Background: an optimization exercise with open tools, aiming at small area. Do not read the settings as production practice.
RTL that was checked went through simulation tests only; none was proved equivalent to the original.
Some runs may be left out. An edit can pass the tests and still lose a function that they never use.
Function not checked in run 11: the RTL went through the layout flow alone.
Power figures rest on the tool's default switching activity, not on a simulated workload.

===== flow/run.sh =====
#!/bin/bash
# Layout flow: the standard ORFS flow (standard.sh), with these changes:
#  - synthesis maps adders as plain logic (no full-adder extraction, no
#    Kogge-Stone carry map) and uses an area-oriented ABC script (flow/abc_speed.script)
#  - port buffers are buf_1
#  - CTS builds the tree from clkbuf_8 with up to 18 sinks per cluster and
#    inserts no dummy loads
# Each tool's output stays in ORFS's own logs (orfs/logs); make's output is in
# standard_flow.log in this folder.
set -euo pipefail
WORK=$(pwd)
SX=$WORK/scripts_x
mkdir -p "$SX"
for f in "$FLOW_HOME"/scripts/*; do ln -sf "$f" "$SX/"; done
rm -f "$SX/abc_speed.script"
cp "$WORK/flow/abc_speed.script" "$SX/abc_speed.script"
export CTS_ARGS="-sink_clustering_enable -repair_clock_nets -dont_use_dummy_load -buf_list sky130_fd_sc_hd__clkbuf_8 -sink_clustering_size 18 -sink_clustering_max_diameter 45"
export BUFFER_PORTS_ARGS="-buffer_cell sky130_fd_sc_hd__buf_1"
export MAKEFLAGS="ADDER_MAP_FILE= SYNTH_OPERATIONS_ARGS=-nofsm SCRIPTS_DIR=$SX"
bash standard.sh > "$WORK/standard_flow.log" 2>&1

===== flow/abc_speed.script =====
strash
&get -n
&fraig -x
&put
dc2
strash
dc2
strash
dc2
strash
&get -n
&dch -f
&nf
&dch -f
&nf
&dch -f
&nf
&put

===== standard.sh =====
#!/bin/bash
# synth_recipe.tcl (not shown) runs the flow's synth.tcl, then flattens the netlist and writes it again
# the make line also repeats each setting of config.mk as NAME=value (left out here)
make -C /OpenROAD-flow-scripts/flow DESIGN_CONFIG=/design/flow/config.mk WORK_HOME=/design/flow/orfs CLKGATE_MAP_FILE= SYNTH_SCRIPT=/design/flow/synth_recipe.tcl "${@:-finish}"

===== config.mk =====
export PLATFORM = sky130hd
export DESIGN_NAME = udp_ip_mac_top
export DESIGN_NICKNAME = udp_ip_mac_top
export VERILOG_FILES = /design/flow/design.v
export SDC_FILE = /design/flow/constraint.sdc
export NUM_CORES = 4
export LEC_CHECK = 0
export CAP_MARGIN = 20
export CORE_MARGIN = 2
export CORE_UTILIZATION = 55
export GPL_TIMING_DRIVEN = 0
export PLACE_DENSITY = 0.7
export SLEW_MARGIN = 20

===== constraint.sdc =====
create_clock -name core_clock -period 8.0 [get_ports {rgmii_clk}]
set_input_delay 1.6000 -clock core_clock [delete_from_list [all_inputs] [get_ports {rgmii_clk}]]
set_output_delay 1.6000 -clock core_clock [all_outputs]
set_load 0.01 [all_outputs]

===== design.v =====
`timescale 1ns / 1ps
module crc32_gen(
	input         clk,
    input         rstn,
	input         crc32_init,       
	input         crc32_en,         
	input         crc_read, 
    input  [7:0]  data,	 
	output [7:0]  crc_out 
);
    reg [31:0]   crc_temp;
    wire [7:0]   x = crc_temp[31:24] ^ {data[0], data[1], data[2], data[3], data[4], data[5], data[6], data[7]};
    assign crc_out = crc_read ? ~{crc_temp[24], crc_temp[25], crc_temp[26], crc_temp[27],
    	                          crc_temp[28], crc_temp[29], crc_temp[30], crc_temp[31]} : 8'h00;			  
    always@(posedge clk) 
    begin        
       if(crc32_init)
    	    crc_temp <= 32'hffffffff;
       else if(crc32_en)
    	  begin
    		 crc_temp[0] <= x[0] ^ x[6];
    		 crc_temp[1] <= x[0] ^ x[1] ^ x[6] ^ x[7];
    		 crc_temp[2] <= x[0] ^ x[1] ^ x[2] ^ x[6] ^ x[7];
    		 crc_temp[3] <= x[1] ^ x[2] ^ x[3] ^ x[7];
    		 crc_temp[4] <= x[0] ^ x[2] ^ x[3] ^ x[4] ^ x[6];
    		 crc_temp[5] <= x[0] ^ x[1] ^ x[3] ^ x[4] ^ x[5] ^ x[6] ^ x[7];
    		 crc_temp[6] <= x[1] ^ x[2] ^ x[4] ^ x[5] ^ x[6] ^ x[7];
    		 crc_temp[7] <= x[0] ^ x[2] ^ x[3] ^ x[5] ^ x[7];
    		 crc_temp[8] <= crc_temp[0] ^ x[0] ^ x[1] ^ x[3] ^ x[4];
    		 crc_temp[9] <= crc_temp[1] ^ x[1] ^ x[2] ^ x[4] ^ x[5];
    		 crc_temp[10] <= crc_temp[2] ^ x[0] ^ x[2] ^ x[3] ^ x[5];
    		 crc_temp[11] <= crc_temp[3] ^ x[0] ^ x[1] ^ x[3] ^ x[4];
    		 crc_temp[12] <= crc_temp[4] ^ x[0] ^ x[1] ^ x[2] ^ x[4] ^ x[5] ^ x[6];
    		 crc_temp[13] <= crc_temp[5] ^ x[1] ^ x[2] ^ x[3] ^ x[5] ^ x[6] ^ x[7];
    		 crc_temp[14] <= crc_temp[6] ^ x[2] ^ x[3] ^ x[4] ^ x[6] ^ x[7];
    		 crc_temp[15] <= crc_temp[7] ^ x[3] ^ x[4] ^ x[5] ^ x[7];
    		 crc_temp[16] <= crc_temp[8] ^ x[0] ^ x[4] ^ x[5];
    		 crc_temp[17] <= crc_temp[9] ^ x[1] ^ x[5] ^ x[6];
    		 crc_temp[18] <= crc_temp[10] ^ x[2] ^ x[6] ^ x[7];
    		 crc_temp[19] <= crc_temp[11] ^ x[3] ^ x[7];
    		 crc_temp[20] <= crc_temp[12] ^ x[4];
    		 crc_temp[21] <= crc_temp[13] ^ x[5];
    		 crc_temp[22] <= crc_temp[14] ^ x[0];
    		 crc_temp[23] <= crc_temp[15] ^ x[0] ^ x[1] ^ x[6];
    		 crc_temp[24] <= crc_temp[16] ^ x[1] ^ x[2] ^ x[7];
    		 crc_temp[25] <= crc_temp[17] ^ x[2] ^ x[3];
    		 crc_temp[26] <= crc_temp[18] ^ x[0] ^ x[3] ^ x[4] ^ x[6];
    		 crc_temp[27] <= crc_temp[19] ^ x[1] ^ x[4] ^ x[5] ^ x[7];
    		 crc_temp[28] <= crc_temp[20] ^ x[2] ^ x[5] ^ x[6];
    		 crc_temp[29] <= crc_temp[21] ^ x[3] ^ x[6] ^ x[7];
    		 crc_temp[30] <= crc_temp[22] ^ x[4] ^ x[7];
    		 crc_temp[31] <= crc_temp[23] ^ x[5];
    	  end
    	else if(crc_read)
    	    crc_temp <= {crc_temp[23:0], 8'hff};
    end
endmodule
module timeout_lfsr (
    input  clk,
    input  rstn,
    input  run,
    output hit
);
    reg [16:0] lfsr ;
    always @(posedge clk)
    begin
        if (run)
            lfsr <= {lfsr[15:0], ~(lfsr[16] ^ lfsr[13])} ;
        else
            lfsr <= 17'd0 ;
    end
    assign hit = (lfsr == 17'h1ff01) ;
endmodule
`timescale 1ns / 1ps
module mac_tx_mode(
    input               clk ,
    input               rstn,
    input               mac_send_end,
    input               arp_tx_req,
    input               arp_tx_ready ,
    input      [7:0]    arp_tx_data,
    input               arp_tx_end,
    output reg          arp_tx_ack,
    input               ip_tx_req,
    input               ip_tx_ready,
    input      [7:0]    ip_tx_data,
    input               ip_tx_end,
    output reg          ip_tx_ack,
    input               mac_tx_ack,
    output reg          mac_tx_req,         
    output reg          mac_tx_ready,
    output reg [7:0]    mac_tx_data,
    output reg          mac_tx_end
);
    wire timeout_hit ;
    parameter IDLE       = 3'd0 ;
    parameter ARP_WAIT   = 3'd1 ;
    parameter ARP        = 3'd2 ;
    parameter IP_WAIT    = 3'd3 ;
    parameter IP         = 3'd4 ;
    reg [2:0]    state  ;
    reg [2:0]    state_n ;
    always @(posedge clk)
    begin
        if (~rstn)
          state  <=  IDLE  ;
        else
          state  <= state_n ;
    end
    always @(*)
    begin
        case(state)
            IDLE        :
            begin
                if (arp_tx_req)
                    state_n = ARP_WAIT ;
                else if (ip_tx_req)
                    state_n = IP_WAIT  ;
                else
                    state_n = IDLE ;
            end
            ARP_WAIT  :
            begin
                if (mac_tx_ack)
                    state_n = ARP ;
                else
                    state_n = ARP_WAIT ;
            end        
            ARP         :
            begin
                if (mac_send_end)
                    state_n = IDLE ;
                else if (timeout_hit)
                    state_n = IDLE ;
                else
                    state_n = ARP ;
            end
            IP_WAIT  :
            begin
                if (mac_tx_ack)
                    state_n = IP ;
                else
                    state_n = IP_WAIT ;
            end    
            IP          :
            begin
                if (mac_send_end)
                    state_n = IDLE ;
                else if (timeout_hit)
                    state_n = IDLE ;
                else
                    state_n = IP ;
            end
            default     :
                state_n = IDLE ;
      endcase
    end
    timeout_lfsr timeout_cnt (
        .clk  ( clk ),
        .rstn ( rstn ),
        .run  ( state == ARP || state == IP ),
        .hit  ( timeout_hit )
    );
    always @(posedge clk)
    begin
        if (~rstn)
            arp_tx_ack <= 1'b0 ;
        else if (state == ARP)
            arp_tx_ack <= 1'b1 ;
        else
            arp_tx_ack <= 1'b0 ;
    end  
    always @(posedge clk)
    begin
        if (~rstn)
            ip_tx_ack <= 1'b0 ;
        else if (state == IP)
            ip_tx_ack <= 1'b1 ;
        else
            ip_tx_ack <= 1'b0 ;
    end 
    always @(posedge clk)
    begin
        if (~rstn)
            mac_tx_req <= 1'b0 ;
        else if (state == ARP_WAIT || state == IP_WAIT)
            mac_tx_req <= 1'b1 ;
        else
            mac_tx_req <= 1'b0 ;
    end   
    always @(posedge clk)
    begin
        if (~rstn)
        begin
            mac_tx_ready      <= 1'b0  ;
            mac_tx_end        <= 1'b0  ;
        end
        else if (state == ARP)
        begin
            mac_tx_ready      <= arp_tx_ready ;
            mac_tx_end        <= arp_tx_end ;
        end
        else if (state == IP)
        begin
            mac_tx_ready      <= ip_tx_ready ;
            mac_tx_end        <= ip_tx_end ;
        end
        else
        begin
            mac_tx_ready      <= 1'b0  ;
            mac_tx_end        <= 1'b0  ;
        end
    end
    always @(posedge clk)
    begin
        if (state == ARP)
            mac_tx_data <= arp_tx_data ;
        else if (state == IP)
            mac_tx_data <= ip_tx_data ;
        else
            mac_tx_data <= 8'h00 ;
    end
endmodule
`timescale 1ns / 1ps
module mac_tx(
    input                  clk,
    input                  rstn,
    input                  mac_tx_req,       
    input                  mac_tx_ready,     
    input      [7:0]       mac_frame_data,   
    input                  mac_tx_end,       
    output reg             mac_tx_ack,       
    output reg             mac_data_req,     
    output reg             mac_send_end,     
    output reg [7:0]       mac_tx_data,      
    output reg             mac_data_valid    
) ;
    reg  [3:0]          mac_tx_cnt    ;     
    reg  [7:0]          mac_frame_data_1d ; 
    reg                 mac_tx_end_dly_1d,mac_tx_end_dly_2d ; 
    reg  [7:0]          mac_tx_data_tmp ;   
    reg                 mac_data_valid_tmp ;
    wire timeout_hit ;
    parameter SEND_IDLE         =  3'd0  ;
    parameter SEND_START        =  3'd1  ;
    parameter SEND_PREAMBLE     =  3'd2  ;
    parameter SEND_DATA         =  3'd3  ;
    parameter SEND_FCS          =  3'd4  ;
    parameter SEND_END          =  3'd5  ;
    reg [2:0]     send_state   ;
    reg [2:0]     send_state_n ;
    always @(posedge clk)
    begin
        if (~rstn)
            send_state <= SEND_IDLE ;
        else
            send_state <= send_state_n ;
    end
    always @(*)
    begin
        case(send_state)
          SEND_IDLE    :
          begin
              if (mac_tx_req)
                  send_state_n = SEND_START ;
              else
                  send_state_n = SEND_IDLE ;
          end
          SEND_START     :
          begin
              if (mac_tx_ready)
                  send_state_n = SEND_PREAMBLE ;
              else
                  send_state_n = SEND_START ;
          end
          SEND_PREAMBLE   :
          begin
              if (mac_tx_cnt == 7)
                  send_state_n = SEND_DATA ;
              else
                  send_state_n = SEND_PREAMBLE ;
          end
          SEND_DATA       :
          begin
              if (mac_tx_end_dly_2d)
                  send_state_n = SEND_FCS ;
              else if (timeout_hit)
                  send_state_n = SEND_END ;
              else
                  send_state_n = SEND_DATA ;
          end
          SEND_FCS        :
          begin
              if (mac_tx_cnt == 4)
                  send_state_n = SEND_END ;
              else
                  send_state_n = SEND_FCS ;
          end
          SEND_END        :
              send_state_n = SEND_IDLE  ;
          default         :
              send_state_n = SEND_IDLE  ;
        endcase
    end
    always @(posedge clk)
    begin
       if (~rstn)
           mac_tx_ack <= 1'b0 ;
       else if (send_state == SEND_START)
           mac_tx_ack <= 1'b1 ;
       else
           mac_tx_ack <= 1'b0 ;
    end 
    always @(posedge clk)
    begin
        if (~rstn)
            mac_send_end <= 1'b0 ;
        else if (send_state == SEND_END)
            mac_send_end <= 1'b1 ;
        else
            mac_send_end <= 1'b0 ;
    end
    reg             crcen;
    reg             crcre;
    always @(posedge clk)
    begin
        if (~rstn)
        begin
            crcre   <= 1'b1 ;
            crcen   <= 1'b0 ;
        end
        else if (send_state == SEND_DATA)
        begin
            crcre   <= 1'b0 ;
            crcen   <= 1'b1 ;
        end
        else if(mac_send_end)
        begin
            crcre   <= 1'b1 ;
            crcen   <= 1'b0 ;
        end
        else
        begin
            crcre   <= 1'b0 ;
            crcen   <= 1'b0 ;
        end
    end
    wire [7:0] crc_data;
    wire       crc_out_en;
    assign crc_out_en = (send_state == SEND_FCS);
    crc32_gen crc32_gen(
        .clk           (  clk        ), 
        .rstn          (  rstn       ), 
        .crc32_init    (  crcre      ), 
        .crc32_en      (  crcen      ), 
        .crc_read      (  crc_out_en ), 
        .data          (  mac_tx_data_tmp ),   
        .crc_out       (  crc_data   )  
    );
    always @(posedge clk)
    begin
        if (~rstn)
            mac_data_valid_tmp <= 1'b0 ;
        else if (send_state == SEND_PREAMBLE || send_state == SEND_DATA || (send_state == SEND_FCS && mac_tx_cnt < 4))
            mac_data_valid_tmp <= 1'b1 ;
        else
            mac_data_valid_tmp <= 1'b0 ;
    end
    always @(posedge clk)
    begin
        if (~rstn)
            mac_data_valid <= 1'b0 ;
        else
            mac_data_valid <= mac_data_valid_tmp ;
    end
    always @(posedge clk)
    begin
        if (~rstn)
            mac_data_req <= 1'b0 ;
        else if (send_state == SEND_PREAMBLE && mac_tx_cnt == 4'd3)
            mac_data_req <= 1'b1 ;
        else
            mac_data_req <= 1'b0 ;
    end
    timeout_lfsr timeout_cnt (
        .clk  ( clk ),
        .rstn ( rstn ),
        .run  ( send_state == SEND_DATA ),
        .hit  ( timeout_hit )
    );
    always @(posedge clk)
    begin
        if (~rstn)
        begin
            mac_tx_end_dly_1d <= 1'b0 ;
            mac_tx_end_dly_2d <= 1'b0;
        end
        else
        begin
            mac_tx_end_dly_1d     <= mac_tx_end ;
            mac_tx_end_dly_2d     <= mac_tx_end_dly_1d ;
        end
    end
    always @(posedge clk)
        mac_frame_data_1d <= mac_frame_data ;
    always @(posedge clk)
    begin
        if (send_state == SEND_PREAMBLE || send_state == SEND_FCS)
            mac_tx_cnt <= mac_tx_cnt + 1'b1 ;
        else
            mac_tx_cnt <= 4'd0 ;
    end
    always @(posedge clk)
    begin
        if (~rstn)
            mac_tx_data_tmp <= 8'h00 ;
        else if (send_state == SEND_PREAMBLE)
        begin
            if (mac_tx_cnt < 7)
                mac_tx_data_tmp <= 8'h55 ;
            else
                mac_tx_data_tmp <= 8'hd5 ;
        end
        else if (send_state == SEND_DATA)
            mac_tx_data_tmp <= mac_frame_data_1d ;
    end
    always @(posedge clk)
    begin
        if (~rstn)
            mac_tx_data <= 8'h00 ;
        else if (send_state == SEND_FCS)
        begin
            case(mac_tx_cnt)
                4'd0    : mac_tx_data <= mac_tx_data_tmp ;
                4'd1    , 
                4'd2    , 
                4'd3    , 
                4'd4    : mac_tx_data <= crc_data;
                default : mac_tx_data <= 8'h00 ;
            endcase
        end
        else
            mac_tx_data <= mac_tx_data_tmp ;
    end
endmodule
`timescale 1ns / 1ps
module mac_rx #(
    parameter              LOCAL_MAC = 48'h3C_2B_1A_09_4D_5E
)(
    input                  clk,   
    input                  rstn,    
    input                  rx_en,
    input      [7:0]       mac_rx_datain,
    input                  checksum_err,      
    input                  ip_rx_end,         
    input                  arp_rx_end,        
    output reg             ip_rx_req,         
    output reg             arp_rx_req,        
    output     [7:0]       mac_rx_dataout,
    output reg             mac_rec_error ,
    output                 mac_rx_dest_mac_ok     
);
    reg [4:0]               mac_rx_cnt        ;
    reg                     preamble_m       ;    
    reg [3:0]               preamble_cnt     ;
    reg                     ft_hi08, ft_lo00, ft_lo06 ;    
    wire                    ft_ip  = ft_hi08 & ft_lo00 ;
    wire                    ft_arp = ft_hi08 & ft_lo06 ;
    wire                    preamble_ok = preamble_m & (preamble_cnt == 4'd8) ;
    wire                    rx_en_posedge    ;
    reg                     rx_en_1d         ;
    reg [7:0]               mac_rx_data_1d   ;
    reg [7:0]               mac_rx_data_2d   ;
    reg [7:0]               mac_rx_data_3d   ;
    wire timeout_hit ;
    reg                     crc_error        ;
    assign mac_rx_dataout = mac_rx_data_3d ;
    assign rx_en_posedge  = ~rx_en_1d & rx_en ;
    parameter IDLE                =  3'd0 ;
    parameter REC_PREAMBLE        =  3'd1 ;
    parameter REC_MAC_HEAD        =  3'd2 ;
    parameter REC_IDENTIFY        =  3'd3 ;
    parameter REC_DATA            =  3'd4 ;
    parameter REC_FCS             =  3'd5 ;
    parameter REC_ERROR           =  3'd6 ;
    parameter REC_END             =  3'd7 ;
    reg [2:0]     rec_state    ;
    reg [2:0]     rec_state_n ;
    always @(posedge clk)
    begin
        if (~rstn)
            rec_state <= IDLE ;
        else 
            rec_state <= rec_state_n ;
    end
    always @(*)
    begin
        case(rec_state)
            IDLE            :  
            begin
                if (rx_en_posedge == 1'b1)
                    rec_state_n = REC_PREAMBLE ;
                else
                    rec_state_n = IDLE ;
            end
            REC_PREAMBLE    :  
            begin
                if (mac_rx_cnt == 7)
                    rec_state_n =  REC_MAC_HEAD  ;
                else
                    rec_state_n =  REC_PREAMBLE    ;
            end
            REC_MAC_HEAD    : 
            begin
                if (!preamble_ok)
                    rec_state_n = REC_ERROR ;
                else if ( mac_rx_cnt == 16'd21)
                    rec_state_n = REC_IDENTIFY ;
                else
                    rec_state_n = REC_MAC_HEAD ; 
            end
            REC_IDENTIFY    : 
            begin
                if (ft_ip || ft_arp)
                    rec_state_n = REC_DATA ;
                else
                    rec_state_n = REC_ERROR ;
            end
            REC_DATA        : 
            begin
                if (checksum_err)
                    rec_state_n = REC_ERROR ;
                else if (ip_rx_end|arp_rx_end)
                    rec_state_n = REC_FCS ;
                else if (timeout_hit)
                    rec_state_n = REC_ERROR ;
                else
                    rec_state_n = REC_DATA ;
            end                               
            REC_FCS         : 
            begin
                if (crc_error)
                    rec_state_n = REC_ERROR ;
                else if (mac_rx_cnt == 5'd27)
                    rec_state_n = REC_END ;
                else
                    rec_state_n = REC_FCS ;
            end
            REC_ERROR :  rec_state_n = IDLE  ;
            REC_END   :  rec_state_n = IDLE  ;
            default   :  rec_state_n = IDLE  ;
        endcase
    end
    always @(posedge clk)
    begin
        if (~rstn)
        begin
            rx_en_1d       <= 1'b0 ;
        end
        else
        begin
            rx_en_1d        <= rx_en ;                         
        end
    end
    always @(posedge clk)
    begin
        mac_rx_data_1d  <= mac_rx_datain ;
        mac_rx_data_2d  <= mac_rx_data_1d ;
        mac_rx_data_3d  <= mac_rx_data_2d ;
    end
    timeout_lfsr timeout_cnt (
        .clk  ( clk ),
        .rstn ( rstn ),
        .run  ( rec_state == REC_DATA ),
        .hit  ( timeout_hit )
    );
    always @(posedge clk)
    begin
        if (rec_state == REC_PREAMBLE || rec_state == REC_MAC_HEAD || rec_state == REC_FCS)
            mac_rx_cnt <= mac_rx_cnt + 1'b1 ;
        else
            mac_rx_cnt <= 5'd0 ;
    end
    always @(posedge clk)
    begin
        if (~rstn)
            mac_rec_error <= 1'b0 ;
        else if (rx_en_posedge)
            mac_rec_error <= 1'b0 ;
        else if (rec_state == REC_ERROR)
            mac_rec_error <= 1'b1 ;
    end
    reg         crcen        ;
    reg         crcre        ;
    reg         crc_eq       ;
    always @(posedge clk)
    begin
        if (~rstn)
        begin
            crcen   <= 1'b0 ;
            crcre   <= 1'b1 ;
        end
        else if ((rec_state == REC_MAC_HEAD && mac_rx_cnt >8) || rec_state == REC_IDENTIFY || rec_state == REC_DATA)
        begin
            crcen   <= 1'b1 ;
            crcre   <= 1'b0 ;
        end
        else if(rec_state == REC_FCS && mac_rx_cnt == 5)
        begin
            crcen   <= 1'b0 ;
            crcre   <= 1'b1 ;
        end
        else
        begin
            crcen   <= 1'b0 ;
            crcre   <= 1'b0 ;
        end
    end
    wire [7:0] crc_data;
    wire       crc_out_en;
    assign crc_out_en = rec_state == REC_FCS;
    crc32_gen crc32_gen(
        .clk           (  clk            ),
        .rstn          (  rstn           ),
        .crc32_init    (  crcre          ),
        .crc32_en      (  crcen          ),
        .crc_read      (  crc_out_en     ),
        .data          (  mac_rx_data_3d ),
        .crc_out       (  crc_data       )
    );
    always @(posedge clk)
    begin
        if (~rstn)
            crc_eq <= 1'b1 ;
        else if (rec_state == REC_FCS && mac_rx_cnt >= 5'd1 && mac_rx_cnt <= 5'd4)
            crc_eq <= (crc_eq | (mac_rx_cnt == 5'd1)) & (crc_data == mac_rx_data_3d) ;
    end
    always @(posedge clk)
    begin
        if (~rstn)
            crc_error <= 1'b0 ;
        else if (rec_state == REC_FCS && mac_rx_cnt == 5)
            crc_error <= ~crc_eq ;
        else
            crc_error <= 1'b0 ;
    end
    always @(posedge clk)
    begin
        if (~rstn) 
            preamble_cnt  <= 4'd0 ;
        else if (rx_en)
        begin
            if (preamble_cnt < 8)
                preamble_cnt <= preamble_cnt + 1'b1 ;
        end
        else
            preamble_cnt <= 4'd0 ;
    end
    always @(posedge clk)
    begin
        if (~rstn)
            preamble_m <= 1'b0 ;
        else if (rx_en)
        begin
            if (preamble_cnt < 8)
                preamble_m <= (preamble_m | (preamble_cnt == 4'd0)) &
                              (mac_rx_datain == ((preamble_cnt == 4'd7) ? 8'hd5 : 8'h55)) ;
        end
        else
            preamble_m <= 1'b0 ;
    end
    reg [5:0] dmac_m ;
    always @(posedge clk)
    begin
        if (~rstn)
            dmac_m <= 6'd0 ;
        else if (rec_state == REC_MAC_HEAD)
        begin
            case(mac_rx_cnt)
                5'd8    : dmac_m[5] <= (mac_rx_data_1d == LOCAL_MAC[47:40]) ;
                5'd9    : dmac_m[4] <= (mac_rx_data_1d == LOCAL_MAC[39:32]) ;
                5'd10   : dmac_m[3] <= (mac_rx_data_1d == LOCAL_MAC[31:24]) ;
                5'd11   : dmac_m[2] <= (mac_rx_data_1d == LOCAL_MAC[23:16]) ;
                5'd12   : dmac_m[1] <= (mac_rx_data_1d == LOCAL_MAC[15:8]) ;
                5'd13   : dmac_m[0] <= (mac_rx_data_1d == LOCAL_MAC[7:0]) ;
                default : ;
            endcase
        end
    end
    assign mac_rx_dest_mac_ok = &dmac_m ;
    always @(posedge clk)
    begin
        if (~rstn)
        begin
            ft_hi08 <= 1'b0 ;
            ft_lo00 <= 1'b1 ;
            ft_lo06 <= 1'b0 ;
        end
        else if (rec_state == REC_MAC_HEAD)
        begin
            if (mac_rx_cnt == 5'd20)
                ft_hi08 <= (mac_rx_data_1d == 8'h08) ;
            if (mac_rx_cnt == 5'd21)
            begin
                ft_lo00 <= (mac_rx_data_1d == 8'h00) ;
                ft_lo06 <= (mac_rx_data_1d == 8'h06) ;
            end
        end
    end
    always @(posedge clk)
    begin
        if (~rstn)
            ip_rx_req <=     1'b0 ;
        else if (rec_state == REC_IDENTIFY &&  ft_ip)
            ip_rx_req <=  1'b1 ;
        else
            ip_rx_req <=  1'b0 ;
    end
    always @(posedge clk)
    begin
        if (~rstn)
            arp_rx_req <= 1'b0 ;
        else if (rec_state == REC_IDENTIFY &&  ft_arp)
            arp_rx_req <= 1'b1 ;
        else
            arp_rx_req <= 1'b0 ;
    end
endmodule
`timescale 1ns / 1ps
module mac_layer #(
    parameter       LOCAL_MAC = 48'h3C_2B_1A_09_4D_5E
)(
    input           clk,          
    input           rstn,         
    input           arp_tx_req,   
    input           arp_tx_ready,
    input  [7:0]    arp_tx_data,  
    input           arp_tx_end,   
    output          arp_tx_ack,   
    input           ip_tx_req,    
    input           ip_tx_ready,  
    input  [7:0]    ip_tx_data,   
    input           ip_tx_end,    
    output          ip_tx_ack,    
    output          mac_data_req, 
    output          mac_send_end,  
    output  [7:0]   mac_tx_data,  
    output          mac_data_valid, 
    input           rx_en,               
    input   [7:0]   mac_rx_datain,       
    input           checksum_err,        
    input           ip_rx_end,          
    output          ip_rx_req,          
    input           arp_rx_end,            
    output          arp_rx_req,          
    output  [7:0]   mac_rx_dataout,      
    output          mac_rec_error ,      
    output          mac_rx_dest_mac_ok
);
    wire               mac_tx_req;   
    wire     [7:0]     mac_frame_data;
    wire               mac_tx_ready; 
    wire               mac_tx_end;   
    wire               mac_tx_ack;  
    mac_tx_mode mac_tx_mode(
        .clk                  (  clk              ), 
        .rstn                 (  rstn             ), 
        .mac_send_end         (  mac_send_end     ), 
        .arp_tx_req           (  arp_tx_req       ), 
        .arp_tx_ready         (  arp_tx_ready     ), 
        .arp_tx_data          (  arp_tx_data      ), 
        .arp_tx_end           (  arp_tx_end       ), 
        .arp_tx_ack           (  arp_tx_ack       ), 
        .ip_tx_req            (  ip_tx_req        ), 
        .ip_tx_ready          (  ip_tx_ready      ), 
        .ip_tx_data           (  ip_tx_data       ), 
        .ip_tx_end            (  ip_tx_end        ), 
        .ip_tx_ack            (  ip_tx_ack        ), 
        .mac_tx_ack           (  mac_tx_ack       ), 
        .mac_tx_req           (  mac_tx_req       ), 
        .mac_tx_ready         (  mac_tx_ready     ), 
        .mac_tx_data          (  mac_frame_data   ), 
        .mac_tx_end           (  mac_tx_end       )  
    );
    mac_tx mac_tx(
        .clk                  (  clk                   ), 
        .rstn                 (  rstn                  ), 
        .mac_tx_req           (  mac_tx_req            ), 
        .mac_frame_data       (  mac_frame_data        ), 
        .mac_tx_ready         (  mac_tx_ready          ), 
        .mac_tx_end           (  mac_tx_end            ), 
        .mac_tx_ack           (  mac_tx_ack            ), 
        .mac_data_req         (  mac_data_req          ), 
        .mac_tx_data          (  mac_tx_data           ), 
        .mac_send_end         (  mac_send_end          ), 
        .mac_data_valid       (  mac_data_valid        )  
    ) ;
    mac_rx #(.LOCAL_MAC(LOCAL_MAC)) mac_rx(
        .clk                  (  clk                   ), 
        .rstn                 (  rstn                  ), 
        .rx_en                (  rx_en                 ), 
        .mac_rx_datain        (  mac_rx_datain         ), 
        .checksum_err         (  checksum_err          ), 
        .ip_rx_end            (  ip_rx_end             ), 
        .arp_rx_end           (  arp_rx_end            ), 
        .ip_rx_req            (  ip_rx_req             ), 
        .arp_rx_req           (  arp_rx_req            ), 
        .mac_rx_dataout       (  mac_rx_dataout        ), 
        .mac_rec_error        (  mac_rec_error         ), 
        .mac_rx_dest_mac_ok   (  mac_rx_dest_mac_ok    )
    );
endmodule
`timescale 1ns / 1ps
module arp_cache(
    input                clk ,
    input                rst_n ,
    input                arp_found,
    input      [31:0]    arp_rec_source_ip_addr,
    input      [47:0]    arp_rec_source_mac_addr,
    input      [31:0]    dest_ip_addr,
    output reg [47:0]    dest_mac_addr,
    output reg           mac_not_exist
) ;
    reg  ip_match ;       
    reg  mac_ones ;       
    reg  arp_found_1d ;
    always @(posedge clk)
    begin
        if (~rst_n)
        begin
            ip_match <= (dest_ip_addr == 32'h00_00_00_00) ;
            mac_ones <= 1'b1 ;
        end
        else if (arp_found)
        begin
            ip_match <= (dest_ip_addr == arp_rec_source_ip_addr) ;
            mac_ones <= (arp_rec_source_mac_addr == 48'hff_ff_ff_ff_ff_ff) ;
        end
    end
    always @(posedge clk)
    begin
        if (~rst_n)
            arp_found_1d <= 1'b0 ;
        else
            arp_found_1d <= arp_found ;
    end
    always @(posedge clk)
    begin
        if (~rst_n)
            dest_mac_addr  <= 48'hff_ff_ff_ff_ff_ff ;
        else if (arp_found_1d)
            dest_mac_addr  <= ip_match ? arp_rec_source_mac_addr : 48'hff_ff_ff_ff_ff_ff ;
    end
    always @(posedge clk or negedge rst_n)
    begin
        if (~rst_n)
            mac_not_exist  <= 1'b0 ;
        else
            mac_not_exist  <= ~ip_match | mac_ones ;
    end
endmodule
`timescale 1ns / 1ps
module arp_tx(
    input                clk             ,                 
    input                rstn            ,                 
    input  [47:0]        sour_mac_addr   ,      
    input  [31:0]        sour_ip_addr    ,  
    input  [47:0]        dest_mac_addr   ,        
    input  [31:0]        dest_ip_addr    , 
    input                arp_request_req,         
    input                arp_reply_req,           
    output reg           arp_reply_ack,           
    input  [31:0]        arp_rec_sour_ip_addr,
    input  [47:0]        arp_rec_sour_mac_addr ,
    input                mac_data_req,           
    output reg           arp_tx_req,
    input                mac_send_end,
    input                mac_tx_ack,
    output reg           arp_tx_ready,
    output reg [7:0]     arp_tx_data,
    output reg           arp_tx_end
) ;
    localparam MAC_TYPE         = 16'h0806 ;
    localparam HARDWARE_TYPE    = 16'h0001 ;
    localparam PROTOCOL_TYPE    = 16'h0800 ;
    localparam MAC_LENGTH       = 8'h06    ;
    localparam IP_LENGTH        = 8'h04    ;
    localparam ARP_REQUEST_CODE = 16'h0001 ;
    localparam ARP_REPLY_CODE   = 16'h0002 ;
    reg  [15:0]        op ;
    reg  [31:0]        arp_dest_ip_addr ;
    reg  [47:0]        arp_dest_mac_addr  ;
    reg  [5:0]         arp_send_cnt ;
    wire timeout_hit ;
    reg                mac_send_end_d0 ;
    parameter IDLE               = 3'd0 ;
    parameter ARP_REQUEST_WAIT_0 = 3'd1 ;
    parameter ARP_REQUEST_WAIT_1 = 3'd2 ;
    parameter ARP_REQUEST        = 3'd3 ;
    parameter ARP_REPLY_WAIT_0   = 3'd4 ;
    parameter ARP_REPLY_WAIT_1   = 3'd5 ;
    parameter ARP_REPLY          = 3'd6 ;
    parameter ARP_END            = 3'd7 ;
    reg [2:0]    state  ;
    reg [2:0]    next_state ;
    always @(posedge clk)
    begin
        if (~rstn)
            state  <=  IDLE  ;
        else
            state  <= next_state ;
    end
    always @(*)
    begin
        case(state)
            IDLE             :
            begin
                if (arp_request_req)
                    next_state = ARP_REQUEST_WAIT_0 ;
                else if (arp_reply_req)
                    next_state = ARP_REPLY_WAIT_0  ;
                else
                    next_state = IDLE ;
            end
    	    ARP_REQUEST_WAIT_0 :
            begin
                if (mac_tx_ack)
                    next_state = ARP_REQUEST_WAIT_1     ;
                else
                    next_state = ARP_REQUEST_WAIT_0 ;
            end
            ARP_REQUEST_WAIT_1 :
            begin
                if (mac_data_req)
                    next_state = ARP_REQUEST     ;
                else if (timeout_hit)
                    next_state = IDLE ;
                else
                    next_state = ARP_REQUEST_WAIT_1 ;
            end
            ARP_REQUEST      :
            begin
                if (arp_tx_end)
                    next_state = ARP_END     ;
                else
                    next_state = ARP_REQUEST ;
            end
    	    ARP_REPLY_WAIT_0   :
            begin
                if (mac_tx_ack)
                    next_state = ARP_REPLY_WAIT_1     ;
                else
                    next_state = ARP_REPLY_WAIT_0 ;
            end
            ARP_REPLY_WAIT_1   :
            begin
                if (mac_data_req)
                    next_state = ARP_REPLY     ;
                else if (timeout_hit)
                    next_state = IDLE ;
                else
                    next_state = ARP_REPLY_WAIT_1 ;
            end
            ARP_REPLY        :
            begin
                if (arp_tx_end)
                    next_state = ARP_END ;
                else
                    next_state = ARP_REPLY ;
            end
    	    ARP_END :
    		begin
                if (mac_send_end_d0)
                    next_state = IDLE ;
                else
                    next_state = ARP_END ;
            end
            default          :
                next_state = IDLE ;
        endcase
    end
    always @(posedge clk)
    begin
        if (~rstn)
            mac_send_end_d0 <= 1'b0 ;
        else 
            mac_send_end_d0 <= mac_send_end ;
    end  
     always @(posedge clk)
    begin
        if (~rstn)
            arp_tx_req <= 1'b0 ;
        else if (state == ARP_REQUEST_WAIT_0 || state == ARP_REPLY_WAIT_0)
            arp_tx_req <= 1'b1  ;
        else
            arp_tx_req <= 1'b0 ;
    end 
    always @(posedge clk)
    begin
        if (~rstn)
            op <= 16'd0 ;
        else if (state == ARP_REPLY)
            op <= ARP_REPLY_CODE  ;
        else
            op <= ARP_REQUEST_CODE ;
    end
    always @(posedge clk)
    begin
        if (~rstn)
            arp_tx_ready <= 1'b0 ;
        else if (state == ARP_REQUEST_WAIT_1 || state == ARP_REPLY_WAIT_1)
            arp_tx_ready <= 1'b1 ;
        else
            arp_tx_ready <= 1'b0 ;
    end
    always @(posedge clk)
    begin
        if (~rstn)
            arp_tx_end <= 1'b0 ;
        else if ((state == ARP_REQUEST && arp_send_cnt == 13 + 46 ) || (state == ARP_REPLY && arp_send_cnt == 13 + 46 ))
            arp_tx_end <= 1'b1 ;
        else
            arp_tx_end <= 1'b0 ;
    end
    timeout_lfsr timeout_cnt (
        .clk  ( clk ),
        .rstn ( rstn ),
        .run  ( state == ARP_REQUEST_WAIT_1 || state == ARP_REPLY_WAIT_1 ),
        .hit  ( timeout_hit )
    );
    always @(posedge clk)
    begin
        if (state == ARP_REQUEST_WAIT_1)
            arp_dest_ip_addr  <= dest_ip_addr ;
        else if (state == ARP_REPLY_WAIT_1)
            arp_dest_ip_addr  <= arp_rec_sour_ip_addr ;
    end
    always @(posedge clk)
    begin
        if (state == ARP_REQUEST_WAIT_1)
            arp_dest_mac_addr  <= dest_mac_addr ;
        else if (state == ARP_REPLY_WAIT_1)
            arp_dest_mac_addr  <= arp_rec_sour_mac_addr ;
    end
    always @(posedge clk)
    begin
        if (~rstn)
            arp_reply_ack  <=  1'b0 ;
        else if (state == ARP_REPLY_WAIT_1)
            arp_reply_ack  <= 1'b1 ;
        else
            arp_reply_ack  <=  1'b0 ;
    end
    always @(posedge clk)
    begin
        if (state == ARP_REQUEST || state == ARP_REPLY)
            arp_send_cnt <= arp_send_cnt + 1'b1 ;
        else
            arp_send_cnt <= 6'd0 ;
    end
    always @(posedge clk)
    begin
        if(state == ARP_REQUEST || state == ARP_REPLY)
        begin
            case(arp_send_cnt)
                16'd0   :  arp_tx_data <= arp_dest_mac_addr[47:40];
                16'd1   :  arp_tx_data <= arp_dest_mac_addr[39:32];
                16'd2   :  arp_tx_data <= arp_dest_mac_addr[31:24];
                16'd3   :  arp_tx_data <= arp_dest_mac_addr[23:16];
                16'd4   :  arp_tx_data <= arp_dest_mac_addr[15:8] ;
                16'd5   :  arp_tx_data <= arp_dest_mac_addr[7:0]  ;
                16'd6   :  arp_tx_data <= sour_mac_addr[47:40]    ;
                16'd7   :  arp_tx_data <= sour_mac_addr[39:32]    ;
                16'd8   :  arp_tx_data <= sour_mac_addr[31:24]    ;
                16'd9   :  arp_tx_data <= sour_mac_addr[23:16]    ;
                16'd10  :  arp_tx_data <= sour_mac_addr[15:8]     ;
                16'd11  :  arp_tx_data <= sour_mac_addr[7:0]      ;
                16'd12  :  arp_tx_data <= MAC_TYPE[15:8]          ;     
                16'd13  :  arp_tx_data <= MAC_TYPE[7:0]           ;
                16'd14  :  arp_tx_data <= HARDWARE_TYPE[15:8]     ;      
                16'd15  :  arp_tx_data <= HARDWARE_TYPE[7:0]      ;
                16'd16  :  arp_tx_data <= PROTOCOL_TYPE[15:8]     ;      
                16'd17  :  arp_tx_data <= PROTOCOL_TYPE[7:0]      ;
                16'd18  :  arp_tx_data <= MAC_LENGTH              ;      
                16'd19  :  arp_tx_data <= IP_LENGTH               ;     
                16'd20  :  arp_tx_data <= op[15:8]                ;
                16'd21  :  arp_tx_data <= op[7:0]                 ;
                16'd22  :  arp_tx_data <= sour_mac_addr[47:40]    ;
                16'd23  :  arp_tx_data <= sour_mac_addr[39:32]    ;
                16'd24  :  arp_tx_data <= sour_mac_addr[31:24]    ;
                16'd25  :  arp_tx_data <= sour_mac_addr[23:16]    ;
                16'd26  :  arp_tx_data <= sour_mac_addr[15:8]     ;
                16'd27  :  arp_tx_data <= sour_mac_addr[7:0]      ;
                16'd28  :  arp_tx_data <= sour_ip_addr[31:24]     ;
                16'd29  :  arp_tx_data <= sour_ip_addr[23:16]     ;
                16'd30  :  arp_tx_data <= sour_ip_addr[15:8]      ;
                16'd31  :  arp_tx_data <= sour_ip_addr[7:0]       ;
                16'd32  :  arp_tx_data <= arp_dest_mac_addr[47:40];
                16'd33  :  arp_tx_data <= arp_dest_mac_addr[39:32];
                16'd34  :  arp_tx_data <= arp_dest_mac_addr[31:24];
                16'd35  :  arp_tx_data <= arp_dest_mac_addr[23:16];
                16'd36  :  arp_tx_data <= arp_dest_mac_addr[15:8] ;
                16'd37  :  arp_tx_data <= arp_dest_mac_addr[7:0]  ;
                16'd38  :  arp_tx_data <= arp_dest_ip_addr[31:24] ;
                16'd39  :  arp_tx_data <= arp_dest_ip_addr[23:16] ;
                16'd40  :  arp_tx_data <= arp_dest_ip_addr[15:8]  ;
                16'd41  :  arp_tx_data <= arp_dest_ip_addr[7:0]   ;
                default :  arp_tx_data <= 8'd0                    ;
            endcase
        end
        else if(state == ARP_END)
            arp_tx_data  <= 8'hA5 ;
        else
            arp_tx_data  <= 8'd0 ;
    end
endmodule
`timescale 1ns / 1ps
module arp_rx(
    input                  clk,   
    input                  rstn,    
    input       [31:0]     local_ip_addr,
    input       [47:0]     local_mac_addr,
    input       [ 7:0]     arp_rx_data,                            
    input                  arp_rx_req,                          
    output reg             arp_rx_end,                                      
    input                  arp_reply_ack,           
    output reg             arp_reply_req,           
    output reg [31:0]      arp_rec_sour_ip_addr,          
    output reg [47:0]      arp_rec_sour_mac_addr,               
    output reg             arp_found                       
) ;
    localparam ARP_REQUEST_CODE = 16'h0001 ;
    localparam ARP_REPLY_CODE   = 16'h0002 ;
    reg [3:0]               dip_eq ;       
    reg [3:0]               dip_sub ;      
    reg [5:0]               dmac_eq ;      
    reg                     op_hi0, op_lo1, op_lo2 ;
    reg [6:0]               arp_rx_cnt ;
    wire                    op_request = op_hi0 & op_lo1 ;
    wire                    op_reply   = op_hi0 & op_lo2 ;
    parameter IDLE          = 2'd0 ;
    parameter ARP_REC_DATA  = 2'd1 ;
    parameter ARP_WAIT      = 2'd3 ;
    parameter ARP_END       = 2'd2 ;
    reg [1:0]    state  ;
    reg [1:0]    state_n ;
    always @(posedge clk)
    begin
        if (~rstn)
            state  <=  IDLE  ;
        else
            state  <= state_n ;
    end
    always @(*)
    begin
        case(state)
            IDLE         : 
            begin
                if (arp_rx_req)
                    state_n = ARP_REC_DATA ;
                else
                    state_n = IDLE ;
            end
            ARP_REC_DATA : 
            begin
                if (arp_rx_cnt == 45)
                    state_n = ARP_WAIT     ;
                else
                    state_n = ARP_REC_DATA ;
            end    
            ARP_WAIT     : 
            begin
                if (arp_rx_cnt == 99)
                    state_n = ARP_END     ;
                else
                    state_n = ARP_WAIT ;
            end              
            ARP_END      : state_n = IDLE ; 
            default      : state_n = IDLE ;
        endcase
    end
    always @(posedge clk)
    begin
        if (~rstn)
            arp_rx_end <= 1'b0 ;
        else if (state == ARP_REC_DATA && arp_rx_cnt == 44)
            arp_rx_end <= 1'b1 ;
        else
            arp_rx_end <= 1'b0 ;
    end
    always @(posedge clk)
    begin
        if (~rstn)
            arp_reply_req  <= 1'b0 ;
        else if (arp_rx_req)
            arp_reply_req  <= 1'b0 ;
        else if (arp_reply_ack)
            arp_reply_req  <= 1'b0 ;
        else if (state == ARP_END)
        begin 
            if (op_request && (&dip_sub))          
                arp_reply_req <= 1'b1 ;
        end
    end
    always @(posedge clk)
    begin
      if (~rstn)
        arp_found  <= 1'b0 ;
      else if (state == ARP_END)
      begin 
          if (op_reply && (&dip_eq) && (&dmac_eq))          
              arp_found <= 1'b1 ;
          else
              arp_found  <= 1'b0 ;
      end
      else
          arp_found  <= 1'b0 ;
    end
    always @(posedge clk)
    begin
        if (state == ARP_REC_DATA || state == ARP_WAIT)
            arp_rx_cnt <= arp_rx_cnt + 1'b1 ;
        else
            arp_rx_cnt <= 7'd0 ;
    end
    always @(posedge clk)
    begin
        if (~rstn)
        begin
            op_hi0 <= 1'b1 ;
            op_lo1 <= 1'b0 ;
            op_lo2 <= 1'b0 ;
        end
        else if (state == ARP_REC_DATA && arp_rx_cnt == 7'd6)
            op_hi0 <= (arp_rx_data == 8'h00) ;
        else if (state == ARP_REC_DATA && arp_rx_cnt == 7'd7)
        begin
            op_lo1 <= (arp_rx_data == 8'h01) ;
            op_lo2 <= (arp_rx_data == 8'h02) ;
        end
    end
    always @(posedge clk)
    begin
        if (state == ARP_REC_DATA && arp_rx_cnt == 7'd8)
            arp_rec_sour_mac_addr[47:40] <= arp_rx_data ;
        else if (state == ARP_REC_DATA && arp_rx_cnt == 7'd9)
            arp_rec_sour_mac_addr[39:32] <= arp_rx_data ;
        else if (state == ARP_REC_DATA && arp_rx_cnt == 7'd10)
            arp_rec_sour_mac_addr[31:24] <= arp_rx_data ;
        else if (state == ARP_REC_DATA && arp_rx_cnt == 7'd11)
            arp_rec_sour_mac_addr[23:16] <= arp_rx_data ;
        else if (state == ARP_REC_DATA && arp_rx_cnt == 7'd12)
            arp_rec_sour_mac_addr[15:8] <= arp_rx_data ;
        else if (state == ARP_REC_DATA && arp_rx_cnt == 7'd13)
            arp_rec_sour_mac_addr[7:0] <= arp_rx_data ;
    end
    always @(posedge clk)
    begin
        if (state == ARP_REC_DATA && arp_rx_cnt == 7'd14)
            arp_rec_sour_ip_addr[31:24] <= arp_rx_data ;
        else if (state == ARP_REC_DATA && arp_rx_cnt == 7'd15)
            arp_rec_sour_ip_addr[23:16] <= arp_rx_data ;
        else if (state == ARP_REC_DATA && arp_rx_cnt == 7'd16)
            arp_rec_sour_ip_addr[15:8] <= arp_rx_data ;
        else if (state == ARP_REC_DATA && arp_rx_cnt == 7'd17)
            arp_rec_sour_ip_addr[7:0] <= arp_rx_data ;
    end
    function [5:0] mac_byte_eq_rst;
        input [47:0] m;
        integer k;
        begin
            for (k = 0; k < 6; k = k + 1)
                mac_byte_eq_rst[k] = (m[8*k +: 8] == 8'h00);
        end
    endfunction
    always @(posedge clk)
    begin
        if (~rstn)
            dmac_eq <= mac_byte_eq_rst(local_mac_addr) ;
        else if (state == ARP_REC_DATA && arp_rx_cnt == 7'd18)
            dmac_eq[5] <= (arp_rx_data == local_mac_addr[47:40]) ;
        else if (state == ARP_REC_DATA && arp_rx_cnt == 7'd19)
            dmac_eq[4] <= (arp_rx_data == local_mac_addr[39:32]) ;
        else if (state == ARP_REC_DATA && arp_rx_cnt == 7'd20)
            dmac_eq[3] <= (arp_rx_data == local_mac_addr[31:24]) ;
        else if (state == ARP_REC_DATA && arp_rx_cnt == 7'd21)
            dmac_eq[2] <= (arp_rx_data == local_mac_addr[23:16]) ;
        else if (state == ARP_REC_DATA && arp_rx_cnt == 7'd22)
            dmac_eq[1] <= (arp_rx_data == local_mac_addr[15:8]) ;
        else if (state == ARP_REC_DATA && arp_rx_cnt == 7'd23)
            dmac_eq[0] <= (arp_rx_data == local_mac_addr[7:0]) ;
    end
    always @(posedge clk)
    begin
        if (~rstn)
        begin
            dip_eq  <= {local_ip_addr[31:24] == 8'h00, local_ip_addr[23:16] == 8'h00,
                        local_ip_addr[15:8]  == 8'h00, local_ip_addr[7:0]   == 8'h00} ;
            dip_sub <= 4'hf ;
        end
        else if (state == ARP_REC_DATA && arp_rx_cnt == 7'd24)
        begin
            dip_eq[3]  <= (arp_rx_data == local_ip_addr[31:24]) ;
            dip_sub[3] <= ((arp_rx_data | local_ip_addr[31:24]) == local_ip_addr[31:24]) ;
        end
        else if (state == ARP_REC_DATA && arp_rx_cnt == 7'd25)
        begin
            dip_eq[2]  <= (arp_rx_data == local_ip_addr[23:16]) ;
            dip_sub[2] <= ((arp_rx_data | local_ip_addr[23:16]) == local_ip_addr[23:16]) ;
        end
        else if (state == ARP_REC_DATA && arp_rx_cnt == 7'd26)
        begin
            dip_eq[1]  <= (arp_rx_data == local_ip_addr[15:8]) ;
            dip_sub[1] <= ((arp_rx_data | local_ip_addr[15:8]) == local_ip_addr[15:8]) ;
        end
        else if (state == ARP_REC_DATA && arp_rx_cnt == 7'd27)
        begin
            dip_eq[0]  <= (arp_rx_data == local_ip_addr[7:0]) ;
            dip_sub[0] <= ((arp_rx_data | local_ip_addr[7:0]) == local_ip_addr[7:0]) ;
        end
    end
endmodule
`timescale 1ns / 1ps
module arp_mac_top#(
    parameter LOCAL_MAC_ADDR = 48'h3C_2B_1A_09_4D_5E,
    parameter LOCAL_IP_ADDR  = 32'hC0_A8_00_02
) (
    input           clk,
    input           rstn,
    input           checksum_err,
    input           ip_tx_req  ,
    input           ip_tx_ready,
    input  [7:0]    ip_tx_data ,
    input           ip_tx_end  ,
    output          ip_tx_ack  ,
    output          mac_data_req,  
    output          mac_send_end,
    input           ip_rx_end  ,
    output          ip_rx_req,
    output  [7:0]   mac_rx_dataout,
    output          mac_rx_dest_mac_ok,
    input           arp_request_req, 
    output          arp_found,
    output          mac_not_exist,
    output [47:0]   arp_dest_mac_addr,
    input   [31:0]  dest_ip_addr,
    output          mac_rec_error,
    output  [7:0]   mac_tx_data,  
    output          mac_data_valid, 
    input           rx_en,               
    input   [7:0]   mac_rx_datain 
);    
    wire          arp_tx_req;  
    wire          arp_tx_ready;
    wire [7:0]    arp_tx_data; 
    wire          arp_tx_end;  
    wire          arp_tx_ack;  
    wire          arp_rx_end;
    wire          arp_rx_req;
    wire [31:0]   arp_rec_source_ip; 
    wire [47:0]   arp_rec_source_mac;
    wire [47:0]   dest_mac_addr;
    assign arp_dest_mac_addr = dest_mac_addr;
    arp_cache arp_cache(
        .clk                    (  clk                   ), 
        .rst_n                  (  rstn                  ), 
        .arp_found              (  arp_found             ), 
        .arp_rec_source_ip_addr (  arp_rec_source_ip     ), 
        .arp_rec_source_mac_addr(  arp_rec_source_mac    ), 
        .dest_ip_addr           (  dest_ip_addr          ), 
        .dest_mac_addr          (  dest_mac_addr         ), 
        .mac_not_exist          (  mac_not_exist         )  
    ) ;
    wire    arp_reply_req; 
    arp_tx arp_tx(
        .clk                    (  clk                   ), 
        .rstn                   (  rstn                  ), 
        .dest_mac_addr          (  48'hFF_FF_FF_FF_FF_FF ), 
        .sour_mac_addr          (  LOCAL_MAC_ADDR        ), 
        .sour_ip_addr           (  LOCAL_IP_ADDR         ), 
        .dest_ip_addr           (  dest_ip_addr          ), 
        .mac_data_req           (  mac_data_req          ), 
        .arp_request_req        (  arp_request_req       ), 
        .arp_reply_ack          (  arp_reply_ack         ), 
        .arp_reply_req          (  arp_reply_req         ), 
        .arp_tx_req             (  arp_tx_req            ), 
        .arp_rec_sour_ip_addr   (  arp_rec_source_ip     ), 
        .arp_rec_sour_mac_addr  (  arp_rec_source_mac    ), 
        .mac_send_end           (  mac_send_end          ), 
        .mac_tx_ack             (  arp_tx_ack            ), 
        .arp_tx_ready           (  arp_tx_ready          ), 
        .arp_tx_data            (  arp_tx_data           ), 
        .arp_tx_end             (  arp_tx_end            )  
    ) ;                         
    arp_rx arp_rx(              
        .clk                    (  clk                   ), 
        .rstn                   (  rstn                  ), 
        .local_ip_addr          (  LOCAL_IP_ADDR         ), 
        .local_mac_addr         (  LOCAL_MAC_ADDR        ), 
        .arp_rx_data            (  mac_rx_dataout        ), 
        .arp_rx_req             (  arp_rx_req            ), 
        .arp_rx_end             (  arp_rx_end            ), 
        .arp_reply_ack          (  arp_reply_ack         ), 
        .arp_reply_req          (  arp_reply_req         ), 
        .arp_rec_sour_ip_addr   (  arp_rec_source_ip     ), 
        .arp_rec_sour_mac_addr  (  arp_rec_source_mac    ), 
        .arp_found              (  arp_found             )  
    ) ;                         
    mac_layer #(.LOCAL_MAC(LOCAL_MAC_ADDR)) mac_layer(        
        .clk                    (  clk                   ), 
        .rstn                   (  rstn                  ), 
        .arp_tx_req             (  arp_tx_req            ), 
        .arp_tx_ready           (  arp_tx_ready          ), 
        .arp_tx_data            (  arp_tx_data           ), 
        .arp_tx_end             (  arp_tx_end            ), 
        .arp_tx_ack             (  arp_tx_ack            ), 
        .ip_tx_req              (  ip_tx_req             ), 
        .ip_tx_ready            (  ip_tx_ready           ), 
        .ip_tx_data             (  ip_tx_data            ), 
        .ip_tx_end              (  ip_tx_end             ), 
        .ip_tx_ack              (  ip_tx_ack             ), 
        .mac_data_req           (  mac_data_req          ), 
        .mac_send_end           (  mac_send_end          ), 
        .mac_tx_data            (  mac_tx_data           ), 
        .mac_data_valid         (  mac_data_valid        ), 
        .rx_en                  (  rx_en                 ), 
        .mac_rx_datain          (  mac_rx_datain         ), 
        .checksum_err           (  checksum_err          ), 
        .ip_rx_end              (  ip_rx_end             ), 
        .arp_rx_end             (  arp_rx_end            ), 
        .ip_rx_req              (  ip_rx_req             ), 
        .arp_rx_req             (  arp_rx_req            ), 
        .mac_rx_dataout         (  mac_rx_dataout        ), 
        .mac_rec_error          (  mac_rec_error         ), 
        .mac_rx_dest_mac_ok     (  mac_rx_dest_mac_ok    )
    );
endmodule
`timescale 1ns / 1ps
module icmp_rx_ram_8_256 (
    input         clk,
    input         wr_en,
    input         wr_first,    
    input  [7:0]  wr_data,
    input         rd_start,    
    output [7:0]  rd_data      
);
    reg [7:0] ring [0:255];
    reg [7:0] pos0;            
    reg [4:0] csel;
    reg [2:0] ksel;
    reg [7:0] dly [1:7];
    wire [7:0] pstart = pos0 + 8'd9;
    integer i;
    always @(posedge clk)
    begin
        ring[0] <= wr_en ? wr_data : ring[255];
        for (i = 1; i < 256; i = i + 1)
            ring[i] <= ring[i-1];
    end
    always @(posedge clk)
    begin
        if (wr_en && wr_first)
            pos0 <= 8'd0;
        else
            pos0 <= pos0 + 8'd1;
    end
    always @(posedge clk)
    begin
        if (rd_start)
        begin
            csel <= pstart[7:3];
            ksel <= pstart[2:0];
        end
    end
    wire [7:0] tap = ring[{csel, 3'b000}];
    always @(posedge clk)
    begin
        dly[1] <= tap;
        for (i = 2; i < 8; i = i + 1)
            dly[i] <= dly[i-1];
    end
    assign rd_data = (ksel == 3'd0) ? tap : dly[ksel];
endmodule
`timescale 1ns / 1ps
module icmp(
    input                  clk,
    input                  rstn,
    input                  mac_send_end,
    input                  ip_tx_ack,
    input  [7:0]           icmp_rx_data ,              
    input                  icmp_rx_req,               
    input                  icmp_rev_error ,            
    input  [15:0]          upper_layer_data_length,   
    input                  icmp_data_req,             
    output reg             icmp_tx_ready,             
    output reg [7:0]       icmp_tx_data,              
    output                 icmp_tx_end,               
    output reg             icmp_tx_req                
);
    localparam ECHO_REQUEST = 8'h08 ;
    localparam ECHO_REPLY   = 8'h00 ;
    reg  [15:0]             icmp_rx_cnt ;
    reg                     icmp_rx_end ;
    reg                     icmp_checksum_error ;      
    reg                     icmp_type_error ;          
    reg  [15:0]             icmp_data_length ;         
    wire                    len_ge2 = |icmp_data_length[15:1] ;
    wire                    rec_last_word = len_ge2 && icmp_rx_cnt[0] && (icmp_rx_cnt[15:1] == icmp_data_length[15:1] - 15'd1) ;
    wire [7:0]              icmp_rec_ram_rdata ;       
    reg  [7:0]              icmp_code  ;               
    reg  [15:0]             icmp_id  ;                 
    reg  [15:0]             icmp_seq ;                 
    reg                     checksum_finish ;          
    reg                     ram_wr_en ;                
    reg                     icmp_rev_error_1d ;
    wire timeout_hit ;
    reg  [7:0]              icmp_rx_data_1d ;          
    reg                     mac_send_end_1d ;
    parameter IDLE             =  4'd0  ;
    parameter REC_DATA         =  4'd1  ;
    parameter REC_ODD_DATA     =  4'd2  ;
    parameter VERIFY_CHECKSUM  =  4'd3  ;
    parameter REC_ERROR        =  4'd4  ;
    parameter REC_END_WAIT     =  4'd5  ;
    parameter GEN_CHECKSUM     =  4'd6  ;
    parameter SEND_WAIT_0      =  4'd7  ;
    parameter SEND_WAIT_1      =  4'd8  ;
    parameter SEND             =  4'd9  ;
    parameter REC_END          =  4'd10  ;
    parameter SEND_END         =  4'd11  ;
    reg [3:0]     state      ;
    reg [3:0]     state_n ;
    always @(posedge clk)
    begin
        if (~rstn)
            state <= IDLE ;
        else
            state <= state_n ;
    end
    always @(*)
    begin
        case(state)
          IDLE            :
          begin
              if (icmp_rx_req == 1'b1)
                  state_n = REC_DATA ;
              else
                  state_n = IDLE ;
          end
          REC_DATA       :
          begin
              if (icmp_rev_error_1d || icmp_type_error)
                  state_n = REC_ERROR ;
              else if (rec_last_word)
                  state_n = icmp_data_length[0] ? REC_ODD_DATA : VERIFY_CHECKSUM ;
              else if (icmp_rx_cnt == 16'hffff)
                  state_n = IDLE ;
              else
                  state_n = REC_DATA ;
          end
          REC_ODD_DATA   :
          begin
              if (icmp_rev_error_1d || icmp_type_error)
                  state_n = REC_ERROR ;
              else    
                  state_n = VERIFY_CHECKSUM ;
          end
          VERIFY_CHECKSUM:
          begin
              if (icmp_checksum_error)
                  state_n = REC_ERROR ;
              else if (icmp_rx_end && checksum_finish)
                  state_n = REC_END_WAIT ;
              else if (icmp_rx_cnt == 16'hffff)
                  state_n = IDLE ;
              else
                  state_n = VERIFY_CHECKSUM ;
          end
          REC_ERROR      :
              state_n = IDLE  ;
          REC_END_WAIT   :
          begin
              if (icmp_rx_cnt == 16'd63)
                  state_n = REC_END ;
              else
                  state_n = REC_END_WAIT ;
          end
    	  SEND_WAIT_0      :
          begin
              if (ip_tx_ack)
                  state_n = SEND_WAIT_1 ;
              else
                  state_n = SEND_WAIT_0 ;
          end
          SEND_WAIT_1      :
          begin
              if (icmp_data_req)
                  state_n = SEND ;
              else if (timeout_hit)
                  state_n = IDLE ;
              else
                  state_n = SEND_WAIT_1 ;
          end
          SEND           :
          begin
              if (icmp_rx_cnt == icmp_data_length)
                  state_n = SEND_END ;
              else if (icmp_rx_cnt == 16'hffff)
                  state_n = IDLE ;
              else
                  state_n = SEND ;
          end
          REC_END        :
              state_n = SEND_WAIT_0  ;
          SEND_END       :
    	  begin
    		  if (mac_send_end_1d)
    		      state_n = IDLE  ;
    		  else
    		      state_n = SEND_END  ;
    	  end        
          default        :
              state_n = IDLE  ;
      endcase
    end
    always @(posedge clk)
    begin
        if (~rstn)
            mac_send_end_1d <= 1'b0 ;
        else 
            mac_send_end_1d <= mac_send_end ;
    end   
    always @(posedge clk)
    begin
        if (~rstn)
            icmp_tx_req <=  1'b0 ;
    	else if (state == SEND_WAIT_1)
    	    icmp_tx_req <=  1'b0 ;
        else if (state == REC_END)
            icmp_tx_req <=  1'b1 ;
    end
    always @(posedge clk)
    begin
        if (~rstn)
            icmp_tx_ready <=  1'b0 ;
        else if (state == SEND_WAIT_1)
            icmp_tx_ready <=  1'b1 ;
        else
            icmp_tx_ready <=  1'b0 ;
    end
    always @(posedge clk)
    begin
        if (~rstn)
            ram_wr_en <=  1'b0 ;
        else if (state == REC_DATA  || state == REC_ODD_DATA)
        begin
            if (len_ge2 && icmp_rx_cnt > 16'd7)    
                ram_wr_en <=  1'b1 ;
            else
                ram_wr_en <=  1'b0 ;
        end
        else
            ram_wr_en <=  1'b0 ;
    end
    timeout_lfsr timeout_cnt (
        .clk  ( clk ),
        .rstn ( rstn ),
        .run  ( state == SEND_WAIT_1 ),
        .hit  ( timeout_hit )
    );
    always @(posedge clk)
    begin
        icmp_rx_data_1d <= icmp_rx_data ;
    end
    always @(posedge clk)
    begin
        if (~rstn)
            icmp_rev_error_1d <= 1'b0 ;
        else
            icmp_rev_error_1d <= icmp_rev_error ;
    end
    always @(posedge clk)
    begin
        if (state == IDLE)
            icmp_data_length <= upper_layer_data_length ;
    end
    always @(posedge clk)
    begin
        if (state == REC_DATA  || state == REC_END_WAIT ||  state == SEND)
            icmp_rx_cnt <= icmp_rx_cnt + 1'b1 ;
        else
            icmp_rx_cnt <= 16'd0 ;
    end
    always @(posedge clk)
    begin
        if (~rstn)
            icmp_type_error <= 1'b0 ;
        else if (state == REC_DATA && icmp_rx_cnt == 16'd0 && icmp_rx_data != ECHO_REQUEST)
            icmp_type_error <= 1'b1 ;
        else
            icmp_type_error <= 1'b0 ;
    end
    always @(posedge clk)
    begin
        if (state == REC_DATA && icmp_rx_cnt == 16'd1)
            icmp_code <= icmp_rx_data ;
    end
    always @(posedge clk)
    begin
        if (state == REC_DATA && icmp_rx_cnt == 16'd4)
            icmp_id[15:8] <= icmp_rx_data ;
        else if (state == REC_DATA && icmp_rx_cnt == 16'd5)
            icmp_id[7:0] <= icmp_rx_data ;
    end
    always @(posedge clk)
    begin
        if (state == REC_DATA && icmp_rx_cnt == 16'd6)
            icmp_seq[15:8] <= icmp_rx_data ;
        else if (state == REC_DATA && icmp_rx_cnt == 16'd7)
            icmp_seq[7:0] <= icmp_rx_data ;
    end
    reg ram_wr_first ;
    always @(posedge clk)
    begin
        if (~rstn)
            ram_wr_first <= 1'b0 ;
        else
            ram_wr_first <= (icmp_rx_cnt[7:0] == 8'd8) ;
    end
    icmp_rx_ram_8_256 icmp_receive_ram(
        .clk      (  clk                          ),
        .wr_en    (  ram_wr_en                    ),
        .wr_first (  ram_wr_first                 ),
        .wr_data  (  icmp_rx_data_1d              ),
        .rd_start (  state == SEND && icmp_rx_cnt == 16'd0 ),
        .rd_data  (  icmp_rec_ram_rdata           )
    );
    reg  [16:0] checksum_acc ;         
    reg  [16:0] reply_acc ;            
    reg  [2:0]  checksum_cnt ;
    wire [15:0] rx_word = {icmp_rx_data_1d, icmp_rx_data} ;
    wire [15:0] odd_word = {icmp_rx_data, 8'h00} ;
    wire        checksum_ok = checksum_acc[16] ? (checksum_acc[15:0] == 16'hfffe) : (checksum_acc[15:0] == 16'hffff) ;
    wire [15:0] reply_checksum = ~reply_acc[15:0] ;
    always @(posedge clk)
    begin
        if (state == REC_DATA)
        begin
            if(icmp_rx_cnt[0] == 1'b1)
                checksum_acc <= {1'b0, checksum_acc[15:0]} + checksum_acc[16] + rx_word;
        end
        else if (state == REC_ODD_DATA)
            checksum_acc <= {1'b0, checksum_acc[15:0]} + checksum_acc[16] + odd_word;
        else if (state == IDLE)
            checksum_acc <= 17'd0;
    end
    always @(posedge clk)
    begin
        if (state ==  VERIFY_CHECKSUM)
            checksum_cnt <= checksum_cnt + 1'b1 ;
        else
            checksum_cnt <= 3'd0 ;
    end
    always @(posedge clk)
    begin
        if (~rstn)
        begin
            icmp_checksum_error <= 1'b0 ;
            icmp_rx_end <= 1'b0 ;
        end
        else if (state == VERIFY_CHECKSUM && checksum_cnt == 3'd3)
        begin
            icmp_checksum_error <= ~checksum_ok ;
            icmp_rx_end <= checksum_ok ;
        end
        else
        begin
            icmp_checksum_error <= 1'b0 ;
            icmp_rx_end <= 1'b0 ;
        end
    end
    always @(posedge clk)
    begin
        if (state == REC_DATA)
        begin
            if (icmp_rx_cnt == 16'd1)
                reply_acc <= {9'h000, icmp_rx_data};
            else if (icmp_rx_cnt == 16'd3)
                reply_acc <= reply_acc ;
            else if(icmp_rx_cnt[0] == 1'b1)
                reply_acc <= {1'b0, reply_acc[15:0]} + reply_acc[16] + rx_word;
        end
        else if (state == REC_ODD_DATA)
            reply_acc <= {1'b0, reply_acc[15:0]} + reply_acc[16] + odd_word;
        else if (state == VERIFY_CHECKSUM && checksum_cnt == 3'd0)
            reply_acc <= {1'b0, reply_acc[15:0]} + reply_acc[16];
        else if (state == IDLE)
            reply_acc <= 17'd0;
    end
    always @(posedge clk)
    begin
        if (~rstn)
            checksum_finish <= 1'b0 ;
        else if (state == VERIFY_CHECKSUM && checksum_cnt == 3'd3)
            checksum_finish <= 1'b1 ;
        else
            checksum_finish <= 1'b0 ;
    end
    always @(posedge clk)
    begin
        if (state == SEND)
        begin
            case(icmp_rx_cnt)
                16'd1    :   icmp_tx_data <= ECHO_REPLY ;
                16'd2    :   icmp_tx_data <= icmp_code ;
                16'd3    :   icmp_tx_data <= reply_checksum[15:8];
                16'd4    :   icmp_tx_data <= reply_checksum[7:0] ;
                16'd5    :   icmp_tx_data <= icmp_id[15:8] ;
                16'd6    :   icmp_tx_data <= icmp_id[7:0] ;
                16'd7    :   icmp_tx_data <= icmp_seq[15:8] ;
                16'd8    :   icmp_tx_data <= icmp_seq[7:0] ;
                default  :   icmp_tx_data <= icmp_rec_ram_rdata ;
            endcase
        end
        else
           icmp_tx_data <= 8'h00 ;
    end
endmodule
`timescale 1ns / 1ps
module ip_tx_mode(
    input                    clk ,
    input                    rstn,
    input                    mac_send_end,
    input                    udp_tx_req,
    input                    udp_tx_ready ,
    input      [7:0]         udp_tx_data,
    input      [15:0]        udp_send_data_length,
    output reg               udp_tx_ack,
    input                    icmp_tx_req,
    input                    icmp_tx_ready,
    input      [7:0]         icmp_tx_data,
    input      [15:0]        icmp_send_data_length,
    output reg               icmp_tx_ack,
    input                    ip_tx_ack,
    output reg               ip_tx_req,
    output reg               ip_tx_ready,
    output reg [7:0]         ip_tx_data,
    output reg [7:0]         ip_send_type,
    output reg [15:0]        ip_send_data_length
);
    localparam ip_udp_type  = 8'h11 ;
    localparam ip_icmp_type = 8'h01 ;
    wire timeout_hit ;
    parameter IDLE      = 3'd0 ;
    parameter UDP_WAIT  = 3'd1 ;
    parameter UDP       = 3'd2 ;
    parameter ICMP_WAIT = 3'd3 ;
    parameter ICMP      = 3'd4 ;
    reg [2:0]    state  ;
    reg [2:0]    next_state ;
    always @(posedge clk)
    begin
        if (~rstn)
            state  <=  IDLE  ;
        else
            state  <= next_state ;
    end
    always @(*)
    begin
        case(state)
          IDLE        :
          begin
              if (udp_tx_req)
                  next_state = UDP_WAIT ;
              else if (icmp_tx_req)
                  next_state = ICMP_WAIT  ;
              else
                  next_state = IDLE ;
          end
          UDP_WAIT    :
          begin
    		  if (ip_tx_ack)
    		      next_state = UDP ;
    		  else
    		      next_state = UDP_WAIT ;
          end		
          UDP         :
          begin
              if (mac_send_end)
                  next_state = IDLE ;
              else if (timeout_hit)
                  next_state = IDLE ;
              else
                  next_state = UDP ;
          end
    	  ICMP_WAIT    :
          begin
    		  if (ip_tx_ack)
    		      next_state = ICMP ;
    		  else
    		      next_state = ICMP_WAIT ;
          end	
          ICMP        :
          begin
              if (mac_send_end)
                  next_state = IDLE ;
              else if (timeout_hit)
                  next_state = IDLE ;
              else
                  next_state = ICMP ;
          end
          default     :
              next_state = IDLE ;
      endcase
    end
    timeout_lfsr timeout_cnt (
        .clk  ( clk ),
        .rstn ( rstn ),
        .run  ( state == UDP || state == ICMP ),
        .hit  ( timeout_hit )
    );
    always @(posedge clk)
    begin
        if (state == ICMP_WAIT || state == ICMP)
            ip_send_data_length <= icmp_send_data_length ;
        else
            ip_send_data_length <= udp_send_data_length + 16'd28 ;    
    end
    always @(posedge clk)
    begin
        if (~rstn)
            ip_tx_req  <= 1'b0  ;
        else if (state == UDP_WAIT || state == ICMP_WAIT)
    	    ip_tx_req  <= 1'b1  ;
        else 
    	    ip_tx_req  <= 1'b0  ;
    end
    always @(posedge clk)
    begin
        if (~rstn)
            udp_tx_ack  <= 1'b0  ;
        else if (state == UDP)
    	    udp_tx_ack  <= ip_tx_ack  ;
        else 
    	    udp_tx_ack  <= 1'b0  ;
    end
    always @(posedge clk)
    begin
        if (~rstn)
            icmp_tx_ack  <= 1'b0  ;
        else if (state == ICMP)
    	    icmp_tx_ack  <= ip_tx_ack  ;
        else 
    	    icmp_tx_ack  <= 1'b0  ;
    end
    always @(posedge clk)
    begin
        if (~rstn)
        begin
            ip_tx_ready       <= 1'b0 ;
            ip_send_type      <= ip_udp_type ;
        end
        else if (state == UDP)
        begin
            ip_tx_ready       <= udp_tx_ready ;
            ip_send_type      <= ip_udp_type ;
        end
        else if (state == ICMP)
        begin
            ip_tx_ready       <= icmp_tx_ready ;
            ip_send_type      <= ip_icmp_type ;
        end
        else
        begin
            ip_tx_ready       <= 1'b0 ;
            ip_send_type      <= ip_udp_type ;
        end
    end
    always @(posedge clk)
    begin
        if (state == UDP)
            ip_tx_data <= udp_tx_data ;
        else if (state == ICMP)
            ip_tx_data <= icmp_tx_data ;
        else
            ip_tx_data <= 8'h00 ;
    end
endmodule
`timescale 1ns / 1ps
module ip_tx(
    input                clk         ,
    input                rstn        ,
    input  [47:0]        dest_mac_addr,   
    input  [47:0]        sour_mac_addr,   
    input  [7:0]         ttl,
    input  [7:0]         ip_send_type,
    input  [31:0]        sour_ip_addr,
    input  [31:0]        dest_ip_addr,
    input  [7:0]         upper_layer_data, 
    output reg           upper_data_req,   
    input                upper_tx_ready,
    input                ip_tx_req,  
    output reg           ip_tx_ack,
    input  [15:0]        ip_send_data_length ,
    input                mac_tx_ack,
    input                mac_send_end,
    input                mac_data_req,
    output reg           ip_tx_ready,
    output reg [7:0]     ip_tx_data,
    output reg           ip_tx_end
) ;
    function [31:0] checksum_adder;
        input [31:0] dataina;
        input [31:0] datainb;
        begin
            checksum_adder = dataina + datainb;
        end
    endfunction
    function [31:0] checksum_out;
        input [31:0] dataina;
        begin
            checksum_out = dataina[15:0] + dataina[31:16];
        end
    endfunction
    localparam MAC_TYPE      = 16'h0800 ;
    localparam IP_VERSION    = 4'h4     ;   
    localparam HEADER_LEN    = 4'h5     ;   
    reg            checksum_finish ;
    reg  [15:0]    identify_code ;
    reg  [15:0]    send_length_1d ;
    reg  [15:0]    ip_send_cnt ;
    wire timeout_hit ;
    reg  [3:0]     wait_cnt ;
    reg            mac_send_end_1d ;
    parameter IDLE             = 3'd0 ;
    parameter START            = 3'd1 ;
    parameter WAIT_DATA_LENGTH = 3'd2 ;
    parameter GEN_CHECKSUM     = 3'd3 ;
    parameter SEND_WAIT        = 3'd4 ;
    parameter WAIT_MAC         = 3'd5 ;
    parameter IP_SEND          = 3'd6 ;
    parameter IP_END           = 3'd7 ;
    reg [2:0]    state  ;
    reg [2:0]    next_state ;
    always @(posedge clk )
    begin
        if (~rstn)
            state  <=  IDLE  ;
        else
            state  <= next_state ;
    end
    always @(*)
    begin
        case(state)
            IDLE            :
            begin
                if (ip_tx_req)
                    next_state = START ;
                else
                    next_state = IDLE ;
            end
            START            :
            begin
                if (mac_tx_ack)
                    next_state = WAIT_DATA_LENGTH ;
                else
                    next_state = START ;
            end  
            WAIT_DATA_LENGTH   :
            begin
                if (wait_cnt == 4'd7)
                    next_state = GEN_CHECKSUM ;
                else
                    next_state = WAIT_DATA_LENGTH ;
            end
            GEN_CHECKSUM     :
            begin
                if (checksum_finish)
                    next_state = SEND_WAIT ;
                else
                    next_state = GEN_CHECKSUM ;
            end
            SEND_WAIT       :
            begin
                if (upper_tx_ready)
                    next_state = WAIT_MAC ;
                else if (timeout_hit)
                    next_state = IDLE ;
                else
                    next_state = SEND_WAIT ;
            end
            WAIT_MAC         :
            begin
                if (mac_data_req)
                    next_state = IP_SEND ;
                else if (timeout_hit)
                    next_state = IDLE ;
                else
                    next_state = WAIT_MAC ;
            end
            IP_SEND         :
            begin
                if (ip_send_cnt == 14 + send_length_1d)
                    next_state = IP_END ;
                else
                    next_state = IP_SEND ;
            end
    	    IP_END         :
            begin
                if (mac_send_end_1d)
                    next_state = IDLE ;
                else
                    next_state = IP_END ;
            end
            default          :
                next_state = IDLE ;
        endcase
    end
    always @(posedge clk )
    begin
        if (~rstn)
          mac_send_end_1d <= 1'b0 ;
        else 
          mac_send_end_1d <= mac_send_end ;
    end  
    always @(posedge clk )
    begin
        if (~rstn)
            ip_tx_ack <= 1'b0 ;
        else if (state == WAIT_DATA_LENGTH)
            ip_tx_ack <= 1'b1 ;
        else
            ip_tx_ack <= 1'b0 ;
    end  
    always @(posedge clk )
    begin
        if (~rstn)
            ip_tx_ready <= 1'b0 ;
        else if (state == WAIT_MAC)
            ip_tx_ready <= upper_tx_ready ;
        else
            ip_tx_ready <= 1'b0 ;
    end
    always @(posedge clk )
    begin
        if (~rstn)
            ip_tx_end <= 1'b0 ;
        else if ((state == IP_SEND) && (ip_send_cnt == 12 + send_length_1d))
            ip_tx_end <= 1'b1 ;
        else
            ip_tx_end <= 1'b0 ;
    end
    always @(posedge clk )
    begin
        if (~rstn)
            upper_data_req <= 1'b0 ;
        else if (state == IP_SEND && ip_send_cnt == 16'd29)
            upper_data_req <= 1'b1 ;
        else
            upper_data_req <= 1'b0 ;
    end
    timeout_lfsr timeout_cnt (
        .clk  ( clk ),
        .rstn ( rstn ),
        .run  ( ~upper_tx_ready && (state == SEND_WAIT || state == WAIT_MAC) ),
        .hit  ( timeout_hit )
    );
    always @(posedge clk )
    begin
        if (state == WAIT_DATA_LENGTH)
            wait_cnt <= wait_cnt + 1'b1 ;
        else
            wait_cnt <= 4'd0 ;
    end
    always @(posedge clk )
    begin
        if (~rstn)
            identify_code  <= 16'd0 ;
        else if (ip_tx_end)
            identify_code  <= identify_code + 1'b1 ;
    end
    always @(posedge clk )
    begin
        begin
            if (ip_send_data_length < 46)
                send_length_1d  <= 16'd46 ;
            else
                send_length_1d  <= ip_send_data_length ;
        end
    end
    always @(posedge clk )
    begin
        if (state == GEN_CHECKSUM || state == IP_SEND)
          ip_send_cnt <= ip_send_cnt + 1'b1 ;
        else
          ip_send_cnt <= 16'd0 ;
    end
    function [15:0] ones_fold;         
        input [18:0] v;
        reg   [16:0] f;
        begin
            f         = v[15:0] + v[18:16];
            ones_fold = f[15:0] + f[16];
        end
    endfunction
    wire [18:0] hdr_const = 19'h4500 + 19'h4000 + sour_ip_addr[31:16] + sour_ip_addr[15:0]
                          + dest_ip_addr[31:16] + dest_ip_addr[15:0] ;
    wire [15:0] hdr_t_udp  = ones_fold(hdr_const + {ttl, 8'h11}) ;
    wire [15:0] hdr_t_icmp = ones_fold(hdr_const + {ttl, 8'h01}) ;
    reg  [15:0] checksum ;
    reg         chk_c ;
    wire        chk_first = (ip_send_cnt == 16'd8) ;
    wire [15:0] chk_a = chk_first ? ip_send_data_length : checksum ;
    wire [15:0] chk_b = chk_first ? ((ip_send_type == 8'h01) ? hdr_t_icmp : hdr_t_udp) :
                        (ip_send_cnt == 16'd9) ? identify_code : 16'd0 ;
    wire [16:0] chk_sum = chk_a + chk_b + (chk_first ? 1'b0 : chk_c) ;
    always @(posedge clk )
    begin
        if (state == GEN_CHECKSUM && ip_send_cnt >= 16'd8 && ip_send_cnt <= 16'd11)
            {chk_c, checksum} <= chk_sum ;
    end
    always @(posedge clk )
    begin
        if (~rstn)
            checksum_finish <= 1'b0 ;
        else if (state == GEN_CHECKSUM && ip_send_cnt == 16'd13)
            checksum_finish <= 1'b1 ;
        else
            checksum_finish <= 1'b0 ;
    end
    always @(posedge clk )
    begin
        if (state == IP_SEND)
        begin
            case(ip_send_cnt)
                16'd0   :  ip_tx_data <= dest_mac_addr[47:40]     ;
                16'd1   :  ip_tx_data <= dest_mac_addr[39:32]     ;
                16'd2   :  ip_tx_data <= dest_mac_addr[31:24]     ;
                16'd3   :  ip_tx_data <= dest_mac_addr[23:16]     ;
                16'd4   :  ip_tx_data <= dest_mac_addr[15:8]      ;
                16'd5   :  ip_tx_data <= dest_mac_addr[7:0]       ;
                16'd6   :  ip_tx_data <= sour_mac_addr[47:40]     ;
                16'd7   :  ip_tx_data <= sour_mac_addr[39:32]     ;
                16'd8   :  ip_tx_data <= sour_mac_addr[31:24]     ;
                16'd9   :  ip_tx_data <= sour_mac_addr[23:16]     ;
                16'd10  :  ip_tx_data <= sour_mac_addr[15:8]      ;
                16'd11  :  ip_tx_data <= sour_mac_addr[7:0]       ;
                16'd12  :  ip_tx_data <= MAC_TYPE[15:8]           ;
                16'd13  :  ip_tx_data <= MAC_TYPE[7:0]            ; 
                16'd14  :  ip_tx_data <= {IP_VERSION, HEADER_LEN} ;
                16'd15  :  ip_tx_data <= 8'h00                    ;
                16'd16  :  ip_tx_data <= ip_send_data_length[15:8];
                16'd17  :  ip_tx_data <= ip_send_data_length[7:0] ;
                16'd18  :  ip_tx_data <= identify_code[15:8]      ;
                16'd19  :  ip_tx_data <= identify_code[7:0]       ;
                16'd20  :  ip_tx_data <= 8'h40                    ;
                16'd21  :  ip_tx_data <= 8'h00                    ;
                16'd22  :  ip_tx_data <= ttl                      ;
                16'd23  :  ip_tx_data <= ip_send_type             ;
                16'd24  :  ip_tx_data <= ~checksum[15:8]          ;
                16'd25  :  ip_tx_data <= ~checksum[7:0]           ;
                16'd26  :  ip_tx_data <= sour_ip_addr[31:24]      ;
                16'd27  :  ip_tx_data <= sour_ip_addr[23:16]      ;
                16'd28  :  ip_tx_data <= sour_ip_addr[15:8]       ;
                16'd29  :  ip_tx_data <= sour_ip_addr[7:0]        ;
                16'd30  :  ip_tx_data <= dest_ip_addr[31:24]      ;
                16'd31  :  ip_tx_data <= dest_ip_addr[23:16]      ;
                16'd32  :  ip_tx_data <= dest_ip_addr[15:8]       ;
                16'd33  :  ip_tx_data <= dest_ip_addr[7:0]        ; 
                default :  ip_tx_data <= upper_layer_data         ;
            endcase
        end
        else
            ip_tx_data  <= 8'h00 ;
    end
endmodule
`timescale 1ns / 1ps
module ip_rx(
    input                  clk,   
    input                  rstn,  
    input    [31:0]        local_ip_addr,
    input    [47:0]        local_mac_addr,
    input  [7:0]           ip_rx_data,
    input                  ip_rx_req,  
    input                  mac_rx_dest_mac_ok, 
    output reg             udp_rx_req,                    
    output reg             icmp_rx_req,                   
    output reg             ip_addr_check_error,           
    output     [15:0]      upper_layer_data_length,       
    output reg [15:0]      ip_total_data_length,          
    output reg             ip_rx_end,
    output reg             ip_checksum_error
) ;
    function [31:0] checksum_adder;
        input [31:0] dataina;
        input [31:0] datainb;
        begin
            checksum_adder = dataina + datainb;
        end
    endfunction
    function [31:0] checksum_out;
        input [31:0] dataina;
        begin
            checksum_out = dataina[15:0] + dataina[31:16];
        end
    endfunction
    reg  [15:0]            ip_rx_cnt ;
    reg                    proto_udp, proto_icmp ;    
    reg  [15:0]            ip_rec_data_length ;
    reg  [7:0]             ip_rx_data_1d ;
    reg  [3:0]             header_length_buf ;
    wire [5:0]             header_length ;
    parameter IDLE             =  3'd0  ;
    parameter REC_HEADER0      =  3'd1  ;
    parameter REC_HEADER1      =  3'd2  ;
    parameter REC_DATA         =  3'd3  ;
    parameter REC_END          =  3'd4  ;
    reg [2:0]     state      ;
    reg [2:0]     state_n ;
    always @(posedge clk)
    begin
      if (~rstn)
        state <= IDLE ;
      else 
        state <= state_n ;
    end
    always @(*)
    begin
        case(state)
         IDLE            :  
         begin
             if (ip_rx_req == 1'b1)
                 state_n = REC_HEADER0 ;
             else
                 state_n = IDLE ;
         end
         REC_HEADER0    :      
         begin
             if (ip_rx_cnt == 16'd3)
                 state_n = REC_HEADER1 ;
             else
                 state_n = REC_HEADER0 ;
         end
         REC_HEADER1    :      
         begin
             if (cnt_is_hl_m1)
                 state_n = REC_DATA ;
             else
                 state_n = REC_HEADER1 ;
         end
         REC_DATA       :   
         begin
             if (ip_checksum_error || ip_rx_end)
                 state_n = REC_END ;        
             else if (ip_rx_cnt == 16'hffff)
                 state_n = REC_END ;                         
             else
                state_n = REC_DATA ;
         end    
         REC_END        :   state_n = IDLE  ;
         default        :   state_n = IDLE  ;
         endcase
    end
    assign header_length = {header_length_buf,2'd0} ; 
    wire [3:0]             hl_words_m1 = header_length_buf - 4'd1 ;
    wire                   cnt_in_last_word = (header_length_buf != 4'd0) && (ip_rx_cnt[15:6] == 10'd0) && (ip_rx_cnt[5:2] == hl_words_m1) ;
    wire                   cnt_is_hl_m1 = cnt_in_last_word && (ip_rx_cnt[1:0] == 2'b11) ;
    wire                   cnt_is_hl_m2 = cnt_in_last_word && (ip_rx_cnt[1:0] == 2'b10) ;
    always @(posedge clk)
    begin
        if (~rstn)
            ip_rx_end <= 1'b0 ;
        else if (state == REC_DATA && ip_rx_cnt == ip_total_data_length - 3)
            ip_rx_end <= 1'b1 ;
        else
            ip_rx_end <= 1'b0 ;
    end
    always @(posedge clk)
    begin
        if (~rstn)
            ip_addr_check_error <= 1'b0 ;
        else if (state == REC_DATA)
        begin
            if (mac_rx_dest_mac_ok && (&dip_m))                        
                ip_addr_check_error <= 1'b0 ;
            else
                ip_addr_check_error <= 1'b1 ;
        end
        else
            ip_addr_check_error <= 1'b0 ;
    end
    always @(posedge clk)
    begin
        if (~rstn)
            udp_rx_req <= 1'b0 ;
        else if (state == REC_HEADER1 && proto_udp && cnt_is_hl_m2)
            udp_rx_req <= 1'b1 ;
        else
            udp_rx_req <= 1'b0 ;
    end
    always @(posedge clk)
    begin
        if (~rstn)
            icmp_rx_req <= 1'b0 ;
        else if (state == REC_HEADER1 && proto_icmp && cnt_is_hl_m2)
            icmp_rx_req <= 1'b1 ;
        else
            icmp_rx_req <= 1'b0 ;
    end
    assign upper_layer_data_length = ip_rec_data_length - header_length ;
    always @(posedge clk)
        ip_rx_data_1d <= ip_rx_data ;
    always @(posedge clk)
    begin
        if (state == REC_HEADER0 || state == REC_HEADER1 || state == REC_DATA)
            ip_rx_cnt <= ip_rx_cnt + 1'b1 ;
        else
            ip_rx_cnt <= 16'd0 ;
    end
    always @(posedge clk)
    begin
        if (state == REC_HEADER1)
        begin
            if (ip_rec_data_length < 16'd46)
                ip_total_data_length <= 16'd46 ;
            else
                ip_total_data_length <= ip_rec_data_length ;
        end
    end
    always @(posedge clk)
    begin
        if (state == REC_HEADER0 && ip_rx_cnt == 16'd0)
            header_length_buf <= ip_rx_data[3:0] ;
    end
    always @(posedge clk)
    begin
        if (state == REC_HEADER0 && ip_rx_cnt == 16'd2)
            ip_rec_data_length[15:8] <= ip_rx_data  ;
        else if (state == REC_HEADER0 && ip_rx_cnt == 16'd3)
            ip_rec_data_length[7:0] <= ip_rx_data  ;
    end
    always @(posedge clk)
    begin
        if (~rstn)
            begin proto_udp <= 1'b0 ; proto_icmp <= 1'b0 ; end
        else if (state == REC_HEADER1 && ip_rx_cnt == 16'd9)
            begin proto_udp <= (ip_rx_data == 8'h11) ; proto_icmp <= (ip_rx_data == 8'h01) ; end
    end
    reg [3:0] dip_m ;
    always @(posedge clk)
    begin
        if (~rstn)
            dip_m <= 4'd0 ;
        else if (state == REC_HEADER1)
        begin
            if (ip_rx_cnt == 16'd16) dip_m[3] <= (ip_rx_data == local_ip_addr[31:24]) ;
            if (ip_rx_cnt == 16'd17) dip_m[2] <= (ip_rx_data == local_ip_addr[23:16]) ;
            if (ip_rx_cnt == 16'd18) dip_m[1] <= (ip_rx_data == local_ip_addr[15:8]) ;
            if (ip_rx_cnt == 16'd19) dip_m[0] <= (ip_rx_data == local_ip_addr[7:0]) ;
        end
    end
    reg  [16:0] checksum_acc ;
    reg  [2:0]  checksum_cnt ;
    wire        checksum_ok = checksum_acc[16] ? (checksum_acc[15:0] == 16'hfffe) : (checksum_acc[15:0] == 16'hffff) ;
    always @(posedge clk)
    begin
        if (state == REC_HEADER0 || state == REC_HEADER1)
        begin
            if (ip_rx_cnt[0] == 1'b1)
                checksum_acc <= {1'b0, checksum_acc[15:0]} + checksum_acc[16] + {ip_rx_data_1d, ip_rx_data};
        end
        else if (state == IDLE)
            checksum_acc <= 17'd0;
    end
    always @(posedge clk)
    begin
      if (state ==     REC_DATA)
      begin
          if (checksum_cnt == 3'd7)
              checksum_cnt <= checksum_cnt ;
          else
              checksum_cnt <= checksum_cnt + 1'b1 ;
      end
      else
          checksum_cnt <= 3'd0 ;
    end
    always @(posedge clk)
    begin
        if (~rstn)
            ip_checksum_error <= 1'b0 ;
        else if (state == REC_DATA && checksum_cnt == 3'd2)
            ip_checksum_error <= ~checksum_ok ;
        else
            ip_checksum_error <= 1'b0 ;
    end
endmodule
`timescale 1ns / 1ps
module ip_layer#(
    parameter    LOCAL_IP  = 32'hC0_A8_00_02,
    parameter    LOCAL_MAC = 48'h3C_2B_1A_09_4D_5E
) (
    input              clk, 
    input              rstn,
    input              mac_tx_ack,  
    input              mac_send_end,
    input              mac_data_req,
    output             ip_tx_req, 
    output             ip_tx_ready, 
    output [7:0]       ip_tx_data,  
    output             ip_tx_end,    
    input  [7:0]       ip_rx_data,          
    input              ip_rx_req,           
    input              mac_rx_dest_mac_ok,
    output             ip_rx_end,  
    input              mac_rec_err ,  
    input  [47:0]      dest_mac_addr,
    input  [31:0]      dest_ip_addr,
    input              udp_tx_req,          
    input              udp_tx_ready ,       
    input      [7:0]   udp_tx_data,         
    input      [15:0]  udp_send_data_length,
    output             udp_tx_ack,     
    output             upper_data_req,    
    output             udp_rx_req,
    output             ip_addr_check_error ,                                                       
    output [15:0]      upper_layer_data_length,
    output             ip_checksum_error        
);
    wire [7:0]         upper_layer_data;      
    wire               upper_tx_ready;                             
    wire               icmp_rx_req;
    wire [15:0]        ip_send_data_length;                                  
    wire               ip_tx_ack;
    wire               icmp_tx_ready;
    wire [7:0]         icmp_tx_data; 
    wire               icmp_tx_end;  
    wire               icmp_tx_req;
    wire               icmp_tx_ack;  
    wire  [7:0]        ip_send_type;
    wire [15:0]        icmp_send_data_length;  
    wire               icmp_rev_error;
    assign  icmp_rev_error = (mac_rec_err | ip_addr_check_error | ip_checksum_error);
    icmp icmp(
        .clk                      (  clk                      ), 
        .rstn                     (  rstn                     ), 
        .mac_send_end             (  mac_send_end             ), 
        .ip_tx_ack                (  icmp_tx_ack              ), 
        .icmp_rx_data             (  ip_rx_data               ), 
        .icmp_rx_req              (  icmp_rx_req              ), 
        .icmp_rev_error           (  icmp_rev_error           ), 
        .upper_layer_data_length  (  upper_layer_data_length  ), 
        .icmp_data_req            (  upper_data_req           ), 
        .icmp_tx_ready            (  icmp_tx_ready            ), 
        .icmp_tx_data             (  icmp_tx_data             ), 
        .icmp_tx_end              (                           ), 
        .icmp_tx_req              (  icmp_tx_req              )  
    );
    wire       tx_ack;  
    wire       tx_req;  
    wire       tx_ready ;
    wire[7:0]  tx_data; 
    assign ip_tx_req= tx_req;
    ip_tx_mode ip_tx_mode(
        .clk                      (  clk                      ), 
        .rstn                     (  rstn                     ), 
        .mac_send_end             (  mac_send_end             ), 
        .udp_tx_req               (  udp_tx_req               ), 
        .udp_tx_ready             (  udp_tx_ready             ), 
        .udp_tx_data              (  udp_tx_data              ), 
        .udp_send_data_length     (  udp_send_data_length     ), 
        .udp_tx_ack               (  udp_tx_ack               ), 
        .icmp_tx_req              (  icmp_tx_req              ), 
        .icmp_tx_ready            (  icmp_tx_ready            ), 
        .icmp_tx_data             (  icmp_tx_data             ), 
        .icmp_send_data_length    (  icmp_send_data_length    ), 
        .icmp_tx_ack              (  icmp_tx_ack              ), 
        .ip_tx_ack                (  tx_ack                   ), 
        .ip_tx_req                (  tx_req                   ), 
        .ip_tx_ready              (  tx_ready                 ), 
        .ip_tx_data               (  tx_data                  ), 
        .ip_send_type             (  ip_send_type             ), 
        .ip_send_data_length      (  ip_send_data_length      )  
    );
    ip_tx ip_tx(
        .clk                      (  clk                      ), 
        .rstn                     (  rstn                     ), 
        .dest_mac_addr            (  dest_mac_addr            ), 
        .sour_mac_addr            (  LOCAL_MAC                ), 
        .ttl                      (  8'h80                    ), 
        .ip_send_type             (  ip_send_type             ), 
        .sour_ip_addr             (  LOCAL_IP                 ), 
        .dest_ip_addr             (  dest_ip_addr             ), 
        .upper_layer_data         (  tx_data                  ), 
        .upper_data_req           (  upper_data_req           ), 
        .upper_tx_ready           (  tx_ready                 ), 
        .ip_tx_req                (  tx_req                   ), 
        .ip_tx_ack                (  tx_ack                   ), 
        .ip_send_data_length      (  ip_send_data_length      ), 
        .mac_tx_ack               (  mac_tx_ack               ), 
        .mac_send_end             (  mac_send_end             ), 
        .mac_data_req             (  mac_data_req             ), 
        .ip_tx_ready              (  ip_tx_ready              ), 
        .ip_tx_data               (  ip_tx_data               ), 
        .ip_tx_end                (  ip_tx_end                )  
    ) ;
    ip_rx ip_rx(
        .clk                      (  clk                      ), 
        .rstn                     (  rstn                     ), 
        .local_ip_addr            (  LOCAL_IP                 ), 
        .local_mac_addr           (  LOCAL_MAC                ), 
        .ip_rx_data               (  ip_rx_data               ), 
        .ip_rx_req                (  ip_rx_req                ), 
        .mac_rx_dest_mac_ok       (  mac_rx_dest_mac_ok       ),
        .udp_rx_req               (  udp_rx_req               ), 
        .icmp_rx_req              (  icmp_rx_req              ), 
        .ip_addr_check_error      (  ip_addr_check_error      ), 
        .upper_layer_data_length  (  upper_layer_data_length  ), 
        .ip_total_data_length     (  icmp_send_data_length    ), 
        .ip_rx_end                (  ip_rx_end                ), 
        .ip_checksum_error        (  ip_checksum_error        )  
    ) ;
endmodule
`timescale 1ns / 1ps
module udp_shift_register (
    input  [7:0] din,
    input        clk,
    input        rst,
    output [7:0] dout
);
    reg [7:0] sr [0:7];
    integer i;
    always @(posedge clk)
    begin
        sr[0] <= din;
        for (i = 1; i < 8; i = i + 1)
            sr[i] <= sr[i-1];
    end
    assign dout = sr[7];
endmodule
`timescale 1ns / 1ps
module udp_tx #(
    parameter LOCAL_PORT_NUM = 16'hf000    
) (
    input wire         udp_send_clk,                                                                                                                                                                                                                                                                                                                                                                    
    input wire         rstn,                                                                                                                                                                                                                                                                                                                                                              
    input wire         app_data_in_valid,                                                                                                                                                                                                                                                                                                                    
    input wire [7:0]   app_data_in,                                                                                                                                                                                                                                                                                                                                          
    input wire [15:0]  app_data_length,                                                                                                                                                                                                                                                                                               
    input wire [15:0]  udp_dest_port,                                                                                                                                                                                                                                                                                                                                      
    input wire         app_data_request,                                                                                                                                                                                                                                                                                                                                    
    output wire        udp_send_ready,                                                                                                                                                                                                                                                                                                                          
    output wire        udp_send_ack,                                                                                                                                                                                                                                                                                                                             
    input wire         ip_send_ready,                                                                                                                                                                                                                                                                                                                             
    input wire         ip_send_ack,                                                                                                                                                                                                                                                                                                                              
    output wire        udp_send_request,                                                                                                                                                                                                                                                                                                                                        
    output reg         udp_data_out_valid,                                                                                                                                                                                                                                                                                                                                  
    output reg [7:0]   udp_data_out,                                                                                                                                                                                                                                                                                                                                               
    output     [15:0]  udp_packet_length     
);
    reg [3:0]   cnt; 
    reg [15:0]  app_len_1d;
    wire [15:0] udp_length = app_len_1d + 16'h0008;    
    assign udp_packet_length = app_len_1d;
    wire [7:0]  shift_data_out;
    reg  [15:0] trans_data_cnt;
    localparam  CHECKSUM = 16'h0000;        
    assign udp_send_ready = state != IDLE; 
    assign udp_send_request = app_data_request;
    assign udp_send_ack = ip_send_ready;
    udp_shift_register udp_shift_register    (           
          .din  (   app_data_in           ), 
          .clk  (   udp_send_clk          ), 
          .rst  (   ~rstn                 ), 
          .dout (   shift_data_out        )  
    );
    localparam  IDLE = 2'd0;
    localparam  WAIT_ACK = 2'd1;
    localparam  SEND_UDP_HEADER = 2'd2;
    localparam  SEND_UDP_PACKET = 2'd3;
    reg  [1:0]  state;
    reg  [1:0]  state_n;
    always @(posedge udp_send_clk) 
    begin
        if(~rstn)
            state <= IDLE;
        else
            state <= state_n;
    end
    always @(*) 
    begin
        case(state)
            IDLE:
            begin
                if(udp_send_request) 
                    state_n = WAIT_ACK;
                else
                    state_n = IDLE;
            end
            WAIT_ACK:
            begin
                if(ip_send_ready)
                    state_n = SEND_UDP_HEADER;
                else
                    state_n = WAIT_ACK;
            end
            SEND_UDP_HEADER:
            begin
                if(cnt == 4'd7)
                    state_n = SEND_UDP_PACKET;
                else
                    state_n = SEND_UDP_HEADER;
            end
            SEND_UDP_PACKET:
            begin
                if (trans_data_cnt != udp_packet_length) 
                    state_n = SEND_UDP_PACKET;
                else 
                    state_n = IDLE;
            end
            default: state_n = IDLE;
        endcase  
    end
    always @(posedge udp_send_clk) 
    begin
        app_len_1d <= app_data_length;       
    end
    always @(posedge udp_send_clk) 
    begin
        if(~rstn) 
        begin
             cnt <= 4'h0;
             udp_data_out_valid <= 1'b0;
             udp_data_out <= 8'd0;
             trans_data_cnt <= 16'd0;
        end
        else 
        begin
            if(state == SEND_UDP_HEADER)
            begin
                case (cnt) 
                    4'd0: 
                    begin
                        if(app_data_in_valid) begin
                            udp_data_out <= LOCAL_PORT_NUM[15:8];
                            udp_data_out_valid <= 1'b1;
                            cnt <= cnt + 1'b1;
                        end
                        else
                            cnt <= 4'd0;
                    end
                    4'd1: 
                    begin
                        udp_data_out <= LOCAL_PORT_NUM[7:0];
                        cnt <= cnt + 1'b1;
                    end
                    4'd2: 
                    begin
                        udp_data_out <= udp_dest_port[15:8];
                        cnt <= cnt + 1'b1;
                    end
                    4'd3: 
                    begin
                        udp_data_out <= udp_dest_port[7:0];
                        cnt <= cnt + 1'b1;
                    end
                    4'd4: 
                    begin
                        udp_data_out <= udp_length[15:8];
                        cnt <= cnt + 1'b1;
                    end
                    4'd5: 
                    begin
                        udp_data_out <= udp_length[7:0];
                        cnt <= cnt + 1'b1;
                    end
                    4'd6: 
                    begin    
                        udp_data_out <= CHECKSUM[15:8];
                        cnt <= cnt + 1'b1;
                    end
                    4'd7:
                    begin
                        udp_data_out <= CHECKSUM[7:0];
                        cnt <= 4'h0;
                    end
                    default: cnt <= 4'h0;
                endcase
            end
            else if(state == SEND_UDP_PACKET)
            begin
                if (trans_data_cnt != udp_packet_length) 
                begin
                    udp_data_out_valid <= 1'b1;
                    udp_data_out <= shift_data_out;
                    trans_data_cnt <= trans_data_cnt + 1'b1;
                end
                else 
                begin
                    trans_data_cnt <= 16'd0;
                    udp_data_out_valid <= 1'b0;
                    udp_data_out <= 8'd0;
                    cnt <= 4'h0;
                end
            end
        end    
    end
endmodule
`timescale 1ns / 1ps
module udp_rx #(
    parameter              LOCAL_PORT= 16'hF000
)(
    input                  clk,   
    input                  rstn,  
    input      [7:0]       udp_rx_data,
    input                  udp_rx_req,
    input                  ip_checksum_error,
    input                  ip_addr_check_error,
    output reg [7:0]       udp_rec_rdata ,       
    output reg [15:0]      udp_rec_data_length,      
    output reg             udp_rec_data_valid        
);
    reg  [15:0]             udp_rx_cnt ;
    reg  [15:0]             udp_data_length ;
    wire [16:0]             udp_rx_cnt_inc = udp_rx_cnt + 17'd1 ;
    reg                     port_hi_eq, port_lo_eq ;    
    localparam IDLE             =  3'd0  ;
    localparam REC_HEAD         =  3'd1  ;
    localparam REC_DATA         =  3'd2  ;
    localparam REC_ODD_DATA     =  3'd3  ;
    localparam VERIFY_CHECKSUM  =  3'd4  ;
    localparam REC_ERROR        =  3'd5  ;
    localparam REC_END_WAIT     =  3'd6  ;
    localparam REC_END          =  3'd7  ;
    reg [2:0]     state      ;
    reg [2:0]     state_n ;
    always @(posedge clk)
    begin
      if (~rstn)
        state <= IDLE ;
      else 
        state <= state_n ;
    end
    always @(*)
    begin
        case(state)
         IDLE            :
         begin
             if (udp_rx_req == 1'b1)
                 state_n = REC_HEAD ;
             else
                 state_n = IDLE ;
         end
         REC_HEAD       :
         begin
             if (ip_checksum_error | ip_addr_check_error)
                 state_n = REC_ERROR ;
             else if (udp_rx_cnt == 16'd7)
             begin
                 if(port_hi_eq && port_lo_eq)
                     state_n = REC_DATA ;
                 else
                     state_n = REC_ERROR ;
             end
             else
                 state_n = REC_HEAD ;
         end
         REC_DATA       :
         begin
             if (udp_rx_cnt_inc == {1'b0, udp_data_length})    
                 state_n = REC_END ;
             else
                 state_n = REC_DATA ;
         end
         REC_ERROR      : state_n = IDLE  ; 
         REC_END        : state_n = IDLE  ;
         default        : state_n = IDLE  ;
         endcase
    end
    always @(posedge clk)
    begin
        if (~rstn)
        begin
            port_hi_eq <= (LOCAL_PORT == 16'd0) ;
            port_lo_eq <= (LOCAL_PORT == 16'd0) ;
        end
        else if (state == REC_HEAD && udp_rx_cnt == 16'd2)
            port_hi_eq <= (udp_rx_data == LOCAL_PORT[15:8]) ;
        else if (state == REC_HEAD && udp_rx_cnt == 16'd3)
            port_lo_eq <= (udp_rx_data == LOCAL_PORT[7:0]) ;
    end
    always @(posedge clk)
    begin
        if (state == REC_HEAD && udp_rx_cnt > 16'd3 && udp_rx_cnt < 16'd6)
            udp_data_length <= {udp_data_length[7:0],udp_rx_data};
    end
    always @(posedge clk)
    begin
        if (~rstn)
            udp_rec_data_length <= 16'd0 ;
        else if (state == REC_END)
            udp_rec_data_length <= udp_data_length - 16'd8;
    end
    always @(posedge clk)
    begin
        if (~rstn)
            udp_rx_cnt <= 16'd0 ;
        else if (state == REC_HEAD || state == REC_DATA)
            udp_rx_cnt <= udp_rx_cnt_inc[15:0] ;
        else
            udp_rx_cnt <= 16'd0 ;
    end
    always @(posedge clk)
    begin
        if (~rstn)
            udp_rec_rdata <= 8'd0 ;
        else if(udp_rx_cnt > 16'd7 && udp_rx_cnt < udp_data_length)
            udp_rec_rdata <= udp_rx_data ;
    end
    reg  udp_rx_end;
    always @(posedge clk)
    begin
        if (~rstn)
            udp_rx_end <= 1'b0 ;       
        else if (state == REC_END)    
            udp_rx_end <= 1'b1 ;   
        else
            udp_rx_end <= 1'b0 ;    
    end 
    always @(posedge clk)
    begin
        if (~rstn)
            udp_rec_data_valid <= 1'b0 ;
        else if (state == REC_DATA)
            udp_rec_data_valid <= 1'b1 ;
        else
            udp_rec_data_valid <= 1'b0 ;
    end
endmodule
`timescale 1ns / 1ps
module udp_layer #(
    parameter LOCAL_PORT_NUM = 16'hf000    
) (
    input              udp_send_clk,                                                                                                                                                                                                                                                                                                                                                                  
    input              rstn,                                                                                                                                                                                                                                                                                                                                                              
    input              app_data_in_valid,                                                                                                                                                                                                                                                                                                                       
    input      [7:0]   app_data_in,                                                                                                                                                                                                                                                                                                                                        
    input      [15:0]  app_data_length,                                                                                                                                                                                                                                                                                               
    input      [15:0]  udp_dest_port,                                                                                                                                                                                                                                                                                                                              
    input              app_data_request,                                                                                                                                                                                                                                                                                                                                 
    output             udp_send_ready,                                                                                                                                                                                                                                                                                                                      
    output             udp_send_ack,                                                                                                                                                                                                                                                                                                                          
    input              ip_send_ready,                                                                                                                                                                                                                                                                                                                         
    input              ip_send_ack,                                                                                                                                                                                                                                                                                                                              
    output             udp_send_request,                                                                                                                                                                                                                                                                                                                                       
    output             udp_data_out_valid,                                                                                                                                                                                                                                                                                                                                    
    output     [7:0]   udp_data_out,                                                                                                                                                                                                                                                                                                                                                             
    output     [15:0]  udp_packet_length, 
    input      [7:0]   udp_rx_data,
    input              udp_rx_req,
    input              ip_checksum_error,
    input              ip_addr_check_error,
    output     [7:0]   udp_rec_rdata ,      
    output     [15:0]  udp_rec_data_length, 
    output             udp_rec_data_valid   
);
    udp_tx #(
        .LOCAL_PORT_NUM        (  LOCAL_PORT_NUM      )  
    )udp_tx (
        .udp_send_clk          (  udp_send_clk        ), 
        .rstn                  (  rstn                ), 
        .app_data_in_valid     (  app_data_in_valid   ), 
        .app_data_in           (  app_data_in         ), 
        .app_data_length       (  app_data_length     ), 
        .udp_dest_port         (  udp_dest_port       ), 
        .app_data_request      (  app_data_request    ), 
        .udp_send_ready        (  udp_send_ready      ), 
        .udp_send_ack          (  udp_send_ack        ), 
        .ip_send_ready         (  ip_send_ready       ), 
        .ip_send_ack           (  ip_send_ack         ), 
        .udp_send_request      (  udp_send_request    ), 
        .udp_data_out_valid    (  udp_data_out_valid  ), 
        .udp_data_out          (  udp_data_out        ), 
        .udp_packet_length     (  udp_packet_length   )  
    );
    udp_rx #(
        .LOCAL_PORT            (  LOCAL_PORT_NUM      )  
    )udp_rx (
        .clk                   (  udp_send_clk        ), 
        .rstn                  (  rstn                ), 
        .udp_rx_data           (  udp_rx_data         ), 
        .udp_rx_req            (  udp_rx_req          ), 
        .ip_checksum_error     (  ip_checksum_error   ), 
        .ip_addr_check_error   (  ip_addr_check_error ), 
        .udp_rec_rdata         (  udp_rec_rdata       ), 
        .udp_rec_data_length   (  udp_rec_data_length ), 
        .udp_rec_data_valid    (  udp_rec_data_valid  )  
    );
endmodule
`timescale 1ns / 1ps
module udp_ip_mac_top #(
    parameter       LOCAL_MAC = 48'h3C_2B_1A_09_4D_5E,
    parameter       LOCAL_IP  = 32'hC0_A8_01_6E,
    parameter       LOCL_PORT = 16'hF0F0,
    parameter       DEST_MAC  = 48'h04_D9_F5_89_43_66,
    parameter       DEST_IP   = 32'hC0_A8_01_69,
    parameter       DEST_PORT = 16'hA0A0 
)(
    input           rgmii_clk,
    input           rstn,
    input           app_data_in_valid,
    input   [7:0]   app_data_in,      
    input   [15:0]  app_data_length,    
    input           app_data_request, 
    output          udp_send_ack,   
    input           arp_req,
    output          arp_found,
    output          mac_not_exist,
    output          mac_send_end,
    output  [7:0]   udp_rec_rdata ,       
    output  [15:0]  udp_rec_data_length,      
    output          udp_rec_data_valid,        
    output          mac_data_valid,
    output  [7:0]   mac_tx_data,   
    input           rx_en,         
    input   [7:0]   mac_rx_datain
);
    wire             udp_tx_req;         
    wire             udp_tx_ready;       
    wire     [7:0]   udp_tx_data;         
    wire     [15:0]  udp_send_data_length;
    wire             udp_tx_ack;         
    wire             upper_data_req;  
    wire             udp_rx_req; 
    wire             ip_addr_check_error;
    wire [7:0]       net_protocol;      
    wire [31:0]      ip_rec_source_addr;
    wire [31:0]      ip_rec_dest_addr; 
    wire             ip_checksum_error;
    wire [15:0]      upper_layer_data_length;
    wire             mac_data_req;
    wire             mac_rec_err;
    wire  [7:0]      mac_rx_dataout;   
    udp_layer #(
        .LOCAL_PORT_NUM          (  LOCL_PORT                )  
    )udp_layer (                                             
        .udp_send_clk            (  rgmii_clk                ), 
        .rstn                    (  rstn                     ), 
        .app_data_in_valid       (  app_data_in_valid        ), 
        .app_data_in             (  app_data_in              ), 
        .app_data_length         (  app_data_length          ), 
        .udp_dest_port           (  DEST_PORT                ), 
        .app_data_request        (  app_data_request         ), 
        .udp_send_ack            (  udp_send_ack             ), 
        .udp_send_ready          (  udp_tx_ready             ), 
        .ip_send_ready           (  upper_data_req           ), 
        .ip_send_ack             (  udp_tx_ack               ), 
        .udp_send_request        (  udp_tx_req               ), 
        .udp_data_out_valid      (                           ), 
        .udp_data_out            (  udp_tx_data              ), 
        .udp_packet_length       (  udp_send_data_length     ), 
        .udp_rx_data             (  mac_rx_dataout           ), 
        .udp_rx_req              (  udp_rx_req               ), 
        .ip_checksum_error       (  ip_checksum_error        ), 
        .ip_addr_check_error     (  ip_addr_check_error      ), 
        .udp_rec_rdata           (  udp_rec_rdata            ), 
        .udp_rec_data_length     (  udp_rec_data_length      ), 
        .udp_rec_data_valid      (  udp_rec_data_valid       )  
    );
    wire          ip_tx_ready;
    wire [7:0]    ip_tx_data ;
    wire          ip_tx_end  ;
    wire          ip_tx_ack  ; 
    wire          mac_tx_req;
    wire          ip_rx_end  ;
    wire          ip_rx_req  ;       
    wire          mac_rx_dest_mac_ok;
    wire  [47:0]  arp_dest_mac_addr;
    ip_layer#(
        .LOCAL_IP                (  LOCAL_IP                 ), 
        .LOCAL_MAC               (  LOCAL_MAC                )  
    ) ip_layer (                                              
        .clk                     (  rgmii_clk                ), 
        .rstn                    (  rstn                     ), 
        .mac_tx_ack              (  ip_tx_ack                ), 
        .mac_send_end            (  mac_send_end             ), 
        .mac_data_req            (  mac_data_req             ), 
        .ip_tx_req               (  ip_tx_req               ), 
        .ip_tx_ready             (  ip_tx_ready              ), 
        .ip_tx_data              (  ip_tx_data               ), 
        .ip_tx_end               (  ip_tx_end                ), 
        .ip_rx_data              (  mac_rx_dataout           ), 
        .ip_rx_req               (  ip_rx_req                ), 
        .mac_rx_dest_mac_ok      (  mac_rx_dest_mac_ok       ),
        .ip_rx_end               (  ip_rx_end                ), 
        .mac_rec_err             (  mac_rec_err              ), 
        .dest_mac_addr           (  arp_dest_mac_addr        ), 
        .dest_ip_addr            (  DEST_IP                  ), 
        .udp_tx_req              (  udp_tx_req               ), 
        .udp_tx_ready            (  udp_tx_ready             ), 
        .udp_tx_data             (  udp_tx_data              ), 
        .udp_send_data_length    (  udp_send_data_length     ), 
        .udp_tx_ack              (  udp_tx_ack               ), 
        .upper_data_req          (  upper_data_req           ), 
        .udp_rx_req              (  udp_rx_req               ), 
        .ip_addr_check_error     (  ip_addr_check_error      ), 
        .upper_layer_data_length (  upper_layer_data_length  ), 
        .ip_checksum_error       (  ip_checksum_error        )  
    );                                                       
    arp_mac_top#(                                            
        .LOCAL_MAC_ADDR          (  LOCAL_MAC                ), 
        .LOCAL_IP_ADDR           (  LOCAL_IP                 )  
    ) arp_mac_top_U1 (                                       
        .clk                     (  rgmii_clk                ), 
        .rstn                    (  rstn                     ), 
        .checksum_err            (  ip_checksum_error        ), 
        .ip_tx_req               (  ip_tx_req                ), 
        .ip_tx_ready             (  ip_tx_ready              ), 
        .ip_tx_data              (  ip_tx_data               ), 
        .ip_tx_end               (  ip_tx_end                ), 
        .ip_tx_ack               (  ip_tx_ack                ), 
        .mac_data_req            (  mac_data_req             ), 
        .mac_send_end            (  mac_send_end             ), 
        .ip_rx_end               (  ip_rx_end                ), 
        .ip_rx_req               (  ip_rx_req                ), 
        .mac_rx_dataout          (  mac_rx_dataout           ), 
        .mac_rx_dest_mac_ok      (  mac_rx_dest_mac_ok       ),                
        .arp_request_req         (  arp_req                  ), 
        .arp_found               (  arp_found                ), 
        .mac_not_exist           (  mac_not_exist            ), 
        .arp_dest_mac_addr       (  arp_dest_mac_addr        ), 
        .dest_ip_addr            (  DEST_IP                  ), 
        .mac_rec_error           (  mac_rec_err              ), 
        .mac_data_valid          (  mac_data_valid           ), 
        .mac_tx_data             (  mac_tx_data              ), 
        .rx_en                   (  rx_en                    ), 
        .mac_rx_datain           (  mac_rx_datain            )  
    );
endmodule

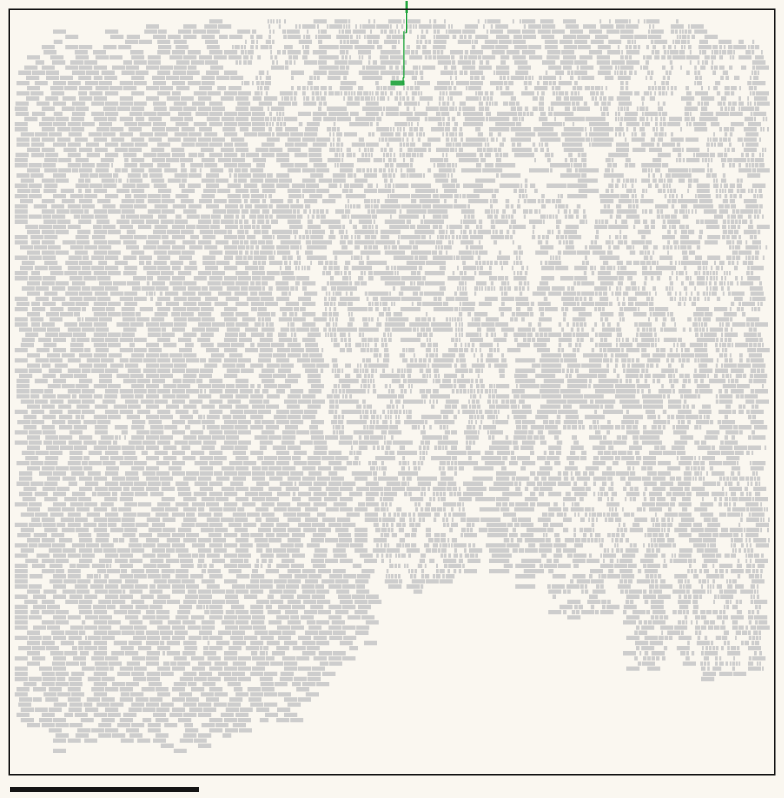
Run 1: I/O nets highlighted
The bar under the picture is 100 microns long.
udp_rec_data_valid: shown in green, bits 1, direction output, end cells 1, buffers 1, wire 41.0 microns.

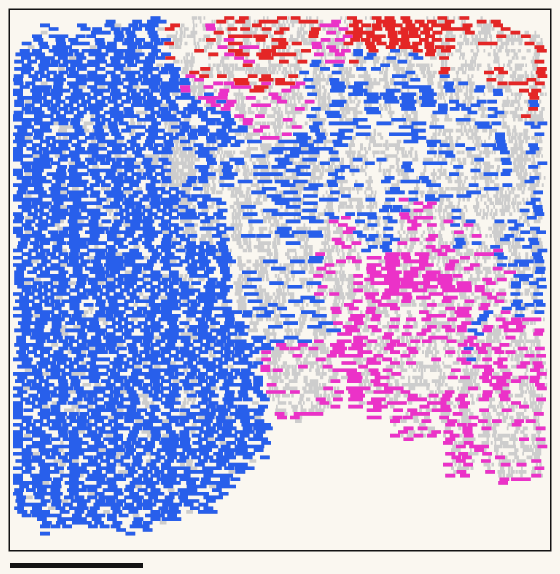
Run 1: hierarchy map of the flops
The bar under the picture is 100 microns long. Other cells in grey.
arp_mac_top_U1: shown in magenta, placed flops 506. ip_layer: shown in blue, placed flops 2,512. udp_layer: shown in red, placed flops 172.

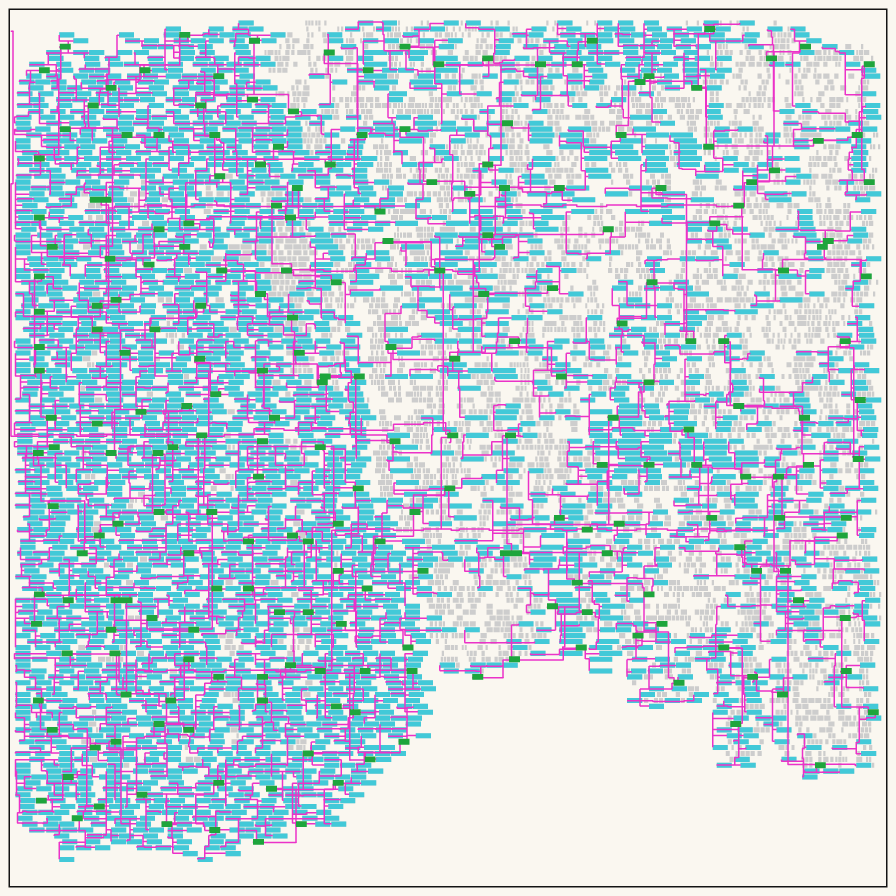
Run 1: clock distribution
clock drivers: shown in green, count 237. clock wires: shown in magenta, length 28.5 mm. flip-flops: shown in cyan, count 3,190.
There are 238 routed clock nets. Position of the flops: spread over the die.

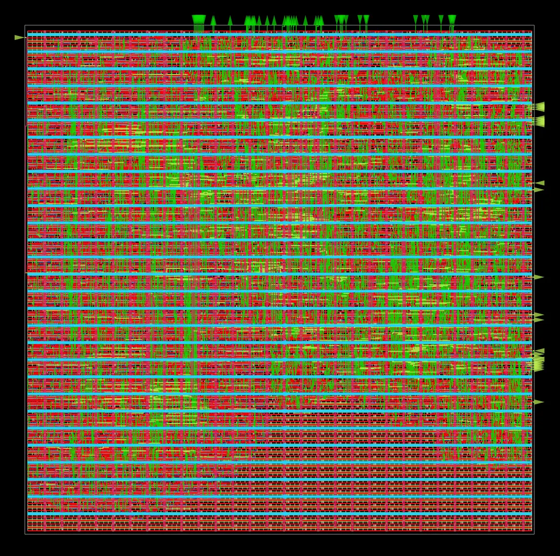
Run 1: top view of the die
WL final: 184 mm
Die ar.: 164,000 sq um
Die H: 405 microns
Top Ports: 76
final cell count without fillers: 9,273

==> flow_summary_export.csv, run 1 <==
group,metric,value,unit
status,status,"finished clean",
yosys,synth_most_common_cell,"dfxtp_1",
global_route,met2_usage,0.352,
worst_setup_path,crit_end,"ip_layer.ip_tx.checksum[15]$_DFFE_PP_",
yosys,synth_top_family_by_area,"simple AND/OR/NAND/NOR gates",
yosys,yosys.area.top_type,"dfxtp_1",
power,power_leakage,35.1,nW
worst_setup_path,path_buf_inv,1,
power,combinationalPower,0.430,mW
min_path,whs_endpoint,"udp_layer.udp_tx.udp_shift_register.sr[1][4]$_DFF_P_",
clock_tree,holdBufCountCts,0,
yosys,synth_compound_area_frac,0.0959,
sta,slew_headroom,0.184,
final_layout,largest_reg_flops,2048,
power,powerSeq,16.5,mW
yosys,synthXorXnorAreaFrac,0.0341,
final_layout,fin_util,0.601,
global_route,top_usage_layer,"met2",
sta,fin_crit_sh,0.804,
sta,fin_setup_tns,0,ns
sta,tightest_slew,1.22,ns
worst_setup_path,worstReg2RegEnd,"ip_layer.ip_tx.checksum[15]$_DFFE_PP_",
final_layout,nonClkBufAreaFrac,0.0120,
routing,vias_per_cell,5.53,
clock_tree,cts-root-buf,"clkbuf_8",
worst_setup_path,cpMostUsedCell,"maj3_1",
routing,post_drt_wl_per_cell,19.8,microns
final_layout,diodes,5,
worst_setup_path,end_kind,"flop",
power,seq_power_share,0.685,
final_layout,flops_and_latches,3190,
clock_tree,h-tree-depth,4,
placement,dp.cells,9031,
worst_setup_path,reg2reg_from,"ip_layer.ip_tx.ip_send_cnt[12]$_SDFF_PN0_",
worst_setup_path,cp.arrival,7.07,ns
final_layout,signal_buffers,153,
final_layout,multi_input_area_share,0.227,
worst_setup_path,rr_worst_depth,19,
final_layout,final_cell_mix,"dfxtp_1, nor2_1, nand2_1, a21oi_1, o21ai_0",
global_route,gr-total-overflow,0,
worst_setup_path,cpLargestDelayFamily,"adder cells",
die,taps,2072,
yosys,synthMuxAreaShare,0.00294,
min_path,min_path_cells,0,
clock_tree,numClockSinks,3190,
final_layout,final_common_cell,"dfxtp_1",
==> run 1 -> run 2 <==
==> flow/abc_speed.script (replaced) <==
strash
&get -n
&fraig -x
&put
dc2
strash
&get -n
&dch -f
&nf
&put
--- a/config.mk
+++ b/config.mk
@@ -9,5 +9,5 @@
 export CORE_MARGIN = 2
-export CORE_UTILIZATION = 55
+export CORE_UTILIZATION = 40
 export GPL_TIMING_DRIVEN = 0
-export PLACE_DENSITY = 0.7
+export PLACE_DENSITY = 0.6
 export SLEW_MARGIN = 20
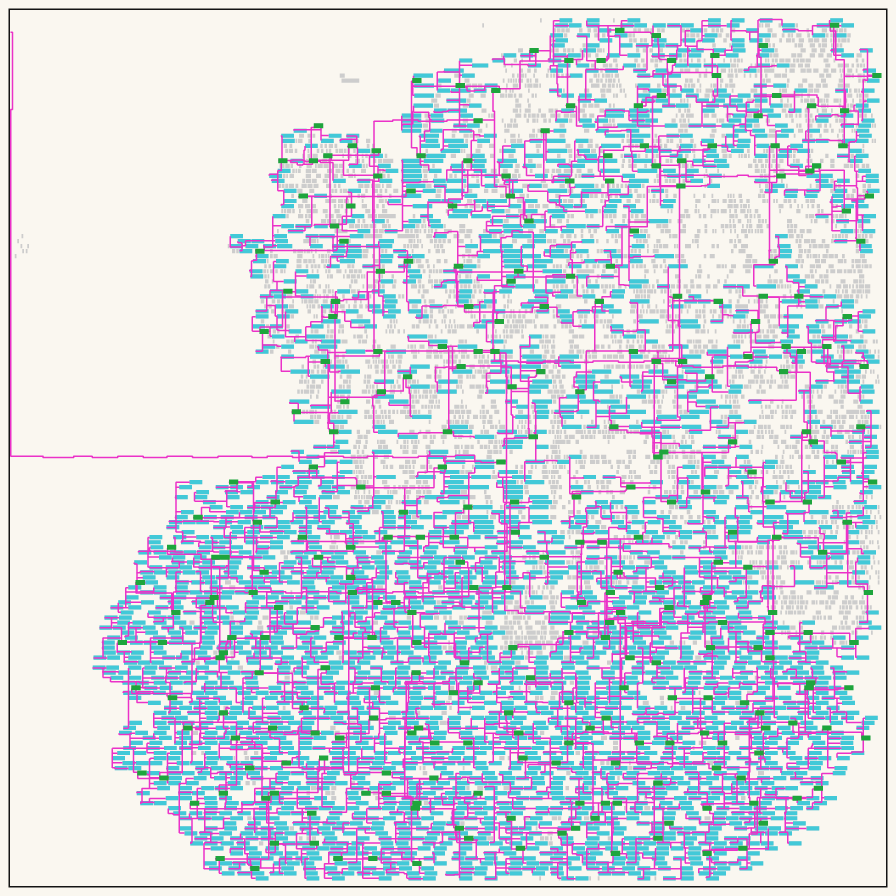
Run 2: clock distribution
clock drivers: shown in green, count 298. flip-flops: shown in cyan, count 3,190. clock wires: shown in magenta, length 31.2 mm.
There are 299 routed clock nets.

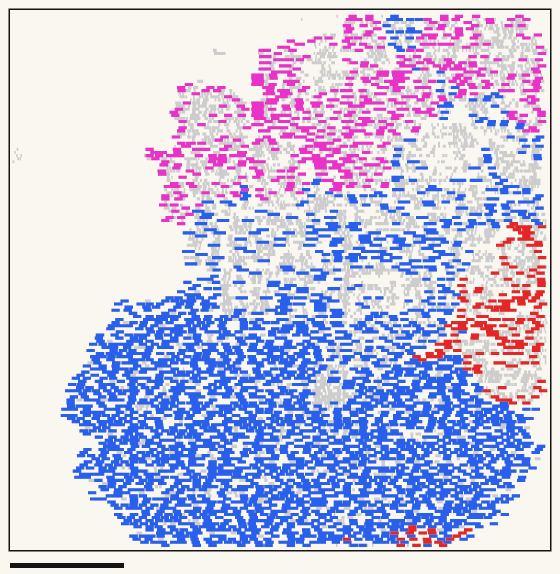
Run 2: hierarchy map of the flops
The bar under the picture is 100 microns long. Other cells in grey.
udp_layer: shown in red, placed flops 172. ip_layer: shown in blue, placed flops 2,512. arp_mac_top_U1: shown in magenta, placed flops 506.

==> run 2 against run 1 <==
  * Still clean
  * Die area up 38%
  * Worst hold slack worse by 0.013 ns
  * Sequential cell count unchanged
  * Clock-buffer cell count increased by 61
  * Final cell count is 11% higher
  * Clock power grew 13%
  * Synthesized area rose by 0.49%
  * Core utilization shrank 16 points
  * Combinational power hardly changed
  * Largest cell class unchanged
==> flow_summary_export.csv, run 2 <==
group,metric,value,unit
global_route,gr-total-overflow,0,
routing,vias_per_cell,5.03,
worst_setup_path,worstReg2RegEnd,"ip_layer.ip_tx.checksum[15]$_DFFE_PP_",
min_path,min_path_cells,0,
die,taps,2958,
worst_setup_path,reg2reg_from,"ip_layer.ip_tx.ip_send_cnt[12]$_SDFF_PN0_",
worst_setup_path,crit_end,"ip_layer.ip_tx.checksum[15]$_DFFE_PP_",
status,status,"finished clean",
worst_setup_path,end_kind,"flop",
power,power_leakage,35.9,nW
worst_setup_path,cp.arrival,7.11,ns
power,seq_power_share,0.660,
final_layout,signal_buffers,160,
worst_setup_path,cpLargestDelayFamily,"compound AO/OA/AOI/OAI gates",
power,powerSeq,16.5,mW
worst_setup_path,rr_worst_depth,18,
clock_tree,cts-root-buf,"clkbuf_8",
yosys,synthXorXnorAreaFrac,0.0400,
clock_tree,holdBufCountCts,0,
final_layout,multi_input_area_share,0.226,
final_layout,flops_and_latches,3190,
yosys,synth_top_family_by_area,"simple AND/OR/NAND/NOR gates",
die,ios,76,
final_layout,nonClkBufAreaFrac,0.0119,
sta,fin_crit_sh,0.797,
global_route,top_usage_layer,"met1",
worst_setup_path,cpMostUsedCell,"maj3_1",
yosys,yosys.area.top_type,"dfxtp_1",
clock_tree,h-tree-depth,5,
yosys,synthMuxAreaShare,0.00343,
worst_setup_path,path_buf_inv,1,
sta,slew_headroom,0.228,
sta,fin_setup_tns,0,ns
global_route,met2_usage,0.241,
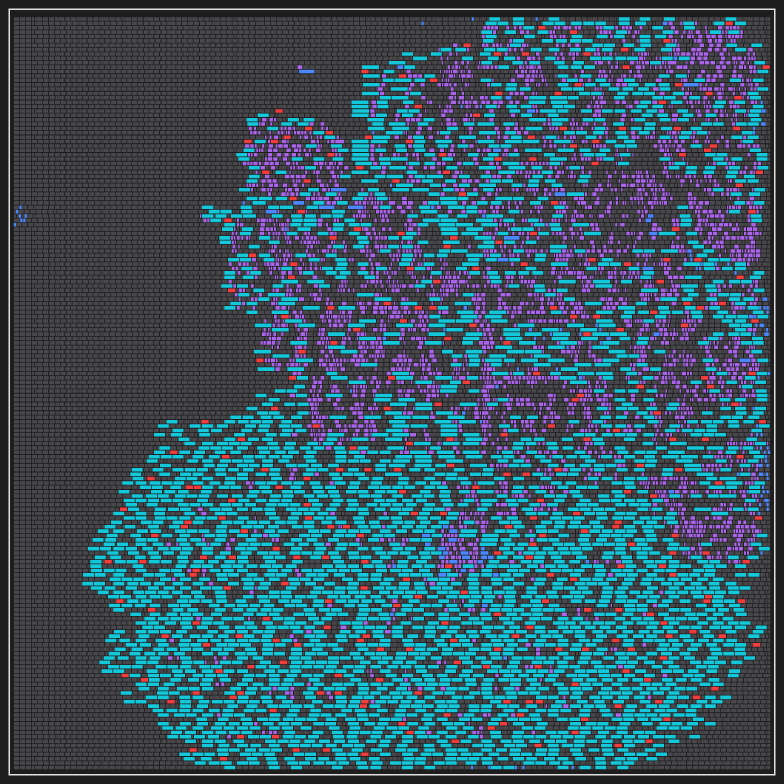
Run 2: cells coloured by class
Fill, decap, tap and diode cells in grey.
remaining buffers and delay cells: shown in blue, cells 160. combinational and other logic: shown in purple, cells 3,640. sequential cells: shown in cyan, cells 3,190. clock drivers: shown in red, cells 298.

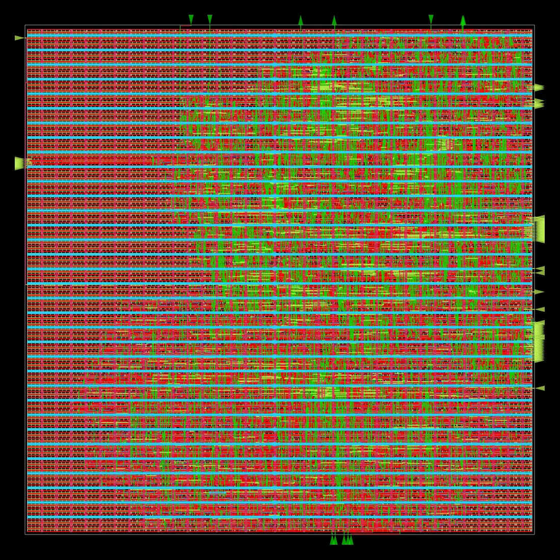
Run 2: top view of the die
Die ar.: 225,000 sq um
Die H: 475 microns
final core area utilization: 0.446
final cell count without fillers: 10,300

==> run 2 -> run 3 <==
--- a/flow/run.sh
+++ b/flow/run.sh
@@ -16,3 +16,3 @@
 cp "$WORK/flow/abc_speed.script" "$SX/abc_speed.script"
-export CTS_ARGS="-sink_clustering_enable -repair_clock_nets -dont_use_dummy_load -buf_list sky130_fd_sc_hd__clkbuf_8 -sink_clustering_size 18 -sink_clustering_max_diameter 45"
+export CTS_ARGS="-sink_clustering_enable -repair_clock_nets -dont_use_dummy_load -buf_list sky130_fd_sc_hd__clkbuf_8 -sink_clustering_size 22 -sink_clustering_max_diameter 45"
 export BUFFER_PORTS_ARGS="-buffer_cell sky130_fd_sc_hd__buf_1"
==> flow/abc_speed.script (replaced) <==
strash
&get -n
&fraig -x
&put
dc2
strash
dc2
strash
dc2
strash
&get -n
&dch -f
&nf
&dch -f
&nf
&dch -f
&nf
&put
--- a/config.mk
+++ b/config.mk
@@ -9,5 +9,5 @@
 export CORE_MARGIN = 2
-export CORE_UTILIZATION = 40
+export CORE_UTILIZATION = 55
 export GPL_TIMING_DRIVEN = 0
-export PLACE_DENSITY = 0.6
+export PLACE_DENSITY = 0.7
 export SLEW_MARGIN = 20
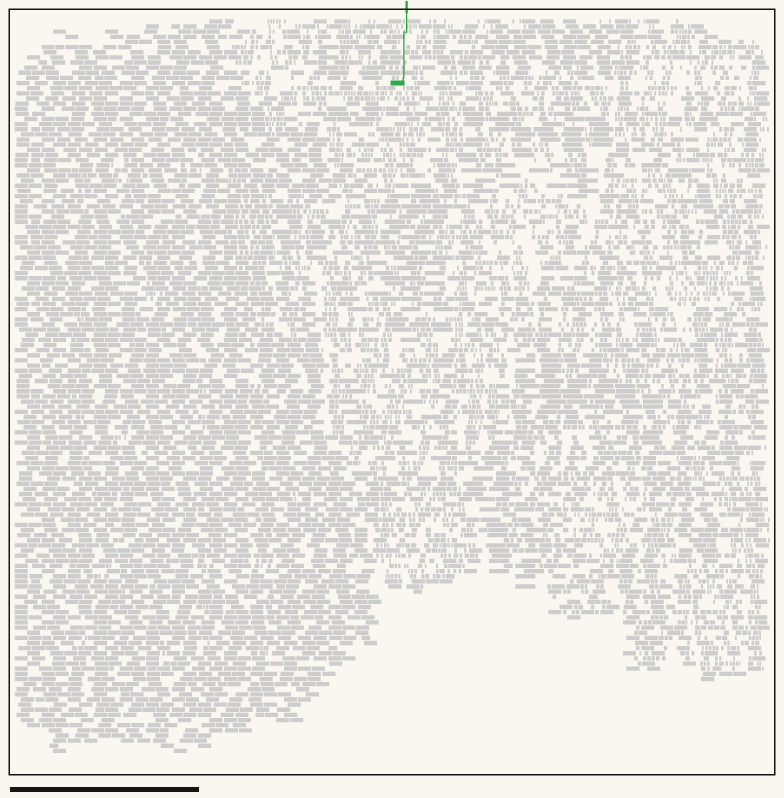
Run 3: I/O nets highlighted
The bar under the picture is 100 microns long.
udp_rec_data_valid: shown in green, bits 1, direction output, end cells 1, buffers 1, wire 41.0 microns.

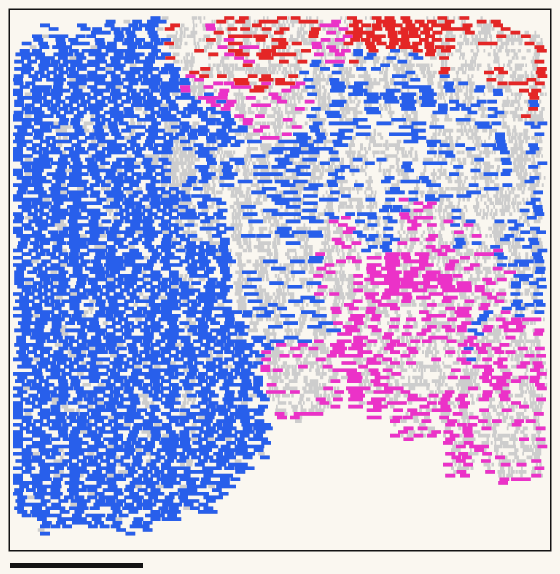
Run 3: hierarchy map of the flops
The bar under the picture is 100 microns long. Other cells in grey.
ip_layer: shown in blue, placed flops 2,512. arp_mac_top_U1: shown in magenta, placed flops 506. udp_layer: shown in red, placed flops 172.

==> run 3 against run 2 <==
  * Synthesized area shrank 0.49%
  * Sequential power is essentially flat
  * Die area shrank 27%
  * Non-clock buffer count shrank 7
  * Combinational power is essentially flat
  * Setup slack lost 0.043 ns
  * Global-route usage grew 5.1 points
  * Synthesized cell count shrank 0.35%
  * Fmax shrank 0.68%
  * Clock skew grew 0.034 ns
  * Final cell count shrank 9.7%
  * Critical endpoint unchanged
  * Largest power group unchanged
  * Highest routed layer is now met4
==> flow_summary_export.csv, run 3 <==
group,metric,value,unit
global_route,gr-total-overflow,0,
sta,fin_setup_tns,0,ns
yosys,synthXorXnorAreaFrac,0.0341,
die,ios,76,
status,status,"finished clean",
clock_tree,cts-root-buf,"clkbuf_8",
worst_setup_path,crit_end,"ip_layer.ip_tx.checksum[15]$_DFFE_PP_",
final_layout,fin_util,0.600,
clock_tree,h-tree-depth,4,
worst_setup_path,path_buf_inv,1,
power,seq_power_share,0.693,
routing,vias_per_cell,5.52,
yosys,synthMuxAreaShare,0.00294,
worst_setup_path,rr_worst_depth,19,
worst_setup_path,cp.arrival,7.05,ns
min_path,min_path_cells,0,
yosys,yosys.area.top_type,"dfxtp_1",
worst_setup_path,cpMostUsedCell,"maj3_1",
worst_setup_path,cpLargestDelayFamily,"adder cells",
clock_tree,holdBufCountCts,0,
power,power_leakage,35.0,nW
worst_setup_path,critPathMaxStageDelay,0.68,ns
sta,fin_crit_sh,0.803,
final_layout,multi_input_area_share,0.228,
final_layout,nonClkBufAreaFrac,0.0120,
die,dieHeight,405,microns
final_layout,flops_and_latches,3190,
yosys,synth_top_family_by_area,"simple AND/OR/NAND/NOR gates",
die,taps,2072,
global_route,top_usage_layer,"met2",
power,powerSeq,16.5,mW
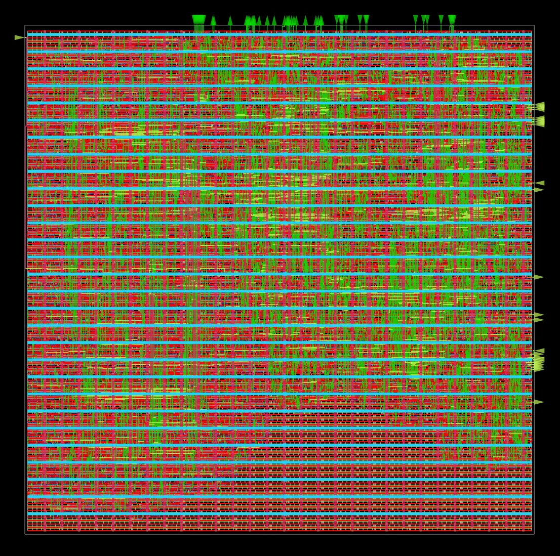
Run 3: top view of the die
WL final: 183 mm
final cell count without fillers: 9,255

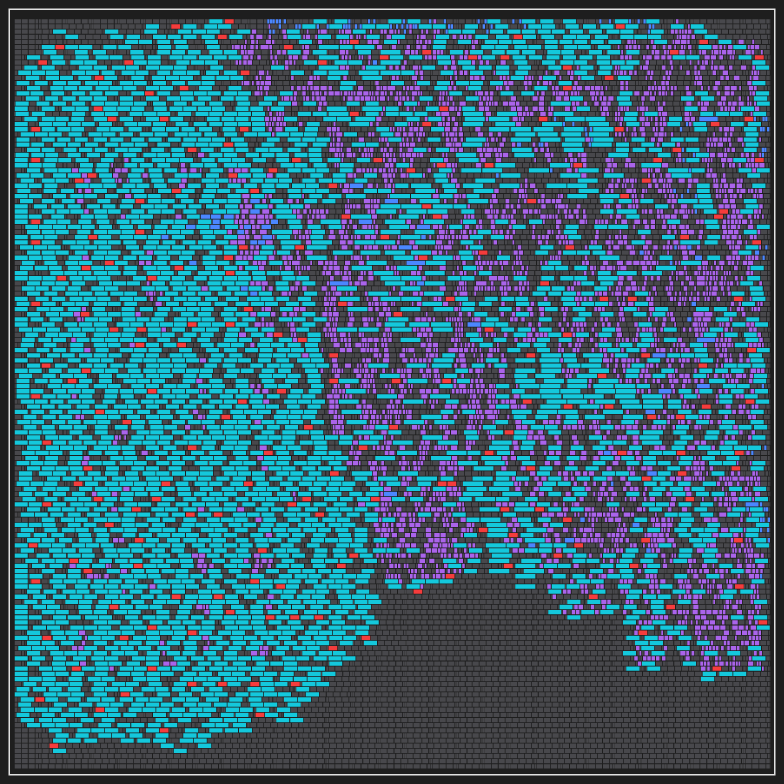
Run 3: cells coloured by class
Fill, decap, tap and diode cells in grey.
remaining buffers and delay cells: shown in blue, cells 153. sequential cells: shown in cyan, cells 3,190. clock drivers: shown in red, cells 219. combinational and other logic: shown in purple, cells 3,616.

==> run 3 -> run 4 <==
--- a/flow/run.sh
+++ b/flow/run.sh
@@ -3,3 +3,4 @@
 #  - synthesis maps adders as plain logic (no full-adder extraction, no
-#    Kogge-Stone carry map) and uses an area-oriented ABC script (flow/abc_speed.script)
+#    Kogge-Stone carry map) and uses an area-oriented ABC script (flow/abc_speed.script, replacing
+#    ORFS's abc_speed.script in a linked copy of the scripts folder)
 #  - port buffers are buf_1
@@ -16,3 +17,3 @@
 cp "$WORK/flow/abc_speed.script" "$SX/abc_speed.script"
-export CTS_ARGS="-sink_clustering_enable -repair_clock_nets -dont_use_dummy_load -buf_list sky130_fd_sc_hd__clkbuf_8 -sink_clustering_size 22 -sink_clustering_max_diameter 45"
+export CTS_ARGS="-sink_clustering_enable -repair_clock_nets -dont_use_dummy_load -buf_list sky130_fd_sc_hd__clkbuf_8 -sink_clustering_size 18 -sink_clustering_max_diameter 45"
 export BUFFER_PORTS_ARGS="-buffer_cell sky130_fd_sc_hd__buf_1"
--- a/config.mk
+++ b/config.mk
@@ -7,3 +7,3 @@
 export LEC_CHECK = 0
-export CAP_MARGIN = 20
+export CAP_MARGIN = 5
 export CORE_MARGIN = 2
@@ -12,2 +12,2 @@
 export PLACE_DENSITY = 0.7
-export SLEW_MARGIN = 20
+export SLEW_MARGIN = 5
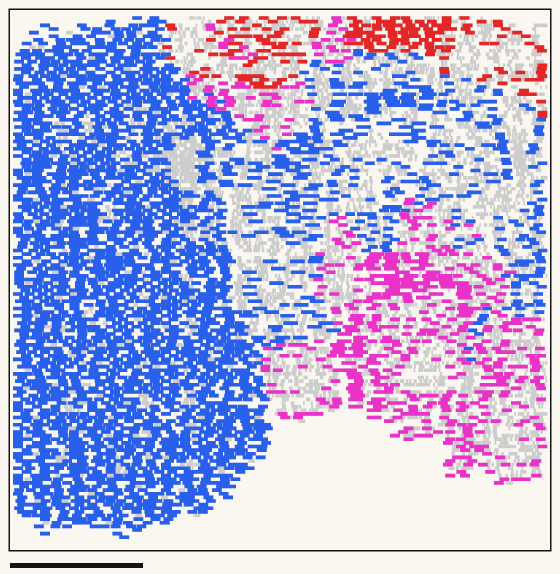
Run 4: hierarchy map of the flops
The bar under the picture is 100 microns long. Other cells in grey.
ip_layer: shown in blue, placed flops 2,512. arp_mac_top_U1: shown in magenta, placed flops 506. udp_layer: shown in red, placed flops 172.

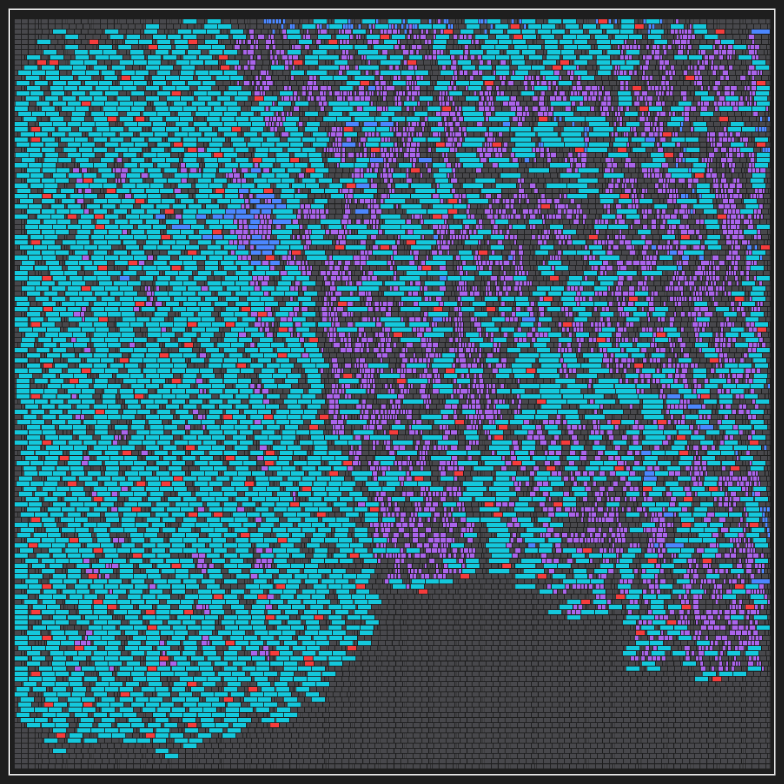
Run 4: cells coloured by class
Fill, decap, tap and diode cells in grey.
sequential cells: shown in cyan, cells 3,190. combinational and other logic: shown in purple, cells 3,616. remaining buffers and delay cells: shown in blue, cells 163. clock drivers: shown in red, cells 240.

==> run 4 against run 3 <==
  * Still clean on timing, DRC and antenna
  * Cell area rose by 0.44%
  * Setup slack improved by 0.30 ns
  * Register-to-register slack improved by 0.30 ns
  * Synthesized area did not move
  * Critical path type unchanged
  * Critical endpoint unchanged
  * Largest cell class unchanged
==> flow_summary_export.csv, run 4 <==
group,metric,value,unit
yosys,synthMuxAreaShare,0.00294,
power,power_leakage,35.2,nW
global_route,gr-total-overflow,0,
worst_setup_path,rr_worst_depth,20,
worst_setup_path,cpMostUsedCell,"maj3_1",
worst_setup_path,cp.arrival,6.83,ns
power,powerSeq,16.5,mW
routing,vias_per_cell,5.51,
final_layout,nonClkBufAreaFrac,0.0154,
yosys,synth_top_family_by_area,"simple AND/OR/NAND/NOR gates",
die,taps,2072,
clock_tree,holdBufCountCts,0,
final_layout,fin_util,0.602,
final_layout,multi_input_area_share,0.225,
worst_setup_path,critPathMaxStageDelay,0.50,ns
worst_setup_path,cpLargestDelayFamily,"adder cells",
global_route,top_usage_layer,"met2",
yosys,synthXorXnorAreaFrac,0.0341,
power,pwr_density_cell,252,nW/um^2
status,status,"finished clean",
sta,fin_crit_sh,0.765,
yosys,synth_area,88200,sq um
die,ios,76,
worst_setup_path,path_buf_inv,2,
routing,routed_wl,184,mm
clock_tree,h-tree-depth,4,
power,seq_power_share,0.683,
worst_setup_path,crit_end,"ip_layer.ip_tx.checksum[15]$_DFFE_PP_",
die,dieHeight,405,microns
sta,fin_setup_tns,0,ns
flow_run,cap_violations,0,
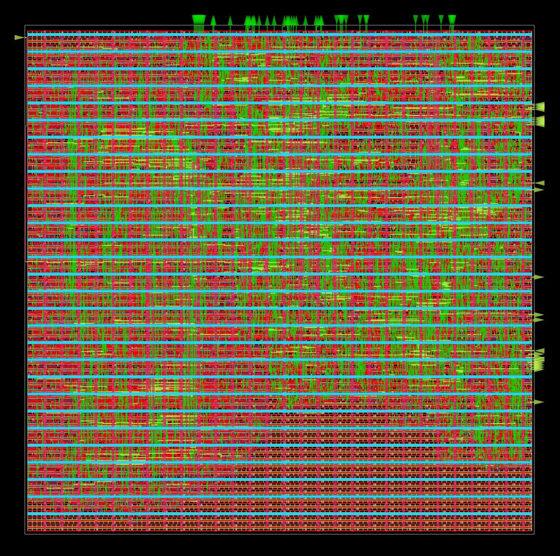
Run 4: top view of the die
Die ar.: 164,000 sq um
final cell count without fillers: 9,286

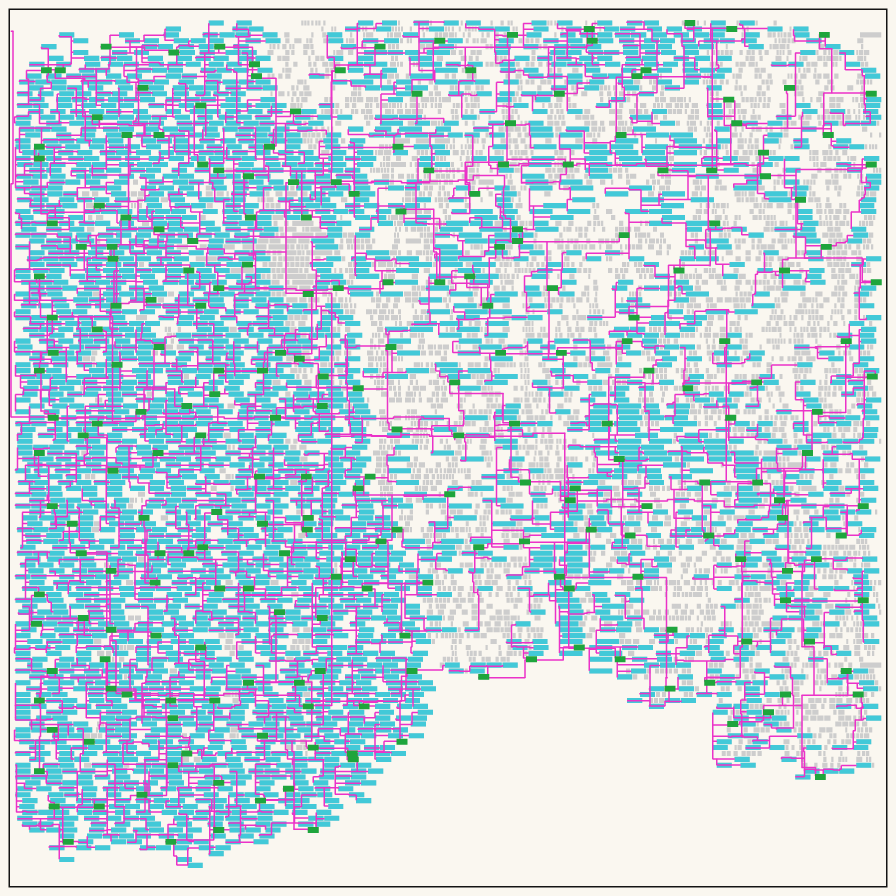
Run 4: clock distribution
clock drivers: shown in green, count 240. flip-flops: shown in cyan, count 3,190. clock wires: shown in magenta, length 28.6 mm.
There are 241 routed clock nets. Position of the flops: spread over the die.

==> run 4 -> run 5 <==
--- a/flow/abc_speed.script
+++ b/flow/abc_speed.script
@@ -18 +18,5 @@
 &put
+topo
+buffer -c
+upsize -c
+dnsize -c
--- a/config.mk
+++ b/config.mk
@@ -7,3 +7,3 @@
 export LEC_CHECK = 0
-export CAP_MARGIN = 5
+export CAP_MARGIN = 20
 export CORE_MARGIN = 2
@@ -12,2 +12,2 @@
 export PLACE_DENSITY = 0.7
-export SLEW_MARGIN = 5
+export SLEW_MARGIN = 20
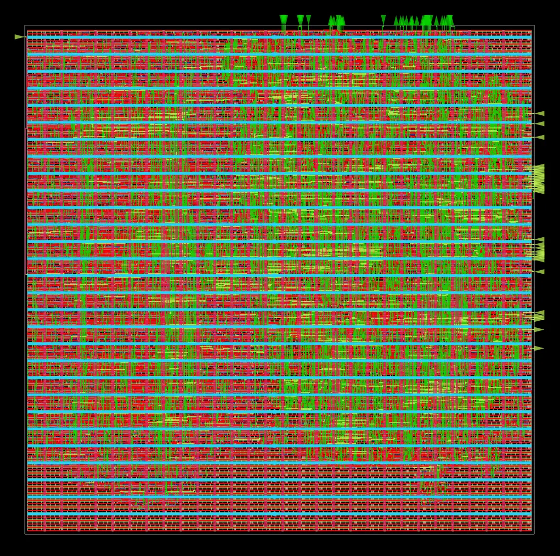
Run 5: top view of the die
final cell count without fillers: 9,564
Die W: 407 microns

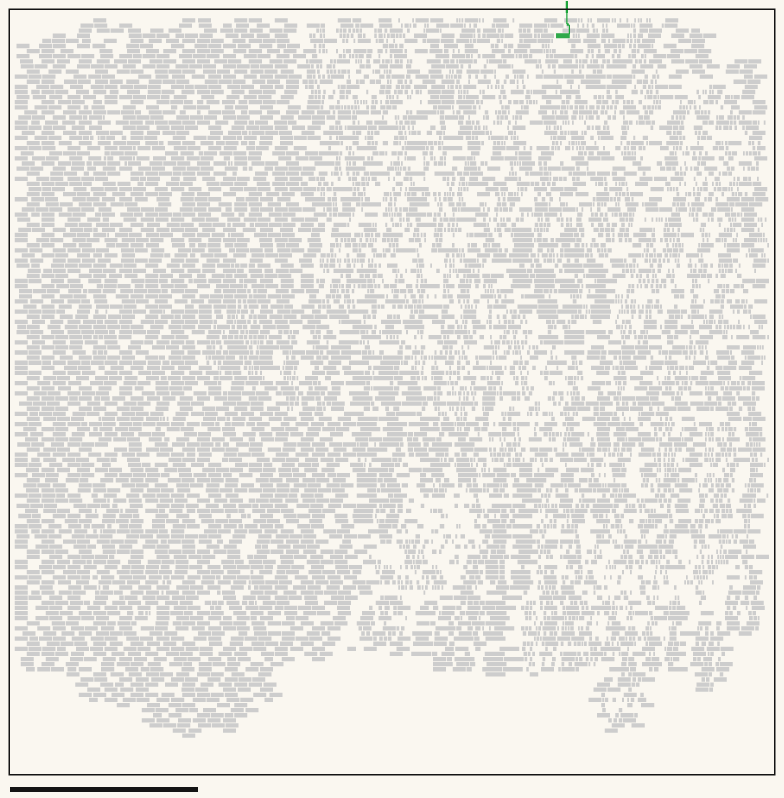
Run 5: I/O nets highlighted
The bar under the picture is 100 microns long.
udp_rec_data_valid: shown in green, bits 1, direction output, end cells 1, buffers 1, wire 14.0 microns.

==> run 5 against run 4 <==
  * Cell area increased by 0.65%
  * Clock power about the same
  * Global-route usage increased by 1.7 points
  * Non-clock buffer count increased by 192
  * Setup slack improved by 0.79 ns
  * Via count increased by 2.7%
  * Still clean on timing, DRC and antenna
==> flow_summary_export.csv, run 5 <==
group,metric,value,unit
status,status,"finished clean",
power,seq_power_share,0.681,
clock_tree,h-tree-depth,4,
yosys,synth_top_family_by_area,"simple AND/OR/NAND/NOR gates",
power,powerSeq,16.5,mW
routing,post_drt_wl_per_cell,21.0,microns
worst_setup_path,path_buf_inv,2,
yosys,synthTopCellsByArea,"dfxtp_1, edfxtp_1, nor2_1, xnor2_1, a21oi_1",
global_route,top_usage_layer,"met2",
power,pwr_density_cell,251,nW/um^2
yosys,synth_cells,7044,
yosys,synth_area,89200,sq um
yosys,synth_compound_area_frac,0.0956,
power,power_leakage,35.6,nW
routing,routed_wl,201,mm
flow_run,cap_violations,0,
die,die-area,165000,sq um
final_layout,nonClkBufAreaFrac,0.0182,
sta,fin_setup_tns,0,ns
final_layout,fin_util,0.600,
worst_setup_path,crit_end,"ip_layer.ip_rx.checksum_acc[15]$_SDFFCE_PN0P_",
final_layout,nClkBuffers,240,
yosys,synthMuxAreaShare,0.00304,
worst_setup_path,cp.arrival,6.12,ns
final_layout,register_area,66500,sq um
routing,vias_per_cell,5.50,
final_layout,multi_input_area_share,0.226,
sta,fin_crit_sh,0.666,
clock_tree,holdBufCountCts,0,
worst_setup_path,critPathMaxStageDelay,0.41,ns
die,taps,2160,
die,ios,76,
worst_setup_path,rr_worst_depth,20,
worst_setup_path,cpMostUsedCell,"a21oi_1",
final_layout,final_area,96400,sq um
worst_setup_path,cpLargestDelayFamily,"compound AO/OA/AOI/OAI gates",
global_route,gr-total-overflow,0,
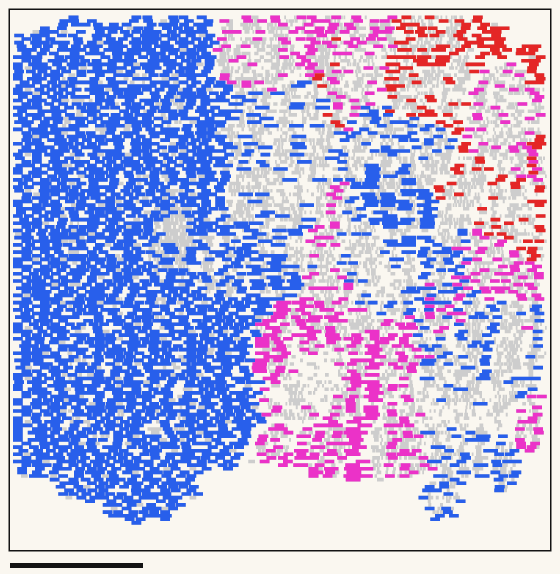
Run 5: hierarchy map of the flops
The bar under the picture is 100 microns long. Other cells in grey.
arp_mac_top_U1: shown in magenta, placed flops 506. udp_layer: shown in red, placed flops 172, where upper right. ip_layer: shown in blue, placed flops 2,512, where spread over the die.

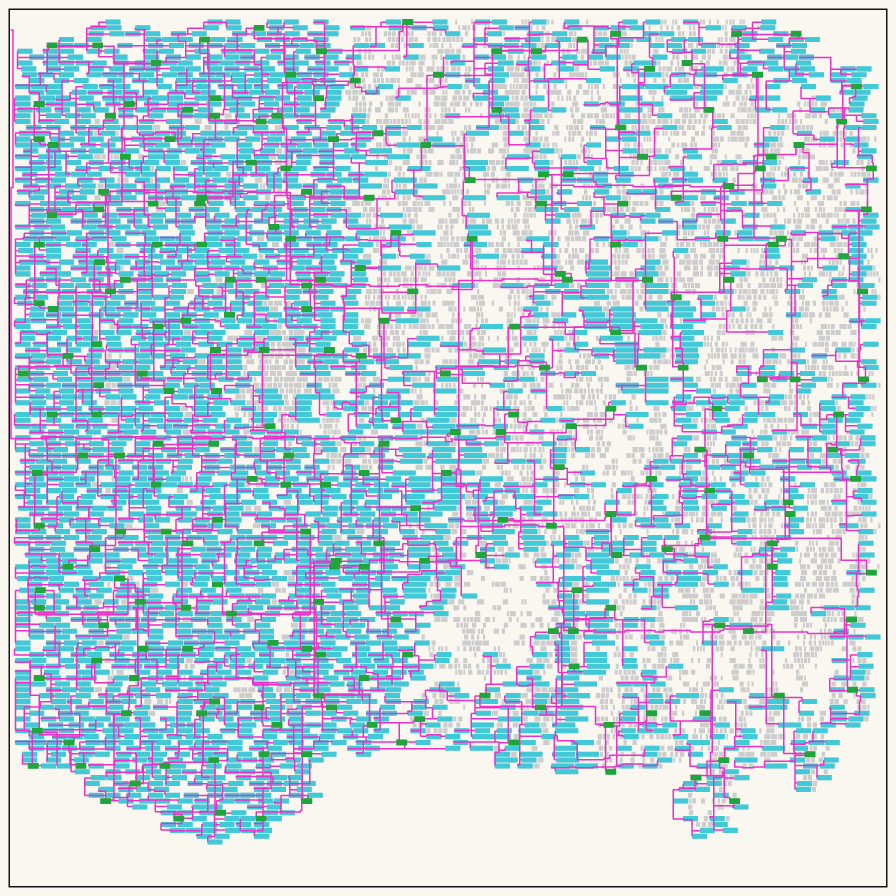
Run 5: clock distribution
clock wires: shown in magenta, length 28.8 mm. flip-flops: shown in cyan, count 3,190. clock drivers: shown in green, count 240.
Position of the flops: spread over the die.

==> run 5 -> run 6 <==
==> flow/abc_speed.script (replaced) <==
strash
&get -n
&fraig -x
&put
dc2
strash
dc2
strash
dc2
strash
&get -n
&dch -f
&nf
&dch -f
&nf
&dch -f
&nf
&put
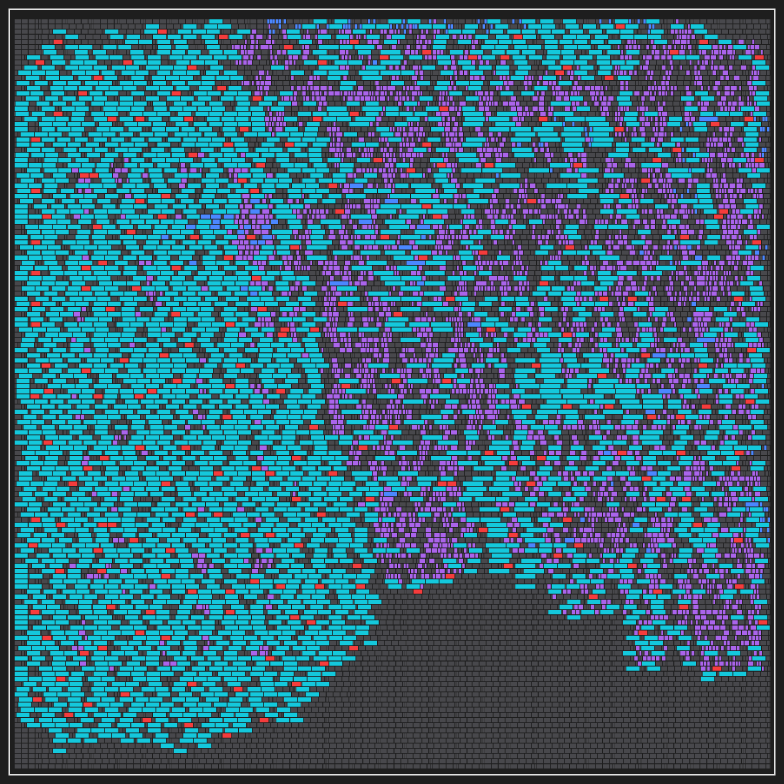
Run 6: cells coloured by class
Fill, decap, tap and diode cells in grey.
sequential cells: shown in cyan, cells 3,190. combinational and other logic: shown in purple, cells 3,616. clock drivers: shown in red, cells 237. remaining buffers and delay cells: shown in blue, cells 153.

==> run 6 against run 5 <==
  * Still clean
  * Global-route usage shrank 1.9 points
  * Synthesized cell count shrank 3.1%
  * Clock skew up 0.0063 ns
  * Critical path depth fell by 1
  * Register-to-register slack worse by 1.1 ns
  * Critical endpoint is now ip_layer.ip_tx.checksum[15]$_DFFE_PP_
==> flow_summary_export.csv, run 6 <==
group,metric,value,unit
status,status,"finished clean",
routing,routed_wl,184,mm
yosys,synth_top_family_by_area,"simple AND/OR/NAND/NOR gates",
flow_run,cap_violations,0,
clock_tree,h-tree-depth,4,
die,die-area,164000,sq um
yosys,synthMuxAreaShare,0.00294,
yosys,synth_area,88200,sq um
final_layout,nClkBuffers,237,
yosys,synth_cells,6826,
die,die_w,405,microns
worst_setup_path,rr_worst_depth,19,
yosys,synth_compound_area_frac,0.0959,
final_layout,nonClkBufAreaFrac,0.0120,
sta,fin_crit_sh,0.804,
worst_setup_path,critPathMaxStageDelay,0.68,ns
clock_tree,holdBufCountCts,0,
die,taps,2072,
sta,fin_setup_tns,0,ns
power,power_leakage,35.1,nW
worst_setup_path,cpMostUsedCell,"maj3_1",
worst_setup_path,cp.arrival,7.07,ns
power,seq_power_share,0.685,
worst_setup_path,path_buf_inv,1,
power,pwr_density_cell,252,nW/um^2
global_route,top_usage_layer,"met2",
worst_setup_path,crit_end,"ip_layer.ip_tx.checksum[15]$_DFFE_PP_",
final_layout,fin_util,0.601,
final_layout,final_cells,9273,
routing,vias_per_cell,5.53,
routing,post_drt_wl_per_cell,19.8,microns
die,ios,76,
==> run 6 -> run 7 <==
--- a/config.mk
+++ b/config.mk
@@ -9,5 +9,5 @@
 export CORE_MARGIN = 2
-export CORE_UTILIZATION = 55
+export CORE_UTILIZATION = 65
 export GPL_TIMING_DRIVEN = 0
-export PLACE_DENSITY = 0.7
+export PLACE_DENSITY = 0.78
 export SLEW_MARGIN = 20
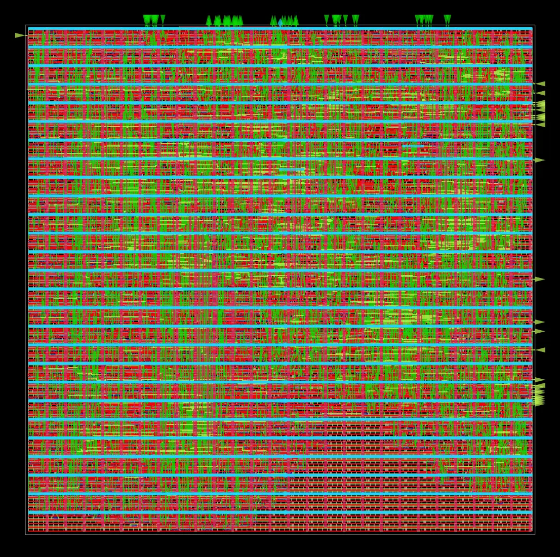
Run 7: top view of the die
Die ar.: 139,000 sq um
post-route cell area: 95,100 sq um
final core area utilization: 0.704
final cell count without fillers: 8,976

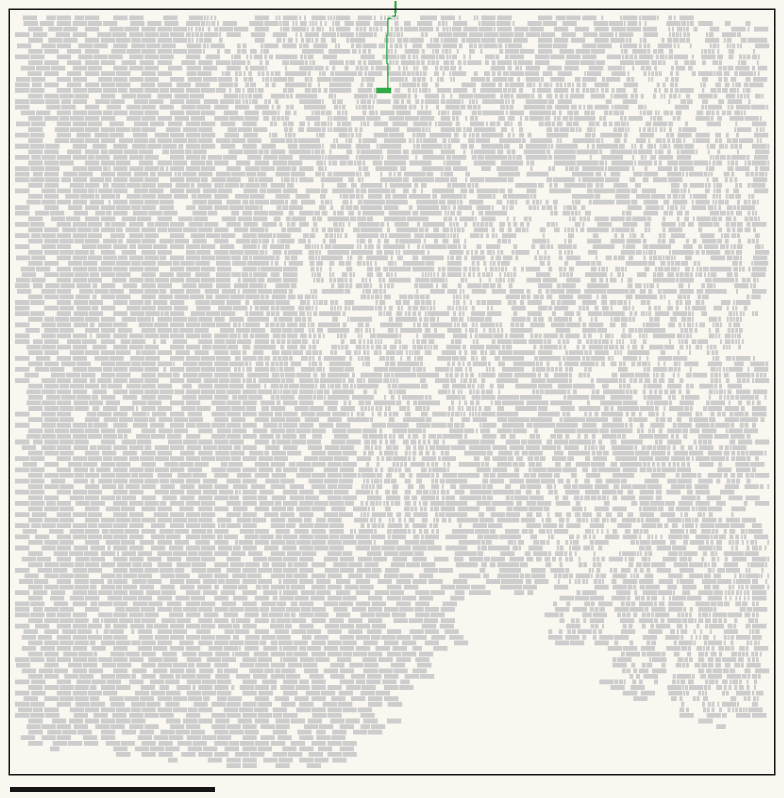
Run 7: I/O nets highlighted
The bar under the picture is 100 microns long.
udp_rec_data_valid: shown in green, bits 1, direction output, end cells 1, buffers 1, wire 42.2 microns.

==> run 7 against run 6 <==
  * Still clean
  * Cell area shrank 0.51%
  * Global-route usage grew 5.0 points
  * Fmax shrank 0.85%
  * Synthesized area is the same
  * Critical path depth is the same
  * Non-clock buffer count grew 10
  * Sequential share of layout area grew 0.35 points
  * Sequential cell count is the same
  * Setup slack lost 0.055 ns
  * Total power shrank 0.39%
  * Synthesized cell count is the same
  * Critical endpoint unchanged
  * Largest cell class unchanged
  * Largest power group unchanged
==> flow_summary_export.csv, run 7 <==
group,metric,value,unit
worst_setup_path,r2r_slack,1.51,ns
routing,routed_wl,190,mm
routing,dr.pass1.iters,8,
flow_run,cap_violations,0,
placement,hpwl,131,mm
worst_setup_path,cpMaxStageDelayCell,"nor4_2",
power,power_leakage,35.1,nW
routing,vias_per_cell,5.79,
worst_setup_path,cp.arrival,7.14,ns
worst_setup_path,path_depth,19,
global_route,top_usage_layer,"met2",
power,p_sw,4.95,mW
die,rows,135,
yosys,synth_top_family_by_area,"simple AND/OR/NAND/NOR gates",
final_layout,dominant_cells,"registers",
yosys,synthArstFlopShare,0.000313,
sta,slew_headroom,0.191,
power,pwr_density_cell,252,nW/um^2
sta,fin_crit_sh,0.811,
power,combPwrFrac,0.018,
worst_setup_path,critPathMaxStageDelay,0.68,ns
worst_setup_path,crit_end,"ip_layer.ip_tx.checksum[15]$_DFFE_PP_",
final_layout,reg_top3,"ip_layer.icmp.icmp_receive_ram.ring x2048, udp_layer.udp_tx.udp_shift_register.sr x64, ip_layer.icmp.icmp_receive_ram.dly x56",
min_path,whs_endpoint,"ip_layer.icmp.icmp_receive_ram.ring[192][6]$_DFF_P_",
final_layout,nNonClkInverters,89,
power,internal_power,19.0,mW
final_layout,nonClkBufAreaFrac,0.0135,
power,seq_power_share,0.688,
final_layout,area_growth,7.79,%
sta,fin_setup_tns,0,ns
min_path,min_path_type,"reg2reg",
final_layout,multi_input_area,21600,sq um
clock_tree,holdBufCountCts,0,
final_layout,comb.multi_input.count,3527,
status,status,"finished clean",
final_layout,nClkBuffers,225,
final_layout,final_cell_mix,"dfxtp_1, nor2_1, nand2_1",
min_path,min_path_cells,0,
yosys,ys.warnings.count,29,
yosys,synth_cells,6826,
die,ios,76,
routing,post_drt_wl_per_cell,21.2,microns
yosys,synth_area,88200,sq um
placement,placed_area,91900,sq um
worst_setup_path,path_buf_inv,1,
yosys,synth_compound_area_frac,0.0959,
clock_tree,clockBufferDepth,3,
power,maxPowerGroup,"sequential cells",
final_layout,largest_reg_flops,2048,
die,taps,1781,
yosys,synthMuxAreaShare,0.00294,
clock_tree,h-tree-depth,4,
die,die_w,372,microns
die,dieHeight,372,microns
worst_setup_path,worstReg2RegEnd,"ip_layer.ip_tx.checksum[15]$_DFFE_PP_",
routing,via_count,51900,
worst_setup_path,rr_worst_depth,19,
clock_tree,insertion_delay,0.98,ns
worst_setup_path,cpMostUsedCell,"maj3_1",
clock_tree,cts_tree,"built",
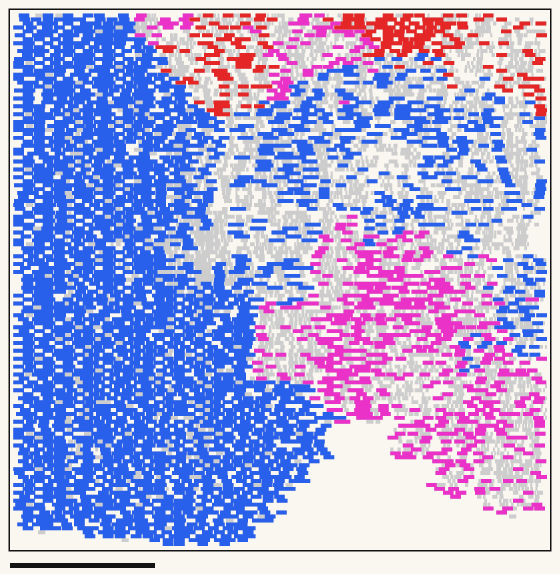
Run 7: hierarchy map of the flops
The bar under the picture is 100 microns long. Other cells in grey.
udp_layer: shown in red, placed flops 172. ip_layer: shown in blue, placed flops 2,512. arp_mac_top_U1: shown in magenta, placed flops 506.

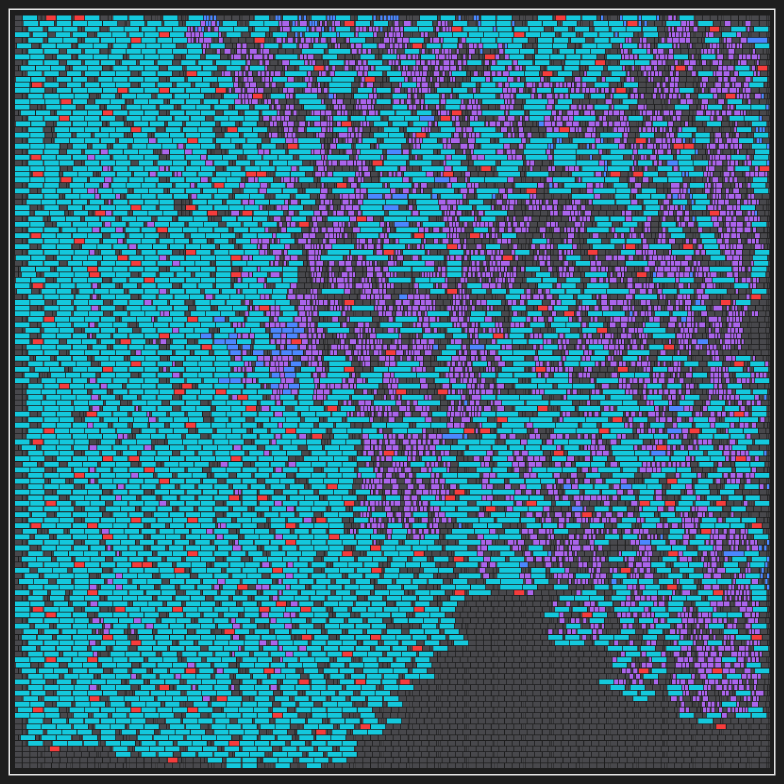
Run 7: cells coloured by class
Fill, decap, tap and diode cells in grey.
remaining buffers and delay cells: shown in blue, cells 163. combinational and other logic: shown in purple, cells 3,616. clock drivers: shown in red, cells 225. sequential cells: shown in cyan, cells 3,190.

==> run 7 -> run 8 <==
--- a/flow/run.sh
+++ b/flow/run.sh
@@ -17,3 +17,3 @@
 cp "$WORK/flow/abc_speed.script" "$SX/abc_speed.script"
-export CTS_ARGS="-sink_clustering_enable -repair_clock_nets -dont_use_dummy_load -buf_list sky130_fd_sc_hd__clkbuf_8 -sink_clustering_size 18 -sink_clustering_max_diameter 45"
+export CTS_ARGS="-sink_clustering_enable -repair_clock_nets -dont_use_dummy_load -buf_list sky130_fd_sc_hd__clkbuf_8 -sink_clustering_size 20 -sink_clustering_max_diameter 45"
 export BUFFER_PORTS_ARGS="-buffer_cell sky130_fd_sc_hd__buf_1"
--- a/config.mk
+++ b/config.mk
@@ -9,5 +9,5 @@
 export CORE_MARGIN = 2
-export CORE_UTILIZATION = 65
+export CORE_UTILIZATION = 55
 export GPL_TIMING_DRIVEN = 0
-export PLACE_DENSITY = 0.78
+export PLACE_DENSITY = 0.7
 export SLEW_MARGIN = 20
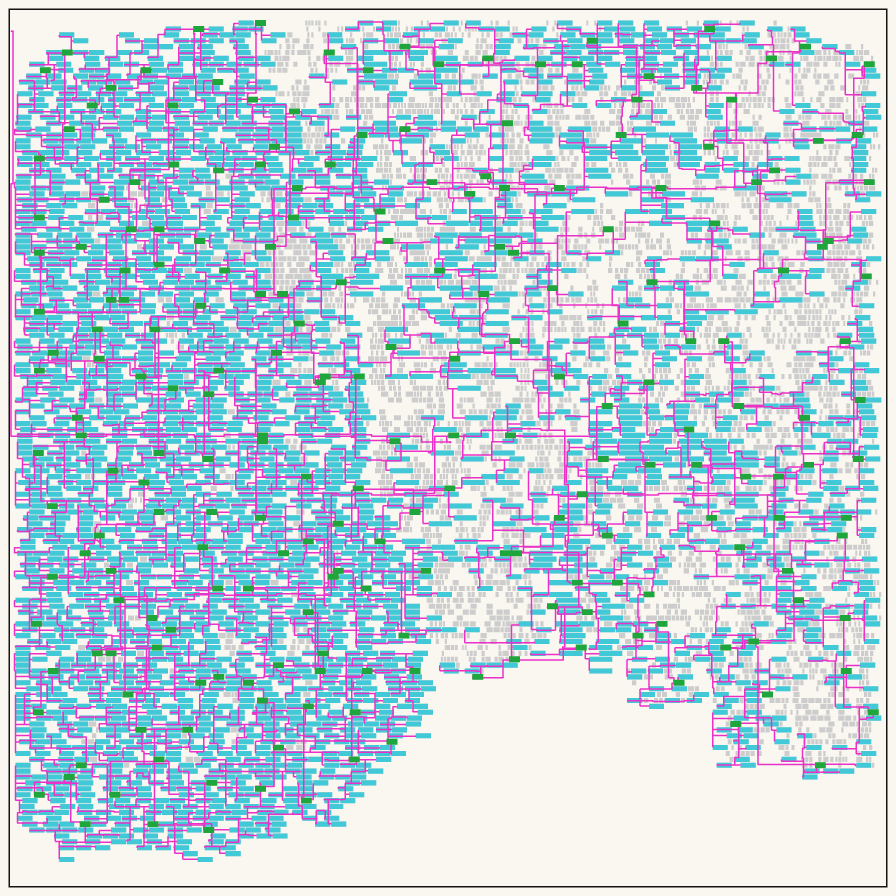
Run 8: clock distribution
clock wires: shown in magenta, length 28.4 mm. clock drivers: shown in green, count 225. flip-flops: shown in cyan, count 3,190.
There are 226 routed clock nets. Position of the flops: spread over the die.

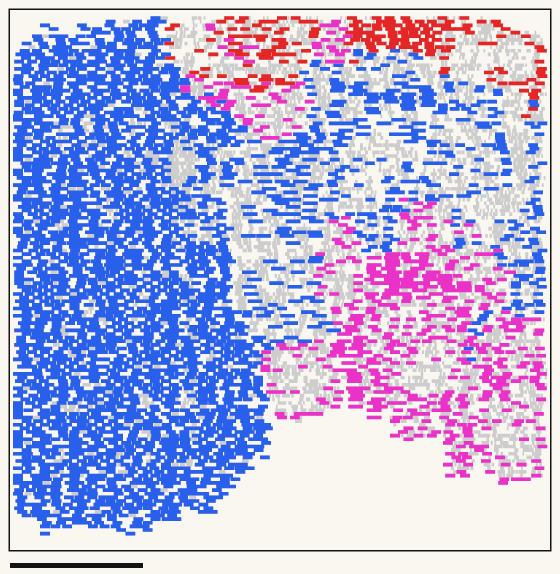
Run 8: hierarchy map of the flops
The bar under the picture is 100 microns long. Other cells in grey.
arp_mac_top_U1: shown in magenta, placed flops 506. ip_layer: shown in blue, placed flops 2,512. udp_layer: shown in red, placed flops 172.

==> run 8 against run 7 <==
  * Sequential cell count unchanged
  * Synthesized area unchanged
  * Largest cell class unchanged
  * Setup slack improved by 0.098 ns
  * Wire length decreased by 3.5%
  * Critical path type unchanged
  * First-iteration DRC count decreased by 3.3%
  * Largest power group unchanged
==> flow_summary_export.csv, run 8 <==
group,metric,value,unit
status,status,"finished clean",
power,maxPowerGroup,"sequential cells",
final_layout,dominant_cells,"registers",
worst_setup_path,path_depth,19,
clock_tree,clockBufferDepth,3,
final_layout,final_cell_mix,"dfxtp_1, nor2_1, nand2_1, a21oi_1, o21ai_0",
power,power_leakage,35.0,nW
clock_tree,insertion_delay,0.98,ns
worst_setup_path,path_buf_inv,1,
routing,post_drt_wl_per_cell,19.8,microns
final_layout,comb.multi_input.count,3527,
clock_tree,cts_tree,"built",
final_layout,drive_above_1_share,0.0525,
routing,dr.pass1.iters,6,
power,internal_power,19.0,mW
yosys,synthMuxAreaShare,0.00294,
final_layout,final_area,95400,sq um
power,pwr_density_cell,250,nW/um^2
clock_tree,h-tree-depth,4,
yosys,synth_top_family_by_area,"simple AND/OR/NAND/NOR gates",
worst_setup_path,crit_end,"ip_layer.ip_tx.checksum[15]$_DFFE_PP_",
final_layout,reg_top3,"ip_layer.icmp.icmp_receive_ram.ring x2048, udp_layer.udp_tx.udp_shift_register.sr x64, ip_layer.icmp.icmp_receive_ram.dly x56",
yosys,synthArstFlopShare,0.000313,
worst_setup_path,cpMaxStageDelayCell,"nor4_2",
worst_setup_path,rr_worst_depth,19,
global_route,top_usage_layer,"met2",
die,die_w,405,microns
yosys,synth_cells,6826,
min_path,whs_endpoint,"ip_layer.icmp.icmp_receive_ram.ring[94][5]$_DFF_P_",
die,dieHeight,405,microns
final_layout,largest_reg_flops,2048,
worst_setup_path,cp.arrival,7.05,ns
power,combPwrFrac,0.018,
final_layout,nNonClkInverters,89,
clock_tree,holdBufCountCts,0,
yosys,ys.warnings.count,29,
sta,fin_crit_sh,0.799,
placement,placed_area,92200,sq um
placement,hpwl,124,mm
die,ios,76,
flow_run,cap_violations,0,
worst_setup_path,cpMostUsedCell,"maj3_1",
final_layout,multi_input_area,21700,sq um
worst_setup_path,worstReg2RegEnd,"ip_layer.ip_tx.checksum[15]$_DFFE_PP_",
yosys,synth_area,88200,sq um
power,seq_power_share,0.690,
sta,slew_headroom,0.260,
die,taps,2072,
final_layout,nClkBuffers,225,
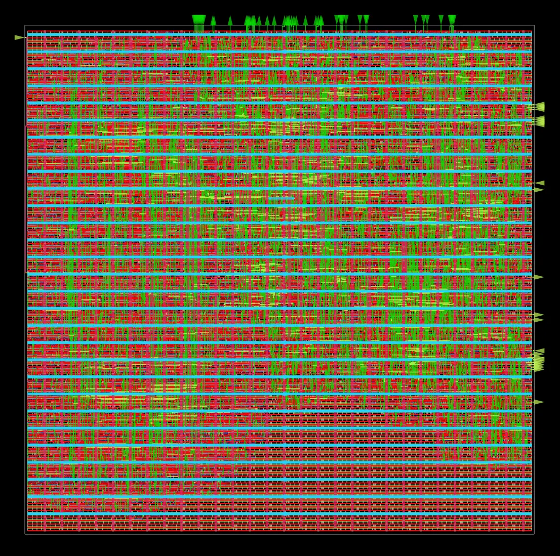
Run 8: top view of the die
final cell count without fillers: 9,262
Core Rows: 146
WL final: 184 mm
final core area utilization: 0.600
Die ar.: 164,000 sq um

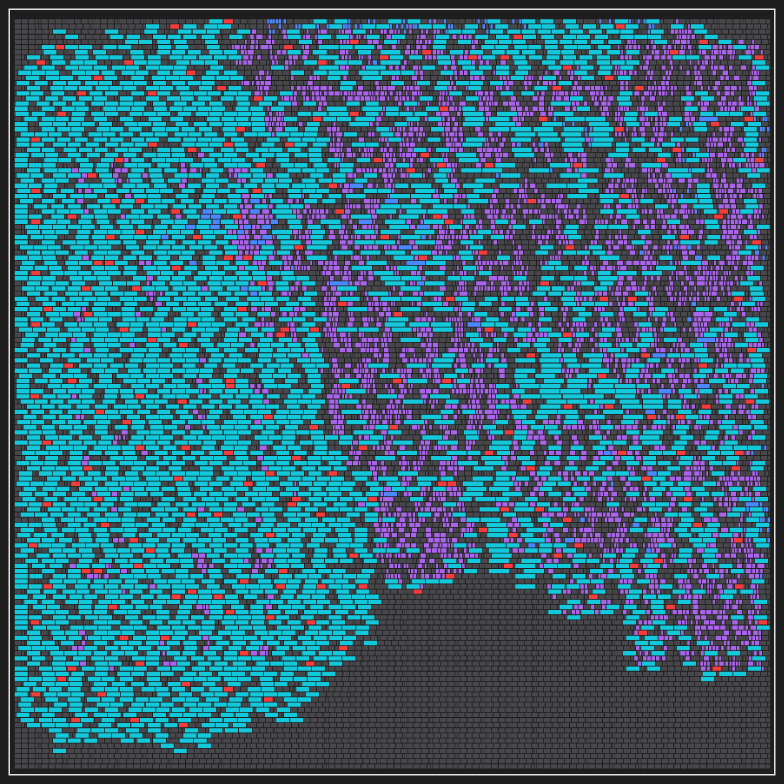
Run 8: cells coloured by class
Fill, decap, tap and diode cells in grey.
remaining buffers and delay cells: shown in blue, cells 154. clock drivers: shown in red, cells 225. combinational and other logic: shown in purple, cells 3,616. sequential cells: shown in cyan, cells 3,190.

==> run 8 -> run 9 <==
--- a/flow/run.sh
+++ b/flow/run.sh
@@ -6,3 +6,3 @@
 #  - port buffers are buf_1
-#  - CTS builds the tree from clkbuf_8 with up to 18 sinks per cluster and
+#  - CTS builds the tree from clkbuf_8 with up to 20 sinks per cluster and
 #    inserts no dummy loads
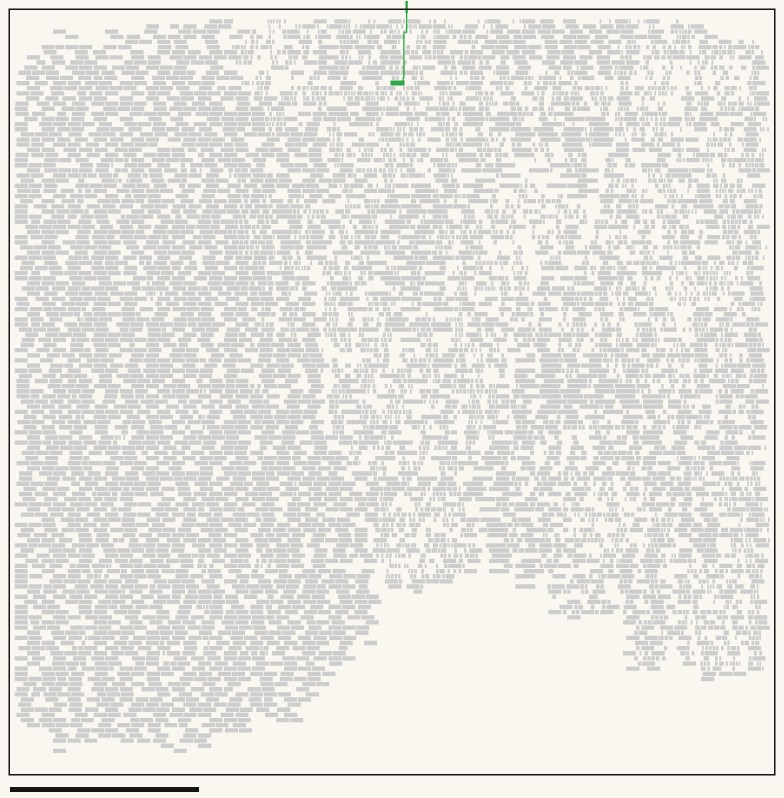
Run 9: I/O nets highlighted
The bar under the picture is 100 microns long.
udp_rec_data_valid: shown in green, bits 1, direction output, end cells 1, buffers 1, wire 41.0 microns.

==> run 9 against run 8 <==
  * Final cell count did not move
  * Die area unchanged
  * Sequential power about the same
  * Sequential share of layout area unchanged
  * Core utilization unchanged
  * Cell area unchanged
  * Global-route usage stayed put
  * Worst hold slack unchanged
  * Critical path depth is the same
  * Total power is the same
  * Highest routed layer unchanged
==> flow_summary_export.csv, run 9 <==
group,metric,value,unit
status,status,"finished clean",
power,power_leakage,35.0,nW
worst_setup_path,rr_worst_depth,19,
power,internal_power,19.0,mW
yosys,synth_top_family_by_area,"simple AND/OR/NAND/NOR gates",
flow_run,cap_violations,0,
final_layout,nNonClkInverters,89,
die,ios,76,
final_layout,nClkBuffers,225,
yosys,synth_cells,6826,
yosys,synthArstFlopShare,0.000313,
clock_tree,holdBufCountCts,0,
clock_tree,insertion_delay,0.98,ns
die,die-area,164000,sq um
final_layout,multi_input_area,21700,sq um
sta,fin_crit_sh,0.799,
worst_setup_path,path_buf_inv,1,
routing,routed_wl,184,mm
die,dieHeight,405,microns
power,combPwrFrac,0.018,
final_layout,reg_top3,"ip_layer.icmp.icmp_receive_ram.ring x2048, udp_layer.udp_tx.udp_shift_register.sr x64, ip_layer.icmp.icmp_receive_ram.dly x56",
final_layout,fin_util,0.600,
final_layout,final_cell_mix,"dfxtp_1, nor2_1, nand2_1, a21oi_1, o21ai_0",
min_path,whs_endpoint,"ip_layer.icmp.icmp_receive_ram.ring[94][5]$_DFF_P_",
die,die_w,405,microns
die,rows,146,
clock_tree,h-tree-depth,4,
worst_setup_path,cpMostUsedCell,"maj3_1",
worst_setup_path,cpMaxStageDelayCell,"nor4_2",
final_layout,final_cells,9262,
final_layout,drive_above_1_share,0.0525,
placement,hpwl,124,mm
die,taps,2072,
routing,dr_wl_met2,83.8,mm
yosys,ys.warnings.count,29,
power,maxPowerGroup,"sequential cells",
placement,placed_area,92200,sq um
clock_tree,cts_tree,"built",
final_layout,dominant_cells,"registers",
worst_setup_path,crit_end,"ip_layer.ip_tx.checksum[15]$_DFFE_PP_",
routing,dr.pass1.iters,6,
sta,slew_headroom,0.260,
final_layout,comb.multi_input.count,3527,
worst_setup_path,worstReg2RegEnd,"ip_layer.ip_tx.checksum[15]$_DFFE_PP_",
routing,post_drt_wl_per_cell,19.8,microns
power,pwr_density_cell,250,nW/um^2
final_layout,final_area,95400,sq um
final_layout,largest_reg_flops,2048,
clock_tree,clockBufferDepth,3,
==> run 9 -> run 10 <==
==> run.sh (new file) <==
#!/bin/bash
# synth_recipe.tcl (not shown) runs the flow's synth.tcl, then flattens the netlist and writes it again
# the make line also repeats each setting of config.mk as NAME=value (left out here)
make -C /OpenROAD-flow-scripts/flow DESIGN_CONFIG=/design/flow/config.mk WORK_HOME=/design/flow/orfs CLKGATE_MAP_FILE= SYNTH_SCRIPT=/design/flow/synth_recipe.tcl finish
--- a/config.mk
+++ b/config.mk
@@ -10,2 +10,5 @@
 export CORE_UTILIZATION = 55
+export CTS_BUF_LIST = sky130_fd_sc_hd__clkbuf_8
+export CTS_CLUSTER_DIAMETER = 45
+export CTS_CLUSTER_SIZE = 18
 export GPL_TIMING_DRIVEN = 0
removed: flow/run.sh
removed: flow/abc_speed.script
removed: standard.sh
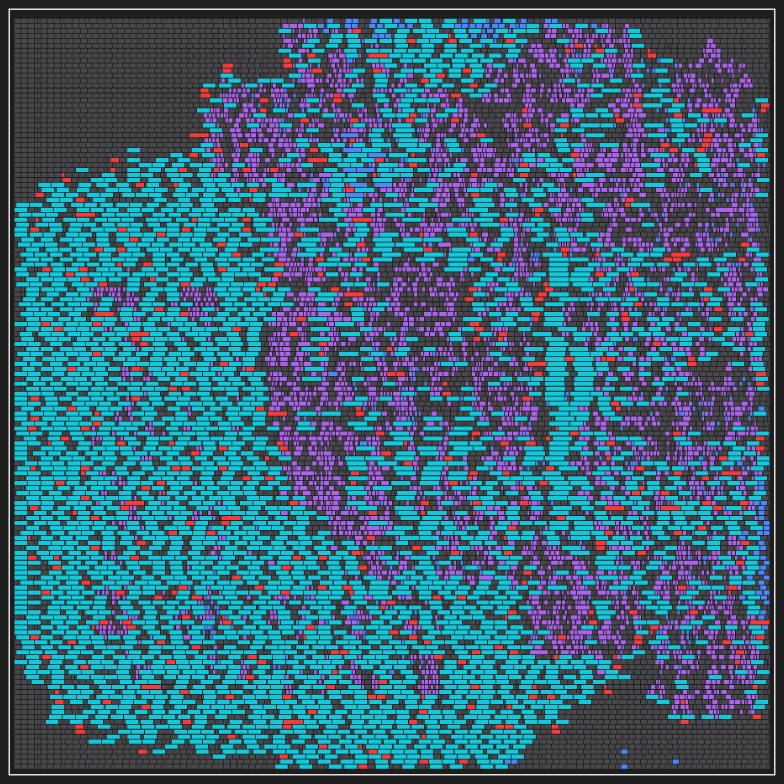
Run 10: cells coloured by class
Fill, decap, tap and diode cells in grey.
remaining buffers and delay cells: shown in blue, cells 449. combinational and other logic: shown in purple, cells 4,199. clock drivers and dummy loads: shown in red, cells 452. sequential cells: shown in cyan, cells 3,190.

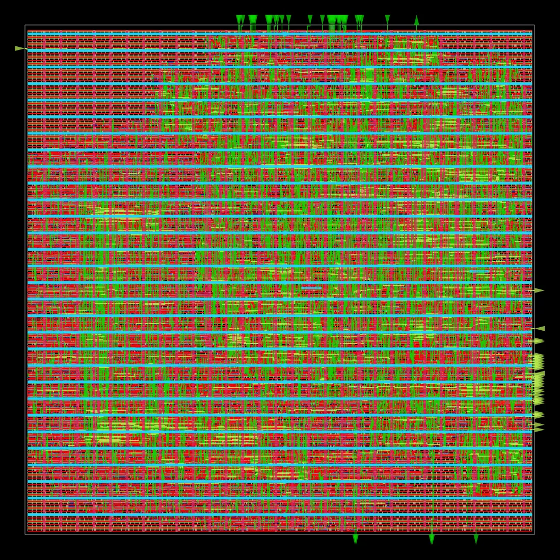
Run 10: top view of the die
Die W: 418 microns
Core Rows: 151

==> run 10 against run 9 <==
  * Sequential power about the same
  * Global-route usage rose by 2.7 points
  * Setup slack better by 1.3 ns
  * Non-clock buffer count grew 295
  * Sequential cell count is the same
  * Clock skew decreased by 0.037 ns
  * Clock-buffer cell count is 86 higher
  * First-iteration DRC count rose by 6.1%
  * Cell area grew 9.2%
  * Total power grew 13%
  * Critical endpoint unchanged
  * Highest routed layer unchanged
==> flow_summary_export.csv, run 10 <==
group,metric,value,unit
die,ios,76,
routing,post_drt_wl_per_cell,21.0,microns
worst_setup_path,worstReg2RegEnd,"ip_layer.ip_tx.checksum[15]$_DFFE_PP_",
worst_setup_path,crit_path_max_fanout,10,
worst_setup_path,crit_end,"ip_layer.ip_tx.checksum[15]$_DFFE_PP_",
power,pwr_density_cell,258,nW/um^2
flow_run,cap_violations,0,
min_path,whs_endpoint,"ip_layer.icmp.icmp_receive_ram.ring[236][6]$_DFF_P_",
yosys,synth_top_family_by_area,"simple AND/OR/NAND/NOR gates",
final_layout,final_cell_mix,"dfxtp_1, nor2_1, nand3_1",
final_layout,final_area,104000,sq um
clock_tree,clockBufferDepth,4,
worst_setup_path,rr_worst_depth,14,
final_layout,reg_top3,"ip_layer.icmp.icmp_receive_ram.ring x2048, udp_layer.udp_tx.udp_shift_register.sr x64, ip_layer.icmp.icmp_receive_ram.dly x56",
yosys,synth_cells,7746,
final_layout,multi_input_area,26000,sq um
sta,tightest_slew,1.20,ns
worst_setup_path,cpMaxStageDelayCell,"a2111oi_0",
final_layout,largest_reg_flops,2048,
worst_setup_path,path_depth,14,
power,internal_power,21.0,mW
power,combPwrFrac,0.022,
clock_tree,h-tree-depth,5,
routing,dr.first_iter.drc_count,4977,
clock_tree,post-cts-setup-buffer-count,0,
routing,vias_per_cell,5.53,
power,power_leakage,39.3,nW
clock_tree,insertion_delay,1.11,ns
final_layout,dominant_cells,"registers",
placement,hpwl,156,mm
status,status,"finished clean",
final_layout,drive_above_1_share,0.0723,
final_layout,nClkBuffers,311,
routing,m1WireLength,97.2,mm
routing,dr.pass1.iters,6,
clock_tree,numClockSinks,3190,
power,p_sw,5.95,mW
final_layout,fin_util,0.613,
final_layout,final_cells,10500,
sta,slew_headroom,0.200,
yosys,synthArstFlopShare,0.000313,
final_layout,nNonClkInverters,136,
final_layout,flops_and_latches,3190,
placement,placed_area,98200,sq um
final_layout,layout.clock.cell_area_share,0.0567,
clock_tree,holdBufCountCts,0,
clock_tree,path_clk_slew,0.10,ns
routing,routed_wl,221,mm
die,die-area,175000,sq um
worst_setup_path,path_buf_inv,2,
final_layout,comb.multi_input.count,4063,
yosys,ys.warnings.count,29,
clock_tree,cts_tree,"built",
sta,fin_crit_sh,0.640,
routing,dr_wl_met2,101,mm
placement,place.gp.congestion,0.961,
final_layout,signal_buffers,449,
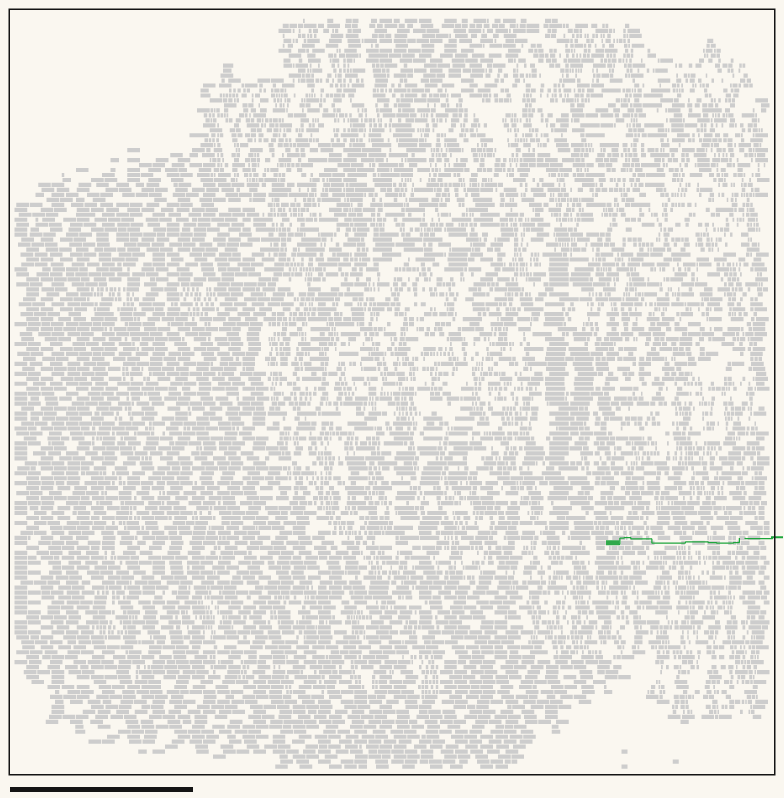
Run 10: I/O nets highlighted
The bar under the picture is 100 microns long.
udp_rec_data_valid: shown in green, bits 1, direction output, end cells 1, buffers 1, wire 92.9 microns.

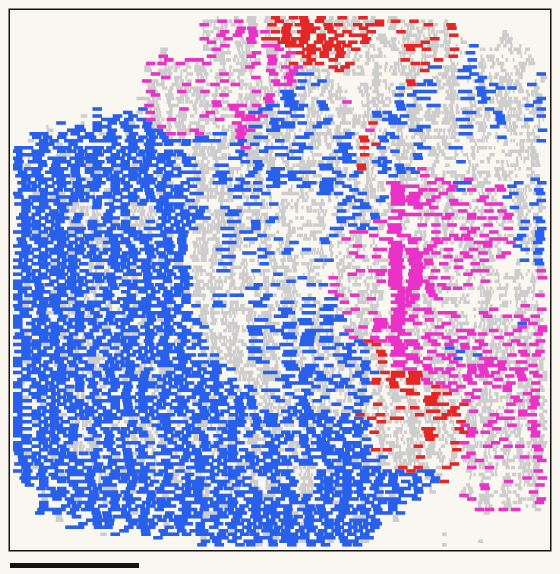
Run 10: hierarchy map of the flops
The bar under the picture is 100 microns long. Other cells in grey.
arp_mac_top_U1: shown in magenta, placed flops 506. udp_layer: shown in red, placed flops 172. ip_layer: shown in blue, placed flops 2,512.

==> run 10 -> run 11 <==
--- a/design.v
+++ b/design.v
@@ -632,5 +632,3 @@
     begin
-        if (~rstn)
-            crc_eq <= 1'b1 ;
-        else if (rec_state == REC_FCS && mac_rx_cnt >= 5'd1 && mac_rx_cnt <= 5'd4)
+        if (rec_state == REC_FCS && mac_rx_cnt >= 5'd1 && mac_rx_cnt <= 5'd4)
             crc_eq <= (crc_eq | (mac_rx_cnt == 5'd1)) & (crc_data == mac_rx_data_3d) ;
@@ -660,5 +658,3 @@
     begin
-        if (~rstn)
-            preamble_m <= 1'b0 ;
-        else if (rx_en)
+        if (rx_en)
         begin
@@ -674,5 +670,3 @@
     begin
-        if (~rstn)
-            dmac_m <= 6'd0 ;
-        else if (rec_state == REC_MAC_HEAD)
+        if (rec_state == REC_MAC_HEAD)
         begin
@@ -692,9 +686,3 @@
     begin
-        if (~rstn)
-        begin
-            ft_hi08 <= 1'b0 ;
-            ft_lo00 <= 1'b1 ;
-            ft_lo06 <= 1'b0 ;
-        end
-        else if (rec_state == REC_MAC_HEAD)
+        if (rec_state == REC_MAC_HEAD)
         begin
@@ -1227,9 +1215,3 @@
     begin
-        if (~rstn)
-        begin
-            op_hi0 <= 1'b1 ;
-            op_lo1 <= 1'b0 ;
-            op_lo2 <= 1'b0 ;
-        end
-        else if (state == ARP_REC_DATA && arp_rx_cnt == 7'd6)
+        if (state == ARP_REC_DATA && arp_rx_cnt == 7'd6)
             op_hi0 <= (arp_rx_data == 8'h00) ;
@@ -1277,5 +1259,3 @@
     begin
-        if (~rstn)
-            dmac_eq <= mac_byte_eq_rst(local_mac_addr) ;
-        else if (state == ARP_REC_DATA && arp_rx_cnt == 7'd18)
+        if (state == ARP_REC_DATA && arp_rx_cnt == 7'd18)
             dmac_eq[5] <= (arp_rx_data == local_mac_addr[47:40]) ;
@@ -1294,9 +1274,3 @@
     begin
-        if (~rstn)
-        begin
-            dip_eq  <= {local_ip_addr[31:24] == 8'h00, local_ip_addr[23:16] == 8'h00,
-                        local_ip_addr[15:8]  == 8'h00, local_ip_addr[7:0]   == 8'h00} ;
-            dip_sub <= 4'hf ;
-        end
-        else if (state == ARP_REC_DATA && arp_rx_cnt == 7'd24)
+        if (state == ARP_REC_DATA && arp_rx_cnt == 7'd24)
         begin
@@ -2443,5 +2417,3 @@
     begin
-        if (~rstn)
-            begin proto_udp <= 1'b0 ; proto_icmp <= 1'b0 ; end
-        else if (state == REC_HEADER1 && ip_rx_cnt == 16'd9)
+        if (state == REC_HEADER1 && ip_rx_cnt == 16'd9)
             begin proto_udp <= (ip_rx_data == 8'h11) ; proto_icmp <= (ip_rx_data == 8'h01) ; end
@@ -2451,5 +2423,3 @@
     begin
-        if (~rstn)
-            dip_m <= 4'd0 ;
-        else if (state == REC_HEADER1)
+        if (state == REC_HEADER1)
         begin
@@ -2880,8 +2850,3 @@
     begin
-        if (~rstn)
-        begin
-            port_hi_eq <= (LOCAL_PORT == 16'd0) ;
-            port_lo_eq <= (LOCAL_PORT == 16'd0) ;
-        end
-        else if (state == REC_HEAD && udp_rx_cnt == 16'd2)
+        if (state == REC_HEAD && udp_rx_cnt == 16'd2)
             port_hi_eq <= (udp_rx_data == LOCAL_PORT[15:8]) ;
==> flow/run.sh (new file) <==
#!/bin/bash
# Layout flow: the standard ORFS flow (standard.sh), with these changes:
#  - synthesis maps adders as plain logic (no full-adder extraction, no
#    Kogge-Stone carry map) and uses an area-oriented ABC script (flow/abc_speed.script, replacing
#    ORFS's abc_speed.script in a linked copy of the scripts folder)
#  - port buffers are buf_1
#  - CTS builds the tree from clkbuf_8 with up to 18 sinks per cluster and
#    inserts no dummy loads
# Each tool's output stays in ORFS's own logs (orfs/logs); make's output is in
# standard_flow.log in this folder.
set -euo pipefail
WORK=$(pwd)
SX=$WORK/scripts_x
mkdir -p "$SX"
for f in "$FLOW_HOME"/scripts/*; do ln -sf "$f" "$SX/"; done
rm -f "$SX/abc_speed.script"
cp "$WORK/flow/abc_speed.script" "$SX/abc_speed.script"
export CTS_ARGS="-sink_clustering_enable -repair_clock_nets -dont_use_dummy_load -buf_list sky130_fd_sc_hd__clkbuf_8 -sink_clustering_size 18 -sink_clustering_max_diameter 45"
export BUFFER_PORTS_ARGS="-buffer_cell sky130_fd_sc_hd__buf_1"
export MAKEFLAGS="ADDER_MAP_FILE= SYNTH_OPERATIONS_ARGS=-nofsm SCRIPTS_DIR=$SX"
bash standard.sh > "$WORK/standard_flow.log" 2>&1
==> flow/abc_speed.script (new file) <==
strash
&get -n
&fraig -x
&put
dc2
strash
dc2
strash
dc2
strash
&get -n
&dch -f
&nf
&dch -f
&nf
&dch -f
&nf
&put
==> standard.sh (new file) <==
#!/bin/bash
# synth_recipe.tcl (not shown) runs the flow's synth.tcl, then flattens the netlist and writes it again
# the make line also repeats each setting of config.mk as NAME=value (left out here)
make -C /OpenROAD-flow-scripts/flow DESIGN_CONFIG=/design/flow/config.mk WORK_HOME=/design/flow/orfs CLKGATE_MAP_FILE= SYNTH_SCRIPT=/design/flow/synth_recipe.tcl "${@:-finish}"
--- a/config.mk
+++ b/config.mk
@@ -10,5 +10,2 @@
 export CORE_UTILIZATION = 55
-export CTS_BUF_LIST = sky130_fd_sc_hd__clkbuf_8
-export CTS_CLUSTER_DIAMETER = 45
-export CTS_CLUSTER_SIZE = 18
 export GPL_TIMING_DRIVEN = 0
removed: run.sh
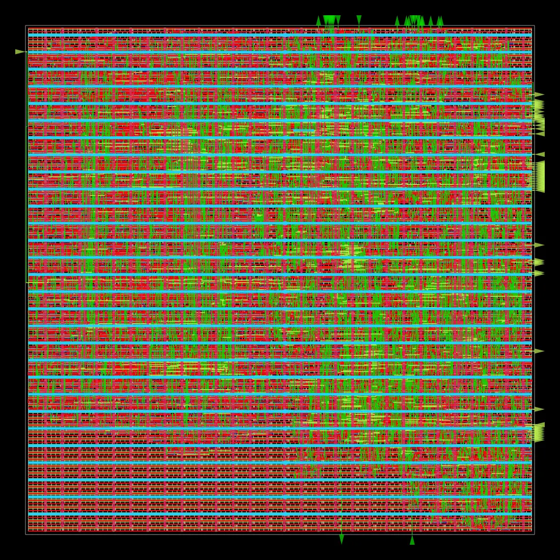
Run 11: top view of the die
WL final: 186 mm
Core Rows: 147

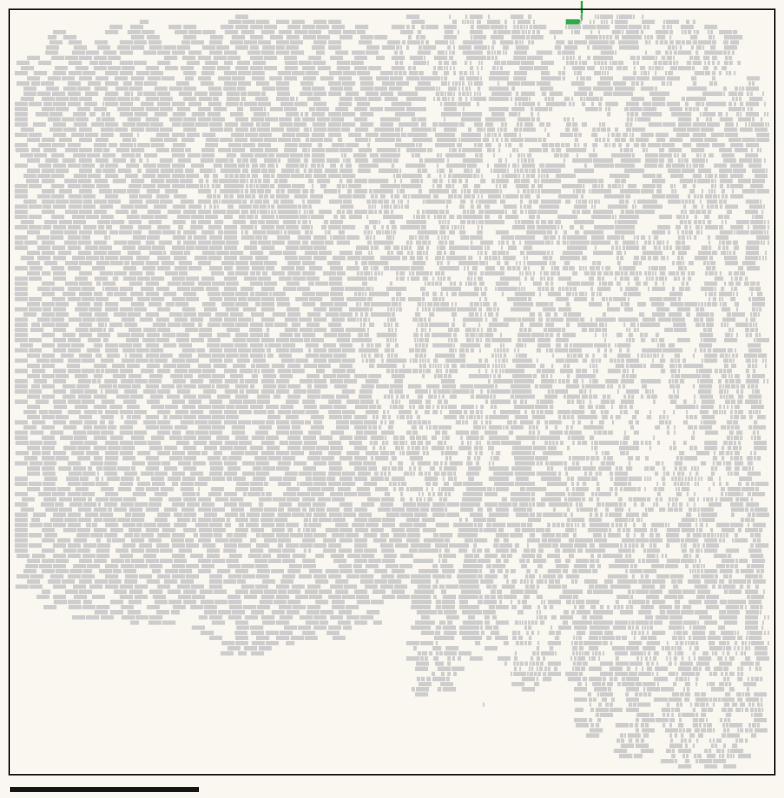
Run 11: I/O nets highlighted
The bar under the picture is 100 microns long.
udp_rec_data_valid: shown in green, bits 1, direction output, end cells 1, buffers 1, wire 6.30 microns.

==> run 11 against run 10 <==
  * Setup slack got worse by 1.4 ns
  * Sequential power hardly changed
  * Worst hold slack got worse by 0.0043 ns
  * Final cell count fell by 12%
  * Die area shrank 6.3%
  * Register-to-register slack got worse by 1.4 ns
  * Cell area decreased by 7.9%
  * Clock-buffer cell count down 70
  * Via count decreased by 12%
  * Largest cell class unchanged
  * Synthesized area shrank 6.3%
==> flow_summary_export.csv, run 11 <==
group,metric,value,unit
status,status,"finished clean",
clock_tree,path_clk_slew,0.08,ns
clock_tree,insertion_delay,1.08,ns
clock_tree,numClockSinks,3190,
power,internal_power,19.3,mW
yosys,synth_cells,6772,
final_layout,comb.multi_input.count,3475,
die,die_w,405,microns
final_layout,layout.clock.cell_area_share,0.0346,
worst_setup_path,rr_worst_depth,16,
worst_setup_path,cpMaxStageDelayCell,"and4_1",
min_path,whs_endpoint,"ip_layer.icmp.icmp_receive_ram.ring[84][3]$_DFF_P_",
routing,dr.first_iter.drc_count,4294,
final_layout,signal_buffers,181,
power,pwr_density_cell,253,nW/um^2
final_layout,fin_util,0.600,
placement,place.gp.congestion,0.914,
worst_setup_path,worstPathRequired,8.68,ns
final_layout,multi_input_area,21500,sq um
clock_tree,post-cts-setup-buffer-count,0,
sta,fmax,154,MHz
final_layout,drive_above_1_share,0.0580,
final_layout,final_cells,9268,
yosys,synthArstFlopShare,0.000313,
clock_tree,holdBufCountCts,0,
clock_tree,cts_tree,"built",
power,combPwrFrac,0.020,
placement,placed_area,92500,sq um
final_layout,final_area,96000,sq um
worst_setup_path,crit_end,"ip_layer.ip_tx.checksum[15]$_DFFE_PP_",
sta,tightest_slew,1.14,ns
die,die-area,164000,sq um
sta,fin_crit_sh,0.811,
final_layout,nNonClkInverters,87,
clock_tree,h-tree-depth,4,
power,power_leakage,35.4,nW
sta,slew_headroom,0.235,
final_layout,reg_top3,"ip_layer.icmp.icmp_receive_ram.ring x2048, udp_layer.udp_tx.udp_shift_register.sr x64, ip_layer.icmp.icmp_receive_ram.dly x56",
worst_setup_path,path_depth,16,
routing,post_drt_wl_per_cell,20.0,microns
worst_setup_path,crit_path_max_fanout,18,
yosys,synth_top_family_by_area,"simple AND/OR/NAND/NOR gates",
final_layout,flops_and_latches,3190,
placement,hpwl,126,mm
routing,m1WireLength,82.9,mm
final_layout,nClkBuffers,241,
final_layout,dominant_cells,"registers",
routing,vias_per_cell,5.50,
power,p_sw,5.00,mW
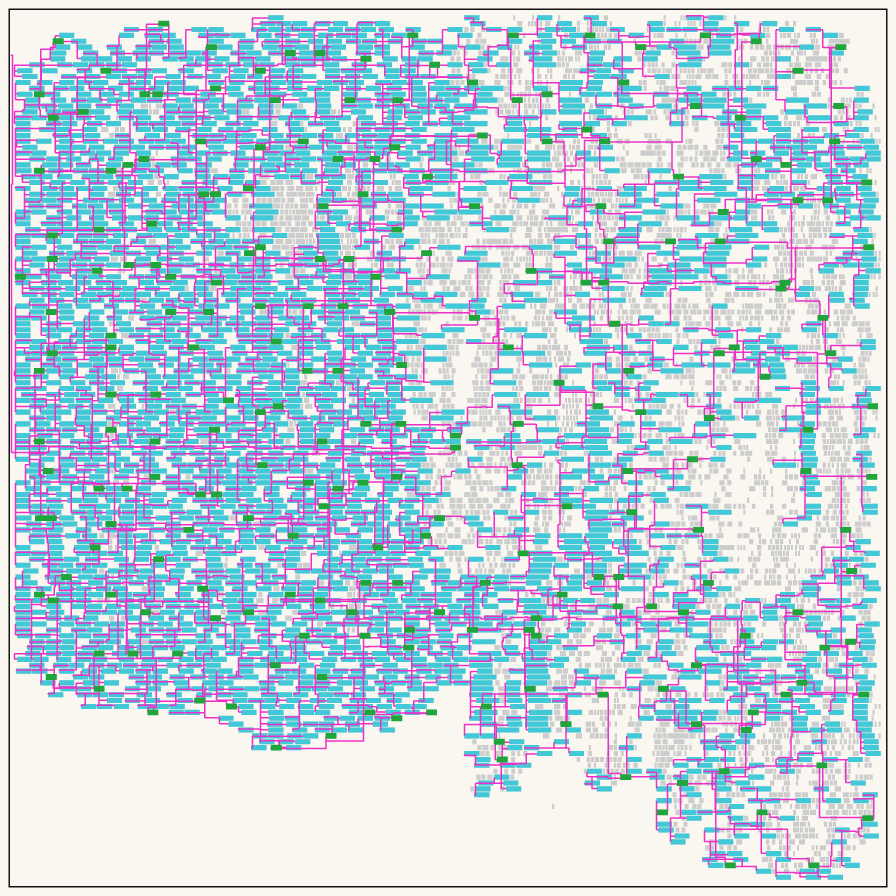
Run 11: clock distribution
clock drivers: shown in green, count 241. clock wires: shown in magenta, length 28.7 mm. flip-flops: shown in cyan, count 3,190.
Position of the flops: spread over the die.

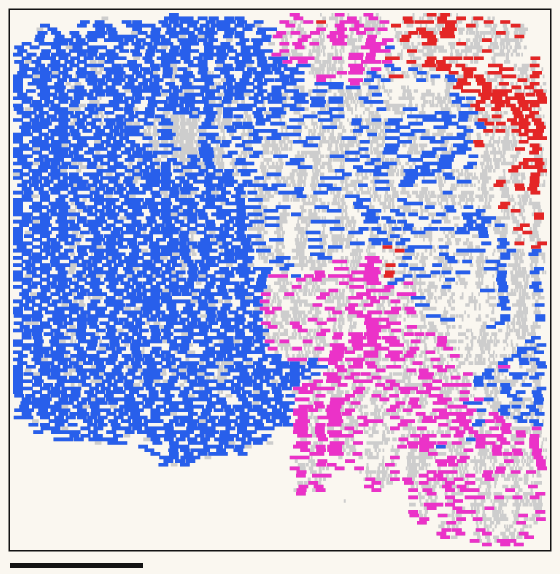
Run 11: hierarchy map of the flops
The bar under the picture is 100 microns long. Other cells in grey.
ip_layer: shown in blue, placed flops 2,512, where spread over the die. udp_layer: shown in red, placed flops 172, where upper right. arp_mac_top_U1: shown in magenta, placed flops 506.

==> run 11 -> run 12 <==
--- a/design.v
+++ b/design.v
@@ -8,5 +8,7 @@
     input  [7:0]  data,	 
-	output [7:0]  crc_out 
+	output [7:0]  crc_out,
+    output [31:0] crc_state     
 );
     reg [31:0]   crc_temp;
+    assign crc_state = crc_temp;
     wire [7:0]   x = crc_temp[31:24] ^ {data[0], data[1], data[2], data[3], data[4], data[5], data[6], data[7]};
@@ -357,3 +359,4 @@
         .data          (  mac_tx_data_tmp ),   
-        .crc_out       (  crc_data   )  
+        .crc_out       (  crc_data   ),  
+        .crc_state     (             )
     );
@@ -594,3 +597,2 @@
     reg         crcre        ;
-    reg         crc_eq       ;
     always @(posedge clk)
@@ -602,3 +604,4 @@
         end
-        else if ((rec_state == REC_MAC_HEAD && mac_rx_cnt >8) || rec_state == REC_IDENTIFY || rec_state == REC_DATA)
+        else if ((rec_state == REC_MAC_HEAD && mac_rx_cnt >8) || rec_state == REC_IDENTIFY || rec_state == REC_DATA ||
+                 (rec_state == REC_FCS && mac_rx_cnt < 5'd4))
         begin
@@ -618,5 +621,3 @@
     end
-    wire [7:0] crc_data;
-    wire       crc_out_en;
-    assign crc_out_en = rec_state == REC_FCS;
+    wire [31:0] crc_state;
     crc32_gen crc32_gen(
@@ -626,5 +627,6 @@
         .crc32_en      (  crcen          ),
-        .crc_read      (  crc_out_en     ),
+        .crc_read      (  1'b0           ),
         .data          (  mac_rx_data_3d ),
-        .crc_out       (  crc_data       )
+        .crc_out       (                 ),
+        .crc_state     (  crc_state      )
     );
@@ -632,7 +634,2 @@
     begin
-        if (rec_state == REC_FCS && mac_rx_cnt >= 5'd1 && mac_rx_cnt <= 5'd4)
-            crc_eq <= (crc_eq | (mac_rx_cnt == 5'd1)) & (crc_data == mac_rx_data_3d) ;
-    end
-    always @(posedge clk)
-    begin
         if (~rstn)
@@ -640,3 +637,3 @@
         else if (rec_state == REC_FCS && mac_rx_cnt == 5)
-            crc_error <= ~crc_eq ;
+            crc_error <= (crc_state != 32'hc704dd7b) ;
         else
@@ -658,3 +655,5 @@
     begin
-        if (rx_en)
+        if (~rstn)
+            preamble_m <= 1'b0 ;
+        else if (rx_en)
         begin
@@ -670,3 +669,5 @@
     begin
-        if (rec_state == REC_MAC_HEAD)
+        if (~rstn)
+            dmac_m <= 6'd0 ;
+        else if (rec_state == REC_MAC_HEAD)
         begin
@@ -686,3 +687,9 @@
     begin
-        if (rec_state == REC_MAC_HEAD)
+        if (~rstn)
+        begin
+            ft_hi08 <= 1'b0 ;
+            ft_lo00 <= 1'b1 ;
+            ft_lo06 <= 1'b0 ;
+        end
+        else if (rec_state == REC_MAC_HEAD)
         begin
@@ -1215,3 +1222,9 @@
     begin
-        if (state == ARP_REC_DATA && arp_rx_cnt == 7'd6)
+        if (~rstn)
+        begin
+            op_hi0 <= 1'b1 ;
+            op_lo1 <= 1'b0 ;
+            op_lo2 <= 1'b0 ;
+        end
+        else if (state == ARP_REC_DATA && arp_rx_cnt == 7'd6)
             op_hi0 <= (arp_rx_data == 8'h00) ;
@@ -1259,3 +1272,5 @@
     begin
-        if (state == ARP_REC_DATA && arp_rx_cnt == 7'd18)
+        if (~rstn)
+            dmac_eq <= mac_byte_eq_rst(local_mac_addr) ;
+        else if (state == ARP_REC_DATA && arp_rx_cnt == 7'd18)
             dmac_eq[5] <= (arp_rx_data == local_mac_addr[47:40]) ;
@@ -1274,3 +1289,9 @@
     begin
-        if (state == ARP_REC_DATA && arp_rx_cnt == 7'd24)
+        if (~rstn)
+        begin
+            dip_eq  <= {local_ip_addr[31:24] == 8'h00, local_ip_addr[23:16] == 8'h00,
+                        local_ip_addr[15:8]  == 8'h00, local_ip_addr[7:0]   == 8'h00} ;
+            dip_sub <= 4'hf ;
+        end
+        else if (state == ARP_REC_DATA && arp_rx_cnt == 7'd24)
         begin
@@ -1712,3 +1733,4 @@
     reg  [16:0] checksum_acc ;         
-    reg  [16:0] reply_acc ;            
+    reg  [15:0] rx_csum ;              
+    reg         reply_zero ;           
     reg  [2:0]  checksum_cnt ;
@@ -1717,3 +1739,5 @@
     wire        checksum_ok = checksum_acc[16] ? (checksum_acc[15:0] == 16'hfffe) : (checksum_acc[15:0] == 16'hffff) ;
-    wire [15:0] reply_checksum = ~reply_acc[15:0] ;
+    wire [16:0] csum_t  = 17'h00800 + rx_csum ;
+    wire [15:0] csum_tf = csum_t[15:0] + csum_t[16] ;
+    wire [15:0] reply_checksum = reply_zero ? 16'hffff : ((csum_tf == 16'hffff) ? 16'h0000 : csum_tf) ;
     always @(posedge clk)
@@ -1760,14 +1784,14 @@
             if (icmp_rx_cnt == 16'd1)
-                reply_acc <= {9'h000, icmp_rx_data};
+                reply_zero <= (icmp_rx_data == 8'h00) ;
+            else if (icmp_rx_cnt == 16'd2)
+                rx_csum[15:8] <= icmp_rx_data ;
             else if (icmp_rx_cnt == 16'd3)
-                reply_acc <= reply_acc ;
-            else if(icmp_rx_cnt[0] == 1'b1)
-                reply_acc <= {1'b0, reply_acc[15:0]} + reply_acc[16] + rx_word;
+                rx_csum[7:0] <= icmp_rx_data ;
+            else if (icmp_rx_cnt[0] == 1'b1)
+                reply_zero <= reply_zero & (rx_word == 16'h0000) ;
         end
         else if (state == REC_ODD_DATA)
-            reply_acc <= {1'b0, reply_acc[15:0]} + reply_acc[16] + odd_word;
-        else if (state == VERIFY_CHECKSUM && checksum_cnt == 3'd0)
-            reply_acc <= {1'b0, reply_acc[15:0]} + reply_acc[16];
+            reply_zero <= reply_zero & (icmp_rx_data == 8'h00) ;
         else if (state == IDLE)
-            reply_acc <= 17'd0;
+            rx_csum <= 16'h0000 ;
     end
@@ -2417,3 +2441,5 @@
     begin
-        if (state == REC_HEADER1 && ip_rx_cnt == 16'd9)
+        if (~rstn)
+            begin proto_udp <= 1'b0 ; proto_icmp <= 1'b0 ; end
+        else if (state == REC_HEADER1 && ip_rx_cnt == 16'd9)
             begin proto_udp <= (ip_rx_data == 8'h11) ; proto_icmp <= (ip_rx_data == 8'h01) ; end
@@ -2423,3 +2449,5 @@
     begin
-        if (state == REC_HEADER1)
+        if (~rstn)
+            dip_m <= 4'd0 ;
+        else if (state == REC_HEADER1)
         begin
@@ -2850,3 +2878,8 @@
     begin
-        if (state == REC_HEAD && udp_rx_cnt == 16'd2)
+        if (~rstn)
+        begin
+            port_hi_eq <= (LOCAL_PORT == 16'd0) ;
+            port_lo_eq <= (LOCAL_PORT == 16'd0) ;
+        end
+        else if (state == REC_HEAD && udp_rx_cnt == 16'd2)
             port_hi_eq <= (udp_rx_data == LOCAL_PORT[15:8]) ;
--- a/flow/run.sh
+++ b/flow/run.sh
@@ -6,3 +6,3 @@
 #  - port buffers are buf_1
-#  - CTS builds the tree from clkbuf_8 with up to 18 sinks per cluster and
+#  - CTS builds the tree from clkbuf_8 with up to 20 sinks per cluster and
 #    inserts no dummy loads
@@ -17,3 +17,3 @@
 cp "$WORK/flow/abc_speed.script" "$SX/abc_speed.script"
-export CTS_ARGS="-sink_clustering_enable -repair_clock_nets -dont_use_dummy_load -buf_list sky130_fd_sc_hd__clkbuf_8 -sink_clustering_size 18 -sink_clustering_max_diameter 45"
+export CTS_ARGS="-sink_clustering_enable -repair_clock_nets -dont_use_dummy_load -buf_list sky130_fd_sc_hd__clkbuf_8 -sink_clustering_size 20 -sink_clustering_max_diameter 45"
 export BUFFER_PORTS_ARGS="-buffer_cell sky130_fd_sc_hd__buf_1"
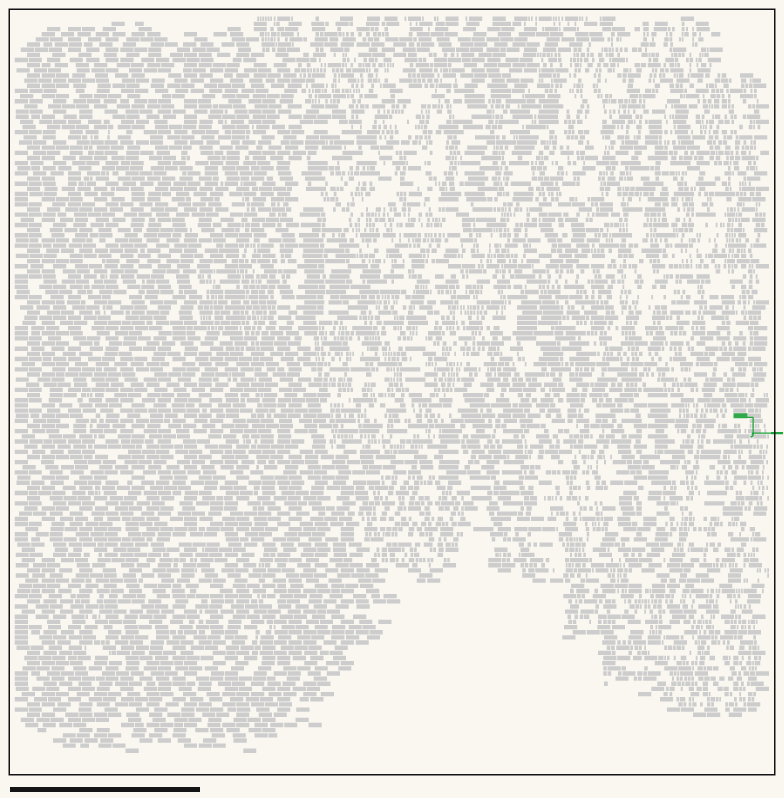
Run 12: I/O nets highlighted
The bar under the picture is 100 microns long.
udp_rec_data_valid: shown in green, bits 1, direction output, end cells 1, buffers 1, wire 26.5 microns.

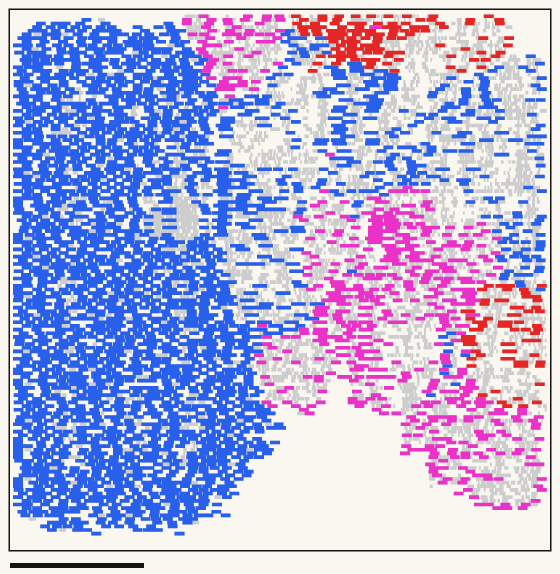
Run 12: hierarchy map of the flops
The bar under the picture is 100 microns long. Other cells in grey.
arp_mac_top_U1: shown in magenta, placed flops 505. ip_layer: shown in blue, placed flops 2,512. udp_layer: shown in red, placed flops 172.

==> run 12 against run 11 <==
  * Clock power decreased by 2%
  * Register-to-register slack got worse by 0.06 ns
  * Clock skew decreased by 0.025 ns
==> flow_summary_export.csv, run 12 <==
group,metric,value,unit
status,status,"finished clean",
final_layout,fin_util,0.601,
power,combPwrFrac,0.018,
power,p_sw,4.90,mW
routing,vias_per_cell,5.49,
final_layout,layout.clock.cell_area_share,0.0332,
final_layout,final_cell_mix,"dfxtp_1, nor2_1, a21oi_1",
die,rows,146,
worst_setup_path,crit_end,"ip_layer.ip_tx.chk_c$_DFFE_PP_",
sta,tightest_slew,1.07,ns
worst_setup_path,crit_path_max_fanout,8,
yosys,synth_cells,6701,
die,die-area,162000,sq um
final_layout,flops_and_latches,3189,
clock_tree,insertion_delay,1.00,ns
clock_tree,h-tree-depth,4,
sta,slew_headroom,0.286,
final_layout,nNonClkInverters,79,
placement,placed_area,91800,sq um
final_layout,signal_buffers,170,
final_layout,final_cells,9157,
worst_setup_path,cpMaxStageDelayCell,"nor4_1",
placement,hpwl,127,mm
routing,post_drt_wl_per_cell,20.3,microns
final_layout,drive_above_1_share,0.0564,
sta,fmax,153,MHz
placement,place.gp.congestion,0.924,
die,die_w,403,microns
final_layout,nClkBuffers,229,
final_layout,comb.multi_input.count,3413,
worst_setup_path,worstPathRequired,8.66,ns
power,internal_power,19.0,mW
power,pwr_density_cell,252,nW/um^2
power,power_leakage,34.9,nW
final_layout,dominant_cells,"registers",
final_layout,reg_top3,"ip_layer.icmp.icmp_receive_ram.ring x2048, udp_layer.udp_tx.udp_shift_register.sr x64, ip_layer.icmp.icmp_receive_ram.dly x56",
clock_tree,cts_tree,"built",
final_layout,multi_input_area,21200,sq um
clock_tree,holdBufCountCts,0,
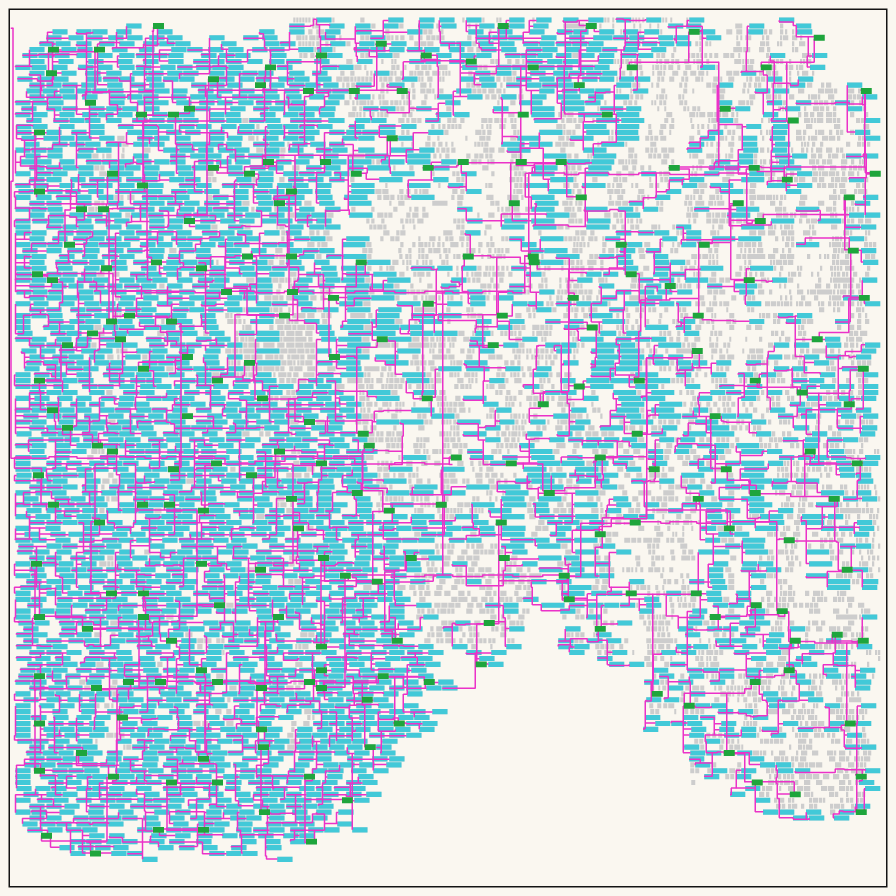
Run 12: clock distribution
clock drivers: shown in green, count 229. clock wires: shown in magenta, length 28.4 mm. flip-flops: shown in cyan, count 3,189.
There are 230 routed clock nets.

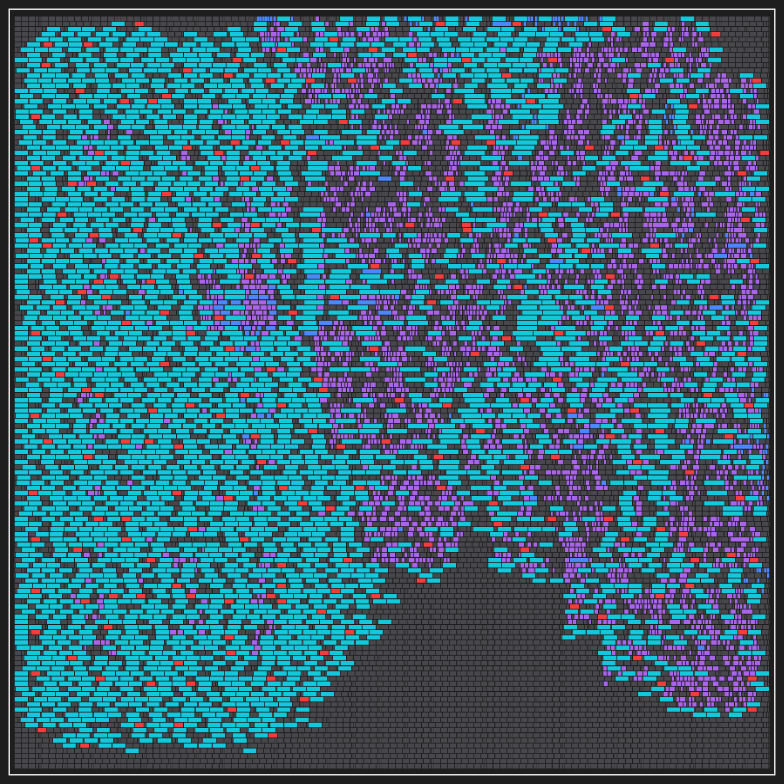
Run 12: cells coloured by class
Fill, decap, tap and diode cells in grey.
clock drivers: shown in red, cells 229. combinational and other logic: shown in purple, cells 3,492. remaining buffers and delay cells: shown in blue, cells 170. sequential cells: shown in cyan, cells 3,189.

static timing again, ports no longer ideal:
How much do the figures lean on ideal ports? The routed layouts below were timed once more, with nothing changed but the port constraints. Step 1: set_driving_cell puts a clkbuf_16 on rgmii_clk and a buf_2 on each other input, an assumption about the parent block. Step 2 also shifts input and output timing later by t, the mid clock arrival at the registers, as if the neighbouring blocks saw the same clock. a / b / c = no drivers / after step 1 / after step 2; a / b = the first two.
| run | t (ns) | setup WS [ns] | worst setup path after step 2 | slew at the worst register clock pin (ns) |
|---|---|---|---|---|
| run 1 | 1.009 | 1.564 / 1.564 / 1.564 | register to register | 0.11 / 0.11 |
| run 2 | 1.091 | 1.623 / 1.623 / 1.517 | input to register | 0.10 / 0.10 |
| run 3 | 1.008 | 1.579 / 1.579 / 1.579 | register to register | 0.13 / 0.13 |
| run 4 | 1.020 | 1.883 / 1.883 / 1.883 | register to register | 0.11 / 0.11 |
| run 5 | 1.042 | 2.669 / 2.669 / 2.669 | register to register | 0.11 / 0.11 |
| run 6 | 1.009 | 1.564 / 1.564 / 1.564 | register to register | 0.11 / 0.11 |
| run 7 | 0.998 | 1.510 / 1.510 / 1.510 | register to register | 0.12 / 0.12 |
| run 8 | 1.006 | 1.607 / 1.607 / 1.607 | register to register | 0.12 / 0.12 |
| run 9 | 1.006 | 1.607 / 1.607 / 1.607 | register to register | 0.12 / 0.12 |
| run 10 | 1.129 | 2.881 / 2.881 / 2.824 | input to register | 0.11 / 0.11 |
| run 11 | 1.067 | 1.509 / 1.509 / 1.509 | register to register | 0.11 / 0.11 |
| run 12 | 1.012 | 1.447 / 1.447 / 1.447 | register to register | 0.12 / 0.12 |
After both steps every run listed still meets setup and hold. The setup slack of run 2, which loses most, moves by 0.000 ns with the drivers and by -0.106 ns with both steps.
